This is an optimization exercise on Yosys and OpenROAD, whose aim is small area and a short achievable clock period, not a production implementation. RTL that was checked went through simulation tests only; none was proved equivalent to the original. Some runs may be left out. An edit can pass the tests and still lose a function that they never use. The RTL of run 14 was laid out without a check of its function.

==> flow/design.v <==
module AccumulatorScale(
  input         clock,
  input         reset,
  output        io_in_ready,
  input         io_in_valid,
  input  [31:0] io_in_bits_acc_read_resp_data_0_0,
  input  [31:0] io_in_bits_acc_read_resp_data_1_0,
  input  [31:0] io_in_bits_acc_read_resp_data_2_0,
  input  [31:0] io_in_bits_acc_read_resp_data_3_0,
  input  [31:0] io_in_bits_acc_read_resp_data_4_0,
  input  [31:0] io_in_bits_acc_read_resp_data_5_0,
  input  [31:0] io_in_bits_acc_read_resp_data_6_0,
  input  [31:0] io_in_bits_acc_read_resp_data_7_0,
  input         io_in_bits_acc_read_resp_fromDMA,
  input  [31:0] io_in_bits_acc_read_resp_scale_bits,
  input  [2:0]  io_in_bits_acc_read_resp_act,
  input  [1:0]  io_in_bits_acc_read_resp_acc_bank_id,
  input         io_out_ready,
  output        io_out_valid,
  output [31:0] io_out_bits_full_data_0_0,
  output [31:0] io_out_bits_full_data_1_0,
  output [31:0] io_out_bits_full_data_2_0,
  output [31:0] io_out_bits_full_data_3_0,
  output [31:0] io_out_bits_full_data_4_0,
  output [31:0] io_out_bits_full_data_5_0,
  output [31:0] io_out_bits_full_data_6_0,
  output [31:0] io_out_bits_full_data_7_0,
  output [7:0]  io_out_bits_data_0_0,
  output [7:0]  io_out_bits_data_1_0,
  output [7:0]  io_out_bits_data_2_0,
  output [7:0]  io_out_bits_data_3_0,
  output [7:0]  io_out_bits_data_4_0,
  output [7:0]  io_out_bits_data_5_0,
  output [7:0]  io_out_bits_data_6_0,
  output [7:0]  io_out_bits_data_7_0,
  output [1:0]  io_out_bits_acc_bank_id,
  output        io_out_bits_fromDMA
);
  reg          valid_0, valid_1, valid_2, valid_3, valid_4, valid_5, valid_6, valid_7;
  wire [7:0]   valid = {valid_7, valid_6, valid_5, valid_4, valid_3, valid_2, valid_1, valid_0};
  wire [7:0]   stalled;
  assign stalled[7] = valid_7 & ~io_out_ready;
  genvar g;
  generate for (g = 0; g < 7; g = g + 1) begin : stall_chain
    assign stalled[g] = valid[g] & stalled[g + 1];
  end endgenerate
  wire         load0 = io_in_valid & ~stalled[0];
  ReadyGate ready_gate (.all_valid(&valid), .out_ready(io_out_ready), .in_ready(io_in_ready));
  assign io_out_valid = valid_7;
  always @(posedge clock) begin
    if (reset) begin
      valid_0 <= 1'b0; valid_1 <= 1'b0; valid_2 <= 1'b0; valid_3 <= 1'b0;
      valid_4 <= 1'b0; valid_5 <= 1'b0; valid_6 <= 1'b0; valid_7 <= 1'b0;
    end else begin
      valid_0 <= load0 | stalled[1] & valid_0;
      valid_1 <= valid_0 | stalled[2] & valid_1;
      valid_2 <= valid_1 | stalled[3] & valid_2;
      valid_3 <= valid_2 | stalled[4] & valid_3;
      valid_4 <= valid_3 | stalled[5] & valid_4;
      valid_5 <= valid_4 | stalled[6] & valid_5;
      valid_6 <= valid_5 | stalled[7] & valid_6;
      valid_7 <= valid_6 | ~io_out_ready & valid_7;
    end
  end
  reg [255:0] fd0, fd1, fd2, fd3, fd4, fd5, fd6, fd7;
  reg [2:0]   sb0, sb1, sb2, sb3, sb4, sb5, sb6, sb7;
  reg [32:0]  sc0, sc1, sc2, sc3, sc4, sc5, sc6;
  reg [63:0]  res7;
  wire [63:0] res6;
  always @(posedge clock) begin
    if (load0) begin
      fd0 <= {io_in_bits_acc_read_resp_data_7_0, io_in_bits_acc_read_resp_data_6_0, io_in_bits_acc_read_resp_data_5_0, io_in_bits_acc_read_resp_data_4_0, io_in_bits_acc_read_resp_data_3_0, io_in_bits_acc_read_resp_data_2_0, io_in_bits_acc_read_resp_data_1_0, io_in_bits_acc_read_resp_data_0_0};
      sb0 <= {io_in_bits_acc_read_resp_acc_bank_id, io_in_bits_acc_read_resp_fromDMA};
      sc0 <= {io_in_bits_acc_read_resp_act == 3'd1, io_in_bits_acc_read_resp_scale_bits};
    end
    if (~stalled[1]) begin fd1 <= fd0; sb1 <= sb0; sc1 <= sc0; end
    if (~stalled[2]) begin fd2 <= fd1; sb2 <= sb1; sc2 <= sc1; end
    if (~stalled[3]) begin fd3 <= fd2; sb3 <= sb2; sc3 <= sc2; end
    if (~stalled[4]) begin fd4 <= fd3; sb4 <= sb3; sc4 <= sc3; end
    if (~stalled[5]) begin fd5 <= fd4; sb5 <= sb4; sc5 <= sc4; end
    if (~stalled[6]) begin fd6 <= fd5; sb6 <= sb5; sc6 <= sc5; end
    if (~stalled[7]) begin fd7 <= fd6; sb7 <= sb6; res7 <= res6; end
  end
  ScaleRow scale_row (
    .x     (fd6),
    .relu  (sc6[32]),
    .scale (sc6[31:0]),
    .y     (res6)
  );
  assign io_out_bits_full_data_0_0 = fd7[31:0];
  assign io_out_bits_full_data_1_0 = fd7[63:32];
  assign io_out_bits_full_data_2_0 = fd7[95:64];
  assign io_out_bits_full_data_3_0 = fd7[127:96];
  assign io_out_bits_full_data_4_0 = fd7[159:128];
  assign io_out_bits_full_data_5_0 = fd7[191:160];
  assign io_out_bits_full_data_6_0 = fd7[223:192];
  assign io_out_bits_full_data_7_0 = fd7[255:224];
  assign io_out_bits_data_0_0 = res7[7:0];
  assign io_out_bits_data_1_0 = res7[15:8];
  assign io_out_bits_data_2_0 = res7[23:16];
  assign io_out_bits_data_3_0 = res7[31:24];
  assign io_out_bits_data_4_0 = res7[39:32];
  assign io_out_bits_data_5_0 = res7[47:40];
  assign io_out_bits_data_6_0 = res7[55:48];
  assign io_out_bits_data_7_0 = res7[63:56];
  assign io_out_bits_fromDMA     = sb7[0];
  assign io_out_bits_acc_bank_id = sb7[2:1];
endmodule
module ScaleRow(
  input  [255:0] x,
  input          relu,
  input  [31:0]  scale,
  output [63:0]  y
);
  wire [7:0]  es = scale[30:23];
  wire [23:0] m1 = {1'b1, scale[22:0]};
  wire g1 = m1[1] & m1[0];
  wire p2 = m1[1] ^ m1[0];
  wire g3 = m1[2] & m1[1];
  wire p4 = m1[2] ^ m1[1];
  wire g5 = m1[3] & m1[2];
  wire p6 = m1[3] ^ m1[2];
  wire g7 = m1[4] & m1[3];
  wire p8 = m1[4] ^ m1[3];
  wire g9 = m1[5] & m1[4];
  wire p10 = m1[5] ^ m1[4];
  wire g11 = m1[6] & m1[5];
  wire p12 = m1[6] ^ m1[5];
  wire g13 = m1[7] & m1[6];
  wire p14 = m1[7] ^ m1[6];
  wire g15 = m1[8] & m1[7];
  wire p16 = m1[8] ^ m1[7];
  wire g17 = m1[9] & m1[8];
  wire p18 = m1[9] ^ m1[8];
  wire g19 = m1[10] & m1[9];
  wire p20 = m1[10] ^ m1[9];
  wire g21 = m1[11] & m1[10];
  wire p22 = m1[11] ^ m1[10];
  wire g23 = m1[12] & m1[11];
  wire p24 = m1[12] ^ m1[11];
  wire g25 = m1[13] & m1[12];
  wire p26 = m1[13] ^ m1[12];
  wire g27 = m1[14] & m1[13];
  wire p28 = m1[14] ^ m1[13];
  wire g29 = m1[15] & m1[14];
  wire p30 = m1[15] ^ m1[14];
  wire g31 = m1[16] & m1[15];
  wire p32 = m1[16] ^ m1[15];
  wire g33 = m1[17] & m1[16];
  wire p34 = m1[17] ^ m1[16];
  wire g35 = m1[18] & m1[17];
  wire p36 = m1[18] ^ m1[17];
  wire g37 = m1[19] & m1[18];
  wire p38 = m1[19] ^ m1[18];
  wire g39 = m1[20] & m1[19];
  wire p40 = m1[20] ^ m1[19];
  wire g41 = m1[21] & m1[20];
  wire p42 = m1[21] ^ m1[20];
  wire g43 = m1[22] & m1[21];
  wire p44 = m1[22] ^ m1[21];
  wire g45 = m1[23] & m1[22];
  wire p46 = m1[23] ^ m1[22];
  wire bg47 = g1 | (p2 & 1'b0);
  wire bg48 = g5 | (p6 & g3);
  wire bp49 = p6 & p4;
  wire bg50 = g9 | (p10 & g7);
  wire bp51 = p10 & p8;
  wire bg52 = g13 | (p14 & g11);
  wire bp53 = p14 & p12;
  wire bg54 = g17 | (p18 & g15);
  wire bp55 = p18 & p16;
  wire bg56 = g21 | (p22 & g19);
  wire bp57 = p22 & p20;
  wire bg58 = g25 | (p26 & g23);
  wire bp59 = p26 & p24;
  wire bg60 = g29 | (p30 & g27);
  wire bp61 = p30 & p28;
  wire bg62 = g33 | (p34 & g31);
  wire bp63 = p34 & p32;
  wire bg64 = g37 | (p38 & g35);
  wire bp65 = p38 & p36;
  wire bg66 = g41 | (p42 & g39);
  wire bp67 = p42 & p40;
  wire bg68 = g45 | (p46 & g43);
  wire bp69 = p46 & p44;
  wire bg70 = 1'b0 | (1'b0 & 1'b0);
  wire bp71 = 1'b0 & m1[23];
  wire bg72 = bg48 | (bp49 & bg47);
  wire bg73 = bg52 | (bp53 & bg50);
  wire bp74 = bp53 & bp51;
  wire bg75 = bg56 | (bp57 & bg54);
  wire bp76 = bp57 & bp55;
  wire bg77 = bg60 | (bp61 & bg58);
  wire bp78 = bp61 & bp59;
  wire bg79 = bg64 | (bp65 & bg62);
  wire bp80 = bp65 & bp63;
  wire bg81 = bg68 | (bp69 & bg66);
  wire bp82 = bp69 & bp67;
  wire bg83 = bg73 | (bp74 & bg72);
  wire bg84 = bg77 | (bp78 & bg75);
  wire bp85 = bp78 & bp76;
  wire bg86 = bg81 | (bp82 & bg79);
  wire bp87 = bp82 & bp80;
  wire bg88 = bg84 | (bp85 & bg83);
  wire bg89 = bg86 | (bp87 & bg88);
  wire bg90 = bg75 | (bp76 & bg83);
  wire bg91 = bg79 | (bp80 & bg88);
  wire bg92 = bg50 | (bp51 & bg72);
  wire bg93 = bg54 | (bp55 & bg83);
  wire bg94 = bg58 | (bp59 & bg90);
  wire bg95 = bg62 | (bp63 & bg88);
  wire bg96 = bg66 | (bp67 & bg91);
  wire bg97 = bg70 | (bp71 & bg89);
  wire bg98 = g3 | (p4 & bg47);
  wire bg99 = g7 | (p8 & bg72);
  wire bg100 = g11 | (p12 & bg92);
  wire bg101 = g15 | (p16 & bg83);
  wire bg102 = g19 | (p20 & bg93);
  wire bg103 = g23 | (p24 & bg90);
  wire bg104 = g27 | (p28 & bg94);
  wire bg105 = g31 | (p32 & bg88);
  wire bg106 = g35 | (p36 & bg95);
  wire bg107 = g39 | (p40 & bg91);
  wire bg108 = g43 | (p44 & bg96);
  wire bg109 = 1'b0 | (m1[23] & bg89);
  wire [25:0] m3;
  assign m3[0] = m1[0];
  assign m3[1] = p2 ^ 1'b0;
  assign m3[2] = p4 ^ bg47;
  assign m3[3] = p6 ^ bg98;
  assign m3[4] = p8 ^ bg72;
  assign m3[5] = p10 ^ bg99;
  assign m3[6] = p12 ^ bg92;
  assign m3[7] = p14 ^ bg100;
  assign m3[8] = p16 ^ bg83;
  assign m3[9] = p18 ^ bg101;
  assign m3[10] = p20 ^ bg93;
  assign m3[11] = p22 ^ bg102;
  assign m3[12] = p24 ^ bg90;
  assign m3[13] = p26 ^ bg103;
  assign m3[14] = p28 ^ bg94;
  assign m3[15] = p30 ^ bg104;
  assign m3[16] = p32 ^ bg88;
  assign m3[17] = p34 ^ bg105;
  assign m3[18] = p36 ^ bg95;
  assign m3[19] = p38 ^ bg106;
  assign m3[20] = p40 ^ bg91;
  assign m3[21] = p42 ^ bg107;
  assign m3[22] = p44 ^ bg96;
  assign m3[23] = p46 ^ bg108;
  assign m3[24] = m1[23] ^ bg89;
  assign m3[25] = 1'b0 ^ bg109;
  wire [8:0]  e102 = 9'd102 - {1'b0, es};
  wire        emax = &es;
  wire        fz = ~|scale[22:0];
  wire        sinf = emax & fz;
  wire        snan = emax & ~fz;
  wire        szero = ~|es;
  genvar k;
  generate for (k = 0; k < 8; k = k + 1) begin : lane
    ScaleLane l (
      .x(x[k*32 +: 32]), .relu(relu), .m1(m1[22:0]), .m3(m3), .e102(e102), .ssign(scale[31]),
      .sinf(sinf), .snan(snan), .szero(szero), .y(y[k*8 +: 8])
    );
  end endgenerate
endmodule
module ScaleLane(
  input  [31:0] x,       
  input         relu,    
  input  [22:0] m1,      
  input  [25:0] m3,      
  input  [8:0]  e102,    
  input         ssign,   
  input         sinf,    
  input         snan,    
  input         szero,   
  output [7:0]  y
);
  wire sx, zx, inc;
  wire [4:0] lz;
  wire [23:0] T;
  assign sx = x[31] & ~relu;
  wire [31:0] o1, o2, o3, o4, o5;
  genvar i;
  generate for (i = 0; i < 32; i = i + 1) begin : sk
    assign o1[i] = (i % 2 >= 1)  ? x[i]  | x[(i / 2) * 2]           : x[i];
    assign o2[i] = (i % 4 >= 2)  ? o1[i] | o1[(i / 4) * 4 + 1]      : o1[i];
    assign o3[i] = (i % 8 >= 4)  ? o2[i] | o2[(i / 8) * 8 + 3]      : o2[i];
    assign o4[i] = (i % 16 >= 8) ? o3[i] | o3[(i / 16) * 16 + 7]    : o3[i];
    assign o5[i] = (i >= 16)     ? o4[i] | o4[15]                   : o4[i];
  end endgenerate
  assign zx = ~o5[31] | (x[31] & relu);
  wire [31:0] mag = x ^ ({o5[30:0], 1'b0} & {32{sx}});
  wire [15:0] z2;
  wire [7:0]  z4;
  wire [3:0]  z8;
  generate for (i = 0; i < 16; i = i + 1) begin : zz2
    assign z2[i] = ~(mag[2*i] | mag[2*i+1]);
  end endgenerate
  generate for (i = 0; i < 8; i = i + 1) begin : zz4
    assign z4[i] = z2[2*i] & z2[2*i+1];
  end endgenerate
  generate for (i = 0; i < 4; i = i + 1) begin : zz8
    assign z8[i] = z4[2*i] & z4[2*i+1];
  end endgenerate
  wire l4 = z8[2] & z8[3];
  wire l3 = l4 ? z8[1] : z8[3];
  wire [1:0] lzsel43 = {l4, l3};
  wire l2 = lzsel43 == 2'b11 ? z4[1] : lzsel43 == 2'b10 ? z4[3] : lzsel43 == 2'b01 ? z4[5] : z4[7];
  wire [2:0] lzn42 = ~{l4, l3, l2};
  wire l1 = z2[{lzn42, 1'b1}];
  wire [3:0] lzn41 = ~{l4, l3, l2, l1};
  wire l0 = ~mag[{lzn41, 1'b1}];
  assign lz = {l4, l3, l2, l1, l0};
  wire [31:0] n1 = l4 ? {mag[15:0], 16'd0} : mag;
  wire [31:0] n2 = l3 ? {n1[23:0], 8'd0} : n1;
  wire [31:0] n3 = l2 ? {n2[27:0], 4'd0} : n2;
  wire [31:0] n4 = l1 ? {n3[29:0], 2'd0} : n3;
  wire [30:0] n5 = l0 ? n4[29:0] << 1 : n4[30:0];
  assign T = {1'b1, n5[30:8]};
  assign inc = n5[7] & (n5[8] | (|n5[6:0]));
  wire [2:0] d0 = {1'b0, T[1:0]} + {2'b0, inc};
  wire e0_1 = d0 == 3'd1;
  wire e0_2 = d0 == 3'd2;
  wire e0_3 = d0 == 3'd3;
  wire e0_4 = d0[2];
  wire e1_1 = T[2] & ~T[3];
  wire e1_2 = ~T[2] & T[3];
  wire e1_3 = T[2] & T[3];
  wire e2_1 = T[4] & ~T[5];
  wire e2_2 = ~T[4] & T[5];
  wire e2_3 = T[4] & T[5];
  wire e3_1 = T[6] & ~T[7];
  wire e3_2 = ~T[6] & T[7];
  wire e3_3 = T[6] & T[7];
  wire e4_1 = T[8] & ~T[9];
  wire e4_2 = ~T[8] & T[9];
  wire e4_3 = T[8] & T[9];
  wire e5_1 = T[10] & ~T[11];
  wire e5_2 = ~T[10] & T[11];
  wire e5_3 = T[10] & T[11];
  wire e6_1 = T[12] & ~T[13];
  wire e6_2 = ~T[12] & T[13];
  wire e6_3 = T[12] & T[13];
  wire e7_1 = T[14] & ~T[15];
  wire e7_2 = ~T[14] & T[15];
  wire e7_3 = T[14] & T[15];
  wire e8_1 = T[16] & ~T[17];
  wire e8_2 = ~T[16] & T[17];
  wire e8_3 = T[16] & T[17];
  wire e9_1 = T[18] & ~T[19];
  wire e9_2 = ~T[18] & T[19];
  wire e9_3 = T[18] & T[19];
  wire e10_1 = T[20] & ~T[21];
  wire e10_2 = ~T[20] & T[21];
  wire e10_3 = T[20] & T[21];
  wire pn0_0 = ((e0_1 & m1[0]) | (e0_3 & m3[0]));
  wire pn0_1 = ((e0_1 & m1[1]) | (e0_2 & m1[0]) | (e0_3 & m3[1]));
  wire pn0_2a = ((e0_1 & m1[2]) | (e0_2 & m1[1]) | (e0_3 & m3[2]));
  wire pn0_2 = pn0_2a | (e0_4 & m1[0]);
  wire pn0_3a = ((e0_1 & m1[3]) | (e0_2 & m1[2]) | (e0_3 & m3[3]));
  wire pn0_3 = pn0_3a | (e0_4 & m1[1]);
  wire pn0_4a = ((e0_1 & m1[4]) | (e0_2 & m1[3]) | (e0_3 & m3[4]));
  wire pn0_4 = pn0_4a | (e0_4 & m1[2]);
  wire pn0_5a = ((e0_1 & m1[5]) | (e0_2 & m1[4]) | (e0_3 & m3[5]));
  wire pn0_5 = pn0_5a | (e0_4 & m1[3]);
  wire pn0_6a = ((e0_1 & m1[6]) | (e0_2 & m1[5]) | (e0_3 & m3[6]));
  wire pn0_6 = pn0_6a | (e0_4 & m1[4]);
  wire pn0_7a = ((e0_1 & m1[7]) | (e0_2 & m1[6]) | (e0_3 & m3[7]));
  wire pn0_7 = pn0_7a | (e0_4 & m1[5]);
  wire pn0_8a = ((e0_1 & m1[8]) | (e0_2 & m1[7]) | (e0_3 & m3[8]));
  wire pn0_8 = pn0_8a | (e0_4 & m1[6]);
  wire pn0_9a = ((e0_1 & m1[9]) | (e0_2 & m1[8]) | (e0_3 & m3[9]));
  wire pn0_9 = pn0_9a | (e0_4 & m1[7]);
  wire pn0_10a = ((e0_1 & m1[10]) | (e0_2 & m1[9]) | (e0_3 & m3[10]));
  wire pn0_10 = pn0_10a | (e0_4 & m1[8]);
  wire pn0_11a = ((e0_1 & m1[11]) | (e0_2 & m1[10]) | (e0_3 & m3[11]));
  wire pn0_11 = pn0_11a | (e0_4 & m1[9]);
  wire pn0_12a = ((e0_1 & m1[12]) | (e0_2 & m1[11]) | (e0_3 & m3[12]));
  wire pn0_12 = pn0_12a | (e0_4 & m1[10]);
  wire pn0_13a = ((e0_1 & m1[13]) | (e0_2 & m1[12]) | (e0_3 & m3[13]));
  wire pn0_13 = pn0_13a | (e0_4 & m1[11]);
  wire pn0_14a = ((e0_1 & m1[14]) | (e0_2 & m1[13]) | (e0_3 & m3[14]));
  wire pn0_14 = pn0_14a | (e0_4 & m1[12]);
  wire pn0_15a = ((e0_1 & m1[15]) | (e0_2 & m1[14]) | (e0_3 & m3[15]));
  wire pn0_15 = pn0_15a | (e0_4 & m1[13]);
  wire pn0_16a = ((e0_1 & m1[16]) | (e0_2 & m1[15]) | (e0_3 & m3[16]));
  wire pn0_16 = pn0_16a | (e0_4 & m1[14]);
  wire pn0_17a = ((e0_1 & m1[17]) | (e0_2 & m1[16]) | (e0_3 & m3[17]));
  wire pn0_17 = pn0_17a | (e0_4 & m1[15]);
  wire pn0_18a = ((e0_1 & m1[18]) | (e0_2 & m1[17]) | (e0_3 & m3[18]));
  wire pn0_18 = pn0_18a | (e0_4 & m1[16]);
  wire pn0_19a = ((e0_1 & m1[19]) | (e0_2 & m1[18]) | (e0_3 & m3[19]));
  wire pn0_19 = pn0_19a | (e0_4 & m1[17]);
  wire pn0_20a = ((e0_1 & m1[20]) | (e0_2 & m1[19]) | (e0_3 & m3[20]));
  wire pn0_20 = pn0_20a | (e0_4 & m1[18]);
  wire pn0_21a = ((e0_1 & m1[21]) | (e0_2 & m1[20]) | (e0_3 & m3[21]));
  wire pn0_21 = pn0_21a | (e0_4 & m1[19]);
  wire pn0_22a = ((e0_1 & m1[22]) | (e0_2 & m1[21]) | (e0_3 & m3[22]));
  wire pn0_22 = pn0_22a | (e0_4 & m1[20]);
  wire pn0_23 = (e0_1 | (e0_2 & m1[22]) | (e0_3 & m3[23]) | (e0_4 & m1[21]));
  wire pn0_24 = (e0_2 | (e0_3 & m3[24]) | (e0_4 & m1[22]));
  wire pn0_25 = ((e0_3 & m3[25]) | e0_4);
  wire pn1_0 = ((e1_1 & m1[0]) | (e1_3 & m3[0]));
  wire pn1_1 = ((e1_1 & m1[1]) | (e1_2 & m1[0]) | (e1_3 & m3[1]));
  wire pn1_2 = ((e1_1 & m1[2]) | (e1_2 & m1[1]) | (e1_3 & m3[2]));
  wire pn1_3 = ((e1_1 & m1[3]) | (e1_2 & m1[2]) | (e1_3 & m3[3]));
  wire pn1_4 = ((e1_1 & m1[4]) | (e1_2 & m1[3]) | (e1_3 & m3[4]));
  wire pn1_5 = ((e1_1 & m1[5]) | (e1_2 & m1[4]) | (e1_3 & m3[5]));
  wire pn1_6 = ((e1_1 & m1[6]) | (e1_2 & m1[5]) | (e1_3 & m3[6]));
  wire pn1_7 = ((e1_1 & m1[7]) | (e1_2 & m1[6]) | (e1_3 & m3[7]));
  wire pn1_8 = ((e1_1 & m1[8]) | (e1_2 & m1[7]) | (e1_3 & m3[8]));
  wire pn1_9 = ((e1_1 & m1[9]) | (e1_2 & m1[8]) | (e1_3 & m3[9]));
  wire pn1_10 = ((e1_1 & m1[10]) | (e1_2 & m1[9]) | (e1_3 & m3[10]));
  wire pn1_11 = ((e1_1 & m1[11]) | (e1_2 & m1[10]) | (e1_3 & m3[11]));
  wire pn1_12 = ((e1_1 & m1[12]) | (e1_2 & m1[11]) | (e1_3 & m3[12]));
  wire pn1_13 = ((e1_1 & m1[13]) | (e1_2 & m1[12]) | (e1_3 & m3[13]));
  wire pn1_14 = ((e1_1 & m1[14]) | (e1_2 & m1[13]) | (e1_3 & m3[14]));
  wire pn1_15 = ((e1_1 & m1[15]) | (e1_2 & m1[14]) | (e1_3 & m3[15]));
  wire pn1_16 = ((e1_1 & m1[16]) | (e1_2 & m1[15]) | (e1_3 & m3[16]));
  wire pn1_17 = ((e1_1 & m1[17]) | (e1_2 & m1[16]) | (e1_3 & m3[17]));
  wire pn1_18 = ((e1_1 & m1[18]) | (e1_2 & m1[17]) | (e1_3 & m3[18]));
  wire pn1_19 = ((e1_1 & m1[19]) | (e1_2 & m1[18]) | (e1_3 & m3[19]));
  wire pn1_20 = ((e1_1 & m1[20]) | (e1_2 & m1[19]) | (e1_3 & m3[20]));
  wire pn1_21 = ((e1_1 & m1[21]) | (e1_2 & m1[20]) | (e1_3 & m3[21]));
  wire pn1_22 = ((e1_1 & m1[22]) | (e1_2 & m1[21]) | (e1_3 & m3[22]));
  wire pn1_23 = (e1_1 | (e1_2 & m1[22]) | (e1_3 & m3[23]));
  wire pn1_24 = (e1_2 | (e1_3 & m3[24]));
  wire pn1_25 = ((e1_3 & m3[25]));
  wire pn2_0 = ((e2_1 & m1[0]) | (e2_3 & m3[0]));
  wire pn2_1 = ((e2_1 & m1[1]) | (e2_2 & m1[0]) | (e2_3 & m3[1]));
  wire pn2_2 = ((e2_1 & m1[2]) | (e2_2 & m1[1]) | (e2_3 & m3[2]));
  wire pn2_3 = ((e2_1 & m1[3]) | (e2_2 & m1[2]) | (e2_3 & m3[3]));
  wire pn2_4 = ((e2_1 & m1[4]) | (e2_2 & m1[3]) | (e2_3 & m3[4]));
  wire pn2_5 = ((e2_1 & m1[5]) | (e2_2 & m1[4]) | (e2_3 & m3[5]));
  wire pn2_6 = ((e2_1 & m1[6]) | (e2_2 & m1[5]) | (e2_3 & m3[6]));
  wire pn2_7 = ((e2_1 & m1[7]) | (e2_2 & m1[6]) | (e2_3 & m3[7]));
  wire pn2_8 = ((e2_1 & m1[8]) | (e2_2 & m1[7]) | (e2_3 & m3[8]));
  wire pn2_9 = ((e2_1 & m1[9]) | (e2_2 & m1[8]) | (e2_3 & m3[9]));
  wire pn2_10 = ((e2_1 & m1[10]) | (e2_2 & m1[9]) | (e2_3 & m3[10]));
  wire pn2_11 = ((e2_1 & m1[11]) | (e2_2 & m1[10]) | (e2_3 & m3[11]));
  wire pn2_12 = ((e2_1 & m1[12]) | (e2_2 & m1[11]) | (e2_3 & m3[12]));
  wire pn2_13 = ((e2_1 & m1[13]) | (e2_2 & m1[12]) | (e2_3 & m3[13]));
  wire pn2_14 = ((e2_1 & m1[14]) | (e2_2 & m1[13]) | (e2_3 & m3[14]));
  wire pn2_15 = ((e2_1 & m1[15]) | (e2_2 & m1[14]) | (e2_3 & m3[15]));
  wire pn2_16 = ((e2_1 & m1[16]) | (e2_2 & m1[15]) | (e2_3 & m3[16]));
  wire pn2_17 = ((e2_1 & m1[17]) | (e2_2 & m1[16]) | (e2_3 & m3[17]));
  wire pn2_18 = ((e2_1 & m1[18]) | (e2_2 & m1[17]) | (e2_3 & m3[18]));
  wire pn2_19 = ((e2_1 & m1[19]) | (e2_2 & m1[18]) | (e2_3 & m3[19]));
  wire pn2_20 = ((e2_1 & m1[20]) | (e2_2 & m1[19]) | (e2_3 & m3[20]));
  wire pn2_21 = ((e2_1 & m1[21]) | (e2_2 & m1[20]) | (e2_3 & m3[21]));
  wire pn2_22 = ((e2_1 & m1[22]) | (e2_2 & m1[21]) | (e2_3 & m3[22]));
  wire pn2_23 = (e2_1 | (e2_2 & m1[22]) | (e2_3 & m3[23]));
  wire pn2_24 = (e2_2 | (e2_3 & m3[24]));
  wire pn2_25 = ((e2_3 & m3[25]));
  wire pn3_0 = ((e3_1 & m1[0]) | (e3_3 & m3[0]));
  wire pn3_1 = ((e3_1 & m1[1]) | (e3_2 & m1[0]) | (e3_3 & m3[1]));
  wire pn3_2 = ((e3_1 & m1[2]) | (e3_2 & m1[1]) | (e3_3 & m3[2]));
  wire pn3_3 = ((e3_1 & m1[3]) | (e3_2 & m1[2]) | (e3_3 & m3[3]));
  wire pn3_4 = ((e3_1 & m1[4]) | (e3_2 & m1[3]) | (e3_3 & m3[4]));
  wire pn3_5 = ((e3_1 & m1[5]) | (e3_2 & m1[4]) | (e3_3 & m3[5]));
  wire pn3_6 = ((e3_1 & m1[6]) | (e3_2 & m1[5]) | (e3_3 & m3[6]));
  wire pn3_7 = ((e3_1 & m1[7]) | (e3_2 & m1[6]) | (e3_3 & m3[7]));
  wire pn3_8 = ((e3_1 & m1[8]) | (e3_2 & m1[7]) | (e3_3 & m3[8]));
  wire pn3_9 = ((e3_1 & m1[9]) | (e3_2 & m1[8]) | (e3_3 & m3[9]));
  wire pn3_10 = ((e3_1 & m1[10]) | (e3_2 & m1[9]) | (e3_3 & m3[10]));
  wire pn3_11 = ((e3_1 & m1[11]) | (e3_2 & m1[10]) | (e3_3 & m3[11]));
  wire pn3_12 = ((e3_1 & m1[12]) | (e3_2 & m1[11]) | (e3_3 & m3[12]));
  wire pn3_13 = ((e3_1 & m1[13]) | (e3_2 & m1[12]) | (e3_3 & m3[13]));
  wire pn3_14 = ((e3_1 & m1[14]) | (e3_2 & m1[13]) | (e3_3 & m3[14]));
  wire pn3_15 = ((e3_1 & m1[15]) | (e3_2 & m1[14]) | (e3_3 & m3[15]));
  wire pn3_16 = ((e3_1 & m1[16]) | (e3_2 & m1[15]) | (e3_3 & m3[16]));
  wire pn3_17 = ((e3_1 & m1[17]) | (e3_2 & m1[16]) | (e3_3 & m3[17]));
  wire pn3_18 = ((e3_1 & m1[18]) | (e3_2 & m1[17]) | (e3_3 & m3[18]));
  wire pn3_19 = ((e3_1 & m1[19]) | (e3_2 & m1[18]) | (e3_3 & m3[19]));
  wire pn3_20 = ((e3_1 & m1[20]) | (e3_2 & m1[19]) | (e3_3 & m3[20]));
  wire pn3_21 = ((e3_1 & m1[21]) | (e3_2 & m1[20]) | (e3_3 & m3[21]));
  wire pn3_22 = ((e3_1 & m1[22]) | (e3_2 & m1[21]) | (e3_3 & m3[22]));
  wire pn3_23 = (e3_1 | (e3_2 & m1[22]) | (e3_3 & m3[23]));
  wire pn3_24 = (e3_2 | (e3_3 & m3[24]));
  wire pn3_25 = ((e3_3 & m3[25]));
  wire pn4_0 = ((e4_1 & m1[0]) | (e4_3 & m3[0]));
  wire pn4_1 = ((e4_1 & m1[1]) | (e4_2 & m1[0]) | (e4_3 & m3[1]));
  wire pn4_2 = ((e4_1 & m1[2]) | (e4_2 & m1[1]) | (e4_3 & m3[2]));
  wire pn4_3 = ((e4_1 & m1[3]) | (e4_2 & m1[2]) | (e4_3 & m3[3]));
  wire pn4_4 = ((e4_1 & m1[4]) | (e4_2 & m1[3]) | (e4_3 & m3[4]));
  wire pn4_5 = ((e4_1 & m1[5]) | (e4_2 & m1[4]) | (e4_3 & m3[5]));
  wire pn4_6 = ((e4_1 & m1[6]) | (e4_2 & m1[5]) | (e4_3 & m3[6]));
  wire pn4_7 = ((e4_1 & m1[7]) | (e4_2 & m1[6]) | (e4_3 & m3[7]));
  wire pn4_8 = ((e4_1 & m1[8]) | (e4_2 & m1[7]) | (e4_3 & m3[8]));
  wire pn4_9 = ((e4_1 & m1[9]) | (e4_2 & m1[8]) | (e4_3 & m3[9]));
  wire pn4_10 = ((e4_1 & m1[10]) | (e4_2 & m1[9]) | (e4_3 & m3[10]));
  wire pn4_11 = ((e4_1 & m1[11]) | (e4_2 & m1[10]) | (e4_3 & m3[11]));
  wire pn4_12 = ((e4_1 & m1[12]) | (e4_2 & m1[11]) | (e4_3 & m3[12]));
  wire pn4_13 = ((e4_1 & m1[13]) | (e4_2 & m1[12]) | (e4_3 & m3[13]));
  wire pn4_14 = ((e4_1 & m1[14]) | (e4_2 & m1[13]) | (e4_3 & m3[14]));
  wire pn4_15 = ((e4_1 & m1[15]) | (e4_2 & m1[14]) | (e4_3 & m3[15]));
  wire pn4_16 = ((e4_1 & m1[16]) | (e4_2 & m1[15]) | (e4_3 & m3[16]));
  wire pn4_17 = ((e4_1 & m1[17]) | (e4_2 & m1[16]) | (e4_3 & m3[17]));
  wire pn4_18 = ((e4_1 & m1[18]) | (e4_2 & m1[17]) | (e4_3 & m3[18]));
  wire pn4_19 = ((e4_1 & m1[19]) | (e4_2 & m1[18]) | (e4_3 & m3[19]));
  wire pn4_20 = ((e4_1 & m1[20]) | (e4_2 & m1[19]) | (e4_3 & m3[20]));
  wire pn4_21 = ((e4_1 & m1[21]) | (e4_2 & m1[20]) | (e4_3 & m3[21]));
  wire pn4_22 = ((e4_1 & m1[22]) | (e4_2 & m1[21]) | (e4_3 & m3[22]));
  wire pn4_23 = (e4_1 | (e4_2 & m1[22]) | (e4_3 & m3[23]));
  wire pn4_24 = (e4_2 | (e4_3 & m3[24]));
  wire pn4_25 = ((e4_3 & m3[25]));
  wire pn5_0 = ((e5_1 & m1[0]) | (e5_3 & m3[0]));
  wire pn5_1 = ((e5_1 & m1[1]) | (e5_2 & m1[0]) | (e5_3 & m3[1]));
  wire pn5_2 = ((e5_1 & m1[2]) | (e5_2 & m1[1]) | (e5_3 & m3[2]));
  wire pn5_3 = ((e5_1 & m1[3]) | (e5_2 & m1[2]) | (e5_3 & m3[3]));
  wire pn5_4 = ((e5_1 & m1[4]) | (e5_2 & m1[3]) | (e5_3 & m3[4]));
  wire pn5_5 = ((e5_1 & m1[5]) | (e5_2 & m1[4]) | (e5_3 & m3[5]));
  wire pn5_6 = ((e5_1 & m1[6]) | (e5_2 & m1[5]) | (e5_3 & m3[6]));
  wire pn5_7 = ((e5_1 & m1[7]) | (e5_2 & m1[6]) | (e5_3 & m3[7]));
  wire pn5_8 = ((e5_1 & m1[8]) | (e5_2 & m1[7]) | (e5_3 & m3[8]));
  wire pn5_9 = ((e5_1 & m1[9]) | (e5_2 & m1[8]) | (e5_3 & m3[9]));
  wire pn5_10 = ((e5_1 & m1[10]) | (e5_2 & m1[9]) | (e5_3 & m3[10]));
  wire pn5_11 = ((e5_1 & m1[11]) | (e5_2 & m1[10]) | (e5_3 & m3[11]));
  wire pn5_12 = ((e5_1 & m1[12]) | (e5_2 & m1[11]) | (e5_3 & m3[12]));
  wire pn5_13 = ((e5_1 & m1[13]) | (e5_2 & m1[12]) | (e5_3 & m3[13]));
  wire pn5_14 = ((e5_1 & m1[14]) | (e5_2 & m1[13]) | (e5_3 & m3[14]));
  wire pn5_15 = ((e5_1 & m1[15]) | (e5_2 & m1[14]) | (e5_3 & m3[15]));
  wire pn5_16 = ((e5_1 & m1[16]) | (e5_2 & m1[15]) | (e5_3 & m3[16]));
  wire pn5_17 = ((e5_1 & m1[17]) | (e5_2 & m1[16]) | (e5_3 & m3[17]));
  wire pn5_18 = ((e5_1 & m1[18]) | (e5_2 & m1[17]) | (e5_3 & m3[18]));
  wire pn5_19 = ((e5_1 & m1[19]) | (e5_2 & m1[18]) | (e5_3 & m3[19]));
  wire pn5_20 = ((e5_1 & m1[20]) | (e5_2 & m1[19]) | (e5_3 & m3[20]));
  wire pn5_21 = ((e5_1 & m1[21]) | (e5_2 & m1[20]) | (e5_3 & m3[21]));
  wire pn5_22 = ((e5_1 & m1[22]) | (e5_2 & m1[21]) | (e5_3 & m3[22]));
  wire pn5_23 = (e5_1 | (e5_2 & m1[22]) | (e5_3 & m3[23]));
  wire pn5_24 = (e5_2 | (e5_3 & m3[24]));
  wire pn5_25 = ((e5_3 & m3[25]));
  wire pn6_0 = ((e6_1 & m1[0]) | (e6_3 & m3[0]));
  wire pn6_1 = ((e6_1 & m1[1]) | (e6_2 & m1[0]) | (e6_3 & m3[1]));
  wire pn6_2 = ((e6_1 & m1[2]) | (e6_2 & m1[1]) | (e6_3 & m3[2]));
  wire pn6_3 = ((e6_1 & m1[3]) | (e6_2 & m1[2]) | (e6_3 & m3[3]));
  wire pn6_4 = ((e6_1 & m1[4]) | (e6_2 & m1[3]) | (e6_3 & m3[4]));
  wire pn6_5 = ((e6_1 & m1[5]) | (e6_2 & m1[4]) | (e6_3 & m3[5]));
  wire pn6_6 = ((e6_1 & m1[6]) | (e6_2 & m1[5]) | (e6_3 & m3[6]));
  wire pn6_7 = ((e6_1 & m1[7]) | (e6_2 & m1[6]) | (e6_3 & m3[7]));
  wire pn6_8 = ((e6_1 & m1[8]) | (e6_2 & m1[7]) | (e6_3 & m3[8]));
  wire pn6_9 = ((e6_1 & m1[9]) | (e6_2 & m1[8]) | (e6_3 & m3[9]));
  wire pn6_10 = ((e6_1 & m1[10]) | (e6_2 & m1[9]) | (e6_3 & m3[10]));
  wire pn6_11 = ((e6_1 & m1[11]) | (e6_2 & m1[10]) | (e6_3 & m3[11]));
  wire pn6_12 = ((e6_1 & m1[12]) | (e6_2 & m1[11]) | (e6_3 & m3[12]));
  wire pn6_13 = ((e6_1 & m1[13]) | (e6_2 & m1[12]) | (e6_3 & m3[13]));
  wire pn6_14 = ((e6_1 & m1[14]) | (e6_2 & m1[13]) | (e6_3 & m3[14]));
  wire pn6_15 = ((e6_1 & m1[15]) | (e6_2 & m1[14]) | (e6_3 & m3[15]));
  wire pn6_16 = ((e6_1 & m1[16]) | (e6_2 & m1[15]) | (e6_3 & m3[16]));
  wire pn6_17 = ((e6_1 & m1[17]) | (e6_2 & m1[16]) | (e6_3 & m3[17]));
  wire pn6_18 = ((e6_1 & m1[18]) | (e6_2 & m1[17]) | (e6_3 & m3[18]));
  wire pn6_19 = ((e6_1 & m1[19]) | (e6_2 & m1[18]) | (e6_3 & m3[19]));
  wire pn6_20 = ((e6_1 & m1[20]) | (e6_2 & m1[19]) | (e6_3 & m3[20]));
  wire pn6_21 = ((e6_1 & m1[21]) | (e6_2 & m1[20]) | (e6_3 & m3[21]));
  wire pn6_22 = ((e6_1 & m1[22]) | (e6_2 & m1[21]) | (e6_3 & m3[22]));
  wire pn6_23 = (e6_1 | (e6_2 & m1[22]) | (e6_3 & m3[23]));
  wire pn6_24 = (e6_2 | (e6_3 & m3[24]));
  wire pn6_25 = ((e6_3 & m3[25]));
  wire pn7_0 = ((e7_1 & m1[0]) | (e7_3 & m3[0]));
  wire pn7_1 = ((e7_1 & m1[1]) | (e7_2 & m1[0]) | (e7_3 & m3[1]));
  wire pn7_2 = ((e7_1 & m1[2]) | (e7_2 & m1[1]) | (e7_3 & m3[2]));
  wire pn7_3 = ((e7_1 & m1[3]) | (e7_2 & m1[2]) | (e7_3 & m3[3]));
  wire pn7_4 = ((e7_1 & m1[4]) | (e7_2 & m1[3]) | (e7_3 & m3[4]));
  wire pn7_5 = ((e7_1 & m1[5]) | (e7_2 & m1[4]) | (e7_3 & m3[5]));
  wire pn7_6 = ((e7_1 & m1[6]) | (e7_2 & m1[5]) | (e7_3 & m3[6]));
  wire pn7_7 = ((e7_1 & m1[7]) | (e7_2 & m1[6]) | (e7_3 & m3[7]));
  wire pn7_8 = ((e7_1 & m1[8]) | (e7_2 & m1[7]) | (e7_3 & m3[8]));
  wire pn7_9 = ((e7_1 & m1[9]) | (e7_2 & m1[8]) | (e7_3 & m3[9]));
  wire pn7_10 = ((e7_1 & m1[10]) | (e7_2 & m1[9]) | (e7_3 & m3[10]));
  wire pn7_11 = ((e7_1 & m1[11]) | (e7_2 & m1[10]) | (e7_3 & m3[11]));
  wire pn7_12 = ((e7_1 & m1[12]) | (e7_2 & m1[11]) | (e7_3 & m3[12]));
  wire pn7_13 = ((e7_1 & m1[13]) | (e7_2 & m1[12]) | (e7_3 & m3[13]));
  wire pn7_14 = ((e7_1 & m1[14]) | (e7_2 & m1[13]) | (e7_3 & m3[14]));
  wire pn7_15 = ((e7_1 & m1[15]) | (e7_2 & m1[14]) | (e7_3 & m3[15]));
  wire pn7_16 = ((e7_1 & m1[16]) | (e7_2 & m1[15]) | (e7_3 & m3[16]));
  wire pn7_17 = ((e7_1 & m1[17]) | (e7_2 & m1[16]) | (e7_3 & m3[17]));
  wire pn7_18 = ((e7_1 & m1[18]) | (e7_2 & m1[17]) | (e7_3 & m3[18]));
  wire pn7_19 = ((e7_1 & m1[19]) | (e7_2 & m1[18]) | (e7_3 & m3[19]));
  wire pn7_20 = ((e7_1 & m1[20]) | (e7_2 & m1[19]) | (e7_3 & m3[20]));
  wire pn7_21 = ((e7_1 & m1[21]) | (e7_2 & m1[20]) | (e7_3 & m3[21]));
  wire pn7_22 = ((e7_1 & m1[22]) | (e7_2 & m1[21]) | (e7_3 & m3[22]));
  wire pn7_23 = (e7_1 | (e7_2 & m1[22]) | (e7_3 & m3[23]));
  wire pn7_24 = (e7_2 | (e7_3 & m3[24]));
  wire pn7_25 = ((e7_3 & m3[25]));
  wire pn8_0 = ((e8_1 & m1[0]) | (e8_3 & m3[0]));
  wire pn8_1 = ((e8_1 & m1[1]) | (e8_2 & m1[0]) | (e8_3 & m3[1]));
  wire pn8_2 = ((e8_1 & m1[2]) | (e8_2 & m1[1]) | (e8_3 & m3[2]));
  wire pn8_3 = ((e8_1 & m1[3]) | (e8_2 & m1[2]) | (e8_3 & m3[3]));
  wire pn8_4 = ((e8_1 & m1[4]) | (e8_2 & m1[3]) | (e8_3 & m3[4]));
  wire pn8_5 = ((e8_1 & m1[5]) | (e8_2 & m1[4]) | (e8_3 & m3[5]));
  wire pn8_6 = ((e8_1 & m1[6]) | (e8_2 & m1[5]) | (e8_3 & m3[6]));
  wire pn8_7 = ((e8_1 & m1[7]) | (e8_2 & m1[6]) | (e8_3 & m3[7]));
  wire pn8_8 = ((e8_1 & m1[8]) | (e8_2 & m1[7]) | (e8_3 & m3[8]));
  wire pn8_9 = ((e8_1 & m1[9]) | (e8_2 & m1[8]) | (e8_3 & m3[9]));
  wire pn8_10 = ((e8_1 & m1[10]) | (e8_2 & m1[9]) | (e8_3 & m3[10]));
  wire pn8_11 = ((e8_1 & m1[11]) | (e8_2 & m1[10]) | (e8_3 & m3[11]));
  wire pn8_12 = ((e8_1 & m1[12]) | (e8_2 & m1[11]) | (e8_3 & m3[12]));
  wire pn8_13 = ((e8_1 & m1[13]) | (e8_2 & m1[12]) | (e8_3 & m3[13]));
  wire pn8_14 = ((e8_1 & m1[14]) | (e8_2 & m1[13]) | (e8_3 & m3[14]));
  wire pn8_15 = ((e8_1 & m1[15]) | (e8_2 & m1[14]) | (e8_3 & m3[15]));
  wire pn8_16 = ((e8_1 & m1[16]) | (e8_2 & m1[15]) | (e8_3 & m3[16]));
  wire pn8_17 = ((e8_1 & m1[17]) | (e8_2 & m1[16]) | (e8_3 & m3[17]));
  wire pn8_18 = ((e8_1 & m1[18]) | (e8_2 & m1[17]) | (e8_3 & m3[18]));
  wire pn8_19 = ((e8_1 & m1[19]) | (e8_2 & m1[18]) | (e8_3 & m3[19]));
  wire pn8_20 = ((e8_1 & m1[20]) | (e8_2 & m1[19]) | (e8_3 & m3[20]));
  wire pn8_21 = ((e8_1 & m1[21]) | (e8_2 & m1[20]) | (e8_3 & m3[21]));
  wire pn8_22 = ((e8_1 & m1[22]) | (e8_2 & m1[21]) | (e8_3 & m3[22]));
  wire pn8_23 = (e8_1 | (e8_2 & m1[22]) | (e8_3 & m3[23]));
  wire pn8_24 = (e8_2 | (e8_3 & m3[24]));
  wire pn8_25 = ((e8_3 & m3[25]));
  wire pn9_0 = ((e9_1 & m1[0]) | (e9_3 & m3[0]));
  wire pn9_1 = ((e9_1 & m1[1]) | (e9_2 & m1[0]) | (e9_3 & m3[1]));
  wire pn9_2 = ((e9_1 & m1[2]) | (e9_2 & m1[1]) | (e9_3 & m3[2]));
  wire pn9_3 = ((e9_1 & m1[3]) | (e9_2 & m1[2]) | (e9_3 & m3[3]));
  wire pn9_4 = ((e9_1 & m1[4]) | (e9_2 & m1[3]) | (e9_3 & m3[4]));
  wire pn9_5 = ((e9_1 & m1[5]) | (e9_2 & m1[4]) | (e9_3 & m3[5]));
  wire pn9_6 = ((e9_1 & m1[6]) | (e9_2 & m1[5]) | (e9_3 & m3[6]));
  wire pn9_7 = ((e9_1 & m1[7]) | (e9_2 & m1[6]) | (e9_3 & m3[7]));
  wire pn9_8 = ((e9_1 & m1[8]) | (e9_2 & m1[7]) | (e9_3 & m3[8]));
  wire pn9_9 = ((e9_1 & m1[9]) | (e9_2 & m1[8]) | (e9_3 & m3[9]));
  wire pn9_10 = ((e9_1 & m1[10]) | (e9_2 & m1[9]) | (e9_3 & m3[10]));
  wire pn9_11 = ((e9_1 & m1[11]) | (e9_2 & m1[10]) | (e9_3 & m3[11]));
  wire pn9_12 = ((e9_1 & m1[12]) | (e9_2 & m1[11]) | (e9_3 & m3[12]));
  wire pn9_13 = ((e9_1 & m1[13]) | (e9_2 & m1[12]) | (e9_3 & m3[13]));
  wire pn9_14 = ((e9_1 & m1[14]) | (e9_2 & m1[13]) | (e9_3 & m3[14]));
  wire pn9_15 = ((e9_1 & m1[15]) | (e9_2 & m1[14]) | (e9_3 & m3[15]));
  wire pn9_16 = ((e9_1 & m1[16]) | (e9_2 & m1[15]) | (e9_3 & m3[16]));
  wire pn9_17 = ((e9_1 & m1[17]) | (e9_2 & m1[16]) | (e9_3 & m3[17]));
  wire pn9_18 = ((e9_1 & m1[18]) | (e9_2 & m1[17]) | (e9_3 & m3[18]));
  wire pn9_19 = ((e9_1 & m1[19]) | (e9_2 & m1[18]) | (e9_3 & m3[19]));
  wire pn9_20 = ((e9_1 & m1[20]) | (e9_2 & m1[19]) | (e9_3 & m3[20]));
  wire pn9_21 = ((e9_1 & m1[21]) | (e9_2 & m1[20]) | (e9_3 & m3[21]));
  wire pn9_22 = ((e9_1 & m1[22]) | (e9_2 & m1[21]) | (e9_3 & m3[22]));
  wire pn9_23 = (e9_1 | (e9_2 & m1[22]) | (e9_3 & m3[23]));
  wire pn9_24 = (e9_2 | (e9_3 & m3[24]));
  wire pn9_25 = ((e9_3 & m3[25]));
  wire pn10_0 = ((e10_1 & m1[0]) | (e10_3 & m3[0]));
  wire pn10_1 = ((e10_1 & m1[1]) | (e10_2 & m1[0]) | (e10_3 & m3[1]));
  wire pn10_2 = ((e10_1 & m1[2]) | (e10_2 & m1[1]) | (e10_3 & m3[2]));
  wire pn10_3 = ((e10_1 & m1[3]) | (e10_2 & m1[2]) | (e10_3 & m3[3]));
  wire pn10_4 = ((e10_1 & m1[4]) | (e10_2 & m1[3]) | (e10_3 & m3[4]));
  wire pn10_5 = ((e10_1 & m1[5]) | (e10_2 & m1[4]) | (e10_3 & m3[5]));
  wire pn10_6 = ((e10_1 & m1[6]) | (e10_2 & m1[5]) | (e10_3 & m3[6]));
  wire pn10_7 = ((e10_1 & m1[7]) | (e10_2 & m1[6]) | (e10_3 & m3[7]));
  wire pn10_8 = ((e10_1 & m1[8]) | (e10_2 & m1[7]) | (e10_3 & m3[8]));
  wire pn10_9 = ((e10_1 & m1[9]) | (e10_2 & m1[8]) | (e10_3 & m3[9]));
  wire pn10_10 = ((e10_1 & m1[10]) | (e10_2 & m1[9]) | (e10_3 & m3[10]));
  wire pn10_11 = ((e10_1 & m1[11]) | (e10_2 & m1[10]) | (e10_3 & m3[11]));
  wire pn10_12 = ((e10_1 & m1[12]) | (e10_2 & m1[11]) | (e10_3 & m3[12]));
  wire pn10_13 = ((e10_1 & m1[13]) | (e10_2 & m1[12]) | (e10_3 & m3[13]));
  wire pn10_14 = ((e10_1 & m1[14]) | (e10_2 & m1[13]) | (e10_3 & m3[14]));
  wire pn10_15 = ((e10_1 & m1[15]) | (e10_2 & m1[14]) | (e10_3 & m3[15]));
  wire pn10_16 = ((e10_1 & m1[16]) | (e10_2 & m1[15]) | (e10_3 & m3[16]));
  wire pn10_17 = ((e10_1 & m1[17]) | (e10_2 & m1[16]) | (e10_3 & m3[17]));
  wire pn10_18 = ((e10_1 & m1[18]) | (e10_2 & m1[17]) | (e10_3 & m3[18]));
  wire pn10_19 = ((e10_1 & m1[19]) | (e10_2 & m1[18]) | (e10_3 & m3[19]));
  wire pn10_20 = ((e10_1 & m1[20]) | (e10_2 & m1[19]) | (e10_3 & m3[20]));
  wire pn10_21 = ((e10_1 & m1[21]) | (e10_2 & m1[20]) | (e10_3 & m3[21]));
  wire pn10_22 = ((e10_1 & m1[22]) | (e10_2 & m1[21]) | (e10_3 & m3[22]));
  wire pn10_23 = (e10_1 | (e10_2 & m1[22]) | (e10_3 & m3[23]));
  wire pn10_24 = (e10_2 | (e10_3 & m3[24]));
  wire pn10_25 = ((e10_3 & m3[25]));
  wire pn11_0 = (T[22] ? m3[0] : 1'b0);
  wire pn11_1 = (T[22] ? m3[1] : m1[0]);
  wire pn11_2 = (T[22] ? m3[2] : m1[1]);
  wire pn11_3 = (T[22] ? m3[3] : m1[2]);
  wire pn11_4 = (T[22] ? m3[4] : m1[3]);
  wire pn11_5 = (T[22] ? m3[5] : m1[4]);
  wire pn11_6 = (T[22] ? m3[6] : m1[5]);
  wire pn11_7 = (T[22] ? m3[7] : m1[6]);
  wire pn11_8 = (T[22] ? m3[8] : m1[7]);
  wire pn11_9 = (T[22] ? m3[9] : m1[8]);
  wire pn11_10 = (T[22] ? m3[10] : m1[9]);
  wire pn11_11 = (T[22] ? m3[11] : m1[10]);
  wire pn11_12 = (T[22] ? m3[12] : m1[11]);
  wire pn11_13 = (T[22] ? m3[13] : m1[12]);
  wire pn11_14 = (T[22] ? m3[14] : m1[13]);
  wire pn11_15 = (T[22] ? m3[15] : m1[14]);
  wire pn11_16 = (T[22] ? m3[16] : m1[15]);
  wire pn11_17 = (T[22] ? m3[17] : m1[16]);
  wire pn11_18 = (T[22] ? m3[18] : m1[17]);
  wire pn11_19 = (T[22] ? m3[19] : m1[18]);
  wire pn11_20 = (T[22] ? m3[20] : m1[19]);
  wire pn11_21 = (T[22] ? m3[21] : m1[20]);
  wire pn11_22 = (T[22] ? m3[22] : m1[21]);
  wire pn11_23 = (T[22] ? m3[23] : m1[22]);
  wire pn11_24 = (T[22] ? m3[24] : 1'b1);
  wire pn11_25 = (T[22] ? m3[25] : 1'b0);
  wire s1, c2;
  HA us1 (.a(pn1_16), .b(pn2_14), .s(s1), .co(c2));
  wire s3, c4;
  FA us3 (.a(pn1_17), .b(pn2_15), .ci(pn3_13), .s(s3), .co(c4));
  wire s5, c6;
  FA us5 (.a(pn1_18), .b(pn2_16), .ci(pn3_14), .s(s5), .co(c6));
  wire s7, c8;
  HA us7 (.a(pn4_12), .b(pn5_10), .s(s7), .co(c8));
  wire s9, c10;
  FA us9 (.a(pn1_19), .b(pn2_17), .ci(pn3_15), .s(s9), .co(c10));
  wire s11, c12;
  FA us11 (.a(pn4_13), .b(pn5_11), .ci(pn6_9), .s(s11), .co(c12));
  wire s13, c14;
  FA us13 (.a(pn11_0), .b(pn1_20), .ci(pn2_18), .s(s13), .co(c14));
  wire s15, c16;
  FA us15 (.a(pn3_16), .b(pn4_14), .ci(pn5_12), .s(s15), .co(c16));
  wire s17, c18;
  HA us17 (.a(pn6_10), .b(pn7_8), .s(s17), .co(c18));
  wire s19, c20;
  FA us19 (.a(pn11_1), .b(pn1_21), .ci(pn2_19), .s(s19), .co(c20));
  wire s21, c22;
  FA us21 (.a(pn3_17), .b(pn4_15), .ci(pn5_13), .s(s21), .co(c22));
  wire s23, c24;
  FA us23 (.a(pn6_11), .b(pn7_9), .ci(pn8_7), .s(s23), .co(c24));
  wire s25, c26;
  FA us25 (.a(pn11_2), .b(pn1_22), .ci(pn2_20), .s(s25), .co(c26));
  wire s27, c28;
  FA us27 (.a(pn3_18), .b(pn4_16), .ci(pn5_14), .s(s27), .co(c28));
  wire s29, c30;
  FA us29 (.a(pn6_12), .b(pn7_10), .ci(pn8_8), .s(s29), .co(c30));
  wire s31, c32;
  FA us31 (.a(pn11_3), .b(pn1_23), .ci(pn2_21), .s(s31), .co(c32));
  wire s33, c34;
  FA us33 (.a(pn3_19), .b(pn4_17), .ci(pn5_15), .s(s33), .co(c34));
  wire s35, c36;
  FA us35 (.a(pn6_13), .b(pn7_11), .ci(pn8_9), .s(s35), .co(c36));
  wire s37, c38;
  FA us37 (.a(pn11_4), .b(pn1_24), .ci(pn2_22), .s(s37), .co(c38));
  wire s39, c40;
  FA us39 (.a(pn3_20), .b(pn4_18), .ci(pn5_16), .s(s39), .co(c40));
  wire s41, c42;
  HA us41 (.a(pn6_14), .b(pn7_12), .s(s41), .co(c42));
  wire s43, c44;
  FA us43 (.a(pn11_5), .b(pn1_25), .ci(pn2_23), .s(s43), .co(c44));
  wire s45, c46;
  FA us45 (.a(pn3_21), .b(pn4_19), .ci(pn5_17), .s(s45), .co(c46));
  wire s47, c48;
  HA us47 (.a(pn6_15), .b(pn7_13), .s(s47), .co(c48));
  wire s49, c50;
  FA us49 (.a(pn11_6), .b(pn2_24), .ci(pn3_22), .s(s49), .co(c50));
  wire s51, c52;
  FA us51 (.a(pn4_20), .b(pn5_18), .ci(pn6_16), .s(s51), .co(c52));
  wire s53, c54;
  FA us53 (.a(pn11_7), .b(pn2_25), .ci(pn3_23), .s(s53), .co(c54));
  wire s55, c56;
  HA us55 (.a(pn4_21), .b(pn5_19), .s(s55), .co(c56));
  wire s57, c58;
  FA us57 (.a(pn11_8), .b(pn3_24), .ci(pn4_22), .s(s57), .co(c58));
  wire s59, c60;
  HA us59 (.a(pn11_9), .b(pn3_25), .s(s59), .co(c60));
  wire s61, c62;
  HA us61 (.a(pn1_10), .b(pn2_8), .s(s61), .co(c62));
  wire s63, c64;
  FA us63 (.a(pn1_11), .b(pn2_9), .ci(pn3_7), .s(s63), .co(c64));
  wire s65, c66;
  FA us65 (.a(pn1_12), .b(pn2_10), .ci(pn3_8), .s(s65), .co(c66));
  wire s67, c68;
  HA us67 (.a(pn4_6), .b(pn5_4), .s(s67), .co(c68));
  wire s69, c70;
  FA us69 (.a(pn1_13), .b(pn2_11), .ci(pn3_9), .s(s69), .co(c70));
  wire s71, c72;
  FA us71 (.a(pn4_7), .b(pn5_5), .ci(pn6_3), .s(s71), .co(c72));
  wire s73, c74;
  FA us73 (.a(pn1_14), .b(pn2_12), .ci(pn3_10), .s(s73), .co(c74));
  wire s75, c76;
  FA us75 (.a(pn4_8), .b(pn5_6), .ci(pn6_4), .s(s75), .co(c76));
  wire s77, c78;
  HA us77 (.a(pn7_2), .b(pn8_0), .s(s77), .co(c78));
  wire s79, c80;
  FA us79 (.a(pn1_15), .b(pn2_13), .ci(pn3_11), .s(s79), .co(c80));
  wire s81, c82;
  FA us81 (.a(pn4_9), .b(pn5_7), .ci(pn6_5), .s(s81), .co(c82));
  wire s83, c84;
  FA us83 (.a(pn7_3), .b(pn8_1), .ci(pn0_17), .s(s83), .co(c84));
  wire s85, c86;
  FA us85 (.a(pn3_12), .b(pn4_10), .ci(pn5_8), .s(s85), .co(c86));
  wire s87, c88;
  FA us87 (.a(pn6_6), .b(pn7_4), .ci(pn8_2), .s(s87), .co(c88));
  wire s89, c90;
  FA us89 (.a(pn9_0), .b(s1), .ci(pn0_18), .s(s89), .co(c90));
  wire s91, c92;
  FA us91 (.a(pn4_11), .b(pn5_9), .ci(pn6_7), .s(s91), .co(c92));
  wire s93, c94;
  FA us93 (.a(pn7_5), .b(pn8_3), .ci(pn9_1), .s(s93), .co(c94));
  wire s95, c96;
  FA us95 (.a(c2), .b(s3), .ci(pn0_19), .s(s95), .co(c96));
  wire s97, c98;
  FA us97 (.a(pn6_8), .b(pn7_6), .ci(pn8_4), .s(s97), .co(c98));
  wire s99, c100;
  FA us99 (.a(pn9_2), .b(pn10_0), .ci(s7), .s(s99), .co(c100));
  wire s101, c102;
  FA us101 (.a(c4), .b(s5), .ci(pn0_20), .s(s101), .co(c102));
  wire s103, c104;
  FA us103 (.a(pn7_7), .b(pn8_5), .ci(pn9_3), .s(s103), .co(c104));
  wire s105, c106;
  FA us105 (.a(pn10_1), .b(c8), .ci(c6), .s(s105), .co(c106));
  wire s107, c108;
  FA us107 (.a(s9), .b(s11), .ci(pn0_21), .s(s107), .co(c108));
  wire s109, c110;
  FA us109 (.a(pn8_6), .b(pn9_4), .ci(pn10_2), .s(s109), .co(c110));
  wire s111, c112;
  FA us111 (.a(s17), .b(c10), .ci(c12), .s(s111), .co(c112));
  wire s113, c114;
  FA us113 (.a(s13), .b(s15), .ci(pn0_22), .s(s113), .co(c114));
  wire s115, c116;
  FA us115 (.a(pn9_5), .b(pn10_3), .ci(c18), .s(s115), .co(c116));
  wire s117, c118;
  FA us117 (.a(c14), .b(c16), .ci(s19), .s(s117), .co(c118));
  wire s119, c120;
  FA us119 (.a(s21), .b(s23), .ci(pn0_23), .s(s119), .co(c120));
  wire s121, c122;
  FA us121 (.a(pn9_6), .b(pn10_4), .ci(c20), .s(s121), .co(c122));
  wire s123, c124;
  FA us123 (.a(c22), .b(c24), .ci(s25), .s(s123), .co(c124));
  wire s125, c126;
  FA us125 (.a(s27), .b(s29), .ci(pn0_24), .s(s125), .co(c126));
  wire s127, c128;
  FA us127 (.a(pn9_7), .b(pn10_5), .ci(c26), .s(s127), .co(c128));
  wire s129, c130;
  FA us129 (.a(c28), .b(c30), .ci(s31), .s(s129), .co(c130));
  wire s131, c132;
  FA us131 (.a(s33), .b(s35), .ci(pn0_25), .s(s131), .co(c132));
  wire s133, c134;
  FA us133 (.a(pn8_10), .b(pn9_8), .ci(pn10_6), .s(s133), .co(c134));
  wire s135, c136;
  FA us135 (.a(s41), .b(c32), .ci(c34), .s(s135), .co(c136));
  wire s137, c138;
  FA us137 (.a(c36), .b(s37), .ci(s39), .s(s137), .co(c138));
  wire s139, c140;
  FA us139 (.a(pn8_11), .b(pn9_9), .ci(pn10_7), .s(s139), .co(c140));
  wire s141, c142;
  FA us141 (.a(s47), .b(c42), .ci(c38), .s(s141), .co(c142));
  wire s143, c144;
  FA us143 (.a(c40), .b(s43), .ci(s45), .s(s143), .co(c144));
  wire s145, c146;
  FA us145 (.a(pn7_14), .b(pn8_12), .ci(pn9_10), .s(s145), .co(c146));
  wire s147, c148;
  FA us147 (.a(pn10_8), .b(c48), .ci(c44), .s(s147), .co(c148));
  wire s149, c150;
  FA us149 (.a(c46), .b(s49), .ci(s51), .s(s149), .co(c150));
  wire s151, c152;
  FA us151 (.a(pn6_17), .b(pn7_15), .ci(pn8_13), .s(s151), .co(c152));
  wire s153, c154;
  FA us153 (.a(pn9_11), .b(pn10_9), .ci(s55), .s(s153), .co(c154));
  wire s155, c156;
  FA us155 (.a(c50), .b(c52), .ci(s53), .s(s155), .co(c156));
  wire s157, c158;
  FA us157 (.a(pn5_20), .b(pn6_18), .ci(pn7_16), .s(s157), .co(c158));
  wire s159, c160;
  FA us159 (.a(pn8_14), .b(pn9_12), .ci(pn10_10), .s(s159), .co(c160));
  wire s161, c162;
  FA us161 (.a(c56), .b(c54), .ci(s57), .s(s161), .co(c162));
  wire s163, c164;
  FA us163 (.a(pn4_23), .b(pn5_21), .ci(pn6_19), .s(s163), .co(c164));
  wire s165, c166;
  FA us165 (.a(pn7_17), .b(pn8_15), .ci(pn9_13), .s(s165), .co(c166));
  wire s167, c168;
  FA us167 (.a(pn10_11), .b(s59), .ci(c58), .s(s167), .co(c168));
  wire s169, c170;
  FA us169 (.a(pn11_10), .b(pn4_24), .ci(pn5_22), .s(s169), .co(c170));
  wire s171, c172;
  FA us171 (.a(pn6_20), .b(pn7_18), .ci(pn8_16), .s(s171), .co(c172));
  wire s173, c174;
  FA us173 (.a(pn9_14), .b(pn10_12), .ci(c60), .s(s173), .co(c174));
  wire s175, c176;
  FA us175 (.a(pn11_11), .b(pn4_25), .ci(pn5_23), .s(s175), .co(c176));
  wire s177, c178;
  FA us177 (.a(pn6_21), .b(pn7_19), .ci(pn8_17), .s(s177), .co(c178));
  wire s179, c180;
  HA us179 (.a(pn9_15), .b(pn10_13), .s(s179), .co(c180));
  wire s181, c182;
  FA us181 (.a(pn11_12), .b(pn5_24), .ci(pn6_22), .s(s181), .co(c182));
  wire s183, c184;
  FA us183 (.a(pn7_20), .b(pn8_18), .ci(pn9_16), .s(s183), .co(c184));
  wire s185, c186;
  FA us185 (.a(pn11_13), .b(pn5_25), .ci(pn6_23), .s(s185), .co(c186));
  wire s187, c188;
  HA us187 (.a(pn7_21), .b(pn8_19), .s(s187), .co(c188));
  wire s189, c190;
  FA us189 (.a(pn11_14), .b(pn6_24), .ci(pn7_22), .s(s189), .co(c190));
  wire s191, c192;
  HA us191 (.a(pn11_15), .b(pn6_25), .s(s191), .co(c192));
  wire s193, c194;
  HA us193 (.a(pn1_6), .b(pn2_4), .s(s193), .co(c194));
  wire s195, c196;
  FA us195 (.a(pn1_7), .b(pn2_5), .ci(pn3_3), .s(s195), .co(c196));
  wire s197, c198;
  FA us197 (.a(pn1_8), .b(pn2_6), .ci(pn3_4), .s(s197), .co(c198));
  wire s199, c200;
  HA us199 (.a(pn4_2), .b(pn5_0), .s(s199), .co(c200));
  wire s201, c202;
  FA us201 (.a(pn1_9), .b(pn2_7), .ci(pn3_5), .s(s201), .co(c202));
  wire s203, c204;
  FA us203 (.a(pn4_3), .b(pn5_1), .ci(pn0_11), .s(s203), .co(c204));
  wire s205, c206;
  FA us205 (.a(pn3_6), .b(pn4_4), .ci(pn5_2), .s(s205), .co(c206));
  wire s207, c208;
  FA us207 (.a(pn6_0), .b(s61), .ci(pn0_12), .s(s207), .co(c208));
  wire s209, c210;
  FA us209 (.a(pn4_5), .b(pn5_3), .ci(pn6_1), .s(s209), .co(c210));
  wire s211, c212;
  FA us211 (.a(c62), .b(s63), .ci(pn0_13), .s(s211), .co(c212));
  wire s213, c214;
  FA us213 (.a(pn6_2), .b(pn7_0), .ci(s67), .s(s213), .co(c214));
  wire s215, c216;
  FA us215 (.a(c64), .b(s65), .ci(pn0_14), .s(s215), .co(c216));
  wire s217, c218;
  FA us217 (.a(pn7_1), .b(c68), .ci(c66), .s(s217), .co(c218));
  wire s219, c220;
  FA us219 (.a(s69), .b(s71), .ci(pn0_15), .s(s219), .co(c220));
  wire s221, c222;
  FA us221 (.a(s77), .b(c70), .ci(c72), .s(s221), .co(c222));
  wire s223, c224;
  FA us223 (.a(s73), .b(s75), .ci(pn0_16), .s(s223), .co(c224));
  wire s225, c226;
  FA us225 (.a(c78), .b(c74), .ci(c76), .s(s225), .co(c226));
  wire s227, c228;
  FA us227 (.a(s79), .b(s81), .ci(s83), .s(s227), .co(c228));
  wire s229, c230;
  FA us229 (.a(c80), .b(c82), .ci(s85), .s(s229), .co(c230));
  wire s231, c232;
  FA us231 (.a(s87), .b(c84), .ci(s89), .s(s231), .co(c232));
  wire s233, c234;
  FA us233 (.a(c86), .b(c88), .ci(s91), .s(s233), .co(c234));
  wire s235, c236;
  FA us235 (.a(s93), .b(c90), .ci(s95), .s(s235), .co(c236));
  wire s237, c238;
  FA us237 (.a(c92), .b(c94), .ci(s97), .s(s237), .co(c238));
  wire s239, c240;
  FA us239 (.a(s99), .b(c96), .ci(s101), .s(s239), .co(c240));
  wire s241, c242;
  FA us241 (.a(c98), .b(s103), .ci(c100), .s(s241), .co(c242));
  wire s243, c244;
  FA us243 (.a(s105), .b(c102), .ci(s107), .s(s243), .co(c244));
  wire s245, c246;
  FA us245 (.a(c104), .b(s109), .ci(c106), .s(s245), .co(c246));
  wire s247, c248;
  FA us247 (.a(s111), .b(c108), .ci(s113), .s(s247), .co(c248));
  wire s249, c250;
  FA us249 (.a(c110), .b(s115), .ci(c112), .s(s249), .co(c250));
  wire s251, c252;
  FA us251 (.a(s117), .b(c114), .ci(s119), .s(s251), .co(c252));
  wire s253, c254;
  FA us253 (.a(c116), .b(s121), .ci(c118), .s(s253), .co(c254));
  wire s255, c256;
  FA us255 (.a(s123), .b(c120), .ci(s125), .s(s255), .co(c256));
  wire s257, c258;
  FA us257 (.a(c122), .b(s127), .ci(c124), .s(s257), .co(c258));
  wire s259, c260;
  FA us259 (.a(s129), .b(c126), .ci(s131), .s(s259), .co(c260));
  wire s261, c262;
  FA us261 (.a(s133), .b(c128), .ci(s135), .s(s261), .co(c262));
  wire s263, c264;
  FA us263 (.a(c130), .b(s137), .ci(c132), .s(s263), .co(c264));
  wire s265, c266;
  FA us265 (.a(c134), .b(s139), .ci(c136), .s(s265), .co(c266));
  wire s267, c268;
  FA us267 (.a(s141), .b(c138), .ci(s143), .s(s267), .co(c268));
  wire s269, c270;
  FA us269 (.a(c140), .b(s145), .ci(c142), .s(s269), .co(c270));
  wire s271, c272;
  FA us271 (.a(s147), .b(c144), .ci(s149), .s(s271), .co(c272));
  wire s273, c274;
  FA us273 (.a(c146), .b(s151), .ci(s153), .s(s273), .co(c274));
  wire s275, c276;
  FA us275 (.a(c148), .b(c150), .ci(s155), .s(s275), .co(c276));
  wire s277, c278;
  FA us277 (.a(c152), .b(s157), .ci(s159), .s(s277), .co(c278));
  wire s279, c280;
  FA us279 (.a(c154), .b(c156), .ci(s161), .s(s279), .co(c280));
  wire s281, c282;
  FA us281 (.a(c158), .b(c160), .ci(s163), .s(s281), .co(c282));
  wire s283, c284;
  FA us283 (.a(s165), .b(s167), .ci(c162), .s(s283), .co(c284));
  wire s285, c286;
  FA us285 (.a(c164), .b(c166), .ci(s169), .s(s285), .co(c286));
  wire s287, c288;
  FA us287 (.a(s171), .b(s173), .ci(c168), .s(s287), .co(c288));
  wire s289, c290;
  FA us289 (.a(s179), .b(c170), .ci(c172), .s(s289), .co(c290));
  wire s291, c292;
  FA us291 (.a(s175), .b(s177), .ci(c174), .s(s291), .co(c292));
  wire s293, c294;
  FA us293 (.a(pn10_14), .b(c180), .ci(c176), .s(s293), .co(c294));
  wire s295, c296;
  FA us295 (.a(c178), .b(s181), .ci(s183), .s(s295), .co(c296));
  wire s297, c298;
  FA us297 (.a(pn9_17), .b(pn10_15), .ci(s187), .s(s297), .co(c298));
  wire s299, c300;
  FA us299 (.a(c182), .b(c184), .ci(s185), .s(s299), .co(c300));
  wire s301, c302;
  FA us301 (.a(pn8_20), .b(pn9_18), .ci(pn10_16), .s(s301), .co(c302));
  wire s303, c304;
  FA us303 (.a(c188), .b(c186), .ci(s189), .s(s303), .co(c304));
  wire s305, c306;
  FA us305 (.a(pn7_23), .b(pn8_21), .ci(pn9_19), .s(s305), .co(c306));
  wire s307, c308;
  FA us307 (.a(pn10_17), .b(s191), .ci(c190), .s(s307), .co(c308));
  wire s309, c310;
  FA us309 (.a(pn11_16), .b(pn7_24), .ci(pn8_22), .s(s309), .co(c310));
  wire s311, c312;
  FA us311 (.a(pn9_20), .b(pn10_18), .ci(c192), .s(s311), .co(c312));
  wire s313, c314;
  FA us313 (.a(pn11_17), .b(pn7_25), .ci(pn8_23), .s(s313), .co(c314));
  wire s315, c316;
  HA us315 (.a(pn9_21), .b(pn10_19), .s(s315), .co(c316));
  wire s317, c318;
  FA us317 (.a(pn11_18), .b(pn8_24), .ci(pn9_22), .s(s317), .co(c318));
  wire s319, c320;
  HA us319 (.a(pn11_19), .b(pn8_25), .s(s319), .co(c320));
  wire s321, c322;
  HA us321 (.a(pn1_4), .b(pn2_2), .s(s321), .co(c322));
  wire s323, c324;
  FA us323 (.a(pn1_5), .b(pn2_3), .ci(pn3_1), .s(s323), .co(c324));
  wire s325, c326;
  FA us325 (.a(pn3_2), .b(pn4_0), .ci(s193), .s(s325), .co(c326));
  wire s327, c328;
  FA us327 (.a(pn4_1), .b(c194), .ci(s195), .s(s327), .co(c328));
  wire s329, c330;
  FA us329 (.a(s199), .b(c196), .ci(s197), .s(s329), .co(c330));
  wire s331, c332;
  FA us331 (.a(c200), .b(c198), .ci(s201), .s(s331), .co(c332));
  wire s333, c334;
  FA us333 (.a(c202), .b(s205), .ci(c204), .s(s333), .co(c334));
  wire s335, c336;
  FA us335 (.a(c206), .b(s209), .ci(c208), .s(s335), .co(c336));
  wire s337, c338;
  FA us337 (.a(c210), .b(s213), .ci(c212), .s(s337), .co(c338));
  wire s339, c340;
  FA us339 (.a(c214), .b(s217), .ci(c216), .s(s339), .co(c340));
  wire s341, c342;
  FA us341 (.a(c218), .b(s221), .ci(c220), .s(s341), .co(c342));
  wire s343, c344;
  FA us343 (.a(c222), .b(s225), .ci(c224), .s(s343), .co(c344));
  wire s345, c346;
  FA us345 (.a(c226), .b(s229), .ci(c228), .s(s345), .co(c346));
  wire s347, c348;
  FA us347 (.a(c230), .b(s233), .ci(c232), .s(s347), .co(c348));
  wire s349, c350;
  FA us349 (.a(c234), .b(s237), .ci(c236), .s(s349), .co(c350));
  wire s351, c352;
  FA us351 (.a(c238), .b(s241), .ci(c240), .s(s351), .co(c352));
  wire s353, c354;
  FA us353 (.a(c242), .b(s245), .ci(c244), .s(s353), .co(c354));
  wire s355, c356;
  FA us355 (.a(c246), .b(s249), .ci(c248), .s(s355), .co(c356));
  wire s357, c358;
  FA us357 (.a(c250), .b(s253), .ci(c252), .s(s357), .co(c358));
  wire s359, c360;
  FA us359 (.a(c254), .b(s257), .ci(c256), .s(s359), .co(c360));
  wire s361, c362;
  FA us361 (.a(c258), .b(s261), .ci(s263), .s(s361), .co(c362));
  wire s363, c364;
  FA us363 (.a(s265), .b(c262), .ci(s267), .s(s363), .co(c364));
  wire s365, c366;
  FA us365 (.a(c266), .b(s269), .ci(c268), .s(s365), .co(c366));
  wire s367, c368;
  FA us367 (.a(c270), .b(s273), .ci(c272), .s(s367), .co(c368));
  wire s369, c370;
  FA us369 (.a(s277), .b(c274), .ci(c276), .s(s369), .co(c370));
  wire s371, c372;
  FA us371 (.a(c278), .b(s281), .ci(s283), .s(s371), .co(c372));
  wire s373, c374;
  FA us373 (.a(c282), .b(s285), .ci(s287), .s(s373), .co(c374));
  wire s375, c376;
  FA us375 (.a(s289), .b(c286), .ci(s291), .s(s375), .co(c376));
  wire s377, c378;
  FA us377 (.a(c290), .b(s293), .ci(s295), .s(s377), .co(c378));
  wire s379, c380;
  FA us379 (.a(s297), .b(c294), .ci(c296), .s(s379), .co(c380));
  wire s381, c382;
  FA us381 (.a(s301), .b(c298), .ci(c300), .s(s381), .co(c382));
  wire s383, c384;
  FA us383 (.a(c302), .b(s305), .ci(s307), .s(s383), .co(c384));
  wire s385, c386;
  FA us385 (.a(c306), .b(s309), .ci(s311), .s(s385), .co(c386));
  wire s387, c388;
  FA us387 (.a(s315), .b(c310), .ci(s313), .s(s387), .co(c388));
  wire s389, c390;
  FA us389 (.a(pn10_20), .b(c316), .ci(c314), .s(s389), .co(c390));
  wire s391, c392;
  FA us391 (.a(pn9_23), .b(pn10_21), .ci(s319), .s(s391), .co(c392));
  wire s393, c394;
  FA us393 (.a(pn11_20), .b(pn9_24), .ci(pn10_22), .s(s393), .co(c394));
  wire s395, c396;
  HA us395 (.a(pn11_21), .b(pn9_25), .s(s395), .co(c396));
  wire s397, c398;
  HA us397 (.a(pn1_2), .b(pn2_0), .s(s397), .co(c398));
  wire s399, c400;
  FA us399 (.a(pn1_3), .b(pn2_1), .ci(pn0_5), .s(s399), .co(c400));
  wire s401, c402;
  FA us401 (.a(pn3_0), .b(s321), .ci(pn0_6), .s(s401), .co(c402));
  wire s403, c404;
  FA us403 (.a(c322), .b(s323), .ci(pn0_7), .s(s403), .co(c404));
  wire s405, c406;
  FA us405 (.a(c324), .b(s325), .ci(pn0_8), .s(s405), .co(c406));
  wire s407, c408;
  FA us407 (.a(c326), .b(s327), .ci(pn0_9), .s(s407), .co(c408));
  wire s409, c410;
  FA us409 (.a(c328), .b(s329), .ci(pn0_10), .s(s409), .co(c410));
  wire s411, c412;
  FA us411 (.a(c330), .b(s331), .ci(s203), .s(s411), .co(c412));
  wire s413, c414;
  FA us413 (.a(c332), .b(s207), .ci(s333), .s(s413), .co(c414));
  wire s415, c416;
  FA us415 (.a(s211), .b(c334), .ci(s335), .s(s415), .co(c416));
  wire s417, c418;
  FA us417 (.a(s215), .b(c336), .ci(s337), .s(s417), .co(c418));
  wire s419, c420;
  FA us419 (.a(s219), .b(c338), .ci(s339), .s(s419), .co(c420));
  wire s421, c422;
  FA us421 (.a(s223), .b(c340), .ci(s341), .s(s421), .co(c422));
  wire s423, c424;
  FA us423 (.a(c342), .b(s343), .ci(s227), .s(s423), .co(c424));
  wire s425, c426;
  FA us425 (.a(c344), .b(s231), .ci(s345), .s(s425), .co(c426));
  wire s427, c428;
  FA us427 (.a(s235), .b(c346), .ci(s347), .s(s427), .co(c428));
  wire s429, c430;
  FA us429 (.a(s239), .b(c348), .ci(s349), .s(s429), .co(c430));
  wire s431, c432;
  FA us431 (.a(s243), .b(c350), .ci(s351), .s(s431), .co(c432));
  wire s433, c434;
  FA us433 (.a(s247), .b(c352), .ci(s353), .s(s433), .co(c434));
  wire s435, c436;
  FA us435 (.a(s251), .b(c354), .ci(s355), .s(s435), .co(c436));
  wire s437, c438;
  FA us437 (.a(s255), .b(c356), .ci(s357), .s(s437), .co(c438));
  wire s439, c440;
  FA us439 (.a(s259), .b(c358), .ci(s359), .s(s439), .co(c440));
  wire s441, c442;
  FA us441 (.a(c260), .b(c360), .ci(s361), .s(s441), .co(c442));
  wire s443, c444;
  FA us443 (.a(c264), .b(s363), .ci(c362), .s(s443), .co(c444));
  wire s445, c446;
  FA us445 (.a(s271), .b(s365), .ci(c364), .s(s445), .co(c446));
  wire s447, c448;
  FA us447 (.a(s275), .b(c366), .ci(s367), .s(s447), .co(c448));
  wire s449, c450;
  FA us449 (.a(s279), .b(c368), .ci(s369), .s(s449), .co(c450));
  wire s451, c452;
  FA us451 (.a(c280), .b(c370), .ci(s371), .s(s451), .co(c452));
  wire s453, c454;
  FA us453 (.a(c284), .b(s373), .ci(c372), .s(s453), .co(c454));
  wire s455, c456;
  FA us455 (.a(c288), .b(s375), .ci(c374), .s(s455), .co(c456));
  wire s457, c458;
  FA us457 (.a(c292), .b(s377), .ci(c376), .s(s457), .co(c458));
  wire s459, c460;
  FA us459 (.a(s299), .b(s379), .ci(c378), .s(s459), .co(c460));
  wire s461, c462;
  FA us461 (.a(s303), .b(c380), .ci(s381), .s(s461), .co(c462));
  wire s463, c464;
  FA us463 (.a(c304), .b(c382), .ci(s383), .s(s463), .co(c464));
  wire s465, c466;
  FA us465 (.a(c308), .b(s385), .ci(c384), .s(s465), .co(c466));
  wire s467, c468;
  FA us467 (.a(c312), .b(s387), .ci(c386), .s(s467), .co(c468));
  wire s469, c470;
  FA us469 (.a(s317), .b(s389), .ci(c388), .s(s469), .co(c470));
  wire s471, c472;
  FA us471 (.a(c318), .b(s391), .ci(c390), .s(s471), .co(c472));
  wire s473, c474;
  FA us473 (.a(c320), .b(s393), .ci(c392), .s(s473), .co(c474));
  wire s475, c476;
  FA us475 (.a(pn10_23), .b(s395), .ci(c394), .s(s475), .co(c476));
  wire s477, c478;
  FA us477 (.a(pn11_22), .b(pn10_24), .ci(c396), .s(s477), .co(c478));
  wire s479, c480;
  HA us479 (.a(pn11_23), .b(pn10_25), .s(s479), .co(c480));
  wire g481 = pn1_0 & pn0_2;
  wire p482 = pn1_0 ^ pn0_2;
  wire g483 = pn1_1 & pn0_3;
  wire p484 = pn1_1 ^ pn0_3;
  wire g485 = s397 & pn0_4;
  wire p486 = s397 ^ pn0_4;
  wire g487 = s399 & c398;
  wire p488 = s399 ^ c398;
  wire g489 = s401 & c400;
  wire p490 = s401 ^ c400;
  wire g491 = s403 & c402;
  wire p492 = s403 ^ c402;
  wire g493 = s405 & c404;
  wire p494 = s405 ^ c404;
  wire g495 = s407 & c406;
  wire p496 = s407 ^ c406;
  wire g497 = s409 & c408;
  wire p498 = s409 ^ c408;
  wire g499 = s411 & c410;
  wire p500 = s411 ^ c410;
  wire g501 = s413 & c412;
  wire p502 = s413 ^ c412;
  wire g503 = s415 & c414;
  wire p504 = s415 ^ c414;
  wire g505 = s417 & c416;
  wire p506 = s417 ^ c416;
  wire g507 = s419 & c418;
  wire p508 = s419 ^ c418;
  wire g509 = s421 & c420;
  wire p510 = s421 ^ c420;
  wire g511 = s423 & c422;
  wire p512 = s423 ^ c422;
  wire g513 = s425 & c424;
  wire p514 = s425 ^ c424;
  wire g515 = s427 & c426;
  wire p516 = s427 ^ c426;
  wire g517 = s429 & c428;
  wire p518 = s429 ^ c428;
  wire g519 = s431 & c430;
  wire p520 = s431 ^ c430;
  wire g521 = s433 & c432;
  wire p522 = s433 ^ c432;
  wire g523 = s435 & c434;
  wire p524 = s435 ^ c434;
  wire g525 = s437 & c436;
  wire p526 = s437 ^ c436;
  wire g527 = s439 & c438;
  wire p528 = s439 ^ c438;
  wire g529 = s441 & c440;
  wire p530 = s441 ^ c440;
  wire g531 = s443 & c442;
  wire p532 = s443 ^ c442;
  wire g533 = s445 & c444;
  wire p534 = s445 ^ c444;
  wire g535 = s447 & c446;
  wire p536 = s447 ^ c446;
  wire g537 = s449 & c448;
  wire p538 = s449 ^ c448;
  wire g539 = s451 & c450;
  wire p540 = s451 ^ c450;
  wire g541 = s453 & c452;
  wire p542 = s453 ^ c452;
  wire g543 = s455 & c454;
  wire p544 = s455 ^ c454;
  wire g545 = s457 & c456;
  wire p546 = s457 ^ c456;
  wire g547 = s459 & c458;
  wire p548 = s459 ^ c458;
  wire g549 = s461 & c460;
  wire p550 = s461 ^ c460;
  wire g551 = s463 & c462;
  wire p552 = s463 ^ c462;
  wire g553 = s465 & c464;
  wire p554 = s465 ^ c464;
  wire g555 = s467 & c466;
  wire p556 = s467 ^ c466;
  wire g557 = s469 & c468;
  wire p558 = s469 ^ c468;
  wire g559 = s471 & c470;
  wire p560 = s471 ^ c470;
  wire g561 = s473 & c472;
  wire p562 = s473 ^ c472;
  wire g563 = s475 & c474;
  wire p564 = s475 ^ c474;
  wire g565 = s477 & c476;
  wire p566 = s477 ^ c476;
  wire g567 = s479 & c478;
  wire p568 = s479 ^ c478;
  wire g569 = pn11_24 & c480;
  wire p570 = pn11_24 ^ c480;
  wire bg571 = 1'b0 | (pn0_1 & 1'b0);
  wire bg572 = g483 | (p484 & g481);
  wire bp573 = p484 & p482;
  wire bg574 = g487 | (p488 & g485);
  wire bp575 = p488 & p486;
  wire bg576 = g491 | (p492 & g489);
  wire bp577 = p492 & p490;
  wire bg578 = g495 | (p496 & g493);
  wire bp579 = p496 & p494;
  wire bg580 = g499 | (p500 & g497);
  wire bp581 = p500 & p498;
  wire bg582 = g503 | (p504 & g501);
  wire bp583 = p504 & p502;
  wire bg584 = g507 | (p508 & g505);
  wire bp585 = p508 & p506;
  wire bg586 = g511 | (p512 & g509);
  wire bp587 = p512 & p510;
  wire bg588 = g515 | (p516 & g513);
  wire bp589 = p516 & p514;
  wire bg590 = g519 | (p520 & g517);
  wire bp591 = p520 & p518;
  wire bg592 = g523 | (p524 & g521);
  wire bp593 = p524 & p522;
  wire bg594 = g527 | (p528 & g525);
  wire bp595 = p528 & p526;
  wire bg596 = g531 | (p532 & g529);
  wire bp597 = p532 & p530;
  wire bg598 = g535 | (p536 & g533);
  wire bp599 = p536 & p534;
  wire bg600 = g539 | (p540 & g537);
  wire bp601 = p540 & p538;
  wire bg602 = g543 | (p544 & g541);
  wire bp603 = p544 & p542;
  wire bg604 = g547 | (p548 & g545);
  wire bp605 = p548 & p546;
  wire bg606 = g551 | (p552 & g549);
  wire bp607 = p552 & p550;
  wire bg608 = g555 | (p556 & g553);
  wire bp609 = p556 & p554;
  wire bg610 = g559 | (p560 & g557);
  wire bp611 = p560 & p558;
  wire bg612 = g563 | (p564 & g561);
  wire bp613 = p564 & p562;
  wire bg614 = g567 | (p568 & g565);
  wire bp615 = p568 & p566;
  wire bg616 = 1'b0 | (pn11_25 & g569);
  wire bp617 = pn11_25 & p570;
  wire bg618 = bg572 | (bp573 & bg571);
  wire bg619 = bg576 | (bp577 & bg574);
  wire bp620 = bp577 & bp575;
  wire bg621 = bg580 | (bp581 & bg578);
  wire bp622 = bp581 & bp579;
  wire bg623 = bg584 | (bp585 & bg582);
  wire bp624 = bp585 & bp583;
  wire bg625 = bg588 | (bp589 & bg586);
  wire bp626 = bp589 & bp587;
  wire bg627 = bg592 | (bp593 & bg590);
  wire bp628 = bp593 & bp591;
  wire bg629 = bg596 | (bp597 & bg594);
  wire bp630 = bp597 & bp595;
  wire bg631 = bg600 | (bp601 & bg598);
  wire bp632 = bp601 & bp599;
  wire bg633 = bg604 | (bp605 & bg602);
  wire bp634 = bp605 & bp603;
  wire bg635 = bg608 | (bp609 & bg606);
  wire bp636 = bp609 & bp607;
  wire bg637 = bg612 | (bp613 & bg610);
  wire bp638 = bp613 & bp611;
  wire bg639 = bg616 | (bp617 & bg614);
  wire bp640 = bp617 & bp615;
  wire bg641 = bg619 | (bp620 & bg618);
  wire bg642 = bg623 | (bp624 & bg621);
  wire bp643 = bp624 & bp622;
  wire bg644 = bg627 | (bp628 & bg625);
  wire bp645 = bp628 & bp626;
  wire bg646 = bg631 | (bp632 & bg629);
  wire bp647 = bp632 & bp630;
  wire bg648 = bg635 | (bp636 & bg633);
  wire bp649 = bp636 & bp634;
  wire bg650 = bg639 | (bp640 & bg637);
  wire bp651 = bp640 & bp638;
  wire bg652 = bg642 | (bp643 & bg641);
  wire bg653 = bg646 | (bp647 & bg644);
  wire bp654 = bp647 & bp645;
  wire bg655 = bg650 | (bp651 & bg648);
  wire bp656 = bp651 & bp649;
  wire bg657 = bg653 | (bp654 & bg652);
  wire bg658 = bg655 | (bp656 & bg657);
  wire bg659 = bg644 | (bp645 & bg652);
  wire bg660 = bg648 | (bp649 & bg657);
  wire bg661 = bg621 | (bp622 & bg641);
  wire bg662 = bg625 | (bp626 & bg652);
  wire bg663 = bg629 | (bp630 & bg659);
  wire bg664 = bg633 | (bp634 & bg657);
  wire bg665 = bg637 | (bp638 & bg660);
  wire bg666 = bg574 | (bp575 & bg618);
  wire bg667 = bg578 | (bp579 & bg641);
  wire bg668 = bg582 | (bp583 & bg661);
  wire bg669 = bg586 | (bp587 & bg652);
  wire bg670 = bg590 | (bp591 & bg662);
  wire bg671 = bg594 | (bp595 & bg659);
  wire bg672 = bg598 | (bp599 & bg663);
  wire bg673 = bg602 | (bp603 & bg657);
  wire bg674 = bg606 | (bp607 & bg664);
  wire bg675 = bg610 | (bp611 & bg660);
  wire bg676 = bg614 | (bp615 & bg665);
  wire bg677 = g481 | (p482 & bg571);
  wire bg678 = g485 | (p486 & bg618);
  wire bg679 = g489 | (p490 & bg666);
  wire bg680 = g493 | (p494 & bg641);
  wire bg681 = g497 | (p498 & bg667);
  wire bg682 = g501 | (p502 & bg661);
  wire bg683 = g505 | (p506 & bg668);
  wire bg684 = g509 | (p510 & bg652);
  wire bg685 = g513 | (p514 & bg669);
  wire bg686 = g517 | (p518 & bg662);
  wire bg687 = g521 | (p522 & bg670);
  wire bg688 = g525 | (p526 & bg659);
  wire bg689 = g529 | (p530 & bg671);
  wire bg690 = g533 | (p534 & bg663);
  wire bg691 = g537 | (p538 & bg672);
  wire bg692 = g541 | (p542 & bg657);
  wire bg693 = g545 | (p546 & bg673);
  wire bg694 = g549 | (p550 & bg664);
  wire bg695 = g553 | (p554 & bg674);
  wire bg696 = g557 | (p558 & bg660);
  wire bg697 = g561 | (p562 & bg675);
  wire bg698 = g565 | (p566 & bg665);
  wire bg699 = g569 | (p570 & bg676);
  wire [47:0] Q;    
  assign Q[0] = pn0_0;
  assign Q[1] = pn0_1 ^ 1'b0;
  assign Q[2] = p482 ^ bg571;
  assign Q[3] = p484 ^ bg677;
  assign Q[4] = p486 ^ bg618;
  assign Q[5] = p488 ^ bg678;
  assign Q[6] = p490 ^ bg666;
  assign Q[7] = p492 ^ bg679;
  assign Q[8] = p494 ^ bg641;
  assign Q[9] = p496 ^ bg680;
  assign Q[10] = p498 ^ bg667;
  assign Q[11] = p500 ^ bg681;
  assign Q[12] = p502 ^ bg661;
  assign Q[13] = p504 ^ bg682;
  assign Q[14] = p506 ^ bg668;
  assign Q[15] = p508 ^ bg683;
  assign Q[16] = p510 ^ bg652;
  assign Q[17] = p512 ^ bg684;
  assign Q[18] = p514 ^ bg669;
  assign Q[19] = p516 ^ bg685;
  assign Q[20] = p518 ^ bg662;
  assign Q[21] = p520 ^ bg686;
  assign Q[22] = p522 ^ bg670;
  assign Q[23] = p524 ^ bg687;
  assign Q[24] = p526 ^ bg659;
  assign Q[25] = p528 ^ bg688;
  assign Q[26] = p530 ^ bg671;
  assign Q[27] = p532 ^ bg689;
  assign Q[28] = p534 ^ bg663;
  assign Q[29] = p536 ^ bg690;
  assign Q[30] = p538 ^ bg672;
  assign Q[31] = p540 ^ bg691;
  assign Q[32] = p542 ^ bg657;
  assign Q[33] = p544 ^ bg692;
  assign Q[34] = p546 ^ bg673;
  assign Q[35] = p548 ^ bg693;
  assign Q[36] = p550 ^ bg664;
  assign Q[37] = p552 ^ bg694;
  assign Q[38] = p554 ^ bg674;
  assign Q[39] = p556 ^ bg695;
  assign Q[40] = p558 ^ bg660;
  assign Q[41] = p560 ^ bg696;
  assign Q[42] = p562 ^ bg675;
  assign Q[43] = p564 ^ bg697;
  assign Q[44] = p566 ^ bg665;
  assign Q[45] = p568 ^ bg698;
  assign Q[46] = p570 ^ bg676;
  assign Q[47] = pn11_25 ^ bg699;
  wire [8:0] t = e102 + {4'd0, lz};           
  wire hlo = t[8];                            
  wire hhi = ~t[8] & (t[7:4] != 4'd0 | t[3] & (t[2:0] != 3'd0));    
  wire [3:0] sh = t[3:0];
  wire q47 = Q[47];
  wire [16:0] qs = Q[47:31] >> sh;
  wire [7:0] A = qs[16:9];                    
  wire H = qs[8];                             
  wire [7:0] mm = (8'd1 << sh) - 8'd1;        
  wire mid_zero = ~|Q[38:24] & (q47 | ~Q[23]) & ~|(Q[46:39] & mm);
  wire mid_ones = &Q[38:24] & (q47 | Q[23]) & &(Q[46:39] | ~mm);
  wire L0 = q47 ? Q[24] : Q[23];
  wire G  = q47 ? Q[23] : Q[22];
  wire S  = (|Q[21:0]) | (q47 & Q[22]);
  wire incF = G & (S | L0);
  wire dlt = incF ? (mid_ones ? (H | A[0]) : H) : (H & (~mid_zero | A[0]));
  wire neg = sx ^ ssign;
  wire [7:0] An = A ^ {8{neg}};
  wire [7:0] Aup = An + 8'd1;
  wire [7:0] ysat = neg ? 8'h80 : 8'h7F;
  wire force7f = snan | (sinf & zx);
  wire force0 = ~sinf & (szero | zx | hhi);
  wire sat0 = sinf | hlo | A[7];
  wire sat1 = sat0 | (A == 8'd127);
  wire [7:0] y0 = force7f ? 8'h7F : force0 ? 8'h00 : sat0 ? ysat : (neg ? Aup : An);
  wire [7:0] y1 = force7f ? 8'h7F : force0 ? 8'h00 : sat1 ? ysat : (neg ? An : Aup);
  assign y = dlt ? y1 : y0;
endmodule
module ReadyGate(input all_valid, input out_ready, output in_ready);
  assign in_ready = ~all_valid | out_ready;
endmodule
module FA(input a, input b, input ci, output s, output co);
  assign s  = a ^ b ^ ci;
  assign co = (a & b) | (a & ci) | (b & ci);
endmodule
module HA(input a, input b, output s, output co);
  assign s  = a ^ b;
  assign co = a & b;
endmodule
module HXNOR(input a, input b, output y);
  assign y = ~(a ^ b);
endmodule
module HOR(input a, input b, output y);
  assign y = a | b;
endmodule
module PPS(input e1, input e2, input e3, input a, input b, input c, output pn);
  assign pn = ~((e1 & a) | (e2 & b) | (e3 & c));
endmodule
==> flow/flow/run.sh <==
#!/bin/bash
# Layout flow: the standard ORFS flow (standard.sh, synthesis included,
# unchanged) with extra ORFS variables for the layout steps, read from
# extra_vars.txt beside this script: the cell used for the port buffers and
# the setup margin that timing repair aims for.
# Each tool's output goes to log_layout.log in the work folder (and ORFS's
# own per-step logs under orfs/logs).
set -uo pipefail
W=$PWD
EXTRA_VARS="$(cat $W/flow/extra_vars.txt | tr '\n' ' ')"
sed "s|\"\${@:-finish}\"|$EXTRA_VARS \"\${@:-finish}\"|" standard.sh > $W/my_standard.sh
grep -q "SETUP_SLACK_MARGIN" $W/my_standard.sh || { echo "could not add the extra variables"; exit 1; }
bash $W/my_standard.sh finish > $W/log_layout.log 2>&1 || { echo "layout failed"; tail -20 $W/log_layout.log; exit 1; }
test -f out/final.def || { echo "no final.def"; exit 1; }
echo "done"
==> flow/flow/extra_vars.txt <==
BUFFER_PORTS_ARGS="-buffer_cell sky130_fd_sc_hd__buf_1"
SETUP_SLACK_MARGIN=28
==> flow/standard.sh <==
#!/bin/bash
# synth_recipe.tcl (not shown) runs the flow's synth.tcl, then flattens the netlist and writes it again
# the make line also repeats each setting of config.mk as NAME=value (left out here)
make -C /OpenROAD-flow-scripts/flow DESIGN_CONFIG=/design/flow/config.mk WORK_HOME=/design/flow/orfs CLKGATE_MAP_FILE= SYNTH_SCRIPT=/design/flow/synth_recipe.tcl "${@:-finish}"
==> flow/config.mk <==
export PLATFORM = sky130hd
export DESIGN_NAME = AccumulatorScale
export DESIGN_NICKNAME = AccumulatorScale
export VERILOG_FILES = /design/flow/design.v
export SDC_FILE = /design/flow/constraint.sdc
export NUM_CORES = 8
export LEC_CHECK = 0
export ABC_AREA = 1
export CAP_MARGIN = 20
export CELL_PAD_IN_SITES_DETAIL_PLACEMENT = 1
export CELL_PAD_IN_SITES_GLOBAL_PLACEMENT = 1
export CORE_MARGIN = 2
export CORE_UTILIZATION = 30
export CTS_BUF_LIST = sky130_fd_sc_hd__clkbuf_8
export CTS_CLUSTER_DIAMETER = 50
export CTS_CLUSTER_SIZE = 16
export PLACE_DENSITY = 0.45
export SLEW_MARGIN = 20
export SYNTH_HIERARCHICAL = 1
export SYNTH_MINIMUM_KEEP_SIZE = 0
==> flow/constraint.sdc <==
create_clock -name core_clock -period 48.0 [get_ports {clock}]
set_input_delay 9.6000 -clock core_clock [delete_from_list [all_inputs] [get_ports {clock}]]
set_output_delay 9.6000 -clock core_clock [all_outputs]
set_load 0.01 [all_outputs]
### Met1 routing, run 1

(1 px per um) Supply wires on this layer in grey.
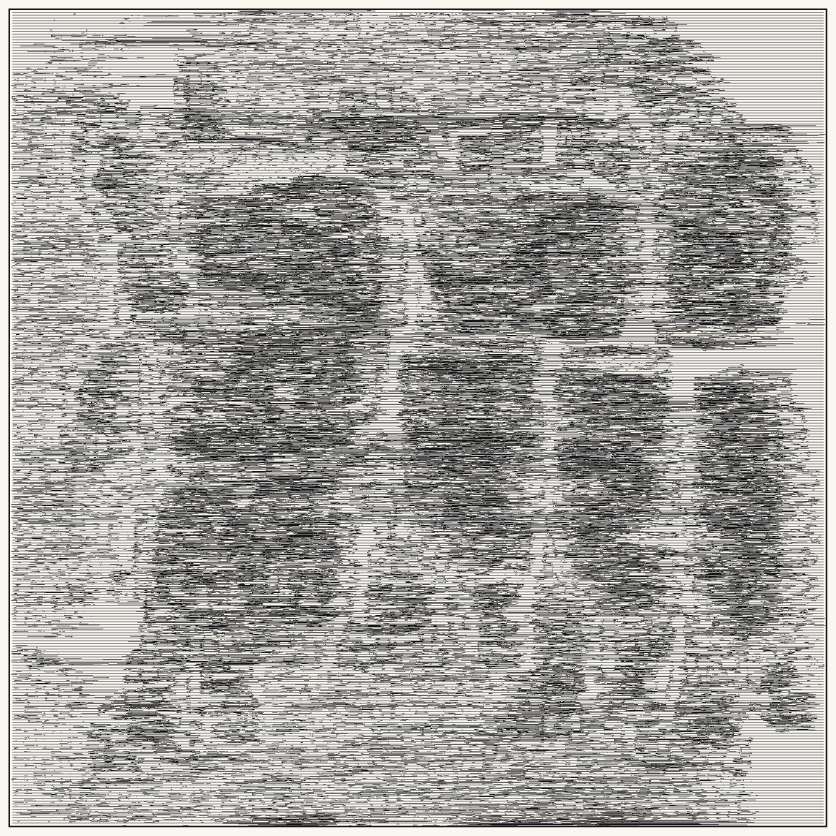
The wires run mostly horizontal. The longest straight run is 163 um. The layer holds 44% of the routed length.
final wirelength: 887000 um
met1 Resource Use GR: 35.1%
Via Count: 165000

### M2 wires, run 1

(1 px per um)
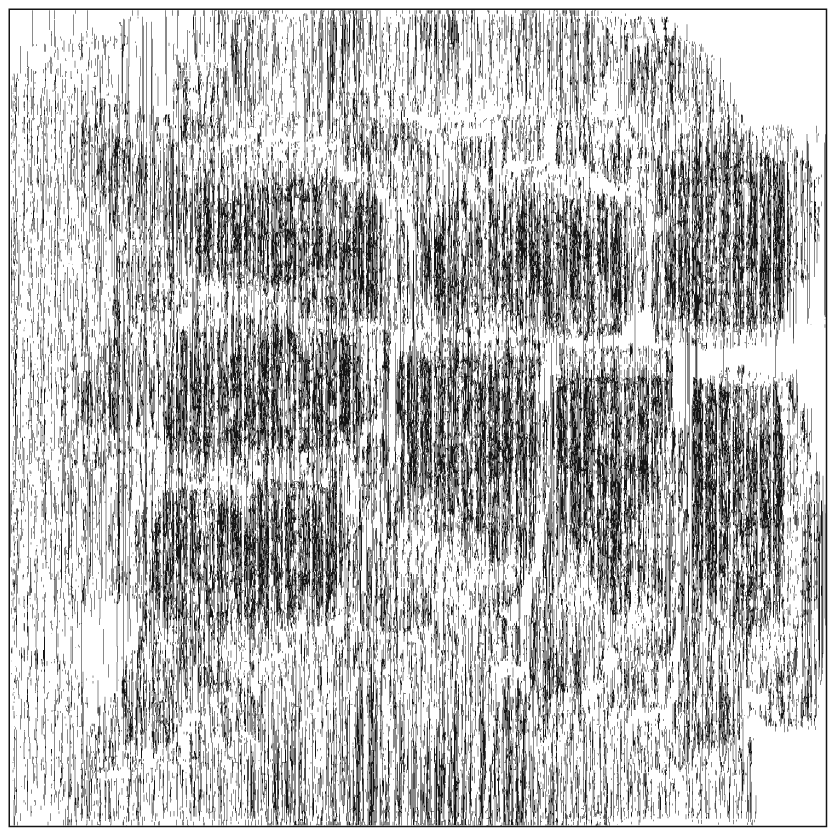
The longest straight run is 203 um. The layer carries 408 mm of wire. 19776 nets have wire on it. The wires run mostly vertical.
GR Util met2: 41.8%

==> run_results.csv, run 1 <==
group,metric,value,unit
status,status,"timing/DRC/antenna clean",
timing,period_share,40.8,%
critical_path,cp_top_family,"buffers and inverters",
logic_synthesis,synthMuxAreaShare,0.162,%
clock_tree,clock_latency,1.21,ns
cells_and_area,drive_above_1_share,7.25,%
critical_path,cp_data_arrival_time,10.00,ns
logic_synthesis,synth_area,198000,um2
timing,slew_headroom,22.1,%
cells_and_area,num-fill-cells,75000,
placement,gp_congestion,0.876,
cells_and_area,final_cell_mix,"5053 x nand2_1, 2367 x edfxtp_1, 2205 x inv_1, 1951 x fa_1, 1816 x o221ai_1",
cells_and_area,clkCellAreaFrac,2.49,%
routing,drc,0,
global_routing,grt_first_pass_wirelength,1270000,um
logic_synthesis,yosys-top-cells-area,"edfxtp_1 36%, fa_1 20%, nand2_1 9.6%, o221ai_1 8.0%, inv_1 4.2%",
cells_and_area,nets,23600,
routing,wl_per_cell,29.9,um
critical_path,worstPathRequired,38.40,ns
cells_and_area,buf_share,3.10,%
cells_and_area,seq_area_share,33.1,%
placement,dpl_cell_area,210000,um2
cells_and_area,postLayoutCellArea,215000,um2
placement,dp_slack,28.40,ns
logic_synthesis,synth-seq-cells,2375,
worst_hold_path,hold_class,"flip-flop to flip-flop",
timing,layout_setup_ws,28.40,ns
clock_tree,cts_hold_buf,0,
routing,routed.top_layer,"met5",
timing,finalCriticalPeriod,19.60,ns
logic_synthesis,synth_xor_area_share,1.24,%
critical_path,crit_buf_inv,3,
logic_synthesis,synth_common_cells,"5058 x nand2_1, 2367 x edfxtp_1, 2198 x inv_1",
cells_and_area,signal_buffers,1167,
routing,wl_met1,388000,um
flow_run,cap_violations,0,
logic_synthesis,synth_compound_gate_area_share,15.1,%
cells_and_area,inverters,2272,
logic_synthesis,synth_top_flop_cell,"edfxtp_1",
clock_tree,post_cts_resize_count,0,
floorplanning,die-area,665000,um2
clock_tree,cts-buffers-inserted,235,
cells_and_area,multi_input_area,112000,um2
logic_synthesis,async_flop_share,0,%
floorplanning,rows,298,
timing,tightest_slew,1.16,ns
clock_tree,cts-root-buf,"clkbuf_8",
timing,finalHoldViolCount,0,
cells_and_area,multi_input_area_share,52.2,%
cells_and_area,comb.multi_input.count,14700,
floorplanning,die_x,816,um
floorplanning,tapCellCount,8700,
cells_and_area,area_growth,8.87,%
placement,hpwl,626000,um
logic_synthesis,yosysSeqAreaShare,36.0,%
cells_and_area,fin_cells,29700,
floorplanning,initial_utilization,30.1,%
placement,io_buffers,622,
timing,rsz0062_at_grt,"no",
timing,fin_tns_setup,0,ns
logic_synthesis,synth_most_common_cell,"nand2_1",
timing,clock.fmax,51.0,MHz
logic_synthesis,synth_top_family_by_area,"adder cells",
logic_synthesis,synth_simple_gate_area_share,16.6,%
routing,met2_length,408000,um
### Signal wires on met3, run 1

(1 px per um) Cells faint in the background.
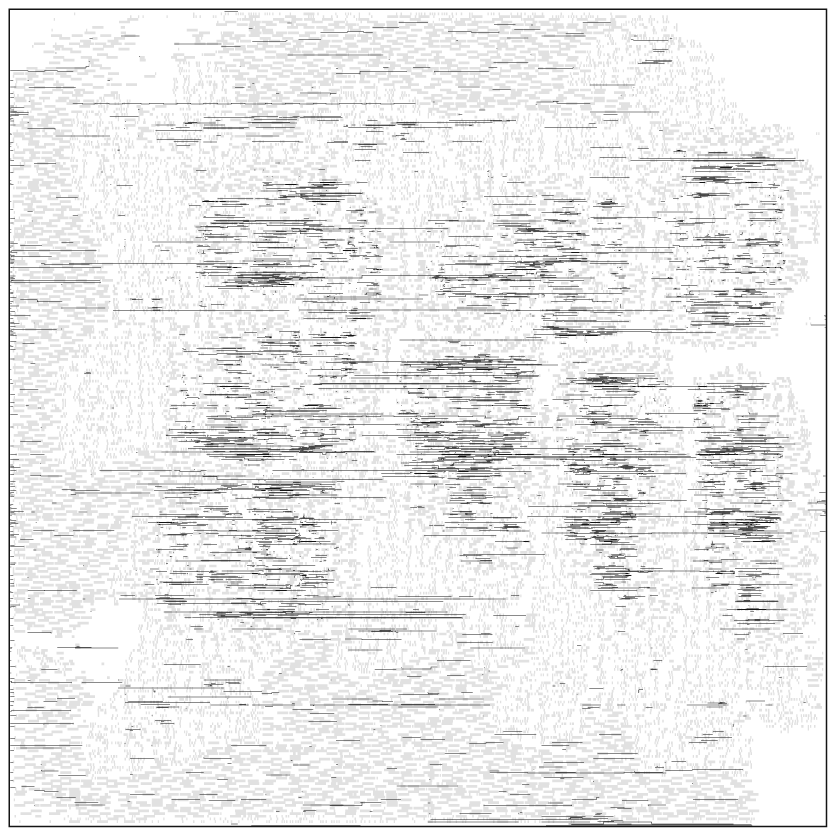
The longest straight run is 386 um. The layer holds 6.6% of the routed length. The wires run mostly horizontal.
met3 usage: 4.47%

-- run 1: final timing paths --
path	start	endpoint	slack, ns	cells past startpoint
worst max-delay path	io_out_ready	io_in_ready	28.40	4
worst min-delay path	fd5[38]$_DFFE_PP_	fd6[38]$_DFFE_PP_	0.32	0
worst max register to register	sc6[32]$_DFFE_PP_	res7[36]$_DFFE_PP_	30.53	72
worst min register to register	fd5[38]$_DFFE_PP_	fd6[38]$_DFFE_PP_	0.32	0
-- run 1: Yosys stat by module, one instance, submodules excluded --
module,cells inside,times used,area (um2),flip-flops and latches
ReadyGate,2,1,7.51,0
HA,1,168,12.5,0
ScaleLane,2030,8,11000,0
FA,1,1752,20.0,0
ScaleRow,204,1,1420,0
AccumulatorScale,2410,1,71400,2375
-- run 1: sequential cells by signal (all words and copies together) (netlist names), 64 cells and up --
| register | cells |
|---|---|
| fd7 | 256 |
| res7 | 64 |
| fd3 | 256 |
| fd2 | 256 |
| fd4 | 256 |
| fd0 | 256 |
| fd1 | 256 |
| fd5 | 256 |
| fd6 | 256 |
### The routed nets, run 1

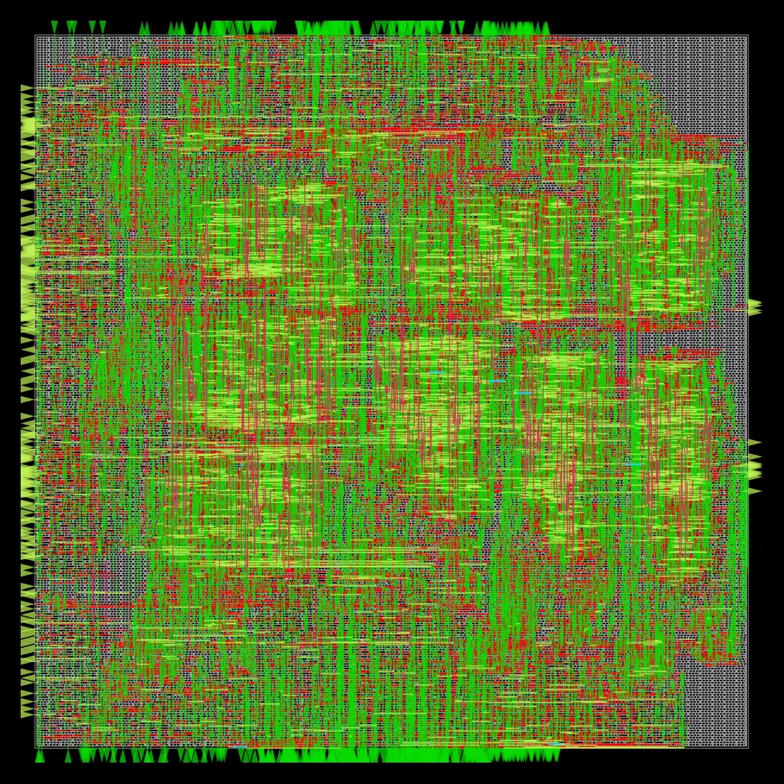

## Run 2: what changed since run 1
--- a/flow/design.v
+++ b/flow/design.v
@@ -281,43 +281,25 @@
   wire [23:0] T;
   assign sx = x[31] & ~relu;
-  wire [31:0] o1, o2, o3, o4, o5;
-  genvar i;
-  generate for (i = 0; i < 32; i = i + 1) begin : sk
-    assign o1[i] = (i % 2 >= 1)  ? x[i]  | x[(i / 2) * 2]           : x[i];
-    assign o2[i] = (i % 4 >= 2)  ? o1[i] | o1[(i / 4) * 4 + 1]      : o1[i];
-    assign o3[i] = (i % 8 >= 4)  ? o2[i] | o2[(i / 8) * 8 + 3]      : o2[i];
-    assign o4[i] = (i % 16 >= 8) ? o3[i] | o3[(i / 16) * 16 + 7]    : o3[i];
-    assign o5[i] = (i >= 16)     ? o4[i] | o4[15]                   : o4[i];
+  assign zx = ~|x | (x[31] & relu);
+  wire [31:0] below;    
+  assign below[0] = 1'b0;
+  genvar gi;
+  generate for (gi = 1; gi < 32; gi = gi + 1) begin : pfx
+    assign below[gi] = below[gi-1] | x[gi-1];
   end endgenerate
-  assign zx = ~o5[31] | (x[31] & relu);
-  wire [31:0] mag = x ^ ({o5[30:0], 1'b0} & {32{sx}});
-  wire [15:0] z2;
-  wire [7:0]  z4;
-  wire [3:0]  z8;
-  generate for (i = 0; i < 16; i = i + 1) begin : zz2
-    assign z2[i] = ~(mag[2*i] | mag[2*i+1]);
-  end endgenerate
-  generate for (i = 0; i < 8; i = i + 1) begin : zz4
-    assign z4[i] = z2[2*i] & z2[2*i+1];
-  end endgenerate
-  generate for (i = 0; i < 4; i = i + 1) begin : zz8
-    assign z8[i] = z4[2*i] & z4[2*i+1];
-  end endgenerate
-  wire l4 = z8[2] & z8[3];
-  wire l3 = l4 ? z8[1] : z8[3];
-  wire [1:0] lzsel43 = {l4, l3};
-  wire l2 = lzsel43 == 2'b11 ? z4[1] : lzsel43 == 2'b10 ? z4[3] : lzsel43 == 2'b01 ? z4[5] : z4[7];
-  wire [2:0] lzn42 = ~{l4, l3, l2};
-  wire l1 = z2[{lzn42, 1'b1}];
-  wire [3:0] lzn41 = ~{l4, l3, l2, l1};
-  wire l0 = ~mag[{lzn41, 1'b1}];
-  assign lz = {l4, l3, l2, l1, l0};
-  wire [31:0] n1 = l4 ? {mag[15:0], 16'd0} : mag;
-  wire [31:0] n2 = l3 ? {n1[23:0], 8'd0} : n1;
-  wire [31:0] n3 = l2 ? {n2[27:0], 4'd0} : n2;
-  wire [31:0] n4 = l1 ? {n3[29:0], 2'd0} : n3;
-  wire [30:0] n5 = l0 ? n4[29:0] << 1 : n4[30:0];
+  wire [31:0] mag = x ^ (below & {32{sx}});
+  wire z16 = ~|mag[31:16];
+  wire [31:0] n1 = z16 ? {mag[15:0], 16'd0} : mag;
+  wire z8 = ~|n1[31:24];
+  wire [31:0] n2 = z8 ? {n1[23:0], 8'd0} : n1;
+  wire z4 = ~|n2[31:28];
+  wire [31:0] n3 = z4 ? {n2[27:0], 4'd0} : n2;
+  wire z2 = ~|n3[31:30];
+  wire [31:0] n4 = z2 ? {n3[29:0], 2'd0} : n3;
+  wire z1 = ~n4[31];
+  wire [30:0] n5 = z1 ? n4[29:0] << 1 : n4[30:0];
+  assign lz = {z16, z8, z4, z2, z1};
   assign T = {1'b1, n5[30:8]};
-  assign inc = n5[7] & (n5[8] | (|n5[6:0]));
+  assign inc = n5[7] & (n5[8] | (|n5[6:0]));    
   wire [2:0] d0 = {1'b0, T[1:0]} + {2'b0, inc};
   wire e0_1 = d0 == 3'd1;
### The routed nets, run 2

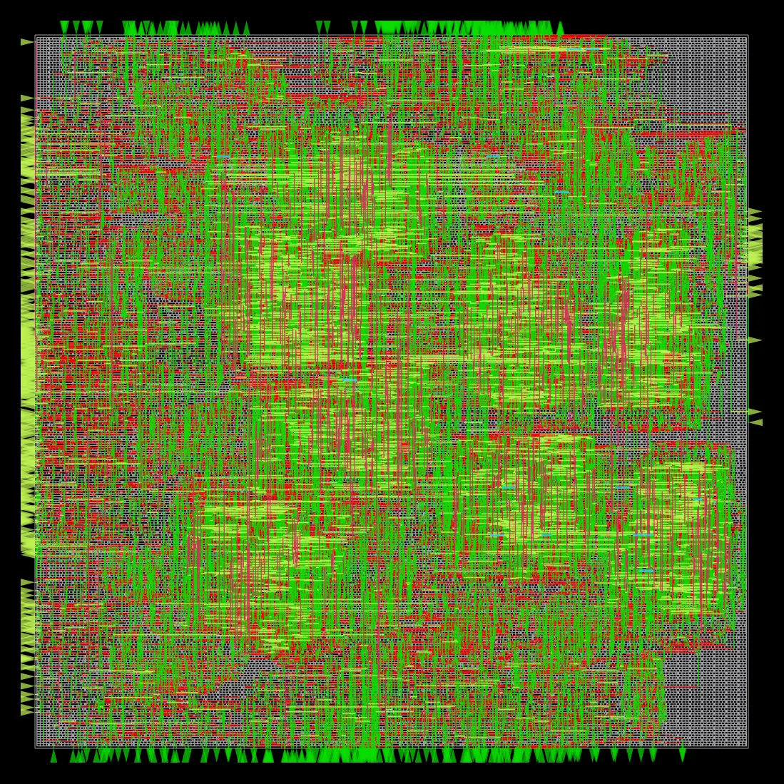
DR WL met3: 68000 um
wl on met1: 394000 um
gr usage total: 26.3%
final wirelength: 894000 um

### M2 wires, run 2

(1 px per um)
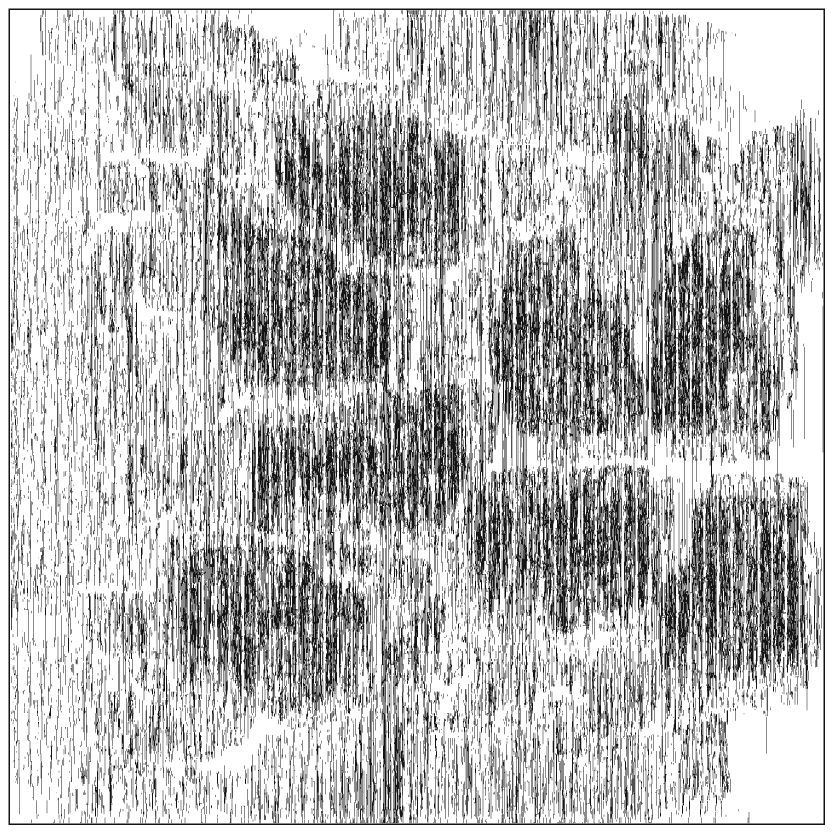
The layer carries 395 mm of wire. The longest straight run is 203 um. 19479 nets have wire on it. The wires run mostly vertical. The layer holds 44% of the routed length.
Via Count: 163000
GR Util met2: 40.9%

==> run_results.csv, run 2 <==
group,metric,value,unit
worst_hold_path,hold_class,"flip-flop to flip-flop",
routing,routed.top_layer,"met5",
cells_and_area,fin_cells,29400,
timing,rsz0062_at_grt,"no",
critical_path,critPathLaunch,"io_out_ready",
logic_synthesis,synth_top_flop_cell,"edfxtp_1",
worst_hold_path,min_delay_path_depth,0,
floorplanning,die_x,814,um
logic_synthesis,yosysSeqAreaShare,36.2,%
floorplanning,die-area,662000,um2
logic_synthesis,synth_top_family_by_area,"adder cells",
critical_path,rrSetupSlack,31.91,ns
status,status,"timing/DRC/antenna clean",
timing,layout_setup_ws,28.37,ns
floorplanning,rows,297,
logic_synthesis,synth_compound_gate_area_share,14.8,%
logic_synthesis,synth_area,197000,um2
logic_synthesis,synth_simple_gate_area_share,16.8,%
logic_synthesis,async_flop_share,0,%
cells_and_area,final_cell_mix,"4925 x nand2_1, 2367 x edfxtp_1, 1962 x inv_1, 1943 x fa_1, 1872 x o221ai_1",
critical_path,r2r.worst_path.cells,66,
clock_tree,cts-buffers-inserted,240,
timing,slew_headroom,20.7,%
critical_path,cp-endpoint,"io_in_ready",
logic_synthesis,synthMuxAreaShare,0.0407,%
placement,hpwl,645000,um
timing,clock.fmax,50.9,MHz
critical_path,r2r-end,"res7[52]$_DFFE_PP_",
cells_and_area,area_growth,9.46,%
placement,gp_congestion,0.889,
cells_and_area,nets,23400,
worst_hold_path,hold-path-endpoint,"fd3[63]$_DFFE_PN_",
timing,tightest_slew,1.19,ns
floorplanning,initial_utilization,30.1,%
clock_tree,clock_latency,1.27,ns
global_routing,grt_first_pass_wirelength,1270000,um
timing,finalHoldViolCount,0,
flow_run,cap_violations,0,
routing,wl_per_cell,30.4,um
critical_path,worstPathRequired,38.40,ns
placement,dpl_cell_area,209000,um2
placement,dp_slack,28.35,ns
logic_synthesis,yosys-top-cells-area,"edfxtp_1 36%, fa_1 20%, nand2_1 9.4%, o221ai_1 8.3%, ha_1 3.8%",
cells_and_area,drive_above_1_share,9.01,%
routing,met2_length,395000,um
routing,drc,0,
worst_hold_path,min_from,"fd2[63]$_DFFE_PN_",
### Signal wires on met3, run 2

(1 px per um) Cells faint in the background.
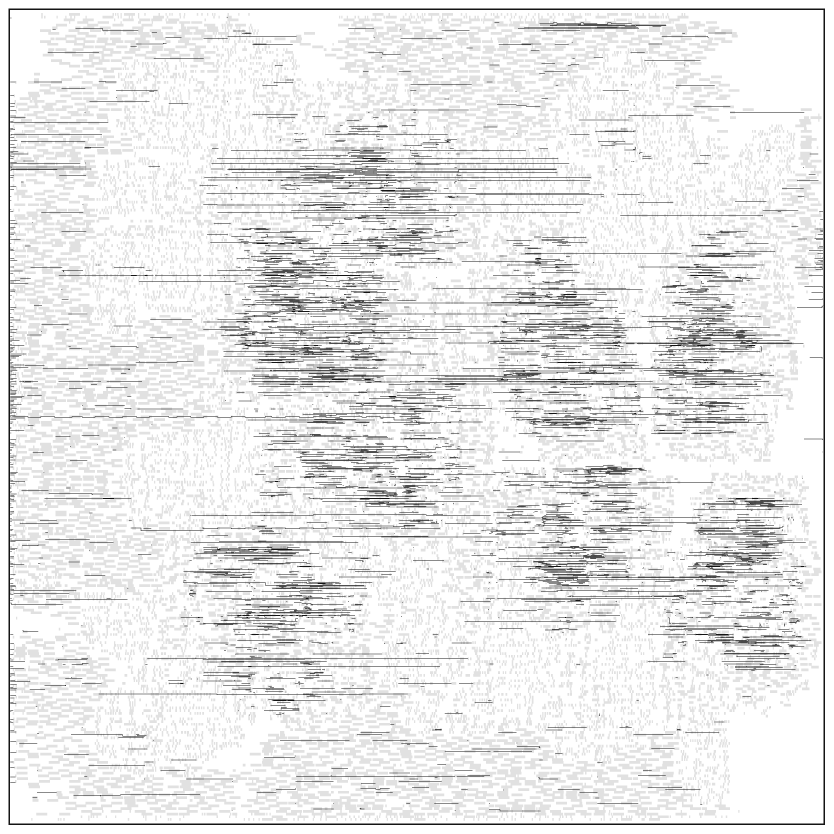
The layer carries 68.0 mm of wire. The wires run mostly horizontal. The longest straight run is 386 um. 1775 nets have wire on it. The layer holds 7.6% of the routed length.
met3 usage: 5.86%

==> run 2: changes by cell type after synthesis, moves of 64 or more <==
cell	delta
buf_2	+136
clkbuf_1	-288
o21ai_1	+120
inv_1	-240
inv_2	+136
nand2_2	+104
a21oi_1	-96
o21ai_0	-88
clkinv_1	+96
nor2_1	-160
nand2_1	-128
xor2_1	+64
o22ai_1	-64
==> run 2: routing by layer <==
layer  vias up  GRT usage, %
li1      71200             -
met2      6645          40.9
met1     83500          36.0
met3      1670          5.86
met5         -             0
met4        26          9.40
==> run 2: area by class of cell <==
class / count / area, um2 / share of cell area, %
Multi-Input combinational cell: 14500 / 112000 / 52.0
Sequential cell: 2375 / 71200 / 33.1
Tap cell: 8671 / 10800 / 5.04
Inverter: 2272 / 8560 / 3.98
Timing Repair Buffer: 1179 / 6730 / 3.13
Clock buffer: 242 / 3330 / 1.55
Clock inverter: 197 / 2430 / 1.13
Antenna cell: 32 / 80.1 / 0.0372
==> run 2: worst max-delay path: cells and delay by family <==
family,cells,cell delay [ns]
AND/OR/NAND/NOR,1,0.06
buffers and inverters,3,0.37
## Run 3: what changed since run 2
--- a/flow/design.v
+++ b/flow/design.v
@@ -281,25 +281,43 @@
   wire [23:0] T;
   assign sx = x[31] & ~relu;
-  assign zx = ~|x | (x[31] & relu);
-  wire [31:0] below;    
-  assign below[0] = 1'b0;
-  genvar gi;
-  generate for (gi = 1; gi < 32; gi = gi + 1) begin : pfx
-    assign below[gi] = below[gi-1] | x[gi-1];
+  wire [31:0] o1, o2, o3, o4, o5;
+  genvar i;
+  generate for (i = 0; i < 32; i = i + 1) begin : sk
+    assign o1[i] = (i % 2 >= 1)  ? x[i]  | x[(i / 2) * 2]           : x[i];
+    assign o2[i] = (i % 4 >= 2)  ? o1[i] | o1[(i / 4) * 4 + 1]      : o1[i];
+    assign o3[i] = (i % 8 >= 4)  ? o2[i] | o2[(i / 8) * 8 + 3]      : o2[i];
+    assign o4[i] = (i % 16 >= 8) ? o3[i] | o3[(i / 16) * 16 + 7]    : o3[i];
+    assign o5[i] = (i >= 16)     ? o4[i] | o4[15]                   : o4[i];
   end endgenerate
-  wire [31:0] mag = x ^ (below & {32{sx}});
-  wire z16 = ~|mag[31:16];
-  wire [31:0] n1 = z16 ? {mag[15:0], 16'd0} : mag;
-  wire z8 = ~|n1[31:24];
-  wire [31:0] n2 = z8 ? {n1[23:0], 8'd0} : n1;
-  wire z4 = ~|n2[31:28];
-  wire [31:0] n3 = z4 ? {n2[27:0], 4'd0} : n2;
-  wire z2 = ~|n3[31:30];
-  wire [31:0] n4 = z2 ? {n3[29:0], 2'd0} : n3;
-  wire z1 = ~n4[31];
-  wire [30:0] n5 = z1 ? n4[29:0] << 1 : n4[30:0];
-  assign lz = {z16, z8, z4, z2, z1};
+  assign zx = ~o5[31] | (x[31] & relu);
+  wire [31:0] mag = x ^ ({o5[30:0], 1'b0} & {32{sx}});
+  wire [15:0] z2;
+  wire [7:0]  z4;
+  wire [3:0]  z8;
+  generate for (i = 0; i < 16; i = i + 1) begin : zz2
+    assign z2[i] = ~(mag[2*i] | mag[2*i+1]);
+  end endgenerate
+  generate for (i = 0; i < 8; i = i + 1) begin : zz4
+    assign z4[i] = z2[2*i] & z2[2*i+1];
+  end endgenerate
+  generate for (i = 0; i < 4; i = i + 1) begin : zz8
+    assign z8[i] = z4[2*i] & z4[2*i+1];
+  end endgenerate
+  wire l4 = z8[2] & z8[3];
+  wire l3 = l4 ? z8[1] : z8[3];
+  wire [1:0] lzsel43 = {l4, l3};
+  wire l2 = lzsel43 == 2'b11 ? z4[1] : lzsel43 == 2'b10 ? z4[3] : lzsel43 == 2'b01 ? z4[5] : z4[7];
+  wire [2:0] lzn42 = ~{l4, l3, l2};
+  wire l1 = z2[{lzn42, 1'b1}];
+  wire [3:0] lzn41 = ~{l4, l3, l2, l1};
+  wire l0 = ~mag[{lzn41, 1'b1}];
+  assign lz = {l4, l3, l2, l1, l0};
+  wire [31:0] n1 = l4 ? {mag[15:0], 16'd0} : mag;
+  wire [31:0] n2 = l3 ? {n1[23:0], 8'd0} : n1;
+  wire [31:0] n3 = l2 ? {n2[27:0], 4'd0} : n2;
+  wire [31:0] n4 = l1 ? {n3[29:0], 2'd0} : n3;
+  wire [30:0] n5 = l0 ? n4[29:0] << 1 : n4[30:0];
   assign T = {1'b1, n5[30:8]};
-  assign inc = n5[7] & (n5[8] | (|n5[6:0]));    
+  assign inc = n5[7] & (n5[8] | (|n5[6:0]));
   wire [2:0] d0 = {1'b0, T[1:0]} + {2'b0, inc};
   wire e0_1 = d0 == 3'd1;
==> flow/flow/run.sh (replaced) <==
#!/bin/bash
# Layout flow: the standard ORFS flow (standard.sh) with two changes.
#  1. After the standard synthesis, every combinational cell is set to the
#     smallest drive strength of its family (downsize.py; same function and
#     pins, registers untouched); the layout's repair steps size up again
#     where timing or slew needs it.
#  2. Extra ORFS variables for the layout steps, from extra_vars.txt: the
#     cell used for the port buffers and the setup margin that timing repair
#     aims for.
# Each step's output goes to a log_*.log file in the work folder (and ORFS's
# own per-step logs under orfs/logs).
set -uo pipefail
W=$PWD
R=$W/orfs/results/sky130hd/AccumulatorScale/base
EXTRA_VARS="$(cat $W/flow/extra_vars.txt | tr '\n' ' ')"
sed "s|\"\${@:-finish}\"|$EXTRA_VARS \"\${@:-finish}\"|" standard.sh > $W/my_standard.sh
grep -q "SETUP_SLACK_MARGIN" $W/my_standard.sh || { echo "could not add the extra variables"; exit 1; }
bash $W/my_standard.sh synth > $W/log_synth.log 2>&1 || { echo "synthesis failed"; exit 1; }
cp $R/1_2_yosys.v $W/synth_1_2_yosys.v
if python3 $W/flow/downsize.py $FLOW_HOME/platforms/sky130hd/lib/sky130_fd_sc_hd__tt_025C_1v80.lib $W/synth_1_2_yosys.v $R/1_2_yosys.v > $W/log_downsize.log 2>&1; then
  rm -f $R/1_synth.odb $R/1_synth.sdc
  touch $R/1_2_yosys.v
else
  echo "downsize step failed; the synthesis netlist is used as it is"
  cp $W/synth_1_2_yosys.v $R/1_2_yosys.v
fi
bash $W/my_standard.sh finish > $W/log_layout.log 2>&1 || { echo "layout failed"; tail -20 $W/log_layout.log; exit 1; }
test -f out/final.def || { echo "no final.def"; exit 1; }
echo "done"
==> flow/flow/downsize.py (new file) <==
#!/usr/bin/env python3
"""Replace each combinational cell of a netlist by the smallest-area cell of
the same family (same name but for the drive-strength suffix) that has the
same pins. Flip-flops are left alone. Usage: downsize.py LIB IN OUT"""
import re, sys
lib = open(sys.argv[1]).read()

def group(text, start):
    i = text.index("{", start); d = 0
    for j in range(i, len(text)):
        if text[j] == "{": d += 1
        elif text[j] == "}":
            d -= 1
            if d == 0: return text[i + 1:j]

cells = {}
for m in re.finditer(r'\n    cell \("(sky130_fd_sc_hd__\w+)"\)', lib):
    body = group(lib, m.end())
    area = float(re.search(r'area : ([\d.]+)', body).group(1))
    pins = tuple(sorted(re.findall(r'\bpin \("(\w+)"\)', body)))
    dont = 'dont_use : true' in body
    cells[m.group(1)] = (area, pins, dont)
fam = {}
for c in cells:
    mm = re.match(r'(sky130_fd_sc_hd__[a-z0-9]+(?:_[a-z0-9]+)*?)_(\d+)$', c)
    if mm: fam.setdefault(mm.group(1), []).append(c)
best = {}
for f, cs in fam.items():
    for c in cs:
        opts = [d for d in cs if cells[d][1] == cells[c][1] and not cells[d][2]]
        best[c] = min(opts, key=lambda d: cells[d][0])
txt = open(sys.argv[2]).read()
skip = re.compile(r'df|dl|sdf|edf|clkbuf|clkdly|dlygate|dlymetal|conb|lpflow|probe|tap|fill|decap')
n = 0
lines = txt.split("\n")
for i, l in enumerate(lines):
    mm = re.match(r'^(\s*)(sky130_fd_sc_hd__\w+)(\s.*)$', l)
    if mm:
        c = mm.group(2)
        if not skip.search(c) and c in best and best[c] != c:
            lines[i] = mm.group(1) + best[c] + mm.group(3)
            n += 1
open(sys.argv[3], "w").write("\n".join(lines))
sys.stderr.write(f"downsized {n} cells\n")
### The routed nets, run 3

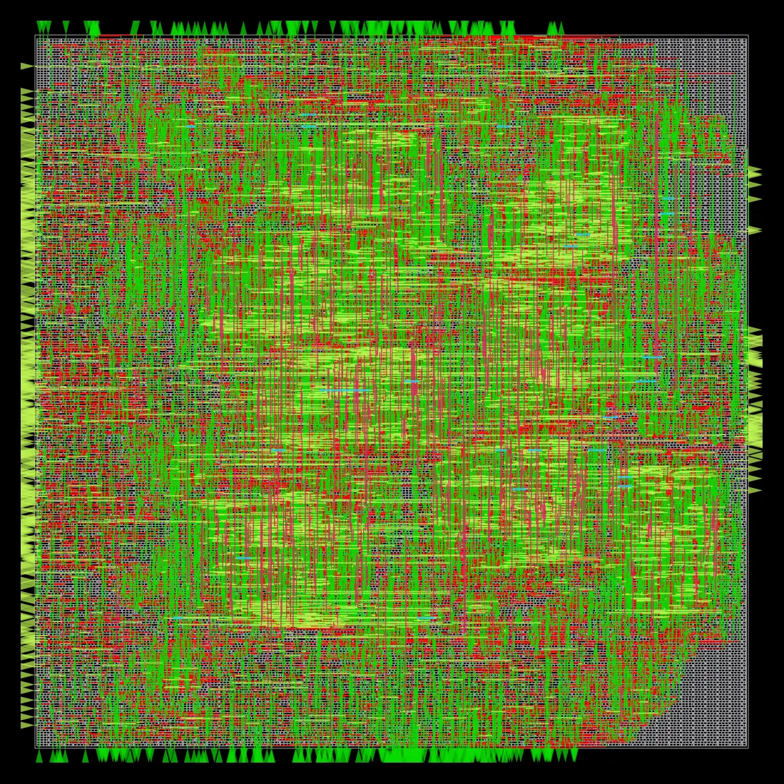
final wirelength: 911000 um
DR WL met3: 70400 um
Avg WL per Cell: 30.6 um
wl on met1: 402000 um
Via Count: 166000

### Signal wires on met3, run 3

(1 px per um) Cells faint in the background.
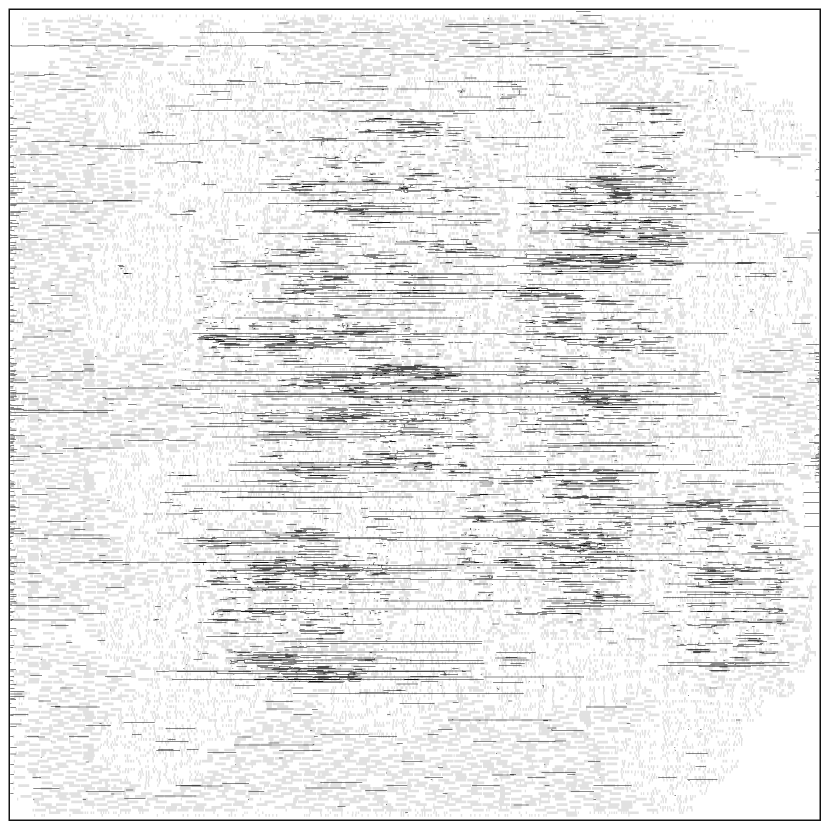
The layer holds 7.7% of the routed length. The wires run mostly horizontal. 1768 nets have wire on it. The layer carries 70.4 mm of wire.
met3 usage: 5.89%

### Met1 routing, run 3

(1 px per um) Supply wires on this layer in grey.
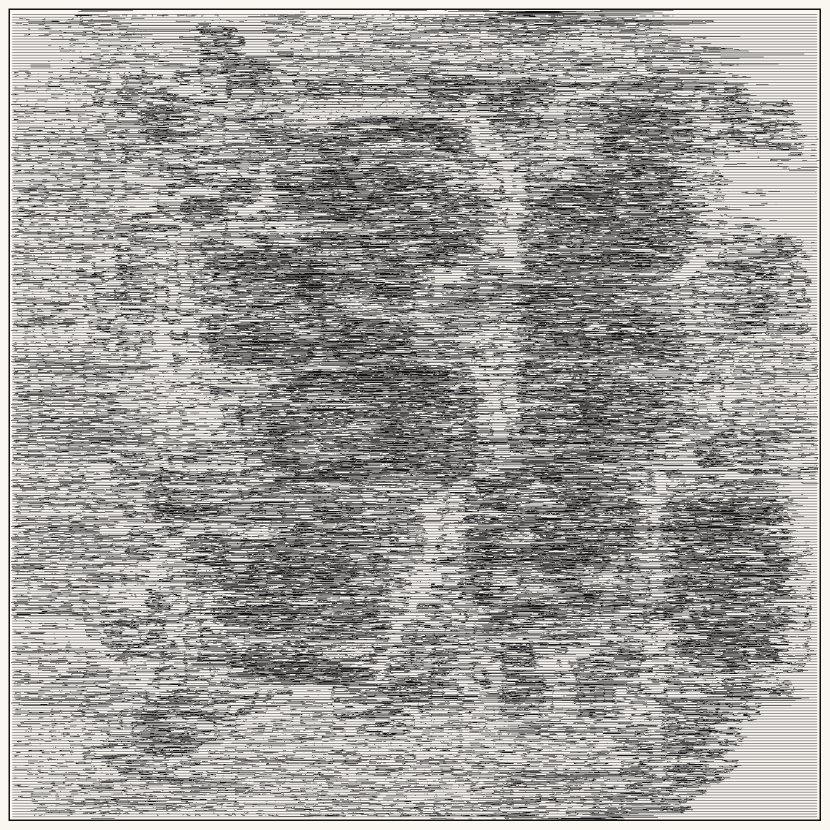
The longest straight run is 154 um. The wires run mostly horizontal. The layer carries 402 mm of wire. The layer holds 44% of the routed length.
met1 Resource Use GR: 37.0%

==> run_results.csv, run 3 <==
group,metric,value,unit
status,status,"timing/DRC/antenna clean",
placement,gp_congestion,0.885,
routing,met2_length,399000,um
clock_tree,post_cts_resize_count,0,
critical_path,r2r_start,"fd6[40]$_DFFE_PP_",
cells_and_area,nets,23800,
global_routing,grt_antenna_before_repair,47,
critical_path,worstPathRequired,38.40,ns
timing,rsz0062_at_grt,"no",
clock_tree,clock_latency,1.21,ns
clock_tree,cts_max_level,5,
routing,routed.top_layer,"met5",
critical_path,rrSetupSlack,29.92,ns
cells_and_area,num-fill-cells,74100,
placement,dp_slack,28.44,ns
floorplanning,die_x,810,um
critical_path,cp-endpoint,"io_in_ready",
placement,dpl_cell_area,208000,um2
flow_run,cap_violations,0,
placement,hpwl,650000,um
timing,slew_headroom,18.4,%
global_routing,grt_first_pass_wirelength,1300000,um
critical_path,critPathLaunch,"io_out_ready",
logic_synthesis,synth_area,195000,um2
timing,period_share,40.7,%
timing,fin_tns_setup,0,ns
clock_tree,tritoncts,"done",
timing,clock.fmax,51.2,MHz
global_routing,grt_busiest_layer,"met2",
routing,drc,0,
floorplanning,initial_utilization,30.1,%
clock_tree,cts-buffers-inserted,269,
cells_and_area,final_cell_mix,"5219 x nand2_1, 2367 x edfxtp_1, 2255 x inv_1, 1951 x fa_1, 1816 x o221ai_1",
critical_path,slowest_delay,0.15,ns
floorplanning,rows,295,
critical_path,r2r.worst_path.cells,71,
worst_hold_path,hold_class,"flip-flop to flip-flop",
timing,finalCriticalPeriod,19.55,ns
cells_and_area,fin_cells,29700,
global_routing,grt_use_met2,41.8,%
routing,avgViaCountPerCell,5.57,
floorplanning,die-area,655000,um2
global_routing,grt_usage,27.0,%
cells_and_area,postLayoutCellArea,214000,um2
timing,layout_setup_ws,28.45,ns
cells_and_area,drive_above_1_share,5.49,%
timing,tightest_slew,1.22,ns
critical_path,cp_max_fo,2,
cells_and_area,area_growth,9.98,%
critical_path,r2r-end,"res7[11]$_DFFE_PP_",
clock_tree,cts_hold_buf,0,
[run 3: critical path, delay by kind of cell]
family / cells / cell delay, ns
buffers and inverters: 3 / 0.30
and+or+nand+nor: 1 / 0.06
[run 3: final cells by class]
class | instances | area, um2 | area share, %
Sequential cell | 2375 | 71200 | 33.3
Clock inverter | 211 | 2330 | 1.09
Antenna cell | 13 | 32.5 | 0.0152
Timing Repair Buffer | 1283 | 7480 | 3.49
Tap cell | 8613 | 10800 | 5.03
Multi-Input combinational cell | 14700 | 110000 | 51.4
Inverter | 2272 | 8550 | 3.99
Clock buffer | 269 | 3700 | 1.73
[run 3: worst min-delay path by stage]
stage	from	end	slack, ns	cells after the start
global placement	fd2[182]$_DFFE_PN_	fd3[182]$_DFFE_PN_	0.40	0
global route	fd3[52]$_DFFE_PN_	fd4[52]$_DFFE_PN_	0.35	0
detailed placement	fd1[151]$_DFFE_PN_	fd2[151]$_DFFE_PN_	0.41	0
CTS	fd3[226]$_DFFE_PN_	fd4[226]$_DFFE_PN_	0.32	0
finish	sc4[13]$_DFFE_PN_	sc5[13]$_DFFE_PP_	0.33	0
floorplan	fd0[0]$_DFFE_PP_	fd1[0]$_DFFE_PN_	0.40	0
## Run 4: what changed since run 3
==> flow/flow/extra_vars.txt (replaced) <==
BUFFER_PORTS_ARGS="-buffer_cell sky130_fd_sc_hd__buf_1"
SETUP_SLACK_MARGIN=28.5
==> run_results.csv, run 4 <==
group,metric,value,unit
cells_and_area,fin_cells,29800,
status,status,"timing/DRC/antenna clean",
critical_path,critPathLaunch,"io_out_ready",
worst_hold_path,min_delay_path_depth,0,
logic_synthesis,synth_cells,20800,
clock_tree,cts-buffers-inserted,269,
cells_and_area,drive_above_1_share,5.52,%
timing,tightest_slew,1.20,ns
floorplanning,die_x,810,um
clock_tree,tritoncts,"done",
timing,fin_tns_setup,0,ns
timing,clock.fmax,51.3,MHz
global_routing,grt_antenna_before_repair,47,
clock_tree,cts_hold_buf,0,
critical_path,r2r_start,"fd6[40]$_DFFE_PP_",
critical_path,cp-endpoint,"io_in_ready",
clock_tree,cts_max_level,5,
logic_synthesis,synth_area,195000,um2
worst_hold_path,hold_class,"flip-flop to flip-flop",
critical_path,rrSetupSlack,30.17,ns
critical_path,worstPathRequired,38.40,ns
critical_path,crit_path_cell_trace,"buf_6, inv_2, nand2_2, buf_6",
cells_and_area,multi_input_area,110000,um2
worst_hold_path,min_from,"sc4[13]$_DFFE_PN_",
critical_path,crit_type,"input pin to output pin",
clock_tree,post_cts_resize_count,1,
cells_and_area,nets,23800,
critical_path,cp_max_fo,2,
cells_and_area,area_growth,10.0,%
timing,finalCriticalPeriod,19.51,ns
routing,antenna_left,0,
global_routing,grt_usage,27.0,%
floorplanning,rows,295,
placement,hpwl,650000,um
critical_path,slowest_delay,0.13,ns
routing,avgViaCountPerCell,5.57,
flow_run,cap_violations,0,
floorplanning,die-area,655000,um2
timing,finalHoldViolCount,0,
cells_and_area,ff_latch_area,71200,um2
placement,gp_congestion,0.885,
routing,drc,0,
critical_path,cp_data_arrival_time,9.91,ns
timing,period_share,40.6,%
placement,dpl_cell_area,208000,um2
timing,slew_headroom,19.4,%
cells_and_area,finalCoreUtilization,33.2,%
global_routing,grt_first_pass_wirelength,1300000,um
cells_and_area,postLayoutCellArea,214000,um2
placement,io_buffers,622,
timing,layout_setup_ws,28.49,ns
clock_tree,cts-root-buf,"clkbuf_8",
cells_and_area,num-fill-cells,74100,
floorplanning,initial_utilization,30.1,%
clock_tree,clock_latency,1.20,ns
timing,rsz0062_at_grt,"yes",
critical_path,r2r-end,"res7[11]$_DFFE_PP_",
placement,dp_slack,28.44,ns
critical_path,r2r.worst_path.cells,71,
cells_and_area,final_cell_mix,"5217 x nand2_1, 2367 x edfxtp_1, 2253 x inv_1, 1951 x fa_1, 1816 x o221ai_1",
run 4: changes by cell type in the layout (fill, tap and decap cells not counted), sizes merged:
cell,previous run,this run
buf,1283,1284
clkinvlp,26,27
diode,13,14
inv,2316,2315
run 4: cell type report:
class | count | area share, %
timing repair buffer | 1284 | 3.50
sequential | 2375 | 33.3
clock buffer | 269 | 1.73
clock inverter | 211 | 1.09
inverter | 2272 | 4.00
tap | 8613 | 5.03
multi-input combinational | 14700 | 51.4
antenna | 14 | 0.0164
run 4: how the worst min path moves through the flow:
stage               slack [ns]                  to
floorplan                 0.40    fd1[0]$_DFFE_PN_
global placement          0.40  fd3[182]$_DFFE_PN_
detailed placement        0.41  fd2[151]$_DFFE_PN_
CTS                       0.32  fd4[226]$_DFFE_PN_
global route              0.35   fd4[52]$_DFFE_PN_
finish                    0.33   sc5[13]$_DFFE_PP_
run 4: per-layer routing:
metal  vias up  track usage [%]  part of all wire [%]
met1     84900             37.0                    44
li1      72400                -                     -
met3      1727             5.89                   7.7
met5         -           0.0511                 0.081
met4        42             10.1                   4.3
met2      6693             41.8                    44
run 4: worst max-delay path, delay by kind of cell:
family	cells	cell delay, ns
buffers and inverters	3	0.26
AND/OR/NAND/NOR	1	0.04
### The routed nets, run 4

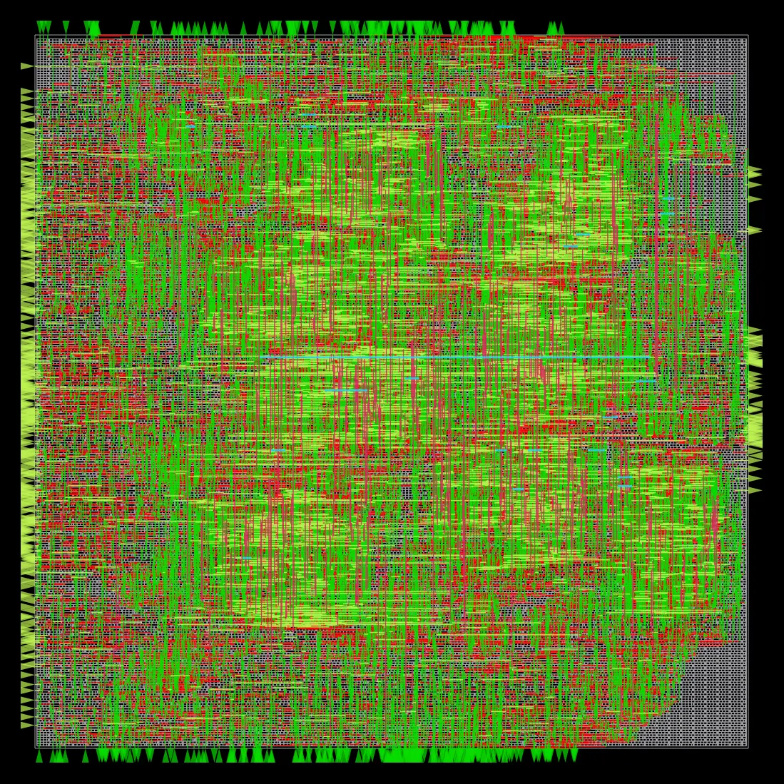
wl on met1: 402000 um
final wirelength: 911000 um
highest metal used: met5
Avg WL per Cell: 30.6 um

### M2 wires, run 4

(1 px per um)
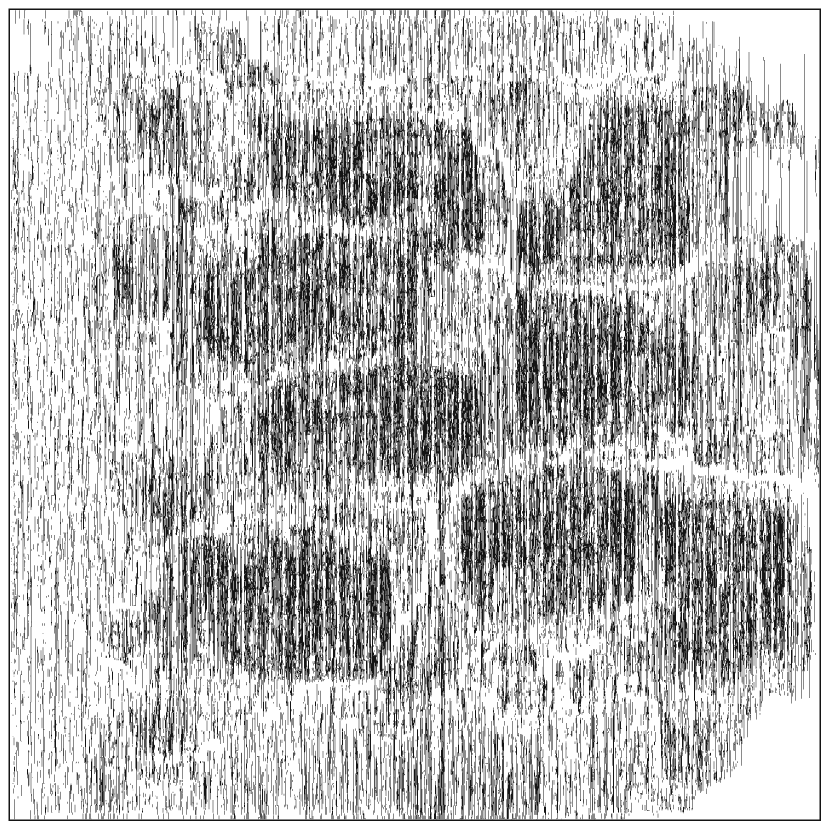
The longest straight run is 204 um. The layer holds 44% of the routed length. 19735 nets have wire on it. The layer carries 399 mm of wire. The wires run mostly vertical.
GR Util met2: 41.8%
Via Count: 166000

### Met4 routing, run 4

(1 px per um) Supply wires on this layer in grey.
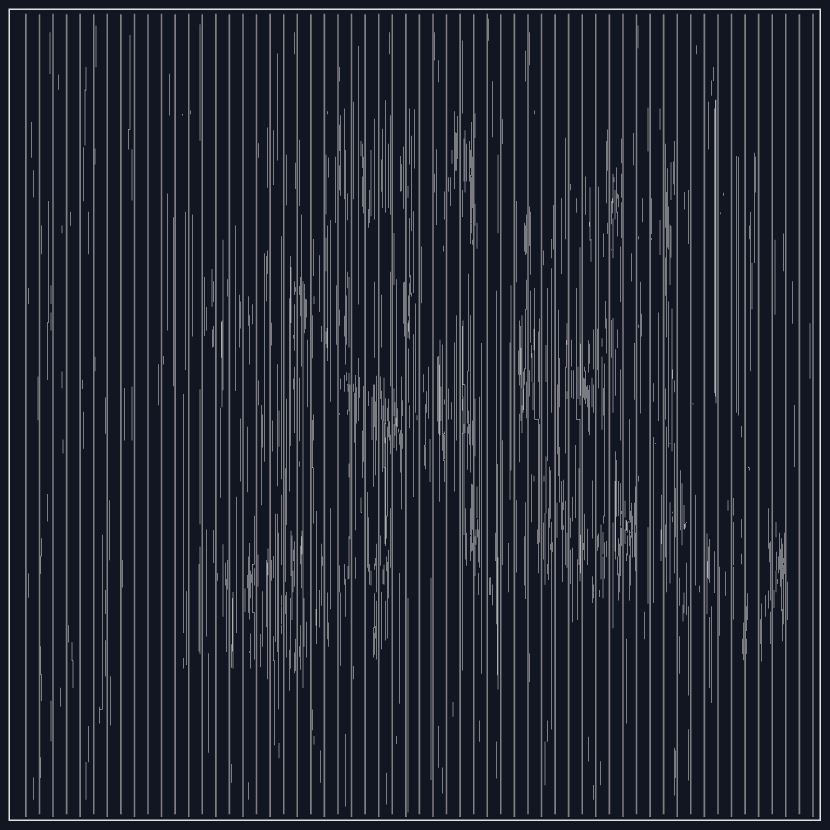
The layer holds 4.3% of the routed length. The layer carries 39.4 mm of wire. 478 nets have wire on it.

## Run 5: what changed since run 4
==> flow/flow/extra_vars.txt (replaced) <==
BUFFER_PORTS_ARGS="-buffer_cell sky130_fd_sc_hd__buf_1"
SETUP_SLACK_MARGIN=28
--- a/flow/config.mk
+++ b/flow/config.mk
@@ -12,7 +12,7 @@
 export CORE_MARGIN = 2
 export CORE_UTILIZATION = 30
-export CTS_BUF_LIST = sky130_fd_sc_hd__clkbuf_8
-export CTS_CLUSTER_DIAMETER = 50
-export CTS_CLUSTER_SIZE = 16
+export CTS_BUF_LIST = sky130_fd_sc_hd__clkbuf_16
+export CTS_CLUSTER_DIAMETER = 80
+export CTS_CLUSTER_SIZE = 30
 export PLACE_DENSITY = 0.45
 export SLEW_MARGIN = 20
### Met1 routing, run 5

(1 px per um) Supply wires on this layer in grey.
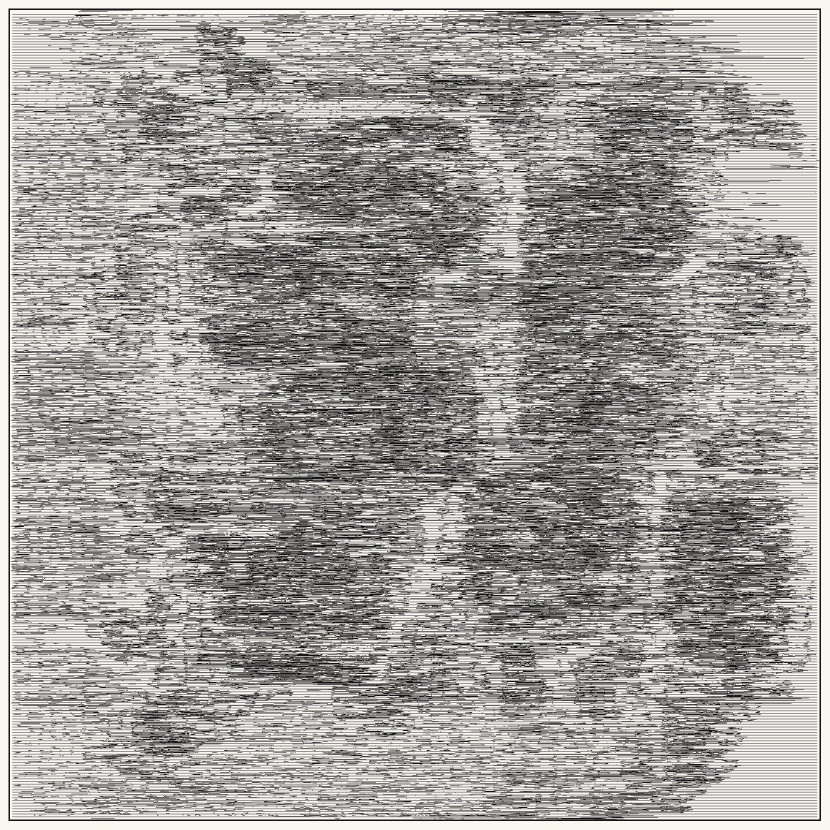
The longest straight run is 159 um. The wires run mostly horizontal. The layer holds 44% of the routed length.
Via Count: 165000
final wirelength: 908000 um
met1 Resource Use GR: 37.0%

### M2 wires, run 5

(1 px per um)
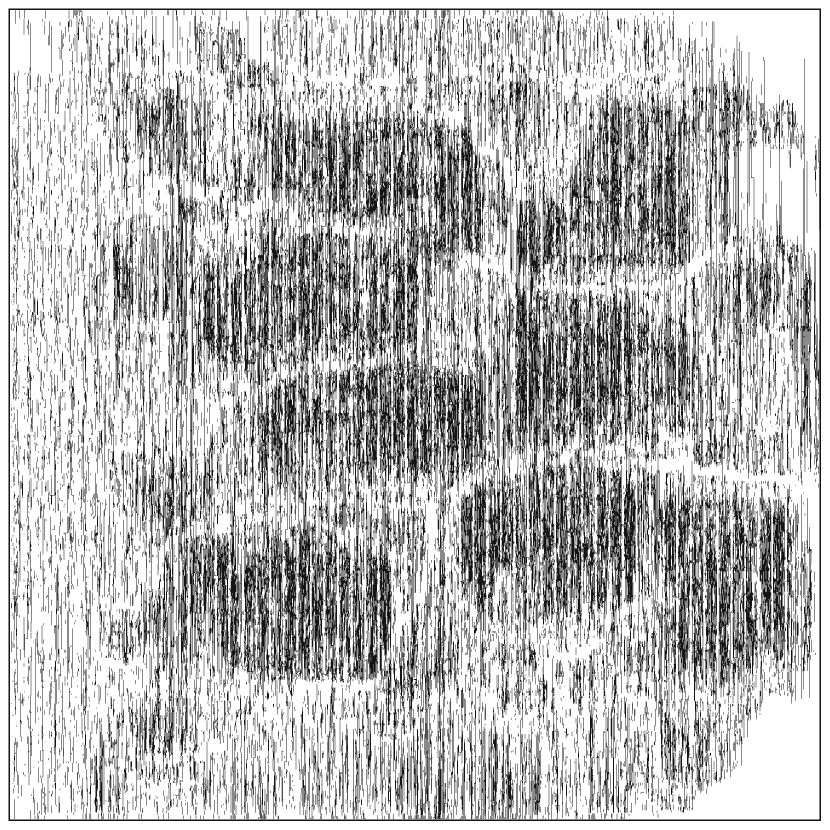
The wires run mostly vertical. 19604 nets have wire on it. The layer carries 400 mm of wire. The layer holds 44% of the routed length. The longest straight run is 241 um.
GR Util met2: 41.8%

==> run_results.csv, run 5 <==
group,metric,value,unit
timing,rsz0062_at_grt,"no",
critical_path,crit_path_cell_trace,"buf_1, inv_1, nand2_1, buf_1",
critical_path,crit_path_end_kind,"output pin",
timing,slew_violations,0,
timing,fin_tns_setup,0,ns
cells_and_area,fin_cells,29500,
floorplanning,core_area,646000,um2
routing,dr.first_iter.drc_count,14600,
critical_path,worstPathRequired,38.40,ns
placement,dpl_cell_area,208000,um2
clock_tree,cts_setup_buffers,0,
clock_tree,cts-root-buf,"clkbuf_16",
floorplanning,num_io_pins,623,
flow_run,cap_violations,0,
logic_synthesis,synth_warnings,7,
clock_tree,clock_latency,0.98,ns
routing,avgViaCountPerCell,5.60,
critical_path,cp_data_arrival_time,9.95,ns
routing,wl_per_cell,30.8,um
timing,layout_setup_ws,28.45,ns
timing,finalSetupViolCount,0,
timing,tightest_slew,1.16,ns
critical_path,cp_max_fo,2,
cells_and_area,nets,23700,
clock_tree,cts-buffers-inserted,153,
logic_synthesis,avgSynthCellArea,9.37,um2
global_routing,grt_max_degree,94,
critical_path,critical_path.most_common_cell,"buf_1",
cells_and_area,area_growth,9.83,%
placement,gp_congestion,0.885,
cells_and_area,drive_above_1_share,4.67,%
clock_tree,tritoncts,"done",
global_routing,grt_pass1_vias,172000,
global_routing,grt_first_pass_wirelength,1290000,um
cells_and_area,postLayoutCellArea,214000,um2
critical_path,crit_buf_inv,3,
routing,drt_first_pass_iters,8,
clock_tree,clkSinkCount,2375,
clock_tree,cts_hold_buf,0,
critical_path,r2r_start,"fd6[40]$_DFFE_PP_",
clock_tree,cts_max_level,4,
status,status,"timing/DRC/antenna clean",
routing,antenna_left,0,
critical_path,cp_top_family,"buffers and inverters",
placement,hpwl,650000,um
cells_and_area,final_cell_mix,"5219 x nand2_1, 2367 x edfxtp_1, 2246 x inv_1, 1951 x fa_1, 1816 x o221ai_1",
critical_path,slowest_delay,0.15,ns
timing,clock.fmax,51.2,MHz
timing,finalCriticalPeriod,19.55,ns
floorplanning,die-area,655000,um2
critical_path,critPathLaunch,"io_out_ready",
timing,finalHoldViolCount,0,
global_routing,grt_antenna_before_repair,43,
cells_and_area,layout_commonest_cell,"nand2_1",
logic_synthesis,synth_cells,20800,
cells_and_area,finalCoreUtilization,33.1,%
routing,drc,0,
timing,period_share,40.7,%
clock_tree,post_cts_resize_count,0,
placement,place_inst,29300,
critical_path,crit_type,"input pin to output pin",
floorplanning,die_x,810,um
floorplanning,initial_utilization,30.1,%
placement,dp_slack,28.44,ns
placement,io_buffers,622,
worst_hold_path,hold_class,"flip-flop to flip-flop",
timing,whs,0.352,ns
logic_synthesis,synth_area,195000,um2
timing,slew_headroom,22.0,%
floorplanning,rows,295,
worst_hold_path,min_from,"fd2[168]$_DFFE_PN_",
### The routed nets, run 5

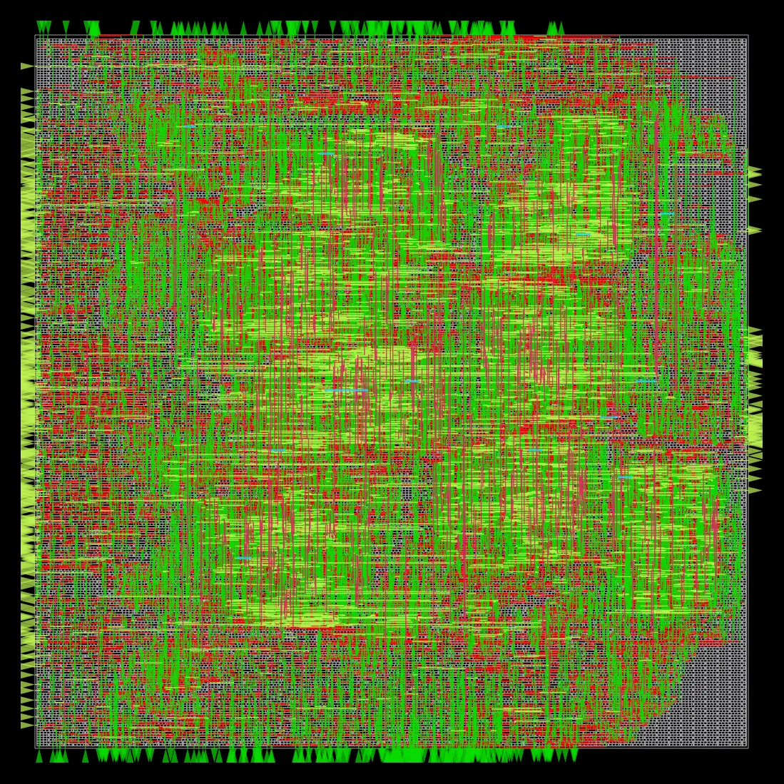
wl on met1: 404000 um
gr usage total: 26.9%

[run 5: metal layers]
layer  vias to the layer above  share of wire [%]  track usage (%)
met1                     85000                 44             37.0
met4                        26                4.1             9.54
met5                         -              0.024           0.0511
met3                      1549                7.4             5.77
met2                      6596                 44             41.8
li1                      72100                  -                -
[run 5: worst paths after layout]
path | endpoint | slack (ns) | depth (start not counted)
worst min-delay path | fd3[168]$_DFFE_PN_ | 0.35 | 0
worst max register to register | res7[11]$_DFFE_PP_ | 29.77 | 72
worst max-delay path | io_in_ready | 28.45 | 4
worst min register to register | fd3[168]$_DFFE_PN_ | 0.35 | 0
[run 5: cell type report]
class | instances | area (um2)
Antenna cell | 12 | 30.0
Clock buffer | 155 | 3880
Clock inverter | 118 | 1850
Fill cell | 73900 | 432000
Inverter | 2272 | 8550
Multi-Input combinational cell | 14700 | 110000
Sequential cell | 2375 | 71200
Tap cell | 8613 | 10800
Timing Repair Buffer | 1283 | 7480
### Met4 routing, run 5

(1 px per um) Supply wires on this layer in grey.
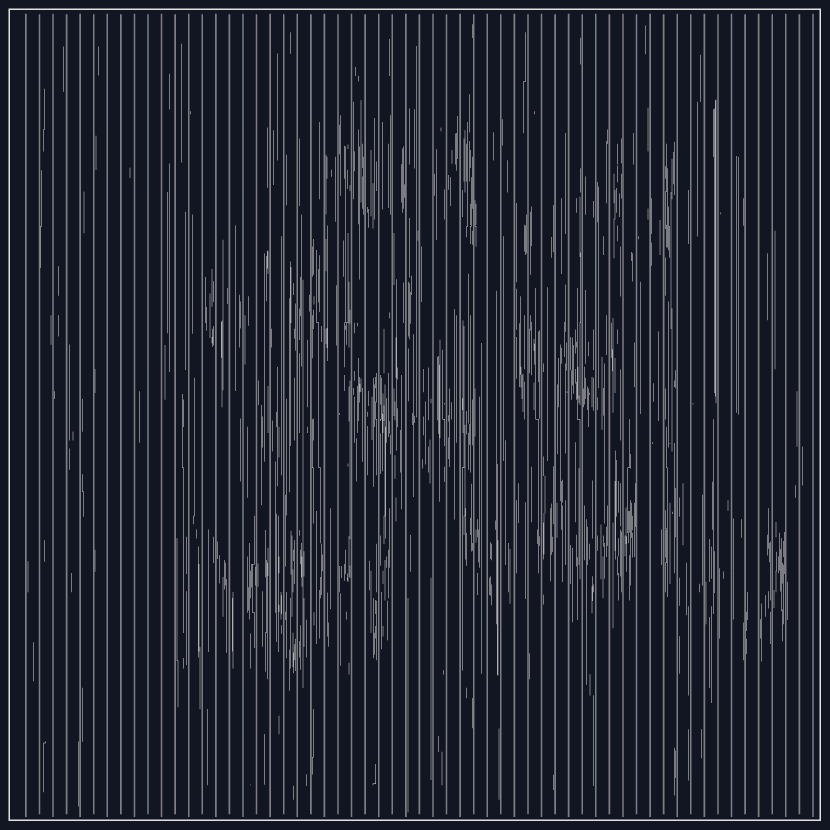

## Run 6: what changed since run 5
==> flow/flow/extra_vars.txt (replaced) <==
BUFFER_PORTS_ARGS="-buffer_cell sky130_fd_sc_hd__buf_1"
SETUP_SLACK_MARGIN=28.5
--- a/flow/config.mk
+++ b/flow/config.mk
@@ -11,9 +11,9 @@
 export CELL_PAD_IN_SITES_GLOBAL_PLACEMENT = 1
 export CORE_MARGIN = 2
-export CORE_UTILIZATION = 30
+export CORE_UTILIZATION = 48
 export CTS_BUF_LIST = sky130_fd_sc_hd__clkbuf_16
 export CTS_CLUSTER_DIAMETER = 80
 export CTS_CLUSTER_SIZE = 30
-export PLACE_DENSITY = 0.45
+export PLACE_DENSITY = 0.62
 export SLEW_MARGIN = 20
 export SYNTH_HIERARCHICAL = 1
### Met4 routing, run 6

(1 px per um) Supply wires on this layer in grey.
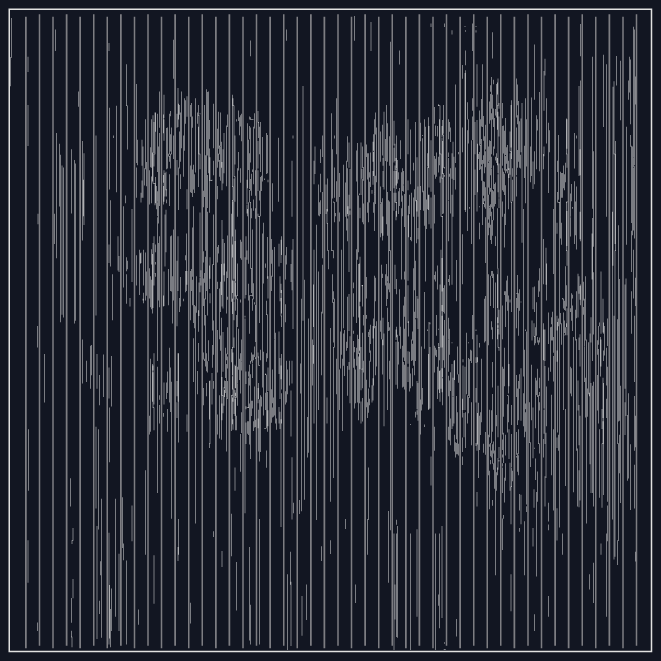
The wires run mostly vertical. The layer carries 53.2 mm of wire. The layer holds 6.5% of the routed length.
Via Count: 171000
final wirelength: 815000 um

### Met1 routing, run 6

(1 px per um) Supply wires on this layer in grey.
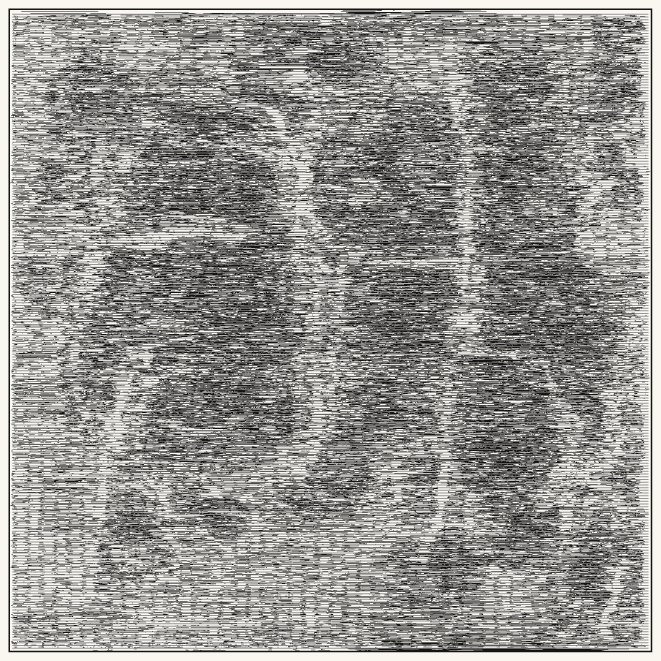
The layer carries 307 mm of wire. 22162 nets have wire on it.
met1 Resource Use GR: 48.8%

==> run_results.csv, run 6 <==
group,metric,value,unit
status,status,"timing/DRC/antenna clean",
floorplanning,num_io_pins,623,
global_routing,grt_max_degree,125,
critical_path,critPathLaunch,"io_out_ready",
floorplanning,initial_utilization,48.3,%
cells_and_area,final_cell_mix,"5218 x nand2_1, 2367 x edfxtp_1, 2259 x inv_1, 1951 x fa_1, 1816 x o221ai_1",
placement,io_buffers,622,
cells_and_area,drive_above_1_share,3.63,%
critical_path,crit_type,"input pin to output pin",
cells_and_area,fin_cells,26100,
critical_path,rrSetupSlack,29.78,ns
timing,fin_tns_setup,0,ns
timing,tightest_slew,1.33,ns
logic_synthesis,synth_warnings,7,
global_routing,grt_pass1_vias,176000,
clock_tree,cts-buffers-inserted,112,
worst_hold_path,min_from,"fd3[197]$_DFFE_PN_",
routing,wl_per_cell,31.2,um
routing,drc,0,
timing,slew_violations,0,
timing,whs,0.400,ns
worst_hold_path,min_delay_path_depth,0,
critical_path,r2r_start,"sc6[32]$_DFFE_PP_",
logic_synthesis,synth_cells,20800,
flow_run,cap_violations,0,
placement,gp_congestion,0.987,
placement,dpl_cell_area,203000,um2
placement,dp_slack,28.46,ns
global_routing,grt_usage,38.8,%
floorplanning,rows,233,
global_routing,grt_first_pass_wirelength,1180000,um
logic_synthesis,avgSynthCellArea,9.37,um2
timing,slew_headroom,9.83,%
timing,rsz0062_at_grt,"yes",
timing,finalCriticalPeriod,19.50,ns
critical_path,cp_data_arrival_time,9.90,ns
routing,antenna_left,0,
timing,layout_setup_ws,28.50,ns
placement,hpwl,577000,um
timing,clock.fmax,51.3,MHz
critical_path,cp-endpoint,"io_in_ready",
timing,period_share,40.6,%
cells_and_area,finalCoreUtilization,51.3,%
clock_tree,clkSinkCount,2375,
clock_tree,cts_max_level,3,
clock_tree,clock_latency,1.00,ns
clock_tree,cts-root-buf,"clkbuf_16",
worst_hold_path,hold_class,"flip-flop to flip-flop",
placement,place_inst,25900,
critical_path,crit_path_end_kind,"output pin",
cells_and_area,area_growth,6.32,%
critical_path,worstPathRequired,38.40,ns
cells_and_area,postLayoutCellArea,207000,um2
routing,drt_first_pass_iters,9,
critical_path,cp_max_fo,2,
cells_and_area,nets,23500,
critical_path,r2r-end,"res7[26]$_DFFE_PP_",
timing,finalSetupViolCount,0,
cells_and_area,layout_commonest_cell,"nand2_1",
global_routing,grt_antenna_before_repair,50,
worst_hold_path,hold-path-endpoint,"fd4[197]$_DFFE_PN_",
### Signal wires on met3, run 6

(1 px per um) Cells faint in the background.
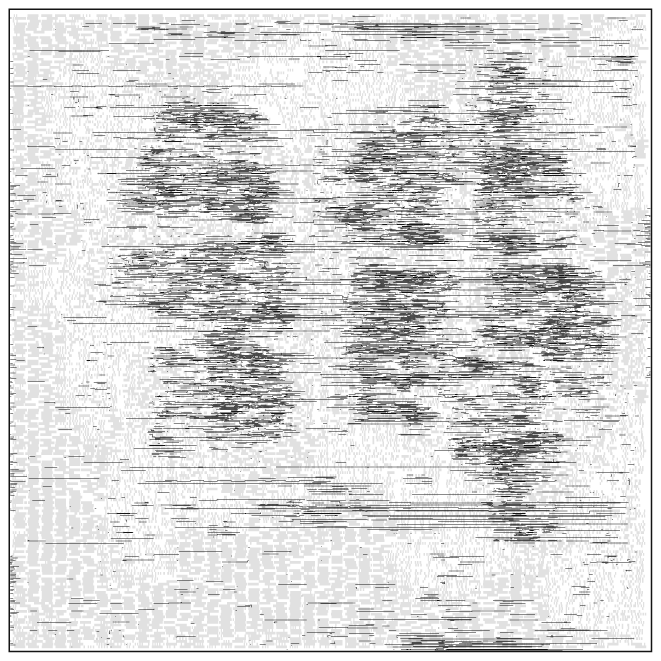
2564 nets have wire on it. The layer holds 11% of the routed length. The longest straight run is 390 um. The wires run mostly horizontal.
met3 usage: 11.7%

[run 6: cell types whose count changed in the layout (fill, tap and decap cells not counted), sizes merged, moves of 4 or more]
cell,previous run,this run
inv,2301,2285
nor2,1149,1153
clkinvlp,2,6
clkinv,84,45
clkbuf,155,112
buf,1283,1156
diode,12,32
[run 6: metal layers]
layer | wire length (um) | vias to the layer above | global-route usage (%)
met5 | 416 | - | 0.0354
met4 | 53200 | 56 | 21.0
met3 | 91500 | 3039 | 11.7
met2 | 362000 | 11000 | 60.3
met1 | 307000 | 85300 | 48.8
li1 | - | 71700 | -
[run 6: timing repair]
item | CTS | global route
setup endpoints to repair | 1 | 32
pin swaps | 0 | 4
resized for setup | 1 | 9
buffers inserted | 1 | 1
hold buffers | 0 | 0
gates cloned | 0 | 4
[run 6: worst max-delay path, cell delays in order]
cell and delay, ns:
buf_6 0.09, inv_2 0.03, nand2_1 0.03, buf_2 0.15
[run 6: cell type report]
type	count	area (um2)
inverter	2272	8560
timing repair buffer	1156	6610
antenna	32	80.1
multi-input combinational	14700	110000
clock buffer	112	2800
sequential	2375	71200
tap	5405	6760
fill	45800	196000
clock inverter	65	893
### The routed nets, run 6

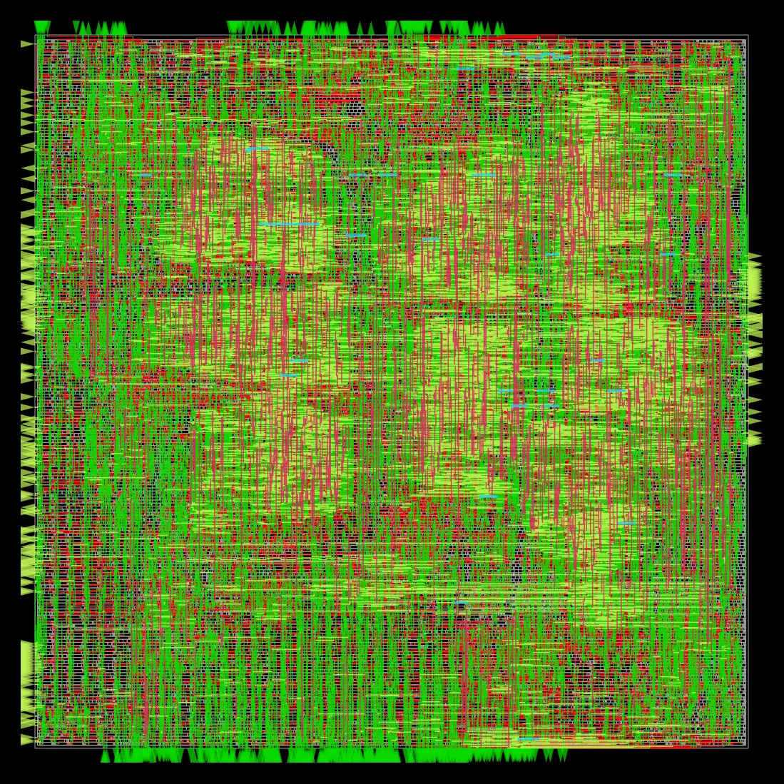

## Run 7: what changed since run 6
--- a/flow/config.mk
+++ b/flow/config.mk
@@ -19,2 +19,3 @@
 export SYNTH_HIERARCHICAL = 1
 export SYNTH_MINIMUM_KEEP_SIZE = 0
+export TNS_END_PERCENT = 5
### The routed nets, run 7

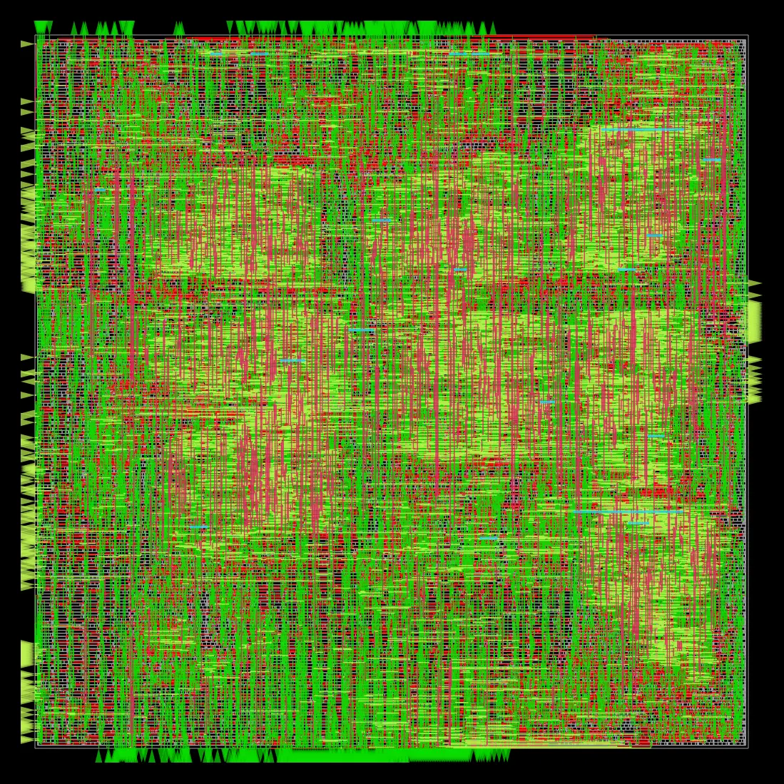
Via Count: 171000
wire length on met2: 359000 um
Avg WL per Cell: 31.2 um
wl on met1: 309000 um
DR WL met3: 90600 um

### Met4 routing, run 7

(1 px per um) Supply wires on this layer in grey.
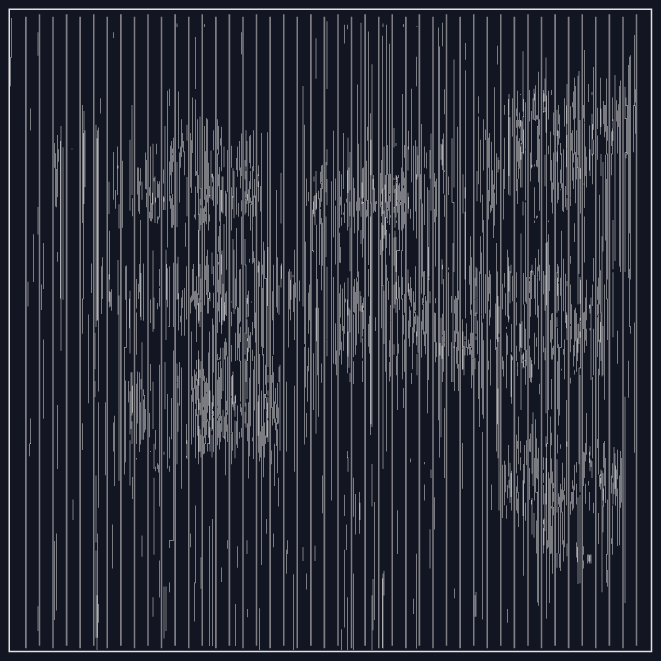
The wires run mostly vertical. The layer holds 7.1% of the routed length. The longest straight run is 411 um. The layer carries 57.7 mm of wire. 785 nets have wire on it.
final wirelength: 816000 um

### M2 wires, run 7

(1 px per um)
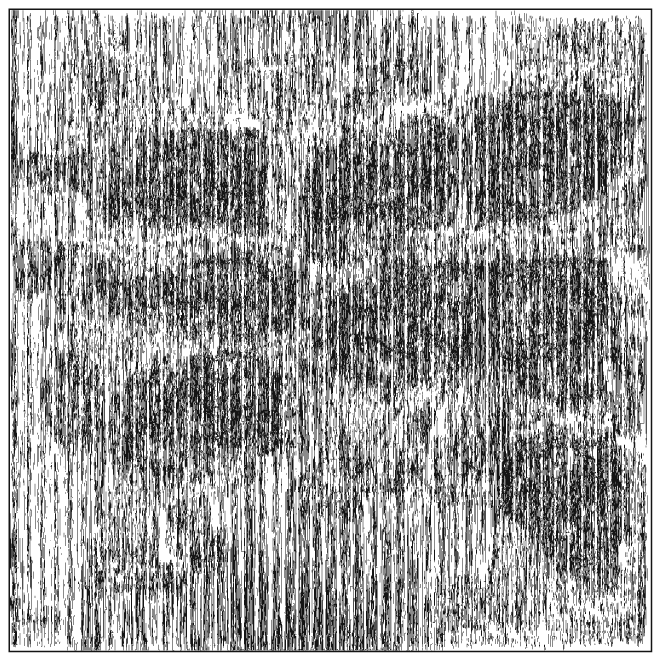
The layer holds 44% of the routed length. The longest straight run is 217 um.
GR Util met2: 59.3%

==> run_results.csv, run 7 <==
group,metric,value,unit
clock_tree,cts_hold_buf,0,
status,status,"timing/DRC/antenna clean",
flow_run,cap_violations,0,
floorplanning,die_x,641,um
clock_tree,cts_setup_buffers,0,
cells_and_area,nets,23500,
placement,hpwl,574000,um
timing,tightest_slew,1.20,ns
timing,period_share,40.7,%
logic_synthesis,synth_area,195000,um2
clock_tree,clock_latency,0.96,ns
timing,fin_tns_setup,0,ns
timing,finalSetupViolCount,0,
routing,antenna_left,0,
critical_path,cp_max_fo,2,
clock_tree,cts_max_level,3,
routing,drt_first_pass_iters,9,
placement,io_buffers,622,
logic_synthesis,avgSynthCellArea,9.37,um2
floorplanning,initial_utilization,48.3,%
placement,place_inst,25900,
global_routing,grt_usage,39.0,%
logic_synthesis,synth_warnings,7,
clock_tree,cts-root-buf,"clkbuf_16",
clock_tree,cts-buffers-inserted,114,
placement,gp_congestion,0.991,
routing,dr.first_iter.drc_count,19900,
worst_hold_path,hold_class,"flip-flop to flip-flop",
timing,slew_headroom,19.9,%
floorplanning,num_io_pins,623,
timing,slew_violations,0,
routing,drc,0,
timing,rsz0062_at_grt,"yes",
clock_tree,tritoncts,"done",
placement,dp_slack,28.43,ns
critical_path,crit_path_cell_trace,"buf_1, inv_1, nand2_1, buf_2",
timing,clock.fmax,51.1,MHz
cells_and_area,drive_above_1_share,3.60,%
critical_path,slowest_delay,0.15,ns
clock_tree,post_cts_resize_count,1,
global_routing,grt_busiest_layer,"met2",
logic_synthesis,synth_cells,20800,
global_routing,grt_first_pass_wirelength,1180000,um
critical_path,cp_data_arrival_time,9.96,ns
global_routing,use_met3,11.4,%
cells_and_area,postLayoutCellArea,207000,um2
clock_tree,clkSinkCount,2375,
cells_and_area,area_growth,6.39,%
cells_and_area,fin_cells,26200,
global_routing,grt_max_degree,131,
critical_path,crit_path_end_kind,"output pin",
cells_and_area,final_cell_mix,"5218 x nand2_1, 2367 x edfxtp_1, 2254 x inv_1, 1951 x fa_1, 1816 x o221ai_1",
cells_and_area,finalCoreUtilization,51.4,%
timing,layout_setup_ws,28.44,ns
[run 7: area by class of cell]
cell class / count / area [um2]
clock inverters: 58 / 967
flip-flops and latches: 2375 / 71200
multi-input cells: 14700 / 110000
clock buffers: 114 / 2850
diodes: 85 / 213
fillers: 45800 / 196000
well taps: 5405 / 6760
inverters: 2272 / 8550
repair buffers: 1153 / 6530
[run 7: path summary, 6_finish.rpt]
check / startpoint / end / slack [ns] / depth (start not counted)
max reg2reg: sc6[32]$_DFFE_PP_ / res7[58]$_DFFE_PP_ / 30.04 / 72
max: io_out_ready / io_in_ready / 28.44 / 4
min: fd4[38]$_DFFE_PN_ / fd5[38]$_DFFE_PP_ / 0.37 / 0
min reg2reg: fd4[38]$_DFFE_PN_ / fd5[38]$_DFFE_PP_ / 0.37 / 0
## Run 8: what changed since run 7
--- a/flow/config.mk
+++ b/flow/config.mk
@@ -11,11 +11,10 @@
 export CELL_PAD_IN_SITES_GLOBAL_PLACEMENT = 1
 export CORE_MARGIN = 2
-export CORE_UTILIZATION = 48
+export CORE_UTILIZATION = 40
 export CTS_BUF_LIST = sky130_fd_sc_hd__clkbuf_16
 export CTS_CLUSTER_DIAMETER = 80
 export CTS_CLUSTER_SIZE = 30
-export PLACE_DENSITY = 0.62
+export PLACE_DENSITY = 0.55
 export SLEW_MARGIN = 20
 export SYNTH_HIERARCHICAL = 1
 export SYNTH_MINIMUM_KEEP_SIZE = 0
-export TNS_END_PERCENT = 5
### Met1 routing, run 8

(1 px per um) Supply wires on this layer in grey.
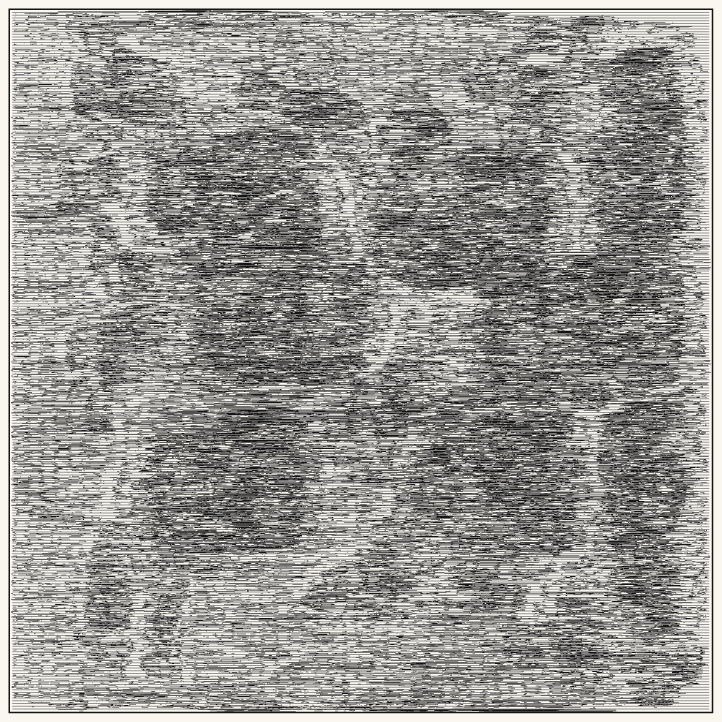
The longest straight run is 188 um. The layer carries 350 mm of wire. The wires run mostly horizontal.
final wirelength: 835000 um
met1 Resource Use GR: 45.3%
Via Count: 167000

### M2 wires, run 8

(1 px per um)
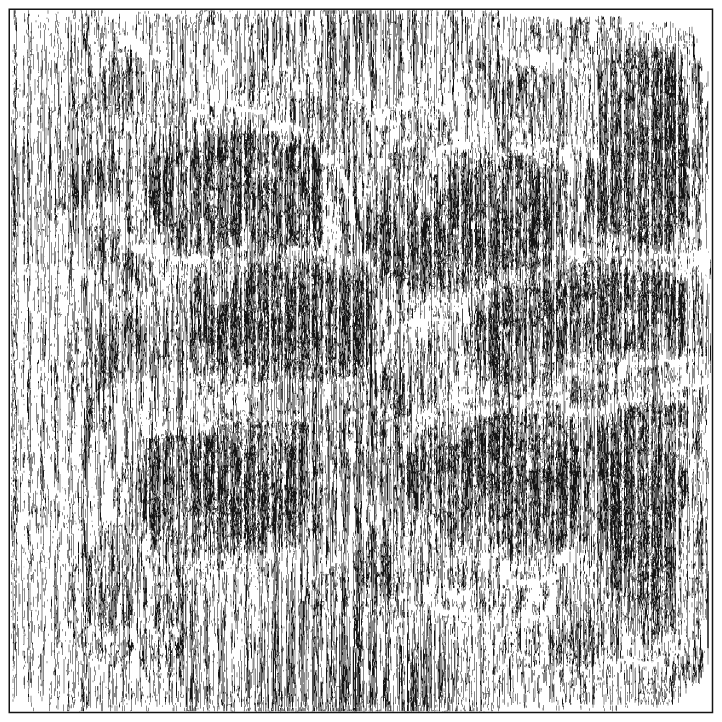
The longest straight run is 205 um. 19599 nets have wire on it. The layer holds 43% of the routed length. The layer carries 359 mm of wire.
GR Util met2: 49.9%

### Met4 routing, run 8

(1 px per um) Supply wires on this layer in grey.
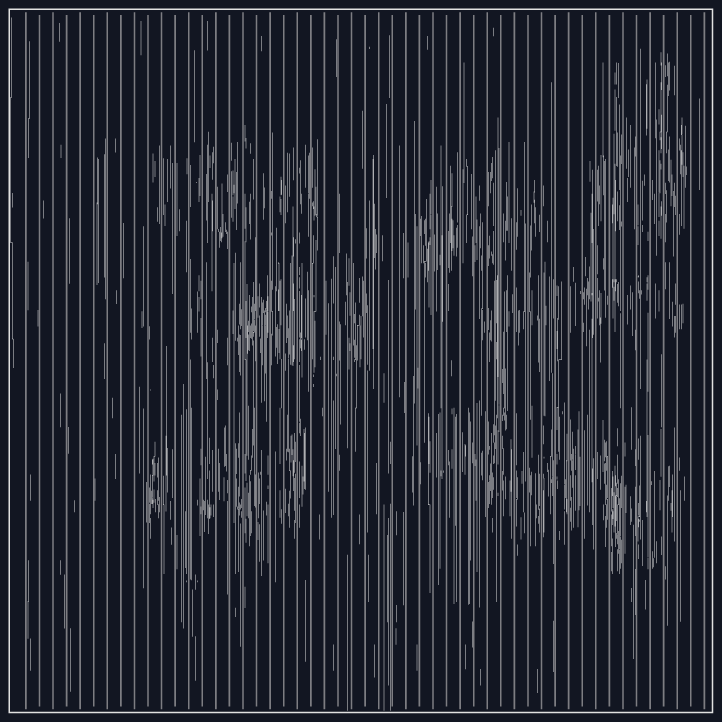
The layer holds 5.2% of the routed length. The layer carries 43.2 mm of wire. The wires run mostly vertical.

==> run_results.csv, run 8 <==
group,metric,value,unit
routing,drc,0,
clock_tree,cts_max_level,3,
critical_path,crit_path_end_kind,"output pin",
cells_and_area,drive_above_1_share,3.92,%
timing,finalHoldViolCount,0,
timing,period_share,40.7,%
clock_tree,clock_latency,0.99,ns
clock_tree,cts-root-buf,"clkbuf_16",
clock_tree,cts_hold_buf,0,
timing,clock.fmax,51.2,MHz
critical_path,cp-endpoint,"io_in_ready",
global_routing,grt_max_degree,113,
global_routing,grt_antenna_before_repair,35,
floorplanning,initial_utilization,40.1,%
status,status,"timing/DRC/antenna clean",
global_routing,grt_pass1_vias,170000,
routing,drt_first_pass_iters,8,
placement,io_buffers,622,
placement,dpl_cell_area,205000,um2
placement,place_inst,27000,
critical_path,r2r_start,"sc6[32]$_DFFE_PP_",
timing,slew_violations,0,
clock_tree,post_cts_resize_count,1,
critical_path,rrSetupSlack,30.10,ns
floorplanning,rows,256,
cells_and_area,postLayoutCellArea,209000,um2
logic_synthesis,synth_warnings,7,
global_routing,grt_first_pass_wirelength,1200000,um
logic_synthesis,synth_cells,20800,
worst_hold_path,hold_class,"flip-flop to flip-flop",
timing,fin_tns_setup,0,ns
worst_hold_path,min_delay_path_depth,0,
critical_path,r2r-end,"res7[31]$_DFFE_PP_",
global_routing,grt_usage,33.1,%
cells_and_area,area_growth,7.31,%
critical_path,r2r.worst_path.cells,73,
clock_tree,cts-buffers-inserted,119,
critical_path,worstPathRequired,38.40,ns
global_routing,grt_busiest_layer,"met2",
timing,finalSetupViolCount,0,
## run 8: cell types whose count changed in the layout (fill, tap and decap cells not counted), sizes merged, moves of 3 or more
cell	before	now
inv	2278	2275
clkinv	47	60
buf	1153	1197
clkbuf	114	119
diode	85	18
## run 8: area by class of cell
type                    count  area (um2)
fillers                 55200      276000
repair inverters            1        5.00
repair buffers           1197        6840
clock inverters            69        1160
well taps                6450        8070
multi-input cells       14700      110000
flip-flops and latches   2375       71200
clock buffers             119        2980
diodes                     18        45.0
inverters                2272        8560
## run 8: critical path, stage by stage
cell and delay [ns]:
buf_6 0.09, inv_2 0.04, nand2_1 0.04, buf_2 0.15
## run 8: per-stage QoR
step	utilization, %	hold WS, ns	worst slack [ns]
2_1_floorplan	-	0.400	28.70
3_3_place_gp	42.2	0.400	28.41
3_5_place_dp	42.2	0.405	28.45
4_1_cts	43.0	0.329	28.47
5_1_grt	43.0	0.345	28.46
6_report	43.0	0.340	28.47
## Run 9: what changed since run 8
--- a/flow/config.mk
+++ b/flow/config.mk
@@ -11,9 +11,9 @@
 export CELL_PAD_IN_SITES_GLOBAL_PLACEMENT = 1
 export CORE_MARGIN = 2
-export CORE_UTILIZATION = 40
+export CORE_UTILIZATION = 66
 export CTS_BUF_LIST = sky130_fd_sc_hd__clkbuf_16
 export CTS_CLUSTER_DIAMETER = 80
 export CTS_CLUSTER_SIZE = 30
-export PLACE_DENSITY = 0.55
+export PLACE_DENSITY = 0.78
 export SLEW_MARGIN = 20
 export SYNTH_HIERARCHICAL = 1
==> run_results.csv, run 9 <==
group,metric,value,unit
status,status,"did not finish",
status,haltStage,"3_5_place_dp",
status,tool.error,"[ERROR DPL-0033] detailed placement checks failed during check placement.",
floorplanning,die_height,547,um
logic_synthesis,synth_cells,20800,
placement,hpwl,667000,um
floorplanning,num_io_pins,623,
floorplanning,initial_utilization,66.3,%
floorplanning,rows,199,
placement,io_buffers,622,
logic_synthesis,avgSynthCellArea,9.37,um2
logic_synthesis,synth_area,195000,um2
placement,gp_congestion,1.06,
logic_synthesis,synth_warnings,7,
floorplanning,die_x,547,um
==> run 9: through the flow <==
step	std cells	cell area [um2]	setup slack (ns)
2_1_floorplan	20800	195000	28.70
3_3_place_gp	24400	201000	28.39
==> run 9: worst max path at each step <==
stage                   to  slack [ns]
2_1_floorplan  io_in_ready       28.70
3_3_place_gp   io_in_ready       28.39
## Run 10: what changed since run 9
--- a/flow/config.mk
+++ b/flow/config.mk
@@ -8,12 +8,10 @@
 export ABC_AREA = 1
 export CAP_MARGIN = 20
-export CELL_PAD_IN_SITES_DETAIL_PLACEMENT = 1
-export CELL_PAD_IN_SITES_GLOBAL_PLACEMENT = 1
 export CORE_MARGIN = 2
-export CORE_UTILIZATION = 66
+export CORE_UTILIZATION = 62
 export CTS_BUF_LIST = sky130_fd_sc_hd__clkbuf_16
 export CTS_CLUSTER_DIAMETER = 80
 export CTS_CLUSTER_SIZE = 30
-export PLACE_DENSITY = 0.78
+export PLACE_DENSITY = 0.72
 export SLEW_MARGIN = 20
 export SYNTH_HIERARCHICAL = 1
### M2 wires, run 10

(1 px per um)
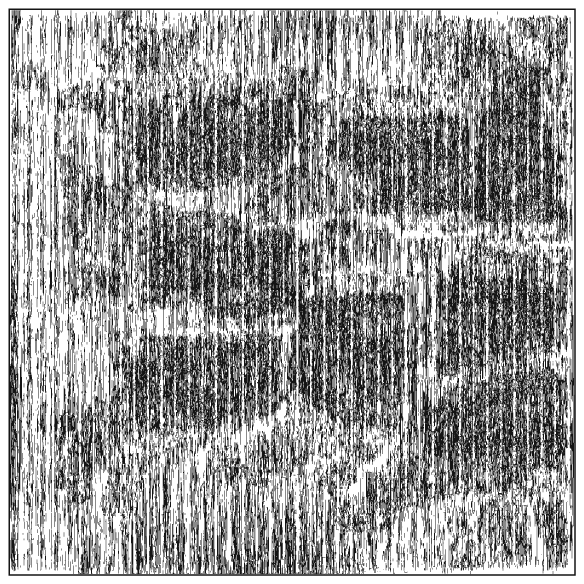
The layer holds 40% of the routed length. The wires run mostly vertical. The longest straight run is 130 um. 18710 nets have wire on it. The layer carries 294 mm of wire.
GR Util met2: 62.1%
Via Count: 172000
final wirelength: 738000 um

### The routed nets, run 10

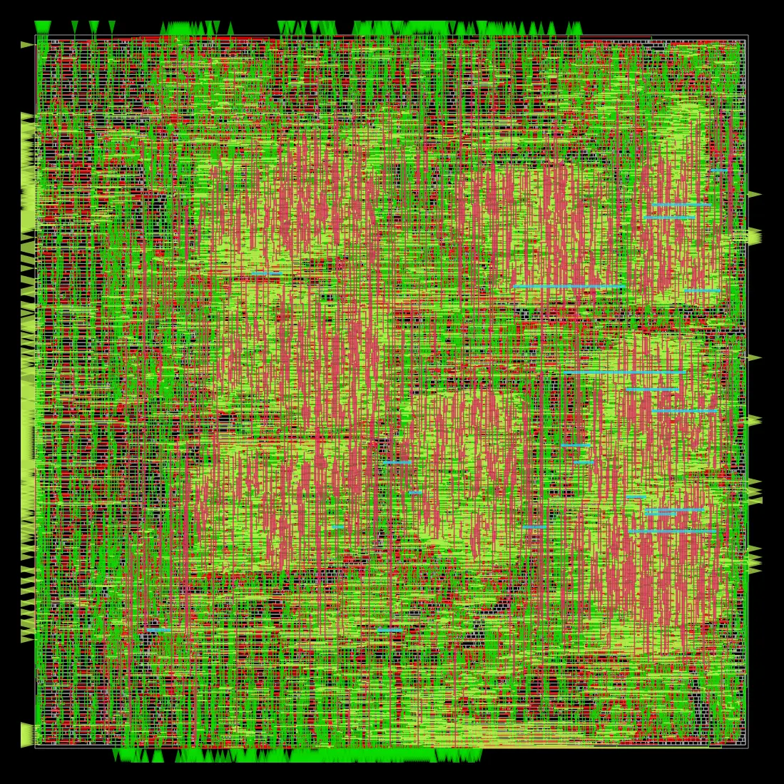
wire length on met2: 294000 um
gr usage total: 45.6%
wl on met1: 259000 um
Avg WL per Cell: 29.7 um
DR WL met3: 121000 um

==> run_results.csv, run 10 <==
group,metric,value,unit
critical_path,r2r.worst_path.cells,77,
timing,finalHoldViolCount,0,
worst_hold_path,hold_class,"flip-flop to flip-flop",
cells_and_area,layout_commonest_cell,"nand2_1",
cells_and_area,num-fill-cells,25100,
routing,antenna_left,0,
critical_path,r2r_start,"fd6[98]$_DFFE_PP_",
floorplanning,die_x,564,um
timing,rsz0062_at_grt,"yes",
cells_and_area,buf_share,3.01,%
cells_and_area,inverters,2272,
placement,hpwl,504000,um
worst_hold_path,min_from,"fd4[106]$_DFFE_PN_",
floorplanning,tapCellCount,4140,
routing,drt_first_pass_iters,17,
timing,period_share,40.7,%
cells_and_area,final_cell_mix,"5218 x nand2_1, 2367 x edfxtp_1, 2248 x inv_1, 1952 x fa_1, 1816 x o221ai_1",
critical_path,cp_max_fo,2,
logic_synthesis,synth_area,195000,um2
routing,drc,0,
placement,dp_slack,28.43,ns
clock_tree,cts-root-buf,"clkbuf_16",
cells_and_area,antenna_cells,70,
critical_path,rrSetupSlack,29.36,ns
floorplanning,rows,205,
floorplanning,die-area,318000,um2
timing,clock.fmax,51.2,MHz
timing,layout_setup_ws,28.48,ns
floorplanning,core_area,312000,um2
worst_hold_path,min_delay_path_depth,0,
clock_tree,cts-buffers-inserted,112,
critical_path,crit_type,"input pin to output pin",
timing,finalCriticalPeriod,19.52,ns
cells_and_area,area_growth,5.31,%
status,status,"timing/DRC/antenna clean",
cells_and_area,multi_input_area,110000,um2
cells_and_area,comb.multi_input.count,14700,
cells_and_area,clkCellAreaFrac,1.77,%
global_routing,grt_antenna_before_repair,46,
cells_and_area,largest_class,"multi-input combinational cells",
flow_run,cap_violations,0,
logic_synthesis,synth_warnings,7,
timing,slew_violations,0,
global_routing,grt_first_pass_wirelength,1070000,um
global_routing,grt_pass1_vias,165000,
cells_and_area,drive_above_1_share,3.45,%
floorplanning,num_io_pins,623,
cells_and_area,signal_buffers,1103,
cells_and_area,seq_area_share,34.7,%
routing,avgViaCountPerCell,6.94,
critical_path,worstPathRequired,38.40,ns
clock_tree,cts_max_level,3,
floorplanning,die_height,564,um
critical_path,r2r-end,"res7[30]$_DFFE_PP_",
timing,tightest_slew,1.44,ns
global_routing,grt_max_degree,130,
floorplanning,initial_utilization,62.4,%
timing,finalSetupViolCount,0,
critical_path,crit_path_end_kind,"output pin",
critical_path,cp_data_arrival_time,9.92,ns
timing,fin_tns_setup,0,ns
cells_and_area,ff_latch_area,71200,um2
worst_hold_path,hold-path-endpoint,"fd5[106]$_DFFE_PP_",
critical_path,cp-endpoint,"io_in_ready",
cells_and_area,multi_input_area_share,53.7,%
### Signal wires on met3, run 10

(1 px per um) Cells faint in the background.
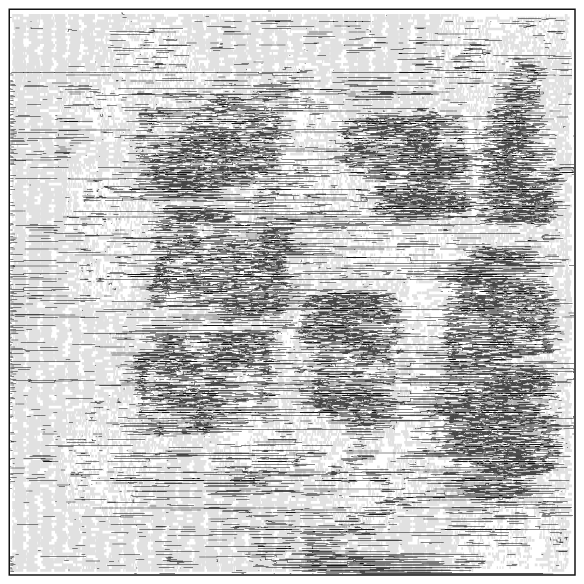
The layer holds 16% of the routed length. The layer carries 121 mm of wire. 3416 nets have wire on it. The longest straight run is 210 um. The wires run mostly horizontal.
met3 usage: 21.7%

-- run 10: per-layer routing --
layer / routed length [um] / global-route usage (%) / vias up / share of wire [%]
li1: - / - / 71600 / -
met1: 259000 / 57.8 / 81000 / 35
met2: 294000 / 62.1 / 15200 / 40
met3: 121000 / 21.7 / 4522 / 16
met4: 63100 / 29.4 / 45 / 8.5
met5: 680 / 2.11 / - / 0.092
-- run 10: timing repair --
action / CTS / global route
resized for setup: 4 / 4
setup endpoints to repair: 1 / 17
setup buffers: 1 / 0
hold buffers: 0 / 0
-- run 10: stage by stage --
step	util [%]	area [um2]	std cells	hold WS [ns]
5_1_grt	65.6	205000	24800	0.330
3_5_place_dp	64.4	201000	24600	0.405
6_report	65.7	205000	24800	0.346
2_1_floorplan	-	195000	20800	0.400
3_3_place_gp	64.4	201000	24600	0.400
4_1_cts	65.6	205000	24800	0.319
-- run 10: critical path, stage by stage --
cell and delay (ns):
buf_6 0.10, inv_2 0.04, nand2_1 0.04, buf_2 0.14
## Run 11: what changed since run 10
==> flow/flow/extra_vars.txt (replaced) <==
BUFFER_PORTS_ARGS="-buffer_cell sky130_fd_sc_hd__buf_1"
SETUP_SLACK_MARGIN=28.6
==> run_results.csv, run 11 <==
group,metric,value,unit
routing,wl_met3,121000,um
critical_path,r2r_start,"fd6[127]$_DFFE_PP_",
placement,io_buffers,622,
timing,rsz0062_at_grt,"yes",
cells_and_area,drive_above_1_share,3.46,%
critical_path,crit_type,"input pin to output pin",
critical_path,cp_data_arrival_time,9.92,ns
worst_hold_path,hold-path-endpoint,"fd5[106]$_DFFE_PP_",
cells_and_area,area_growth,5.31,%
timing,finalHoldViolCount,0,
logic_synthesis,avgSynthCellArea,9.37,um2
status,so_faults,"max-capacitance violations",
timing,period_share,40.7,%
timing,tightest_slew,1.51,ns
floorplanning,rows,205,
routing,avgViaCountPerCell,6.95,
floorplanning,initial_utilization,62.4,%
global_routing,grt_use_met2,62.1,%
placement,place_inst,24600,
routing,routed.top_layer,"met5",
cells_and_area,fin_cells,24800,
timing,layout_setup_ws,28.48,ns
critical_path,cp_max_fo,2,
worst_hold_path,min_from,"fd4[106]$_DFFE_PN_",
critical_path,r2r.worst_path.cells,76,
timing,clock.fmax,51.2,MHz
global_routing,grt_max_degree,130,
cells_and_area,layout_commonest_cell,"nand2_1",
clock_tree,cts-buffers-inserted,112,
routing,wl_met1,260000,um
clock_tree,cts_max_level,3,
worst_hold_path,min_delay_path_depth,0,
placement,dpl_cell_area,201000,um2
timing,slew_violations,12,
floorplanning,die_height,564,um
floorplanning,die_x,564,um
routing,drc,0,
routing,wl_per_cell,29.7,um
status,status,"finished with violations",
global_routing,grt_busiest_layer,"met2",
floorplanning,core_area,312000,um2
placement,dp_slack,28.43,ns
logic_synthesis,synth_cells,20800,
worst_hold_path,hold_class,"flip-flop to flip-flop",
routing,dr.first_iter.drc_count,28900,
flow_run,cap_violations,1,
clock_tree,cts-root-buf,"clkbuf_16",
timing,finalCriticalPeriod,19.52,ns
critical_path,crit_path_end_kind,"output pin",
critical_path,r2r-end,"res7[30]$_DFFE_PP_",
global_routing,grt_antenna_before_repair,46,
routing,drt_first_pass_iters,20,
cells_and_area,nets,23400,
placement,hpwl,504000,um
timing,whs,0.346,ns
timing,slew_headroom,-0.395,%
global_routing,grt_pass1_vias,165000,
global_routing,grt_first_pass_wirelength,1070000,um
routing,antenna_left,0,
clock_tree,cts_hold_buf,0,
==> run 11: cell types whose count changed in the layout (fill, tap and decap cells not counted), sizes merged <==
cell,previous run,this run
diode,70,71
==> run 11: what timing repair did <==
| action | in CTS | in global routing |
|---|---|---|
| resized for setup | 4 | 5 |
| setup buffers | 1 | 0 |
| endpoints found under the setup margin | 1 | 20 |
==> run 11: worst max-delay path by stage <==
stage,startpoint,end,cells past startpoint
4_1_cts,io_out_ready,io_in_ready,4
3_5_place_dp,io_out_ready,io_in_ready,4
5_1_grt,io_out_ready,io_in_ready,4
6_report,io_out_ready,io_in_ready,4
3_3_place_gp,io_out_ready,io_in_ready,4
2_1_floorplan,io_out_ready,io_in_ready,2
==> run 11: cell type report <==
type	count	area [um2]
Multi-Input combinational cell	14700	110000
Fill cell	25100	107000
Sequential cell	2375	71200
Inverter	2272	8560
Timing Repair Buffer	1103	6170
Tap cell	4140	5180
Clock buffer	112	2800
Clock inverter	47	818
Antenna cell	71	178
==> run 11: critical path, cell delays in order <==
cell	delay, ns
buf_6	0.10
inv_2	0.04
nand2_1	0.04
buf_2	0.14
### Signal wires on met3, run 11

(1 px per um) Cells faint in the background.
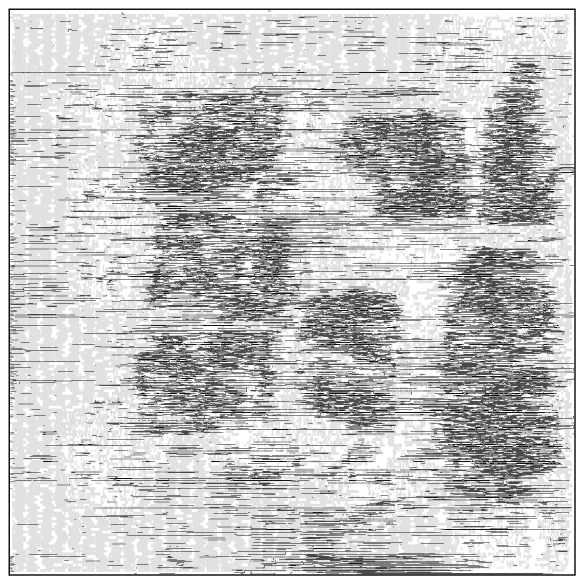
The longest straight run is 202 um. The wires run mostly horizontal. The layer carries 121 mm of wire.
final wirelength: 739000 um
Via Count: 173000

### Met1 routing, run 11

(1 px per um) Supply wires on this layer in grey.
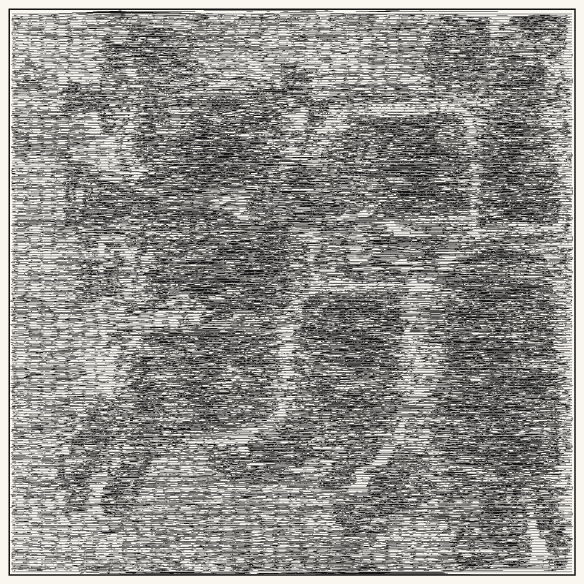
The wires run mostly horizontal. The longest straight run is 142 um. The layer holds 35% of the routed length. 22094 nets have wire on it.
met1 Resource Use GR: 57.8%

### M2 wires, run 11

(1 px per um)
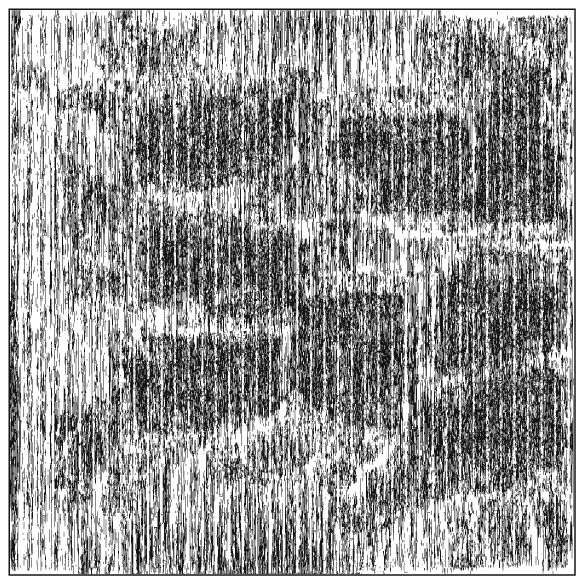
The layer holds 40% of the routed length. The longest straight run is 132 um.

## Run 12: what changed since run 11
==> flow/flow/extra_vars.txt (replaced) <==
BUFFER_PORTS_ARGS="-buffer_cell sky130_fd_sc_hd__buf_1"
SETUP_SLACK_MARGIN=28.5
--- a/flow/config.mk
+++ b/flow/config.mk
@@ -9,9 +9,9 @@
 export CAP_MARGIN = 20
 export CORE_MARGIN = 2
-export CORE_UTILIZATION = 62
+export CORE_UTILIZATION = 55
 export CTS_BUF_LIST = sky130_fd_sc_hd__clkbuf_16
 export CTS_CLUSTER_DIAMETER = 80
 export CTS_CLUSTER_SIZE = 30
-export PLACE_DENSITY = 0.72
+export PLACE_DENSITY = 0.66
 export SLEW_MARGIN = 20
 export SYNTH_HIERARCHICAL = 1
### Met4 routing, run 12

(1 px per um) Supply wires on this layer in grey.
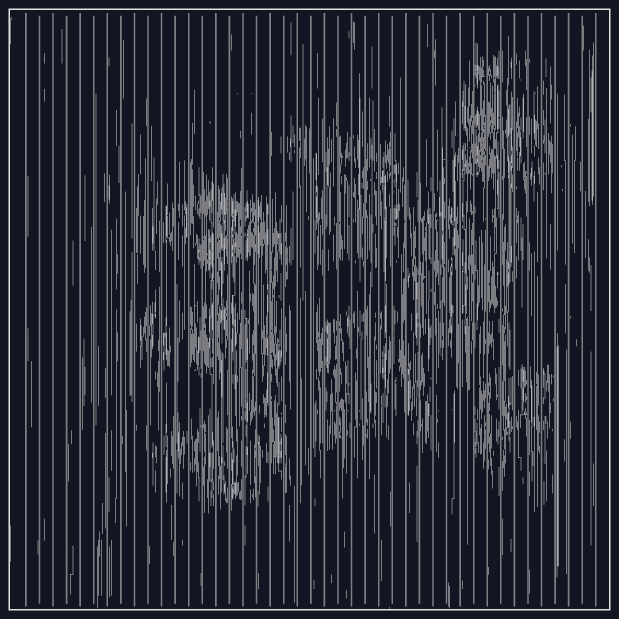
The wires run mostly vertical. The longest straight run is 331 um. 914 nets have wire on it.
Via Count: 169000
final wirelength: 719000 um

### M2 wires, run 12

(1 px per um)
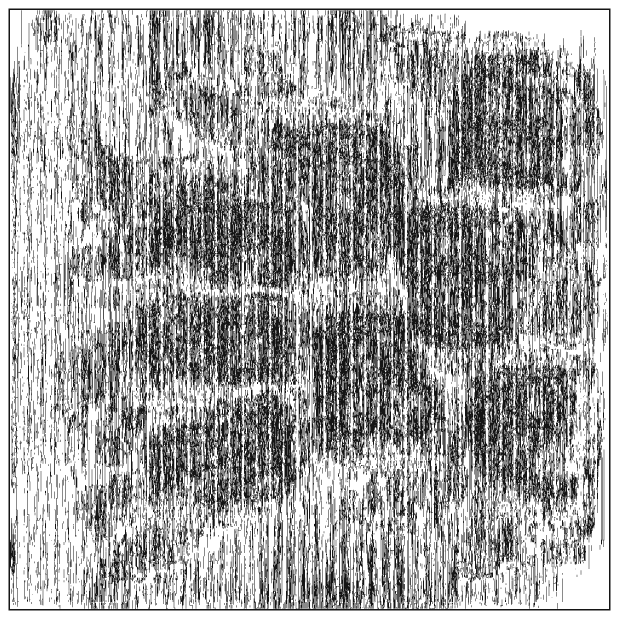
The longest straight run is 131 um. 18328 nets have wire on it. The wires run mostly vertical. The layer carries 294 mm of wire. The layer holds 41% of the routed length.
GR Util met2: 55.4%

==> run_results.csv, run 12 <==
group,metric,value,unit
critical_path,r2r_start,"fd6[200]$_DFFE_PP_",
placement,place_inst,25200,
clock_tree,cts-buffers-inserted,115,
clock_tree,clkSinkCount,2375,
floorplanning,core_area,352000,um2
global_routing,grt_first_pass_wirelength,1050000,um
timing,tightest_slew,1.38,ns
timing,fin_tns_setup,0,ns
cells_and_area,num-fill-cells,30800,
cells_and_area,layout_commonest_cell,"nand2_1",
flow_run,cap_violations,0,
logic_synthesis,synth_warnings,7,
cells_and_area,ff_latch_area,71200,um2
routing,dr.first_iter.drc_count,25600,
routing,wl_per_cell,28.3,um
cells_and_area,signal_buffers,1125,
floorplanning,num_io_pins,623,
clock_tree,cts_hold_buf,0,
placement,io_buffers,622,
critical_path,critPathLaunch,"io_out_ready",
routing,antenna_left,0,
critical_path,slowest_delay,0.14,ns
timing,finalHoldViolCount,0,
critical_path,critPathSlowestCell,"buf_2",
clock_tree,tritoncts,"done",
critical_path,cp-endpoint,"io_in_ready",
floorplanning,die_x,599,um
global_routing,grt_usage,39.2,%
critical_path,rrSetupSlack,30.07,ns
cells_and_area,postLayoutCellArea,206000,um2
worst_hold_path,min_delay_path_depth,0,
cells_and_area,final_cell_mix,"5218 x nand2_1, 2367 x edfxtp_1, 2254 x inv_1, 1952 x fa_1, 1816 x o221ai_1",
cells_and_area,buf_share,3.09,%
critical_path,crit_path_cell_trace,"buf_6, inv_2, nand2_1, buf_2",
critical_path,worstPathRequired,38.40,ns
placement,hpwl,491000,um
timing,period_share,40.6,%
cells_and_area,largest_class,"multi-input combinational cells",
floorplanning,die_height,599,um
worst_hold_path,min_from,"sc3[12]$_DFFE_PN_",
worst_hold_path,hold_class,"flip-flop to flip-flop",
timing,layout_setup_ws,28.50,ns
critical_path,cp.depth,4,
timing,clock.fmax,51.3,MHz
cells_and_area,nFlopsAndLatches,2375,
critical_path,crit_type,"input pin to output pin",
clock_tree,cts_max_level,3,
cells_and_area,clkCellAreaFrac,1.89,%
clock_tree,clock_latency,0.94,ns
floorplanning,rows,218,
critical_path,crit_buf_inv,3,
floorplanning,tapCellCount,4730,
timing,whs,0.369,ns
clock_tree,cts-root-buf,"clkbuf_16",
logic_synthesis,synth_area,195000,um2
cells_and_area,multi_input_area_share,53.4,%
cells_and_area,fin_cells,25500,
critical_path,cp_data_arrival_time,9.90,ns
status,status,"timing/DRC/antenna clean",
timing,slew_violations,0,
critical_path,cp_top_family,"buffers and inverters",
critical_path,r2r.worst_path.cells,69,
cells_and_area,antenna_cells,64,
placement,dp_slack,28.46,ns
timing,rsz0062_at_grt,"yes",
placement,gp_congestion,1.03,
timing,finalCriticalPeriod,19.50,ns
floorplanning,die-area,359000,um2
routing,drc,0,
worst_hold_path,hold-path-endpoint,"sc4[12]$_DFFE_PN_",
cells_and_area,multi_input_area,110000,um2
routing,drt_first_pass_iters,13,
logic_synthesis,synth_cells,20800,
critical_path,cp_max_fo,2,
cells_and_area,area_growth,5.88,%
global_routing,grt_max_degree,114,
timing,slew_headroom,7.73,%
cells_and_area,drive_above_1_share,3.50,%
placement,dpl_cell_area,202000,um2
floorplanning,initial_utilization,55.2,%
cells_and_area,inverters,2272,
routing,avgViaCountPerCell,6.62,
logic_synthesis,avgSynthCellArea,9.37,um2
cells_and_area,comb.multi_input.count,14700,
critical_path,crit_path_end_kind,"output pin",
cells_and_area,nets,23500,
cells_and_area,seq_area_share,34.6,%
timing,finalSetupViolCount,0,
### Met1 routing, run 12

(1 px per um) Supply wires on this layer in grey.
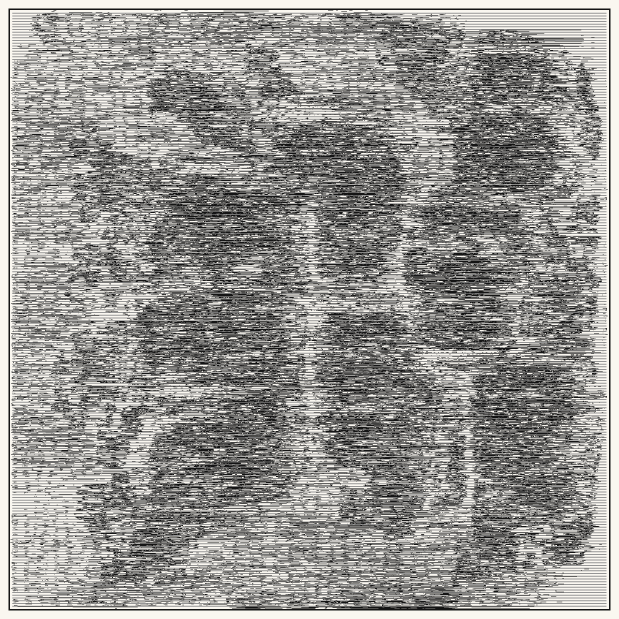
The wires run mostly horizontal. 21999 nets have wire on it. The longest straight run is 121 um.
met1 Resource Use GR: 50.8%

run 12: metal layers:
layer  vias up  wire length, um  GRT usage [%]
li1      71700                -              -
met1     79800           268000           50.8
met2     13400           294000           55.4
met3      3573           106000           16.3
met4        56            50600           21.4
met5         -             1460           2.01
run 12: worst reg2reg max path, delay by kind of cell, from the launching register on:
kind | cells | cell delay, ns
AOI/OAI and AO/OA | 13 | 3.94
adders and majority gates | 7 | 2.92
and+or+nand+nor | 38 | 6.89
xor gates and xnor gates | 1 | 0.26
buffers and inverters | 10 | 3.17
DFF | 1 | 0.60
run 12: timing repair:
item / 4_1_cts / 5_1_grt
setup endpoints to repair: 1 / 1
buffers inserted: 1 / 0
resized for setup: 1 / 3
endpoints found under the hold margin: 0 / 0
gates cloned: 0 / 0
## Run 13: what changed since run 12
--- a/flow/config.mk
+++ b/flow/config.mk
@@ -9,9 +9,9 @@
 export CAP_MARGIN = 20
 export CORE_MARGIN = 2
-export CORE_UTILIZATION = 55
+export CORE_UTILIZATION = 68
 export CTS_BUF_LIST = sky130_fd_sc_hd__clkbuf_16
 export CTS_CLUSTER_DIAMETER = 80
 export CTS_CLUSTER_SIZE = 30
-export PLACE_DENSITY = 0.66
+export PLACE_DENSITY = 0.78
 export SLEW_MARGIN = 20
 export SYNTH_HIERARCHICAL = 1
==> run_results.csv, run 13 <==
group,metric,value,unit
status,haltStage,"5_1_grt",
clock_tree,cts_hold_buf,0,
logic_synthesis,avgSynthCellArea,9.37,um2
global_routing,grt_pass1_vias,171000,
clock_tree,cts_max_level,3,
clock_tree,cts-buffers-inserted,111,
placement,place_inst,24200,
clock_tree,clockBufferDepth,4,
placement,dp_slack,28.39,ns
clock_tree,cts-root-buf,"clkbuf_16",
placement,hpwl,490000,um
logic_synthesis,synth_area,195000,um2
global_routing,grt_usage,49.6,%
floorplanning,die_height,539,um
floorplanning,rows,196,
global_routing,grt_max_degree,129,
floorplanning,initial_utilization,68.3,%
placement,io_buffers,622,
placement,gp_congestion,1.08,
status,status,"did not finish",
clock_tree,cts_setup_buffers,0,
global_routing,grt_overflow_total,2,
global_routing,grt_first_pass_wirelength,1080000,um
logic_synthesis,synth_warnings,7,
floorplanning,num_io_pins,623,
logic_synthesis,synth_cells,20800,
floorplanning,die_x,539,um
status,tool.error,"[ERROR GRT-0116] Global routing finished with congestion. Check the congestion regions in the DRC Viewer.",
[run 13: per-stage QoR]
step | utilization, % | area, um2
after CTS | 71.6 | 204000
after detailed placement | 70.3 | 200000
after global placement | 70.3 | 200000
after floorplan | - | 195000
[run 13: routing by layer]
metal	GRT overflow	GRT usage [%]
met2	0	67.6
met1	0	60.3
met3	0	25.6
met4	2	34.2
met5	0	5.52
[run 13: timing repair]
item                                   4_1_cts
gates cloned                                 0
endpoints found under the hold margin        0
resized for setup                            9
setup endpoints to repair                    1
[run 13: worst max-delay path by stage]
| stage | from | end | slack (ns) |
|---|---|---|---|
| 4_1_cts | io_out_ready | io_in_ready | 28.45 |
| 3_5_place_dp | io_out_ready | io_in_ready | 28.39 |
| 3_3_place_gp | io_out_ready | io_in_ready | 28.45 |
| 2_1_floorplan | io_out_ready | io_in_ready | 28.70 |
--- run 14: outline of the changes from run 13 ---
flow/design.v: 1485 -> 953 lines; modules unchanged: 0
  AccumulatorScale: edited, 108 -> 300 lines
  Pipeline_9: new, 414 lines
  INToRecFN_4: new, 15 lines
  RoundAnyRawFNToRecFN_8: new, 10 lines
  MulAddRecFN: new, 76 lines
  MulAddRecFNToRaw_preMul: new, 38 lines
  MulAddRecFNToRaw_postMul: new, 37 lines
  RoundRawFNToRecFN: new, 21 lines
  RoundAnyRawFNToRecFN_1: new, 25 lines
  RecFNToIN_4: new, 17 lines
  removed: ScaleRow, ScaleLane, ReadyGate, FA, HA, HXNOR, HOR, PPS
==> module INToRecFN_4 as of run 14 <==
module INToRecFN_4(
  input  [31:0] io_in,	 
  output [32:0] io_out	 
);
  wire [31:0] intAsRawFloat_absIn = io_in[31] ? 32'h0 - io_in : io_in;	 
  wire [4:0]  intAsRawFloat_adjustedNormDist = intAsRawFloat_absIn[31] ? 5'h0 : intAsRawFloat_absIn[30] ? 5'h1 : intAsRawFloat_absIn[29] ? 5'h2 : intAsRawFloat_absIn[28] ? 5'h3 : intAsRawFloat_absIn[27] ? 5'h4 : intAsRawFloat_absIn[26] ? 5'h5 : intAsRawFloat_absIn[25] ? 5'h6 : intAsRawFloat_absIn[24] ? 5'h7 : intAsRawFloat_absIn[23] ? 5'h8 : intAsRawFloat_absIn[22] ? 5'h9 : intAsRawFloat_absIn[21] ? 5'hA : intAsRawFloat_absIn[20] ? 5'hB : intAsRawFloat_absIn[19] ? 5'hC : intAsRawFloat_absIn[18] ? 5'hD : intAsRawFloat_absIn[17] ? 5'hE : intAsRawFloat_absIn[16] ? 5'hF : intAsRawFloat_absIn[15] ? 5'h10 : intAsRawFloat_absIn[14] ? 5'h11 : intAsRawFloat_absIn[13] ? 5'h12 : intAsRawFloat_absIn[12] ? 5'h13 : intAsRawFloat_absIn[11] ? 5'h14 : intAsRawFloat_absIn[10] ? 5'h15 : intAsRawFloat_absIn[9] ? 5'h16 : intAsRawFloat_absIn[8] ? 5'h17 : intAsRawFloat_absIn[7] ? 5'h18 : intAsRawFloat_absIn[6] ? 5'h19 : intAsRawFloat_absIn[5] ? 5'h1A : intAsRawFloat_absIn[4] ? 5'h1B : intAsRawFloat_absIn[3] ? 5'h1C : intAsRawFloat_absIn[2] ? 5'h1D : {4'hF, ~(intAsRawFloat_absIn[1])};	 
  wire [62:0] _intAsRawFloat_sig_T = {31'h0, intAsRawFloat_absIn} << intAsRawFloat_adjustedNormDist;	 
  RoundAnyRawFNToRecFN_8 roundAnyRawFNToRecFN (	 
    .io_in_isZero (~(_intAsRawFloat_sig_T[31])),	 
    .io_in_sign   (io_in[31]),	 
    .io_in_sExp   ({3'h2, ~intAsRawFloat_adjustedNormDist}),	 
    .io_in_sig    ({1'h0, _intAsRawFloat_sig_T[31:0]}),	 
    .io_out       (io_out)
  );
endmodule
==> module RecFNToIN_4 as of run 14 <==
module RecFNToIN_4(
  input  [32:0] io_in,	 
  output [31:0] io_out,	 
  output [2:0]  io_intExceptionFlags	 
);
  wire        rawIn_isNaN = (&(io_in[31:30])) & io_in[29];	 
  wire [54:0] shiftedSig = {31'h0, io_in[31], io_in[22:0]} << (io_in[31] ? io_in[27:23] : 5'h0);	 
  wire [1:0]  _roundIncr_near_even_T_6 = {shiftedSig[22], |(shiftedSig[21:0])};	 
  wire        roundIncr_near_even = io_in[31] & ((&(shiftedSig[23:22])) | (&_roundIncr_near_even_T_6)) | ~(io_in[31]) & (&(io_in[30:23])) & (|_roundIncr_near_even_T_6);	 
  wire [31:0] complUnroundedInt = {32{io_in[32]}} ^ shiftedSig[54:23];	 
  wire        magGeOne_atOverflowEdge = io_in[30:23] == 8'h1F;	 
  wire        common_overflow = io_in[31] & ((|(io_in[30:28])) | (io_in[32] ? magGeOne_atOverflowEdge & ((|(shiftedSig[53:23])) | roundIncr_near_even) : magGeOne_atOverflowEdge | io_in[30:23] == 8'h1E & (&(shiftedSig[52:23])) & roundIncr_near_even));	 
  wire        invalidExc = rawIn_isNaN | (&(io_in[31:30])) & ~(io_in[29]);	 
  wire        excSign = ~rawIn_isNaN & io_in[32];	 
  assign io_out = invalidExc | common_overflow ? {excSign, {31{~excSign}}} : roundIncr_near_even ^ io_in[32] ? complUnroundedInt + 32'h1 : complUnroundedInt;	 
  assign io_intExceptionFlags = {invalidExc, ~invalidExc & common_overflow, ~invalidExc & ~common_overflow & (io_in[31] ? (|_roundIncr_near_even_T_6) : (|(io_in[31:29])))};	 
endmodule
==> module RoundAnyRawFNToRecFN_1 as of run 14 <==
module RoundAnyRawFNToRecFN_1(
  input         io_invalidExc,	 
                io_in_isNaN,	 
                io_in_isInf,	 
                io_in_isZero,	 
                io_in_sign,	 
  input  [9:0]  io_in_sExp,	 
  input  [26:0] io_in_sig,	 
  output [32:0] io_out	 
);
  wire [8:0]  _roundMask_T_1 = ~(io_in_sExp[8:0]);	 
  wire [64:0] _GEN = {59'h0, _roundMask_T_1[5:0]};	 
  wire [64:0] roundMask_shift = $signed(65'sh10000000000000000 >>> _GEN);	 
  wire [64:0] roundMask_shift_1 = $signed(65'sh10000000000000000 >>> _GEN);	 
  wire [24:0] _roundMask_T_73 = _roundMask_T_1[8] ? (_roundMask_T_1[7] ? {~(_roundMask_T_1[6] ? 22'h0 : ~{roundMask_shift[42], roundMask_shift[43], roundMask_shift[44], roundMask_shift[45], roundMask_shift[46], {{roundMask_shift[47:46], roundMask_shift[49]} & 3'h5, 1'h0} | {roundMask_shift[49:48], roundMask_shift[51:50]} & 4'h5, roundMask_shift[51], roundMask_shift[52], roundMask_shift[53], roundMask_shift[54], roundMask_shift[55], roundMask_shift[56], roundMask_shift[57], roundMask_shift[58], roundMask_shift[59], roundMask_shift[60], roundMask_shift[61], roundMask_shift[62], roundMask_shift[63]}), 3'h7} : {22'h0, _roundMask_T_1[6] ? {roundMask_shift_1[0], roundMask_shift_1[1], roundMask_shift_1[2]} : 3'h0}) : 25'h0;	 
  wire        _GEN_0 = _roundMask_T_73[0] | io_in_sig[26];	 
  wire [25:0] _GEN_1 = {_roundMask_T_73[24:1], _GEN_0, 1'h1};	 
  wire [25:0] _roundPosBit_T = io_in_sig[26:1] & {1'h1, ~(_roundMask_T_73[24:1]), ~_GEN_0} & _GEN_1;	 
  wire [25:0] roundedSig = (|_roundPosBit_T) ? {1'h0, io_in_sig[26:2] | {_roundMask_T_73[24:1], _GEN_0}} + 26'h1 & ~((|_roundPosBit_T) & (io_in_sig[25:0] & _GEN_1) == 26'h0 ? {_roundMask_T_73[24:1], _GEN_0, 1'h1} : 26'h0) : {1'h0, io_in_sig[26:2] & {~(_roundMask_T_73[24:1]), ~_GEN_0}};	 
  wire [10:0] sRoundedExp = {io_in_sExp[9], io_in_sExp} + {9'h0, roundedSig[25:24]};	 
  wire        common_totalUnderflow = $signed(sRoundedExp) < 11'sh6B;	 
  wire        isNaNOut = io_invalidExc | io_in_isNaN;	 
  wire        notNaN_isInfOut = io_in_isInf | ~isNaNOut & ~io_in_isInf & ~io_in_isZero & $signed(sRoundedExp[10:7]) > 4'sh2;	 
  assign io_out = {~isNaNOut & io_in_sign, sRoundedExp[8:0] & ~(io_in_isZero | common_totalUnderflow ? 9'h1C0 : 9'h0) & {2'h3, ~notNaN_isInfOut, 6'h3F} | (notNaN_isInfOut ? 9'h180 : 9'h0) | (isNaNOut ? 9'h1C0 : 9'h0), isNaNOut | io_in_isZero | common_totalUnderflow ? {isNaNOut, 22'h0} : io_in_sig[26] ? roundedSig[23:1] : roundedSig[22:0]};	 
endmodule
==> module RoundRawFNToRecFN as of run 14 <==
module RoundRawFNToRecFN(
  input         io_invalidExc,	 
                io_in_isNaN,	 
                io_in_isInf,	 
                io_in_isZero,	 
                io_in_sign,	 
  input  [9:0]  io_in_sExp,	 
  input  [26:0] io_in_sig,	 
  output [32:0] io_out	 
);
  RoundAnyRawFNToRecFN_1 roundAnyRawFNToRecFN (	 
    .io_invalidExc (io_invalidExc),
    .io_in_isNaN   (io_in_isNaN),
    .io_in_isInf   (io_in_isInf),
    .io_in_isZero  (io_in_isZero),
    .io_in_sign    (io_in_sign),
    .io_in_sExp    (io_in_sExp),
    .io_in_sig     (io_in_sig),
    .io_out        (io_out)
  );
endmodule
==> module MulAddRecFNToRaw_postMul as of run 14 <==
module MulAddRecFNToRaw_postMul(
  input         io_fromPreMul_isSigNaNAny,	 
                io_fromPreMul_isNaNAOrB,	 
                io_fromPreMul_isInfA,	 
                io_fromPreMul_isZeroA,	 
                io_fromPreMul_isInfB,	 
                io_fromPreMul_isZeroB,	 
                io_fromPreMul_signProd,	 
  input  [9:0]  io_fromPreMul_sExpSum,	 
  input         io_fromPreMul_doSubMags,	 
  input  [25:0] io_fromPreMul_highAlignedSigC,	 
  input         io_fromPreMul_bit0AlignedSigC,	 
  input  [48:0] io_mulAddResult,	 
  output        io_invalidExc,	 
                io_rawOut_isNaN,	 
                io_rawOut_isInf,	 
                io_rawOut_isZero,	 
                io_rawOut_sign,	 
  output [9:0]  io_rawOut_sExp,	 
  output [26:0] io_rawOut_sig	 
);
  wire [2:0]   _sigSum_T_3 = io_mulAddResult[48] ? io_fromPreMul_highAlignedSigC[2:0] + 3'h1 : io_fromPreMul_highAlignedSigC[2:0];	 
  wire [50:0]  notCDom_absSigSum = _sigSum_T_3[2] ? ~{_sigSum_T_3[1:0], io_mulAddResult[47:0], io_fromPreMul_bit0AlignedSigC} : {_sigSum_T_3[1:0], io_mulAddResult[47:0], io_fromPreMul_bit0AlignedSigC} + {50'h0, io_fromPreMul_doSubMags};	 
  wire [4:0]   notCDom_normDistReduced2 = notCDom_absSigSum[50] ? 5'h0 : (|(notCDom_absSigSum[49:48])) ? 5'h1 : (|(notCDom_absSigSum[47:46])) ? 5'h2 : (|(notCDom_absSigSum[45:44])) ? 5'h3 : (|(notCDom_absSigSum[43:42])) ? 5'h4 : (|(notCDom_absSigSum[41:40])) ? 5'h5 : (|(notCDom_absSigSum[39:38])) ? 5'h6 : (|(notCDom_absSigSum[37:36])) ? 5'h7 : (|(notCDom_absSigSum[35:34])) ? 5'h8 : (|(notCDom_absSigSum[33:32])) ? 5'h9 : (|(notCDom_absSigSum[31:30])) ? 5'hA : (|(notCDom_absSigSum[29:28])) ? 5'hB : (|(notCDom_absSigSum[27:26])) ? 5'hC : (|(notCDom_absSigSum[25:24])) ? 5'hD : (|(notCDom_absSigSum[23:22])) ? 5'hE : (|(notCDom_absSigSum[21:20])) ? 5'hF : (|(notCDom_absSigSum[19:18])) ? 5'h10 : (|(notCDom_absSigSum[17:16])) ? 5'h11 : (|(notCDom_absSigSum[15:14])) ? 5'h12 : (|(notCDom_absSigSum[13:12])) ? 5'h13 : (|(notCDom_absSigSum[11:10])) ? 5'h14 : (|(notCDom_absSigSum[9:8])) ? 5'h15 : (|(notCDom_absSigSum[7:6])) ? 5'h16 : (|(notCDom_absSigSum[5:4])) ? 5'h17 : {4'hC, ~(|(notCDom_absSigSum[3:2]))};	 
  wire [113:0] _notCDom_mainSig_T = {63'h0, notCDom_absSigSum} << {108'h0, notCDom_normDistReduced2, 1'h0};	 
  wire [16:0]  notCDom_reduced4SigExtra_shift = $signed(17'sh10000 >>> ~(notCDom_normDistReduced2[4:1]));	 
  wire         notCDom_completeCancellation = _notCDom_mainSig_T[51:50] == 2'h0;	 
  wire         notNaN_isInfProd = io_fromPreMul_isInfA | io_fromPreMul_isInfB;	 
  wire         _notNaN_addZeros_T = io_fromPreMul_isZeroA | io_fromPreMul_isZeroB;	 
  assign io_invalidExc = io_fromPreMul_isSigNaNAny | io_fromPreMul_isInfA & io_fromPreMul_isZeroB | io_fromPreMul_isZeroA & io_fromPreMul_isInfB;	 
  assign io_rawOut_isNaN = io_fromPreMul_isNaNAOrB;
  assign io_rawOut_isInf = notNaN_isInfProd;	 
  assign io_rawOut_isZero = _notNaN_addZeros_T | notCDom_completeCancellation;	 
  assign io_rawOut_sign = notNaN_isInfProd & io_fromPreMul_signProd | _notNaN_addZeros_T & io_fromPreMul_signProd & (io_fromPreMul_signProd ^ io_fromPreMul_doSubMags) | ~notNaN_isInfProd & ~_notNaN_addZeros_T & ~notCDom_completeCancellation & (io_fromPreMul_signProd ^ _sigSum_T_3[2]);	 
  assign io_rawOut_sExp = io_fromPreMul_sExpSum - {4'h0, notCDom_normDistReduced2, 1'h0};	 
  assign io_rawOut_sig = {_notCDom_mainSig_T[51:26], (|(_notCDom_mainSig_T[25:23])) | (|({|{|(notCDom_absSigSum[23:22]), |(notCDom_absSigSum[21:20])}, |{|(notCDom_absSigSum[19:18]), |(notCDom_absSigSum[17:16])}, |{|(notCDom_absSigSum[15:14]), |(notCDom_absSigSum[13:12])}, |{|(notCDom_absSigSum[11:10]), |(notCDom_absSigSum[9:8])}, |{|(notCDom_absSigSum[7:6]), |(notCDom_absSigSum[5:4])}, |{|(notCDom_absSigSum[3:2]), |(notCDom_absSigSum[1:0])}} & {notCDom_reduced4SigExtra_shift[1], notCDom_reduced4SigExtra_shift[2], notCDom_reduced4SigExtra_shift[3], notCDom_reduced4SigExtra_shift[4], notCDom_reduced4SigExtra_shift[5], notCDom_reduced4SigExtra_shift[6]}))};	 
endmodule
==> module RoundAnyRawFNToRecFN_8 as of run 14 <==
module RoundAnyRawFNToRecFN_8(
  input         io_in_isZero,	 
                io_in_sign,	 
  input  [7:0]  io_in_sExp,	 
  input  [32:0] io_in_sig,	 
  output [32:0] io_out	 
);
  wire [25:0] roundedSig = io_in_sig[7] ? {1'h0, io_in_sig[32:8]} + 26'h1 & {25'h1FFFFFF, ~(io_in_sig[7] & io_in_sig[6:0] == 7'h0)} : {1'h0, io_in_sig[32:8]};	 
  assign io_out = {io_in_sign, {io_in_sExp[7], io_in_sExp} + {7'h0, roundedSig[25:24]} + 9'hC0 & ~(io_in_isZero ? 9'h1C0 : 9'h0), io_in_isZero ? 23'h0 : roundedSig[22:0]};	 
endmodule
==> flow/run.sh (new file) <==
#!/bin/bash
# synth_recipe.tcl (not shown) runs the flow's synth.tcl, then flattens the netlist and writes it again
# the make line also repeats each setting of config.mk as NAME=value (left out here)
make -C /OpenROAD-flow-scripts/flow DESIGN_CONFIG=/design/flow/config.mk WORK_HOME=/design/flow/orfs CLKGATE_MAP_FILE= SYNTH_SCRIPT=/design/flow/synth_recipe.tcl finish
==> flow/config.mk (replaced) <==
export PLATFORM = sky130hd
export DESIGN_NAME = AccumulatorScale
export DESIGN_NICKNAME = AccumulatorScale
export VERILOG_FILES = /design/flow/design.v
export SDC_FILE = /design/flow/constraint.sdc
export NUM_CORES = 8
export LEC_CHECK = 0
export CAP_MARGIN = 20
export CORE_MARGIN = 2
export CORE_UTILIZATION = 40
export SLEW_MARGIN = 20
removed: flow/flow/run.sh
removed: flow/flow/downsize.py
removed: flow/flow/extra_vars.txt
removed: flow/standard.sh
==> run_results.csv, run 14 <==
group,metric,value,unit
status,status,"timing/DRC/antenna clean",
timing,clock.fmax,21.9,MHz
cells_and_area,finalCoreUtilization,43.8,%
clock_tree,clockBufferDepth,5,
cells_and_area,num-fill-cells,98400,
placement,io_buffers,622,
logic_synthesis,synth_common_cells,"5608 x inv_1, 5085 x nand2_1, 4677 x nor2_1",
cells_and_area,final_cell_mix,"5598 x inv_1, 5066 x nand2_1, 4655 x nor2_1, 4256 x fa_1, 2584 x edfxtp_1",
floorplanning,core_area,992000,um2
cells_and_area,nets,53300,
critical_path,critPathSlowestCell,"clkinv_1",
floorplanning,initial_utilization,40.1,%
global_routing,grt_first_pass_wirelength,2710000,um
logic_synthesis,avgSynthCellArea,8.46,um2
logic_synthesis,synth-seq-cells,2592,
cells_and_area,inverters,5664,
routing,drt_first_pass_iters,9,
logic_synthesis,async_flop_share,0,%
clock_tree,clock_latency,1.09,ns
cells_and_area,area_growth,9.23,%
timing,slew_violations,0,
cells_and_area,multi_input_area_share,66.9,%
cells_and_area,multi_input_area,291000,um2
placement,dpl_cell_area,425000,um2
floorplanning,tapCellCount,13200,
critical_path,cp_top_family,"simple AND/OR/NAND/NOR gates",
timing,tightest_slew,1.29,ns
routing,drc,0,
cells_and_area,antenna_cells,136,
floorplanning,num_io_pins,623,
critical_path,cp_data_arrival_time,46.51,ns
floorplanning,rows,366,
timing,finalSetupViolCount,0,
flow_run,cap_violations,0,
critical_path,critical_path.most_common_cell,"a21oi_1",
floorplanning,die_x,1000,um
clock_tree,cts-root-buf,"clkbuf_16",
cells_and_area,postLayoutCellArea,435000,um2
cells_and_area,largest_class,"multi-input combinational cells",
placement,place_inst,60000,
global_routing,grt_use_met2,56.5,%
routing,dr.first_iter.drc_count,45900,
timing,layout_setup_ws,2.32,ns
cells_and_area,layout_commonest_cell,"inv_1",
logic_synthesis,synth_most_common_cell,"inv_1",
global_routing,grt_overflow_total,0,
cells_and_area,buf_share,4.38,%
worst_hold_path,hold_class,"flip-flop to flip-flop",
global_routing,grt_pass1_vias,385000,
global_routing,grt_busiest_layer,"met2",
placement,gp_congestion,1.04,
logic_synthesis,yosysSeqAreaShare,19.5,%
clock_tree,cts_hold_buf,0,
cells_and_area,comb.multi_input.count,36200,
timing,whs,0.318,ns
clock_tree,clkSinkCount,2592,
timing,period_share,95.2,%
cells_and_area,seq_area_share,17.9,%
logic_synthesis,synth_warnings,1,
clock_tree,cts_setup_buffers,0,
critical_path,crit_type,"input pin to flip-flop",
logic_synthesis,synth_top_flop_cell,"edfxtp_1",
clock_tree,post_cts_resize_count,0,
critical_path,slowest_delay,0.99,ns
-- run 14: kinds of logic (layout without fill, tap and decap cells) --
kind of cell | count (synthesis) | after routing | synth area share (%)
and+or+nand+nor | 16900 | 16900 | 20.3
AOI/OAI and AO/OA | 10700 | 10700 | 18.9
buffers and inverters | 8191 | 8423 | 8.17
adders and majority gates | 5929 | 5929 | 26.7
DFF | 2592 | 2592 | 19.5
xor gates and xnor gates | 1551 | 1551 | 3.43
muxes | 1134 | 1134 | 2.98
other | 1 | 144 | 0.000943
-- run 14: path summary, 6_finish.rpt --
path	endpoint	start	depth (start not counted)
hold / removal	pipe_out_p.stages_3_full_data_5_0[3]$_DFFE_PN_	pipe_out_p.stages_2_full_data_5_0[3]$_DFFE_PN_	0
setup reg to reg	pipe_out_p.stages_1_resp_data_0_0[7]$_DFFE_PN_	pipe_out_p.valids_7$_SDFF_PP0_	12
setup / recovery	pipe_out_p.stages_0_resp_data_2_0[4]$_SDFFCE_PN1P_	io_in_bits_acc_read_resp_act[0]	116
hold reg to reg	pipe_out_p.stages_3_full_data_5_0[3]$_DFFE_PN_	pipe_out_p.stages_2_full_data_5_0[3]$_DFFE_PN_	0
### Met4 routing, run 14

Supply wires on this layer in grey.
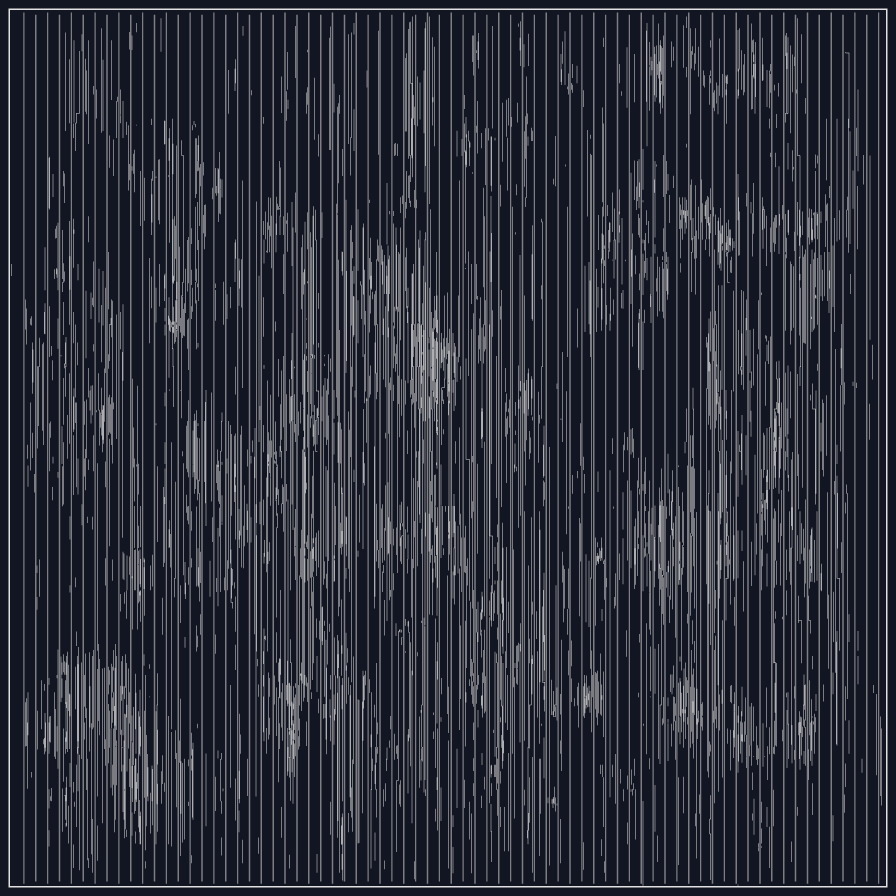
The wires run mostly vertical. The longest straight run is 625 um. The layer holds 6.6% of the routed length.
final wirelength: 1870000 um
Via Count: 388000

### Met1 routing, run 14

Supply wires on this layer in grey.
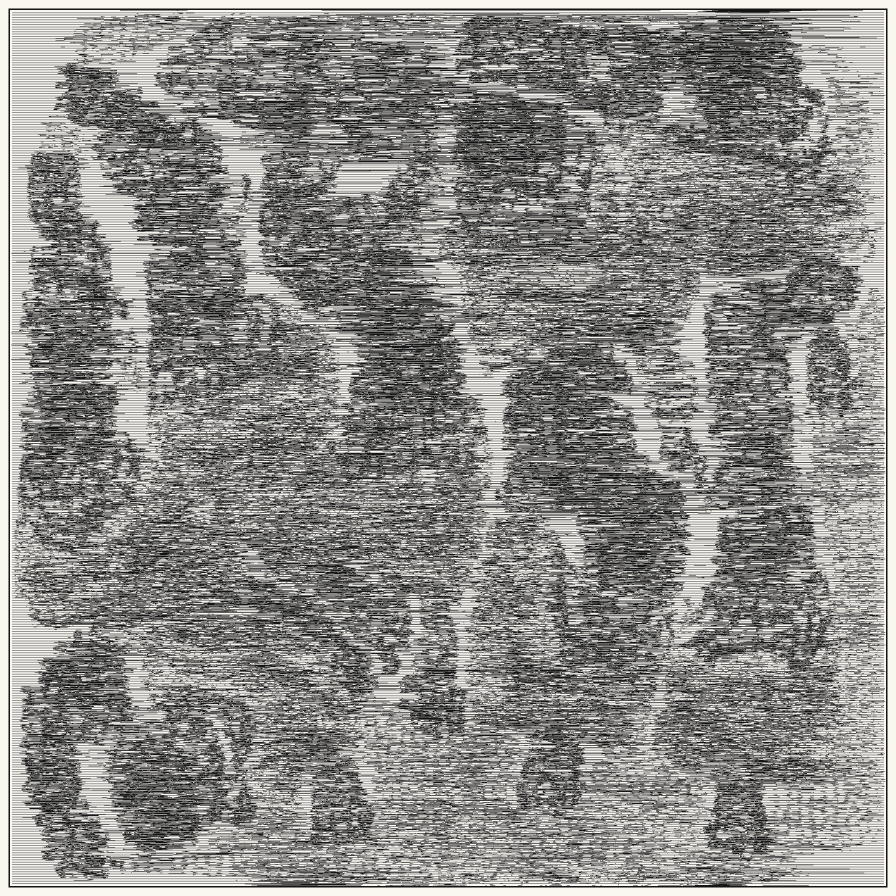
The layer carries 736 mm of wire. The wires run mostly horizontal. The longest straight run is 387 um. 50462 nets have wire on it. The layer holds 39% of the routed length.
met1 Resource Use GR: 46.5%

### The routed nets, run 14

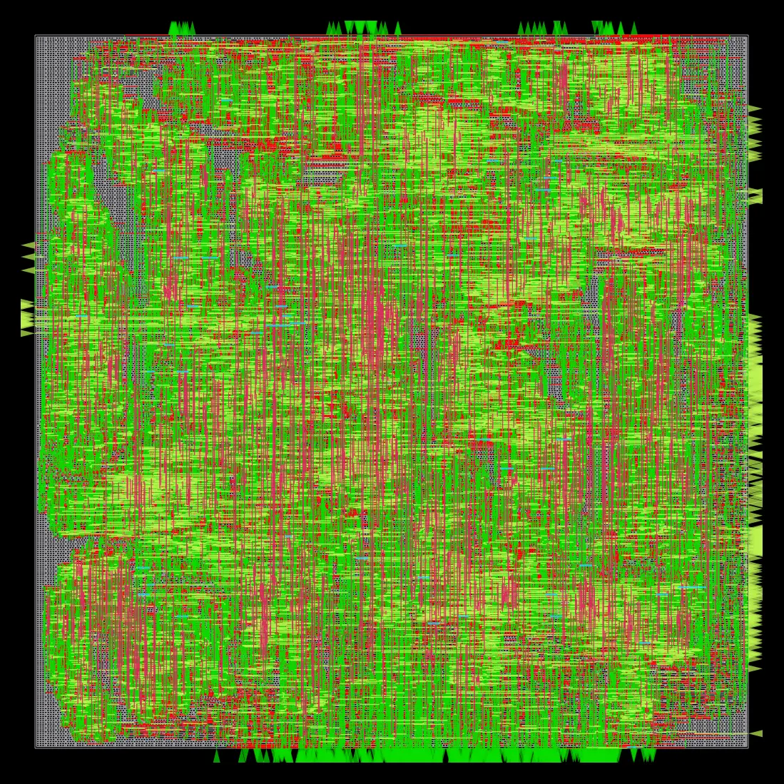
gr usage total: 36.2%
wl on met1: 736000 um
Avg WL per Cell: 30.9 um
wire length on met2: 825000 um
DR WL met3: 188000 um

==> afterwards: timing with drivers on the ports <==
No port has a modelled driver above. Below, the same layouts with a new extraction and two added sets of constraints.
Step 1 sets driving cells, clkbuf_16 on the clock port and buf_2 on the other inputs (assumed; they add their load-dependent delay and slew).
Step 2, shift: input delay + t, output delay - t, t = (earliest + latest rising clock arrival at the registers) / 2. This alone moves slack from input paths to output paths.
a / b / c = ideal ports / drivers / drivers and shift; a / b = the first two.
run	t (ns)	setup slack, ns	latest minus earliest clock arrival (ns)	max-slew violations
run 1	1.268	28.399 / 28.370 / 28.370	0.161 / 0.161	0 / 0
run 2	1.315	28.368 / 28.339 / 28.339	0.188 / 0.188	0 / 0
run 3	1.280	28.452 / 28.430 / 28.430	0.137 / 0.137	0 / 0
run 4	1.276	28.489 / 28.458 / 28.458	0.131 / 0.131	0 / 0
run 5	1.066	28.453 / 28.430 / 28.430	0.110 / 0.111	0 / 0
run 6	1.060	28.495 / 28.464 / 28.464	0.143 / 0.143	0 / 0
run 7	1.045	28.442 / 28.416 / 28.416	0.132 / 0.132	0 / 0
run 8	1.051	28.474 / 28.443 / 28.443	0.158 / 0.157	0 / 0
run 10	1.018	28.484 / 28.452 / 28.452	0.137 / 0.137	0 / 0
run 11	1.014	28.484 / 28.452 / 28.452	0.137 / 0.137	12 / 13
run 12	1.030	28.499 / 28.464 / 28.464	0.083 / 0.083	0 / 0
run 14	1.195	2.317 / 2.465 / 1.270	0.137 / 0.138	0 / 0
The drivers bring new slew violations in run 11. The setup slack of run 14, which loses most, moves by +0.148 ns with the drivers and by -1.047 ns with both steps.
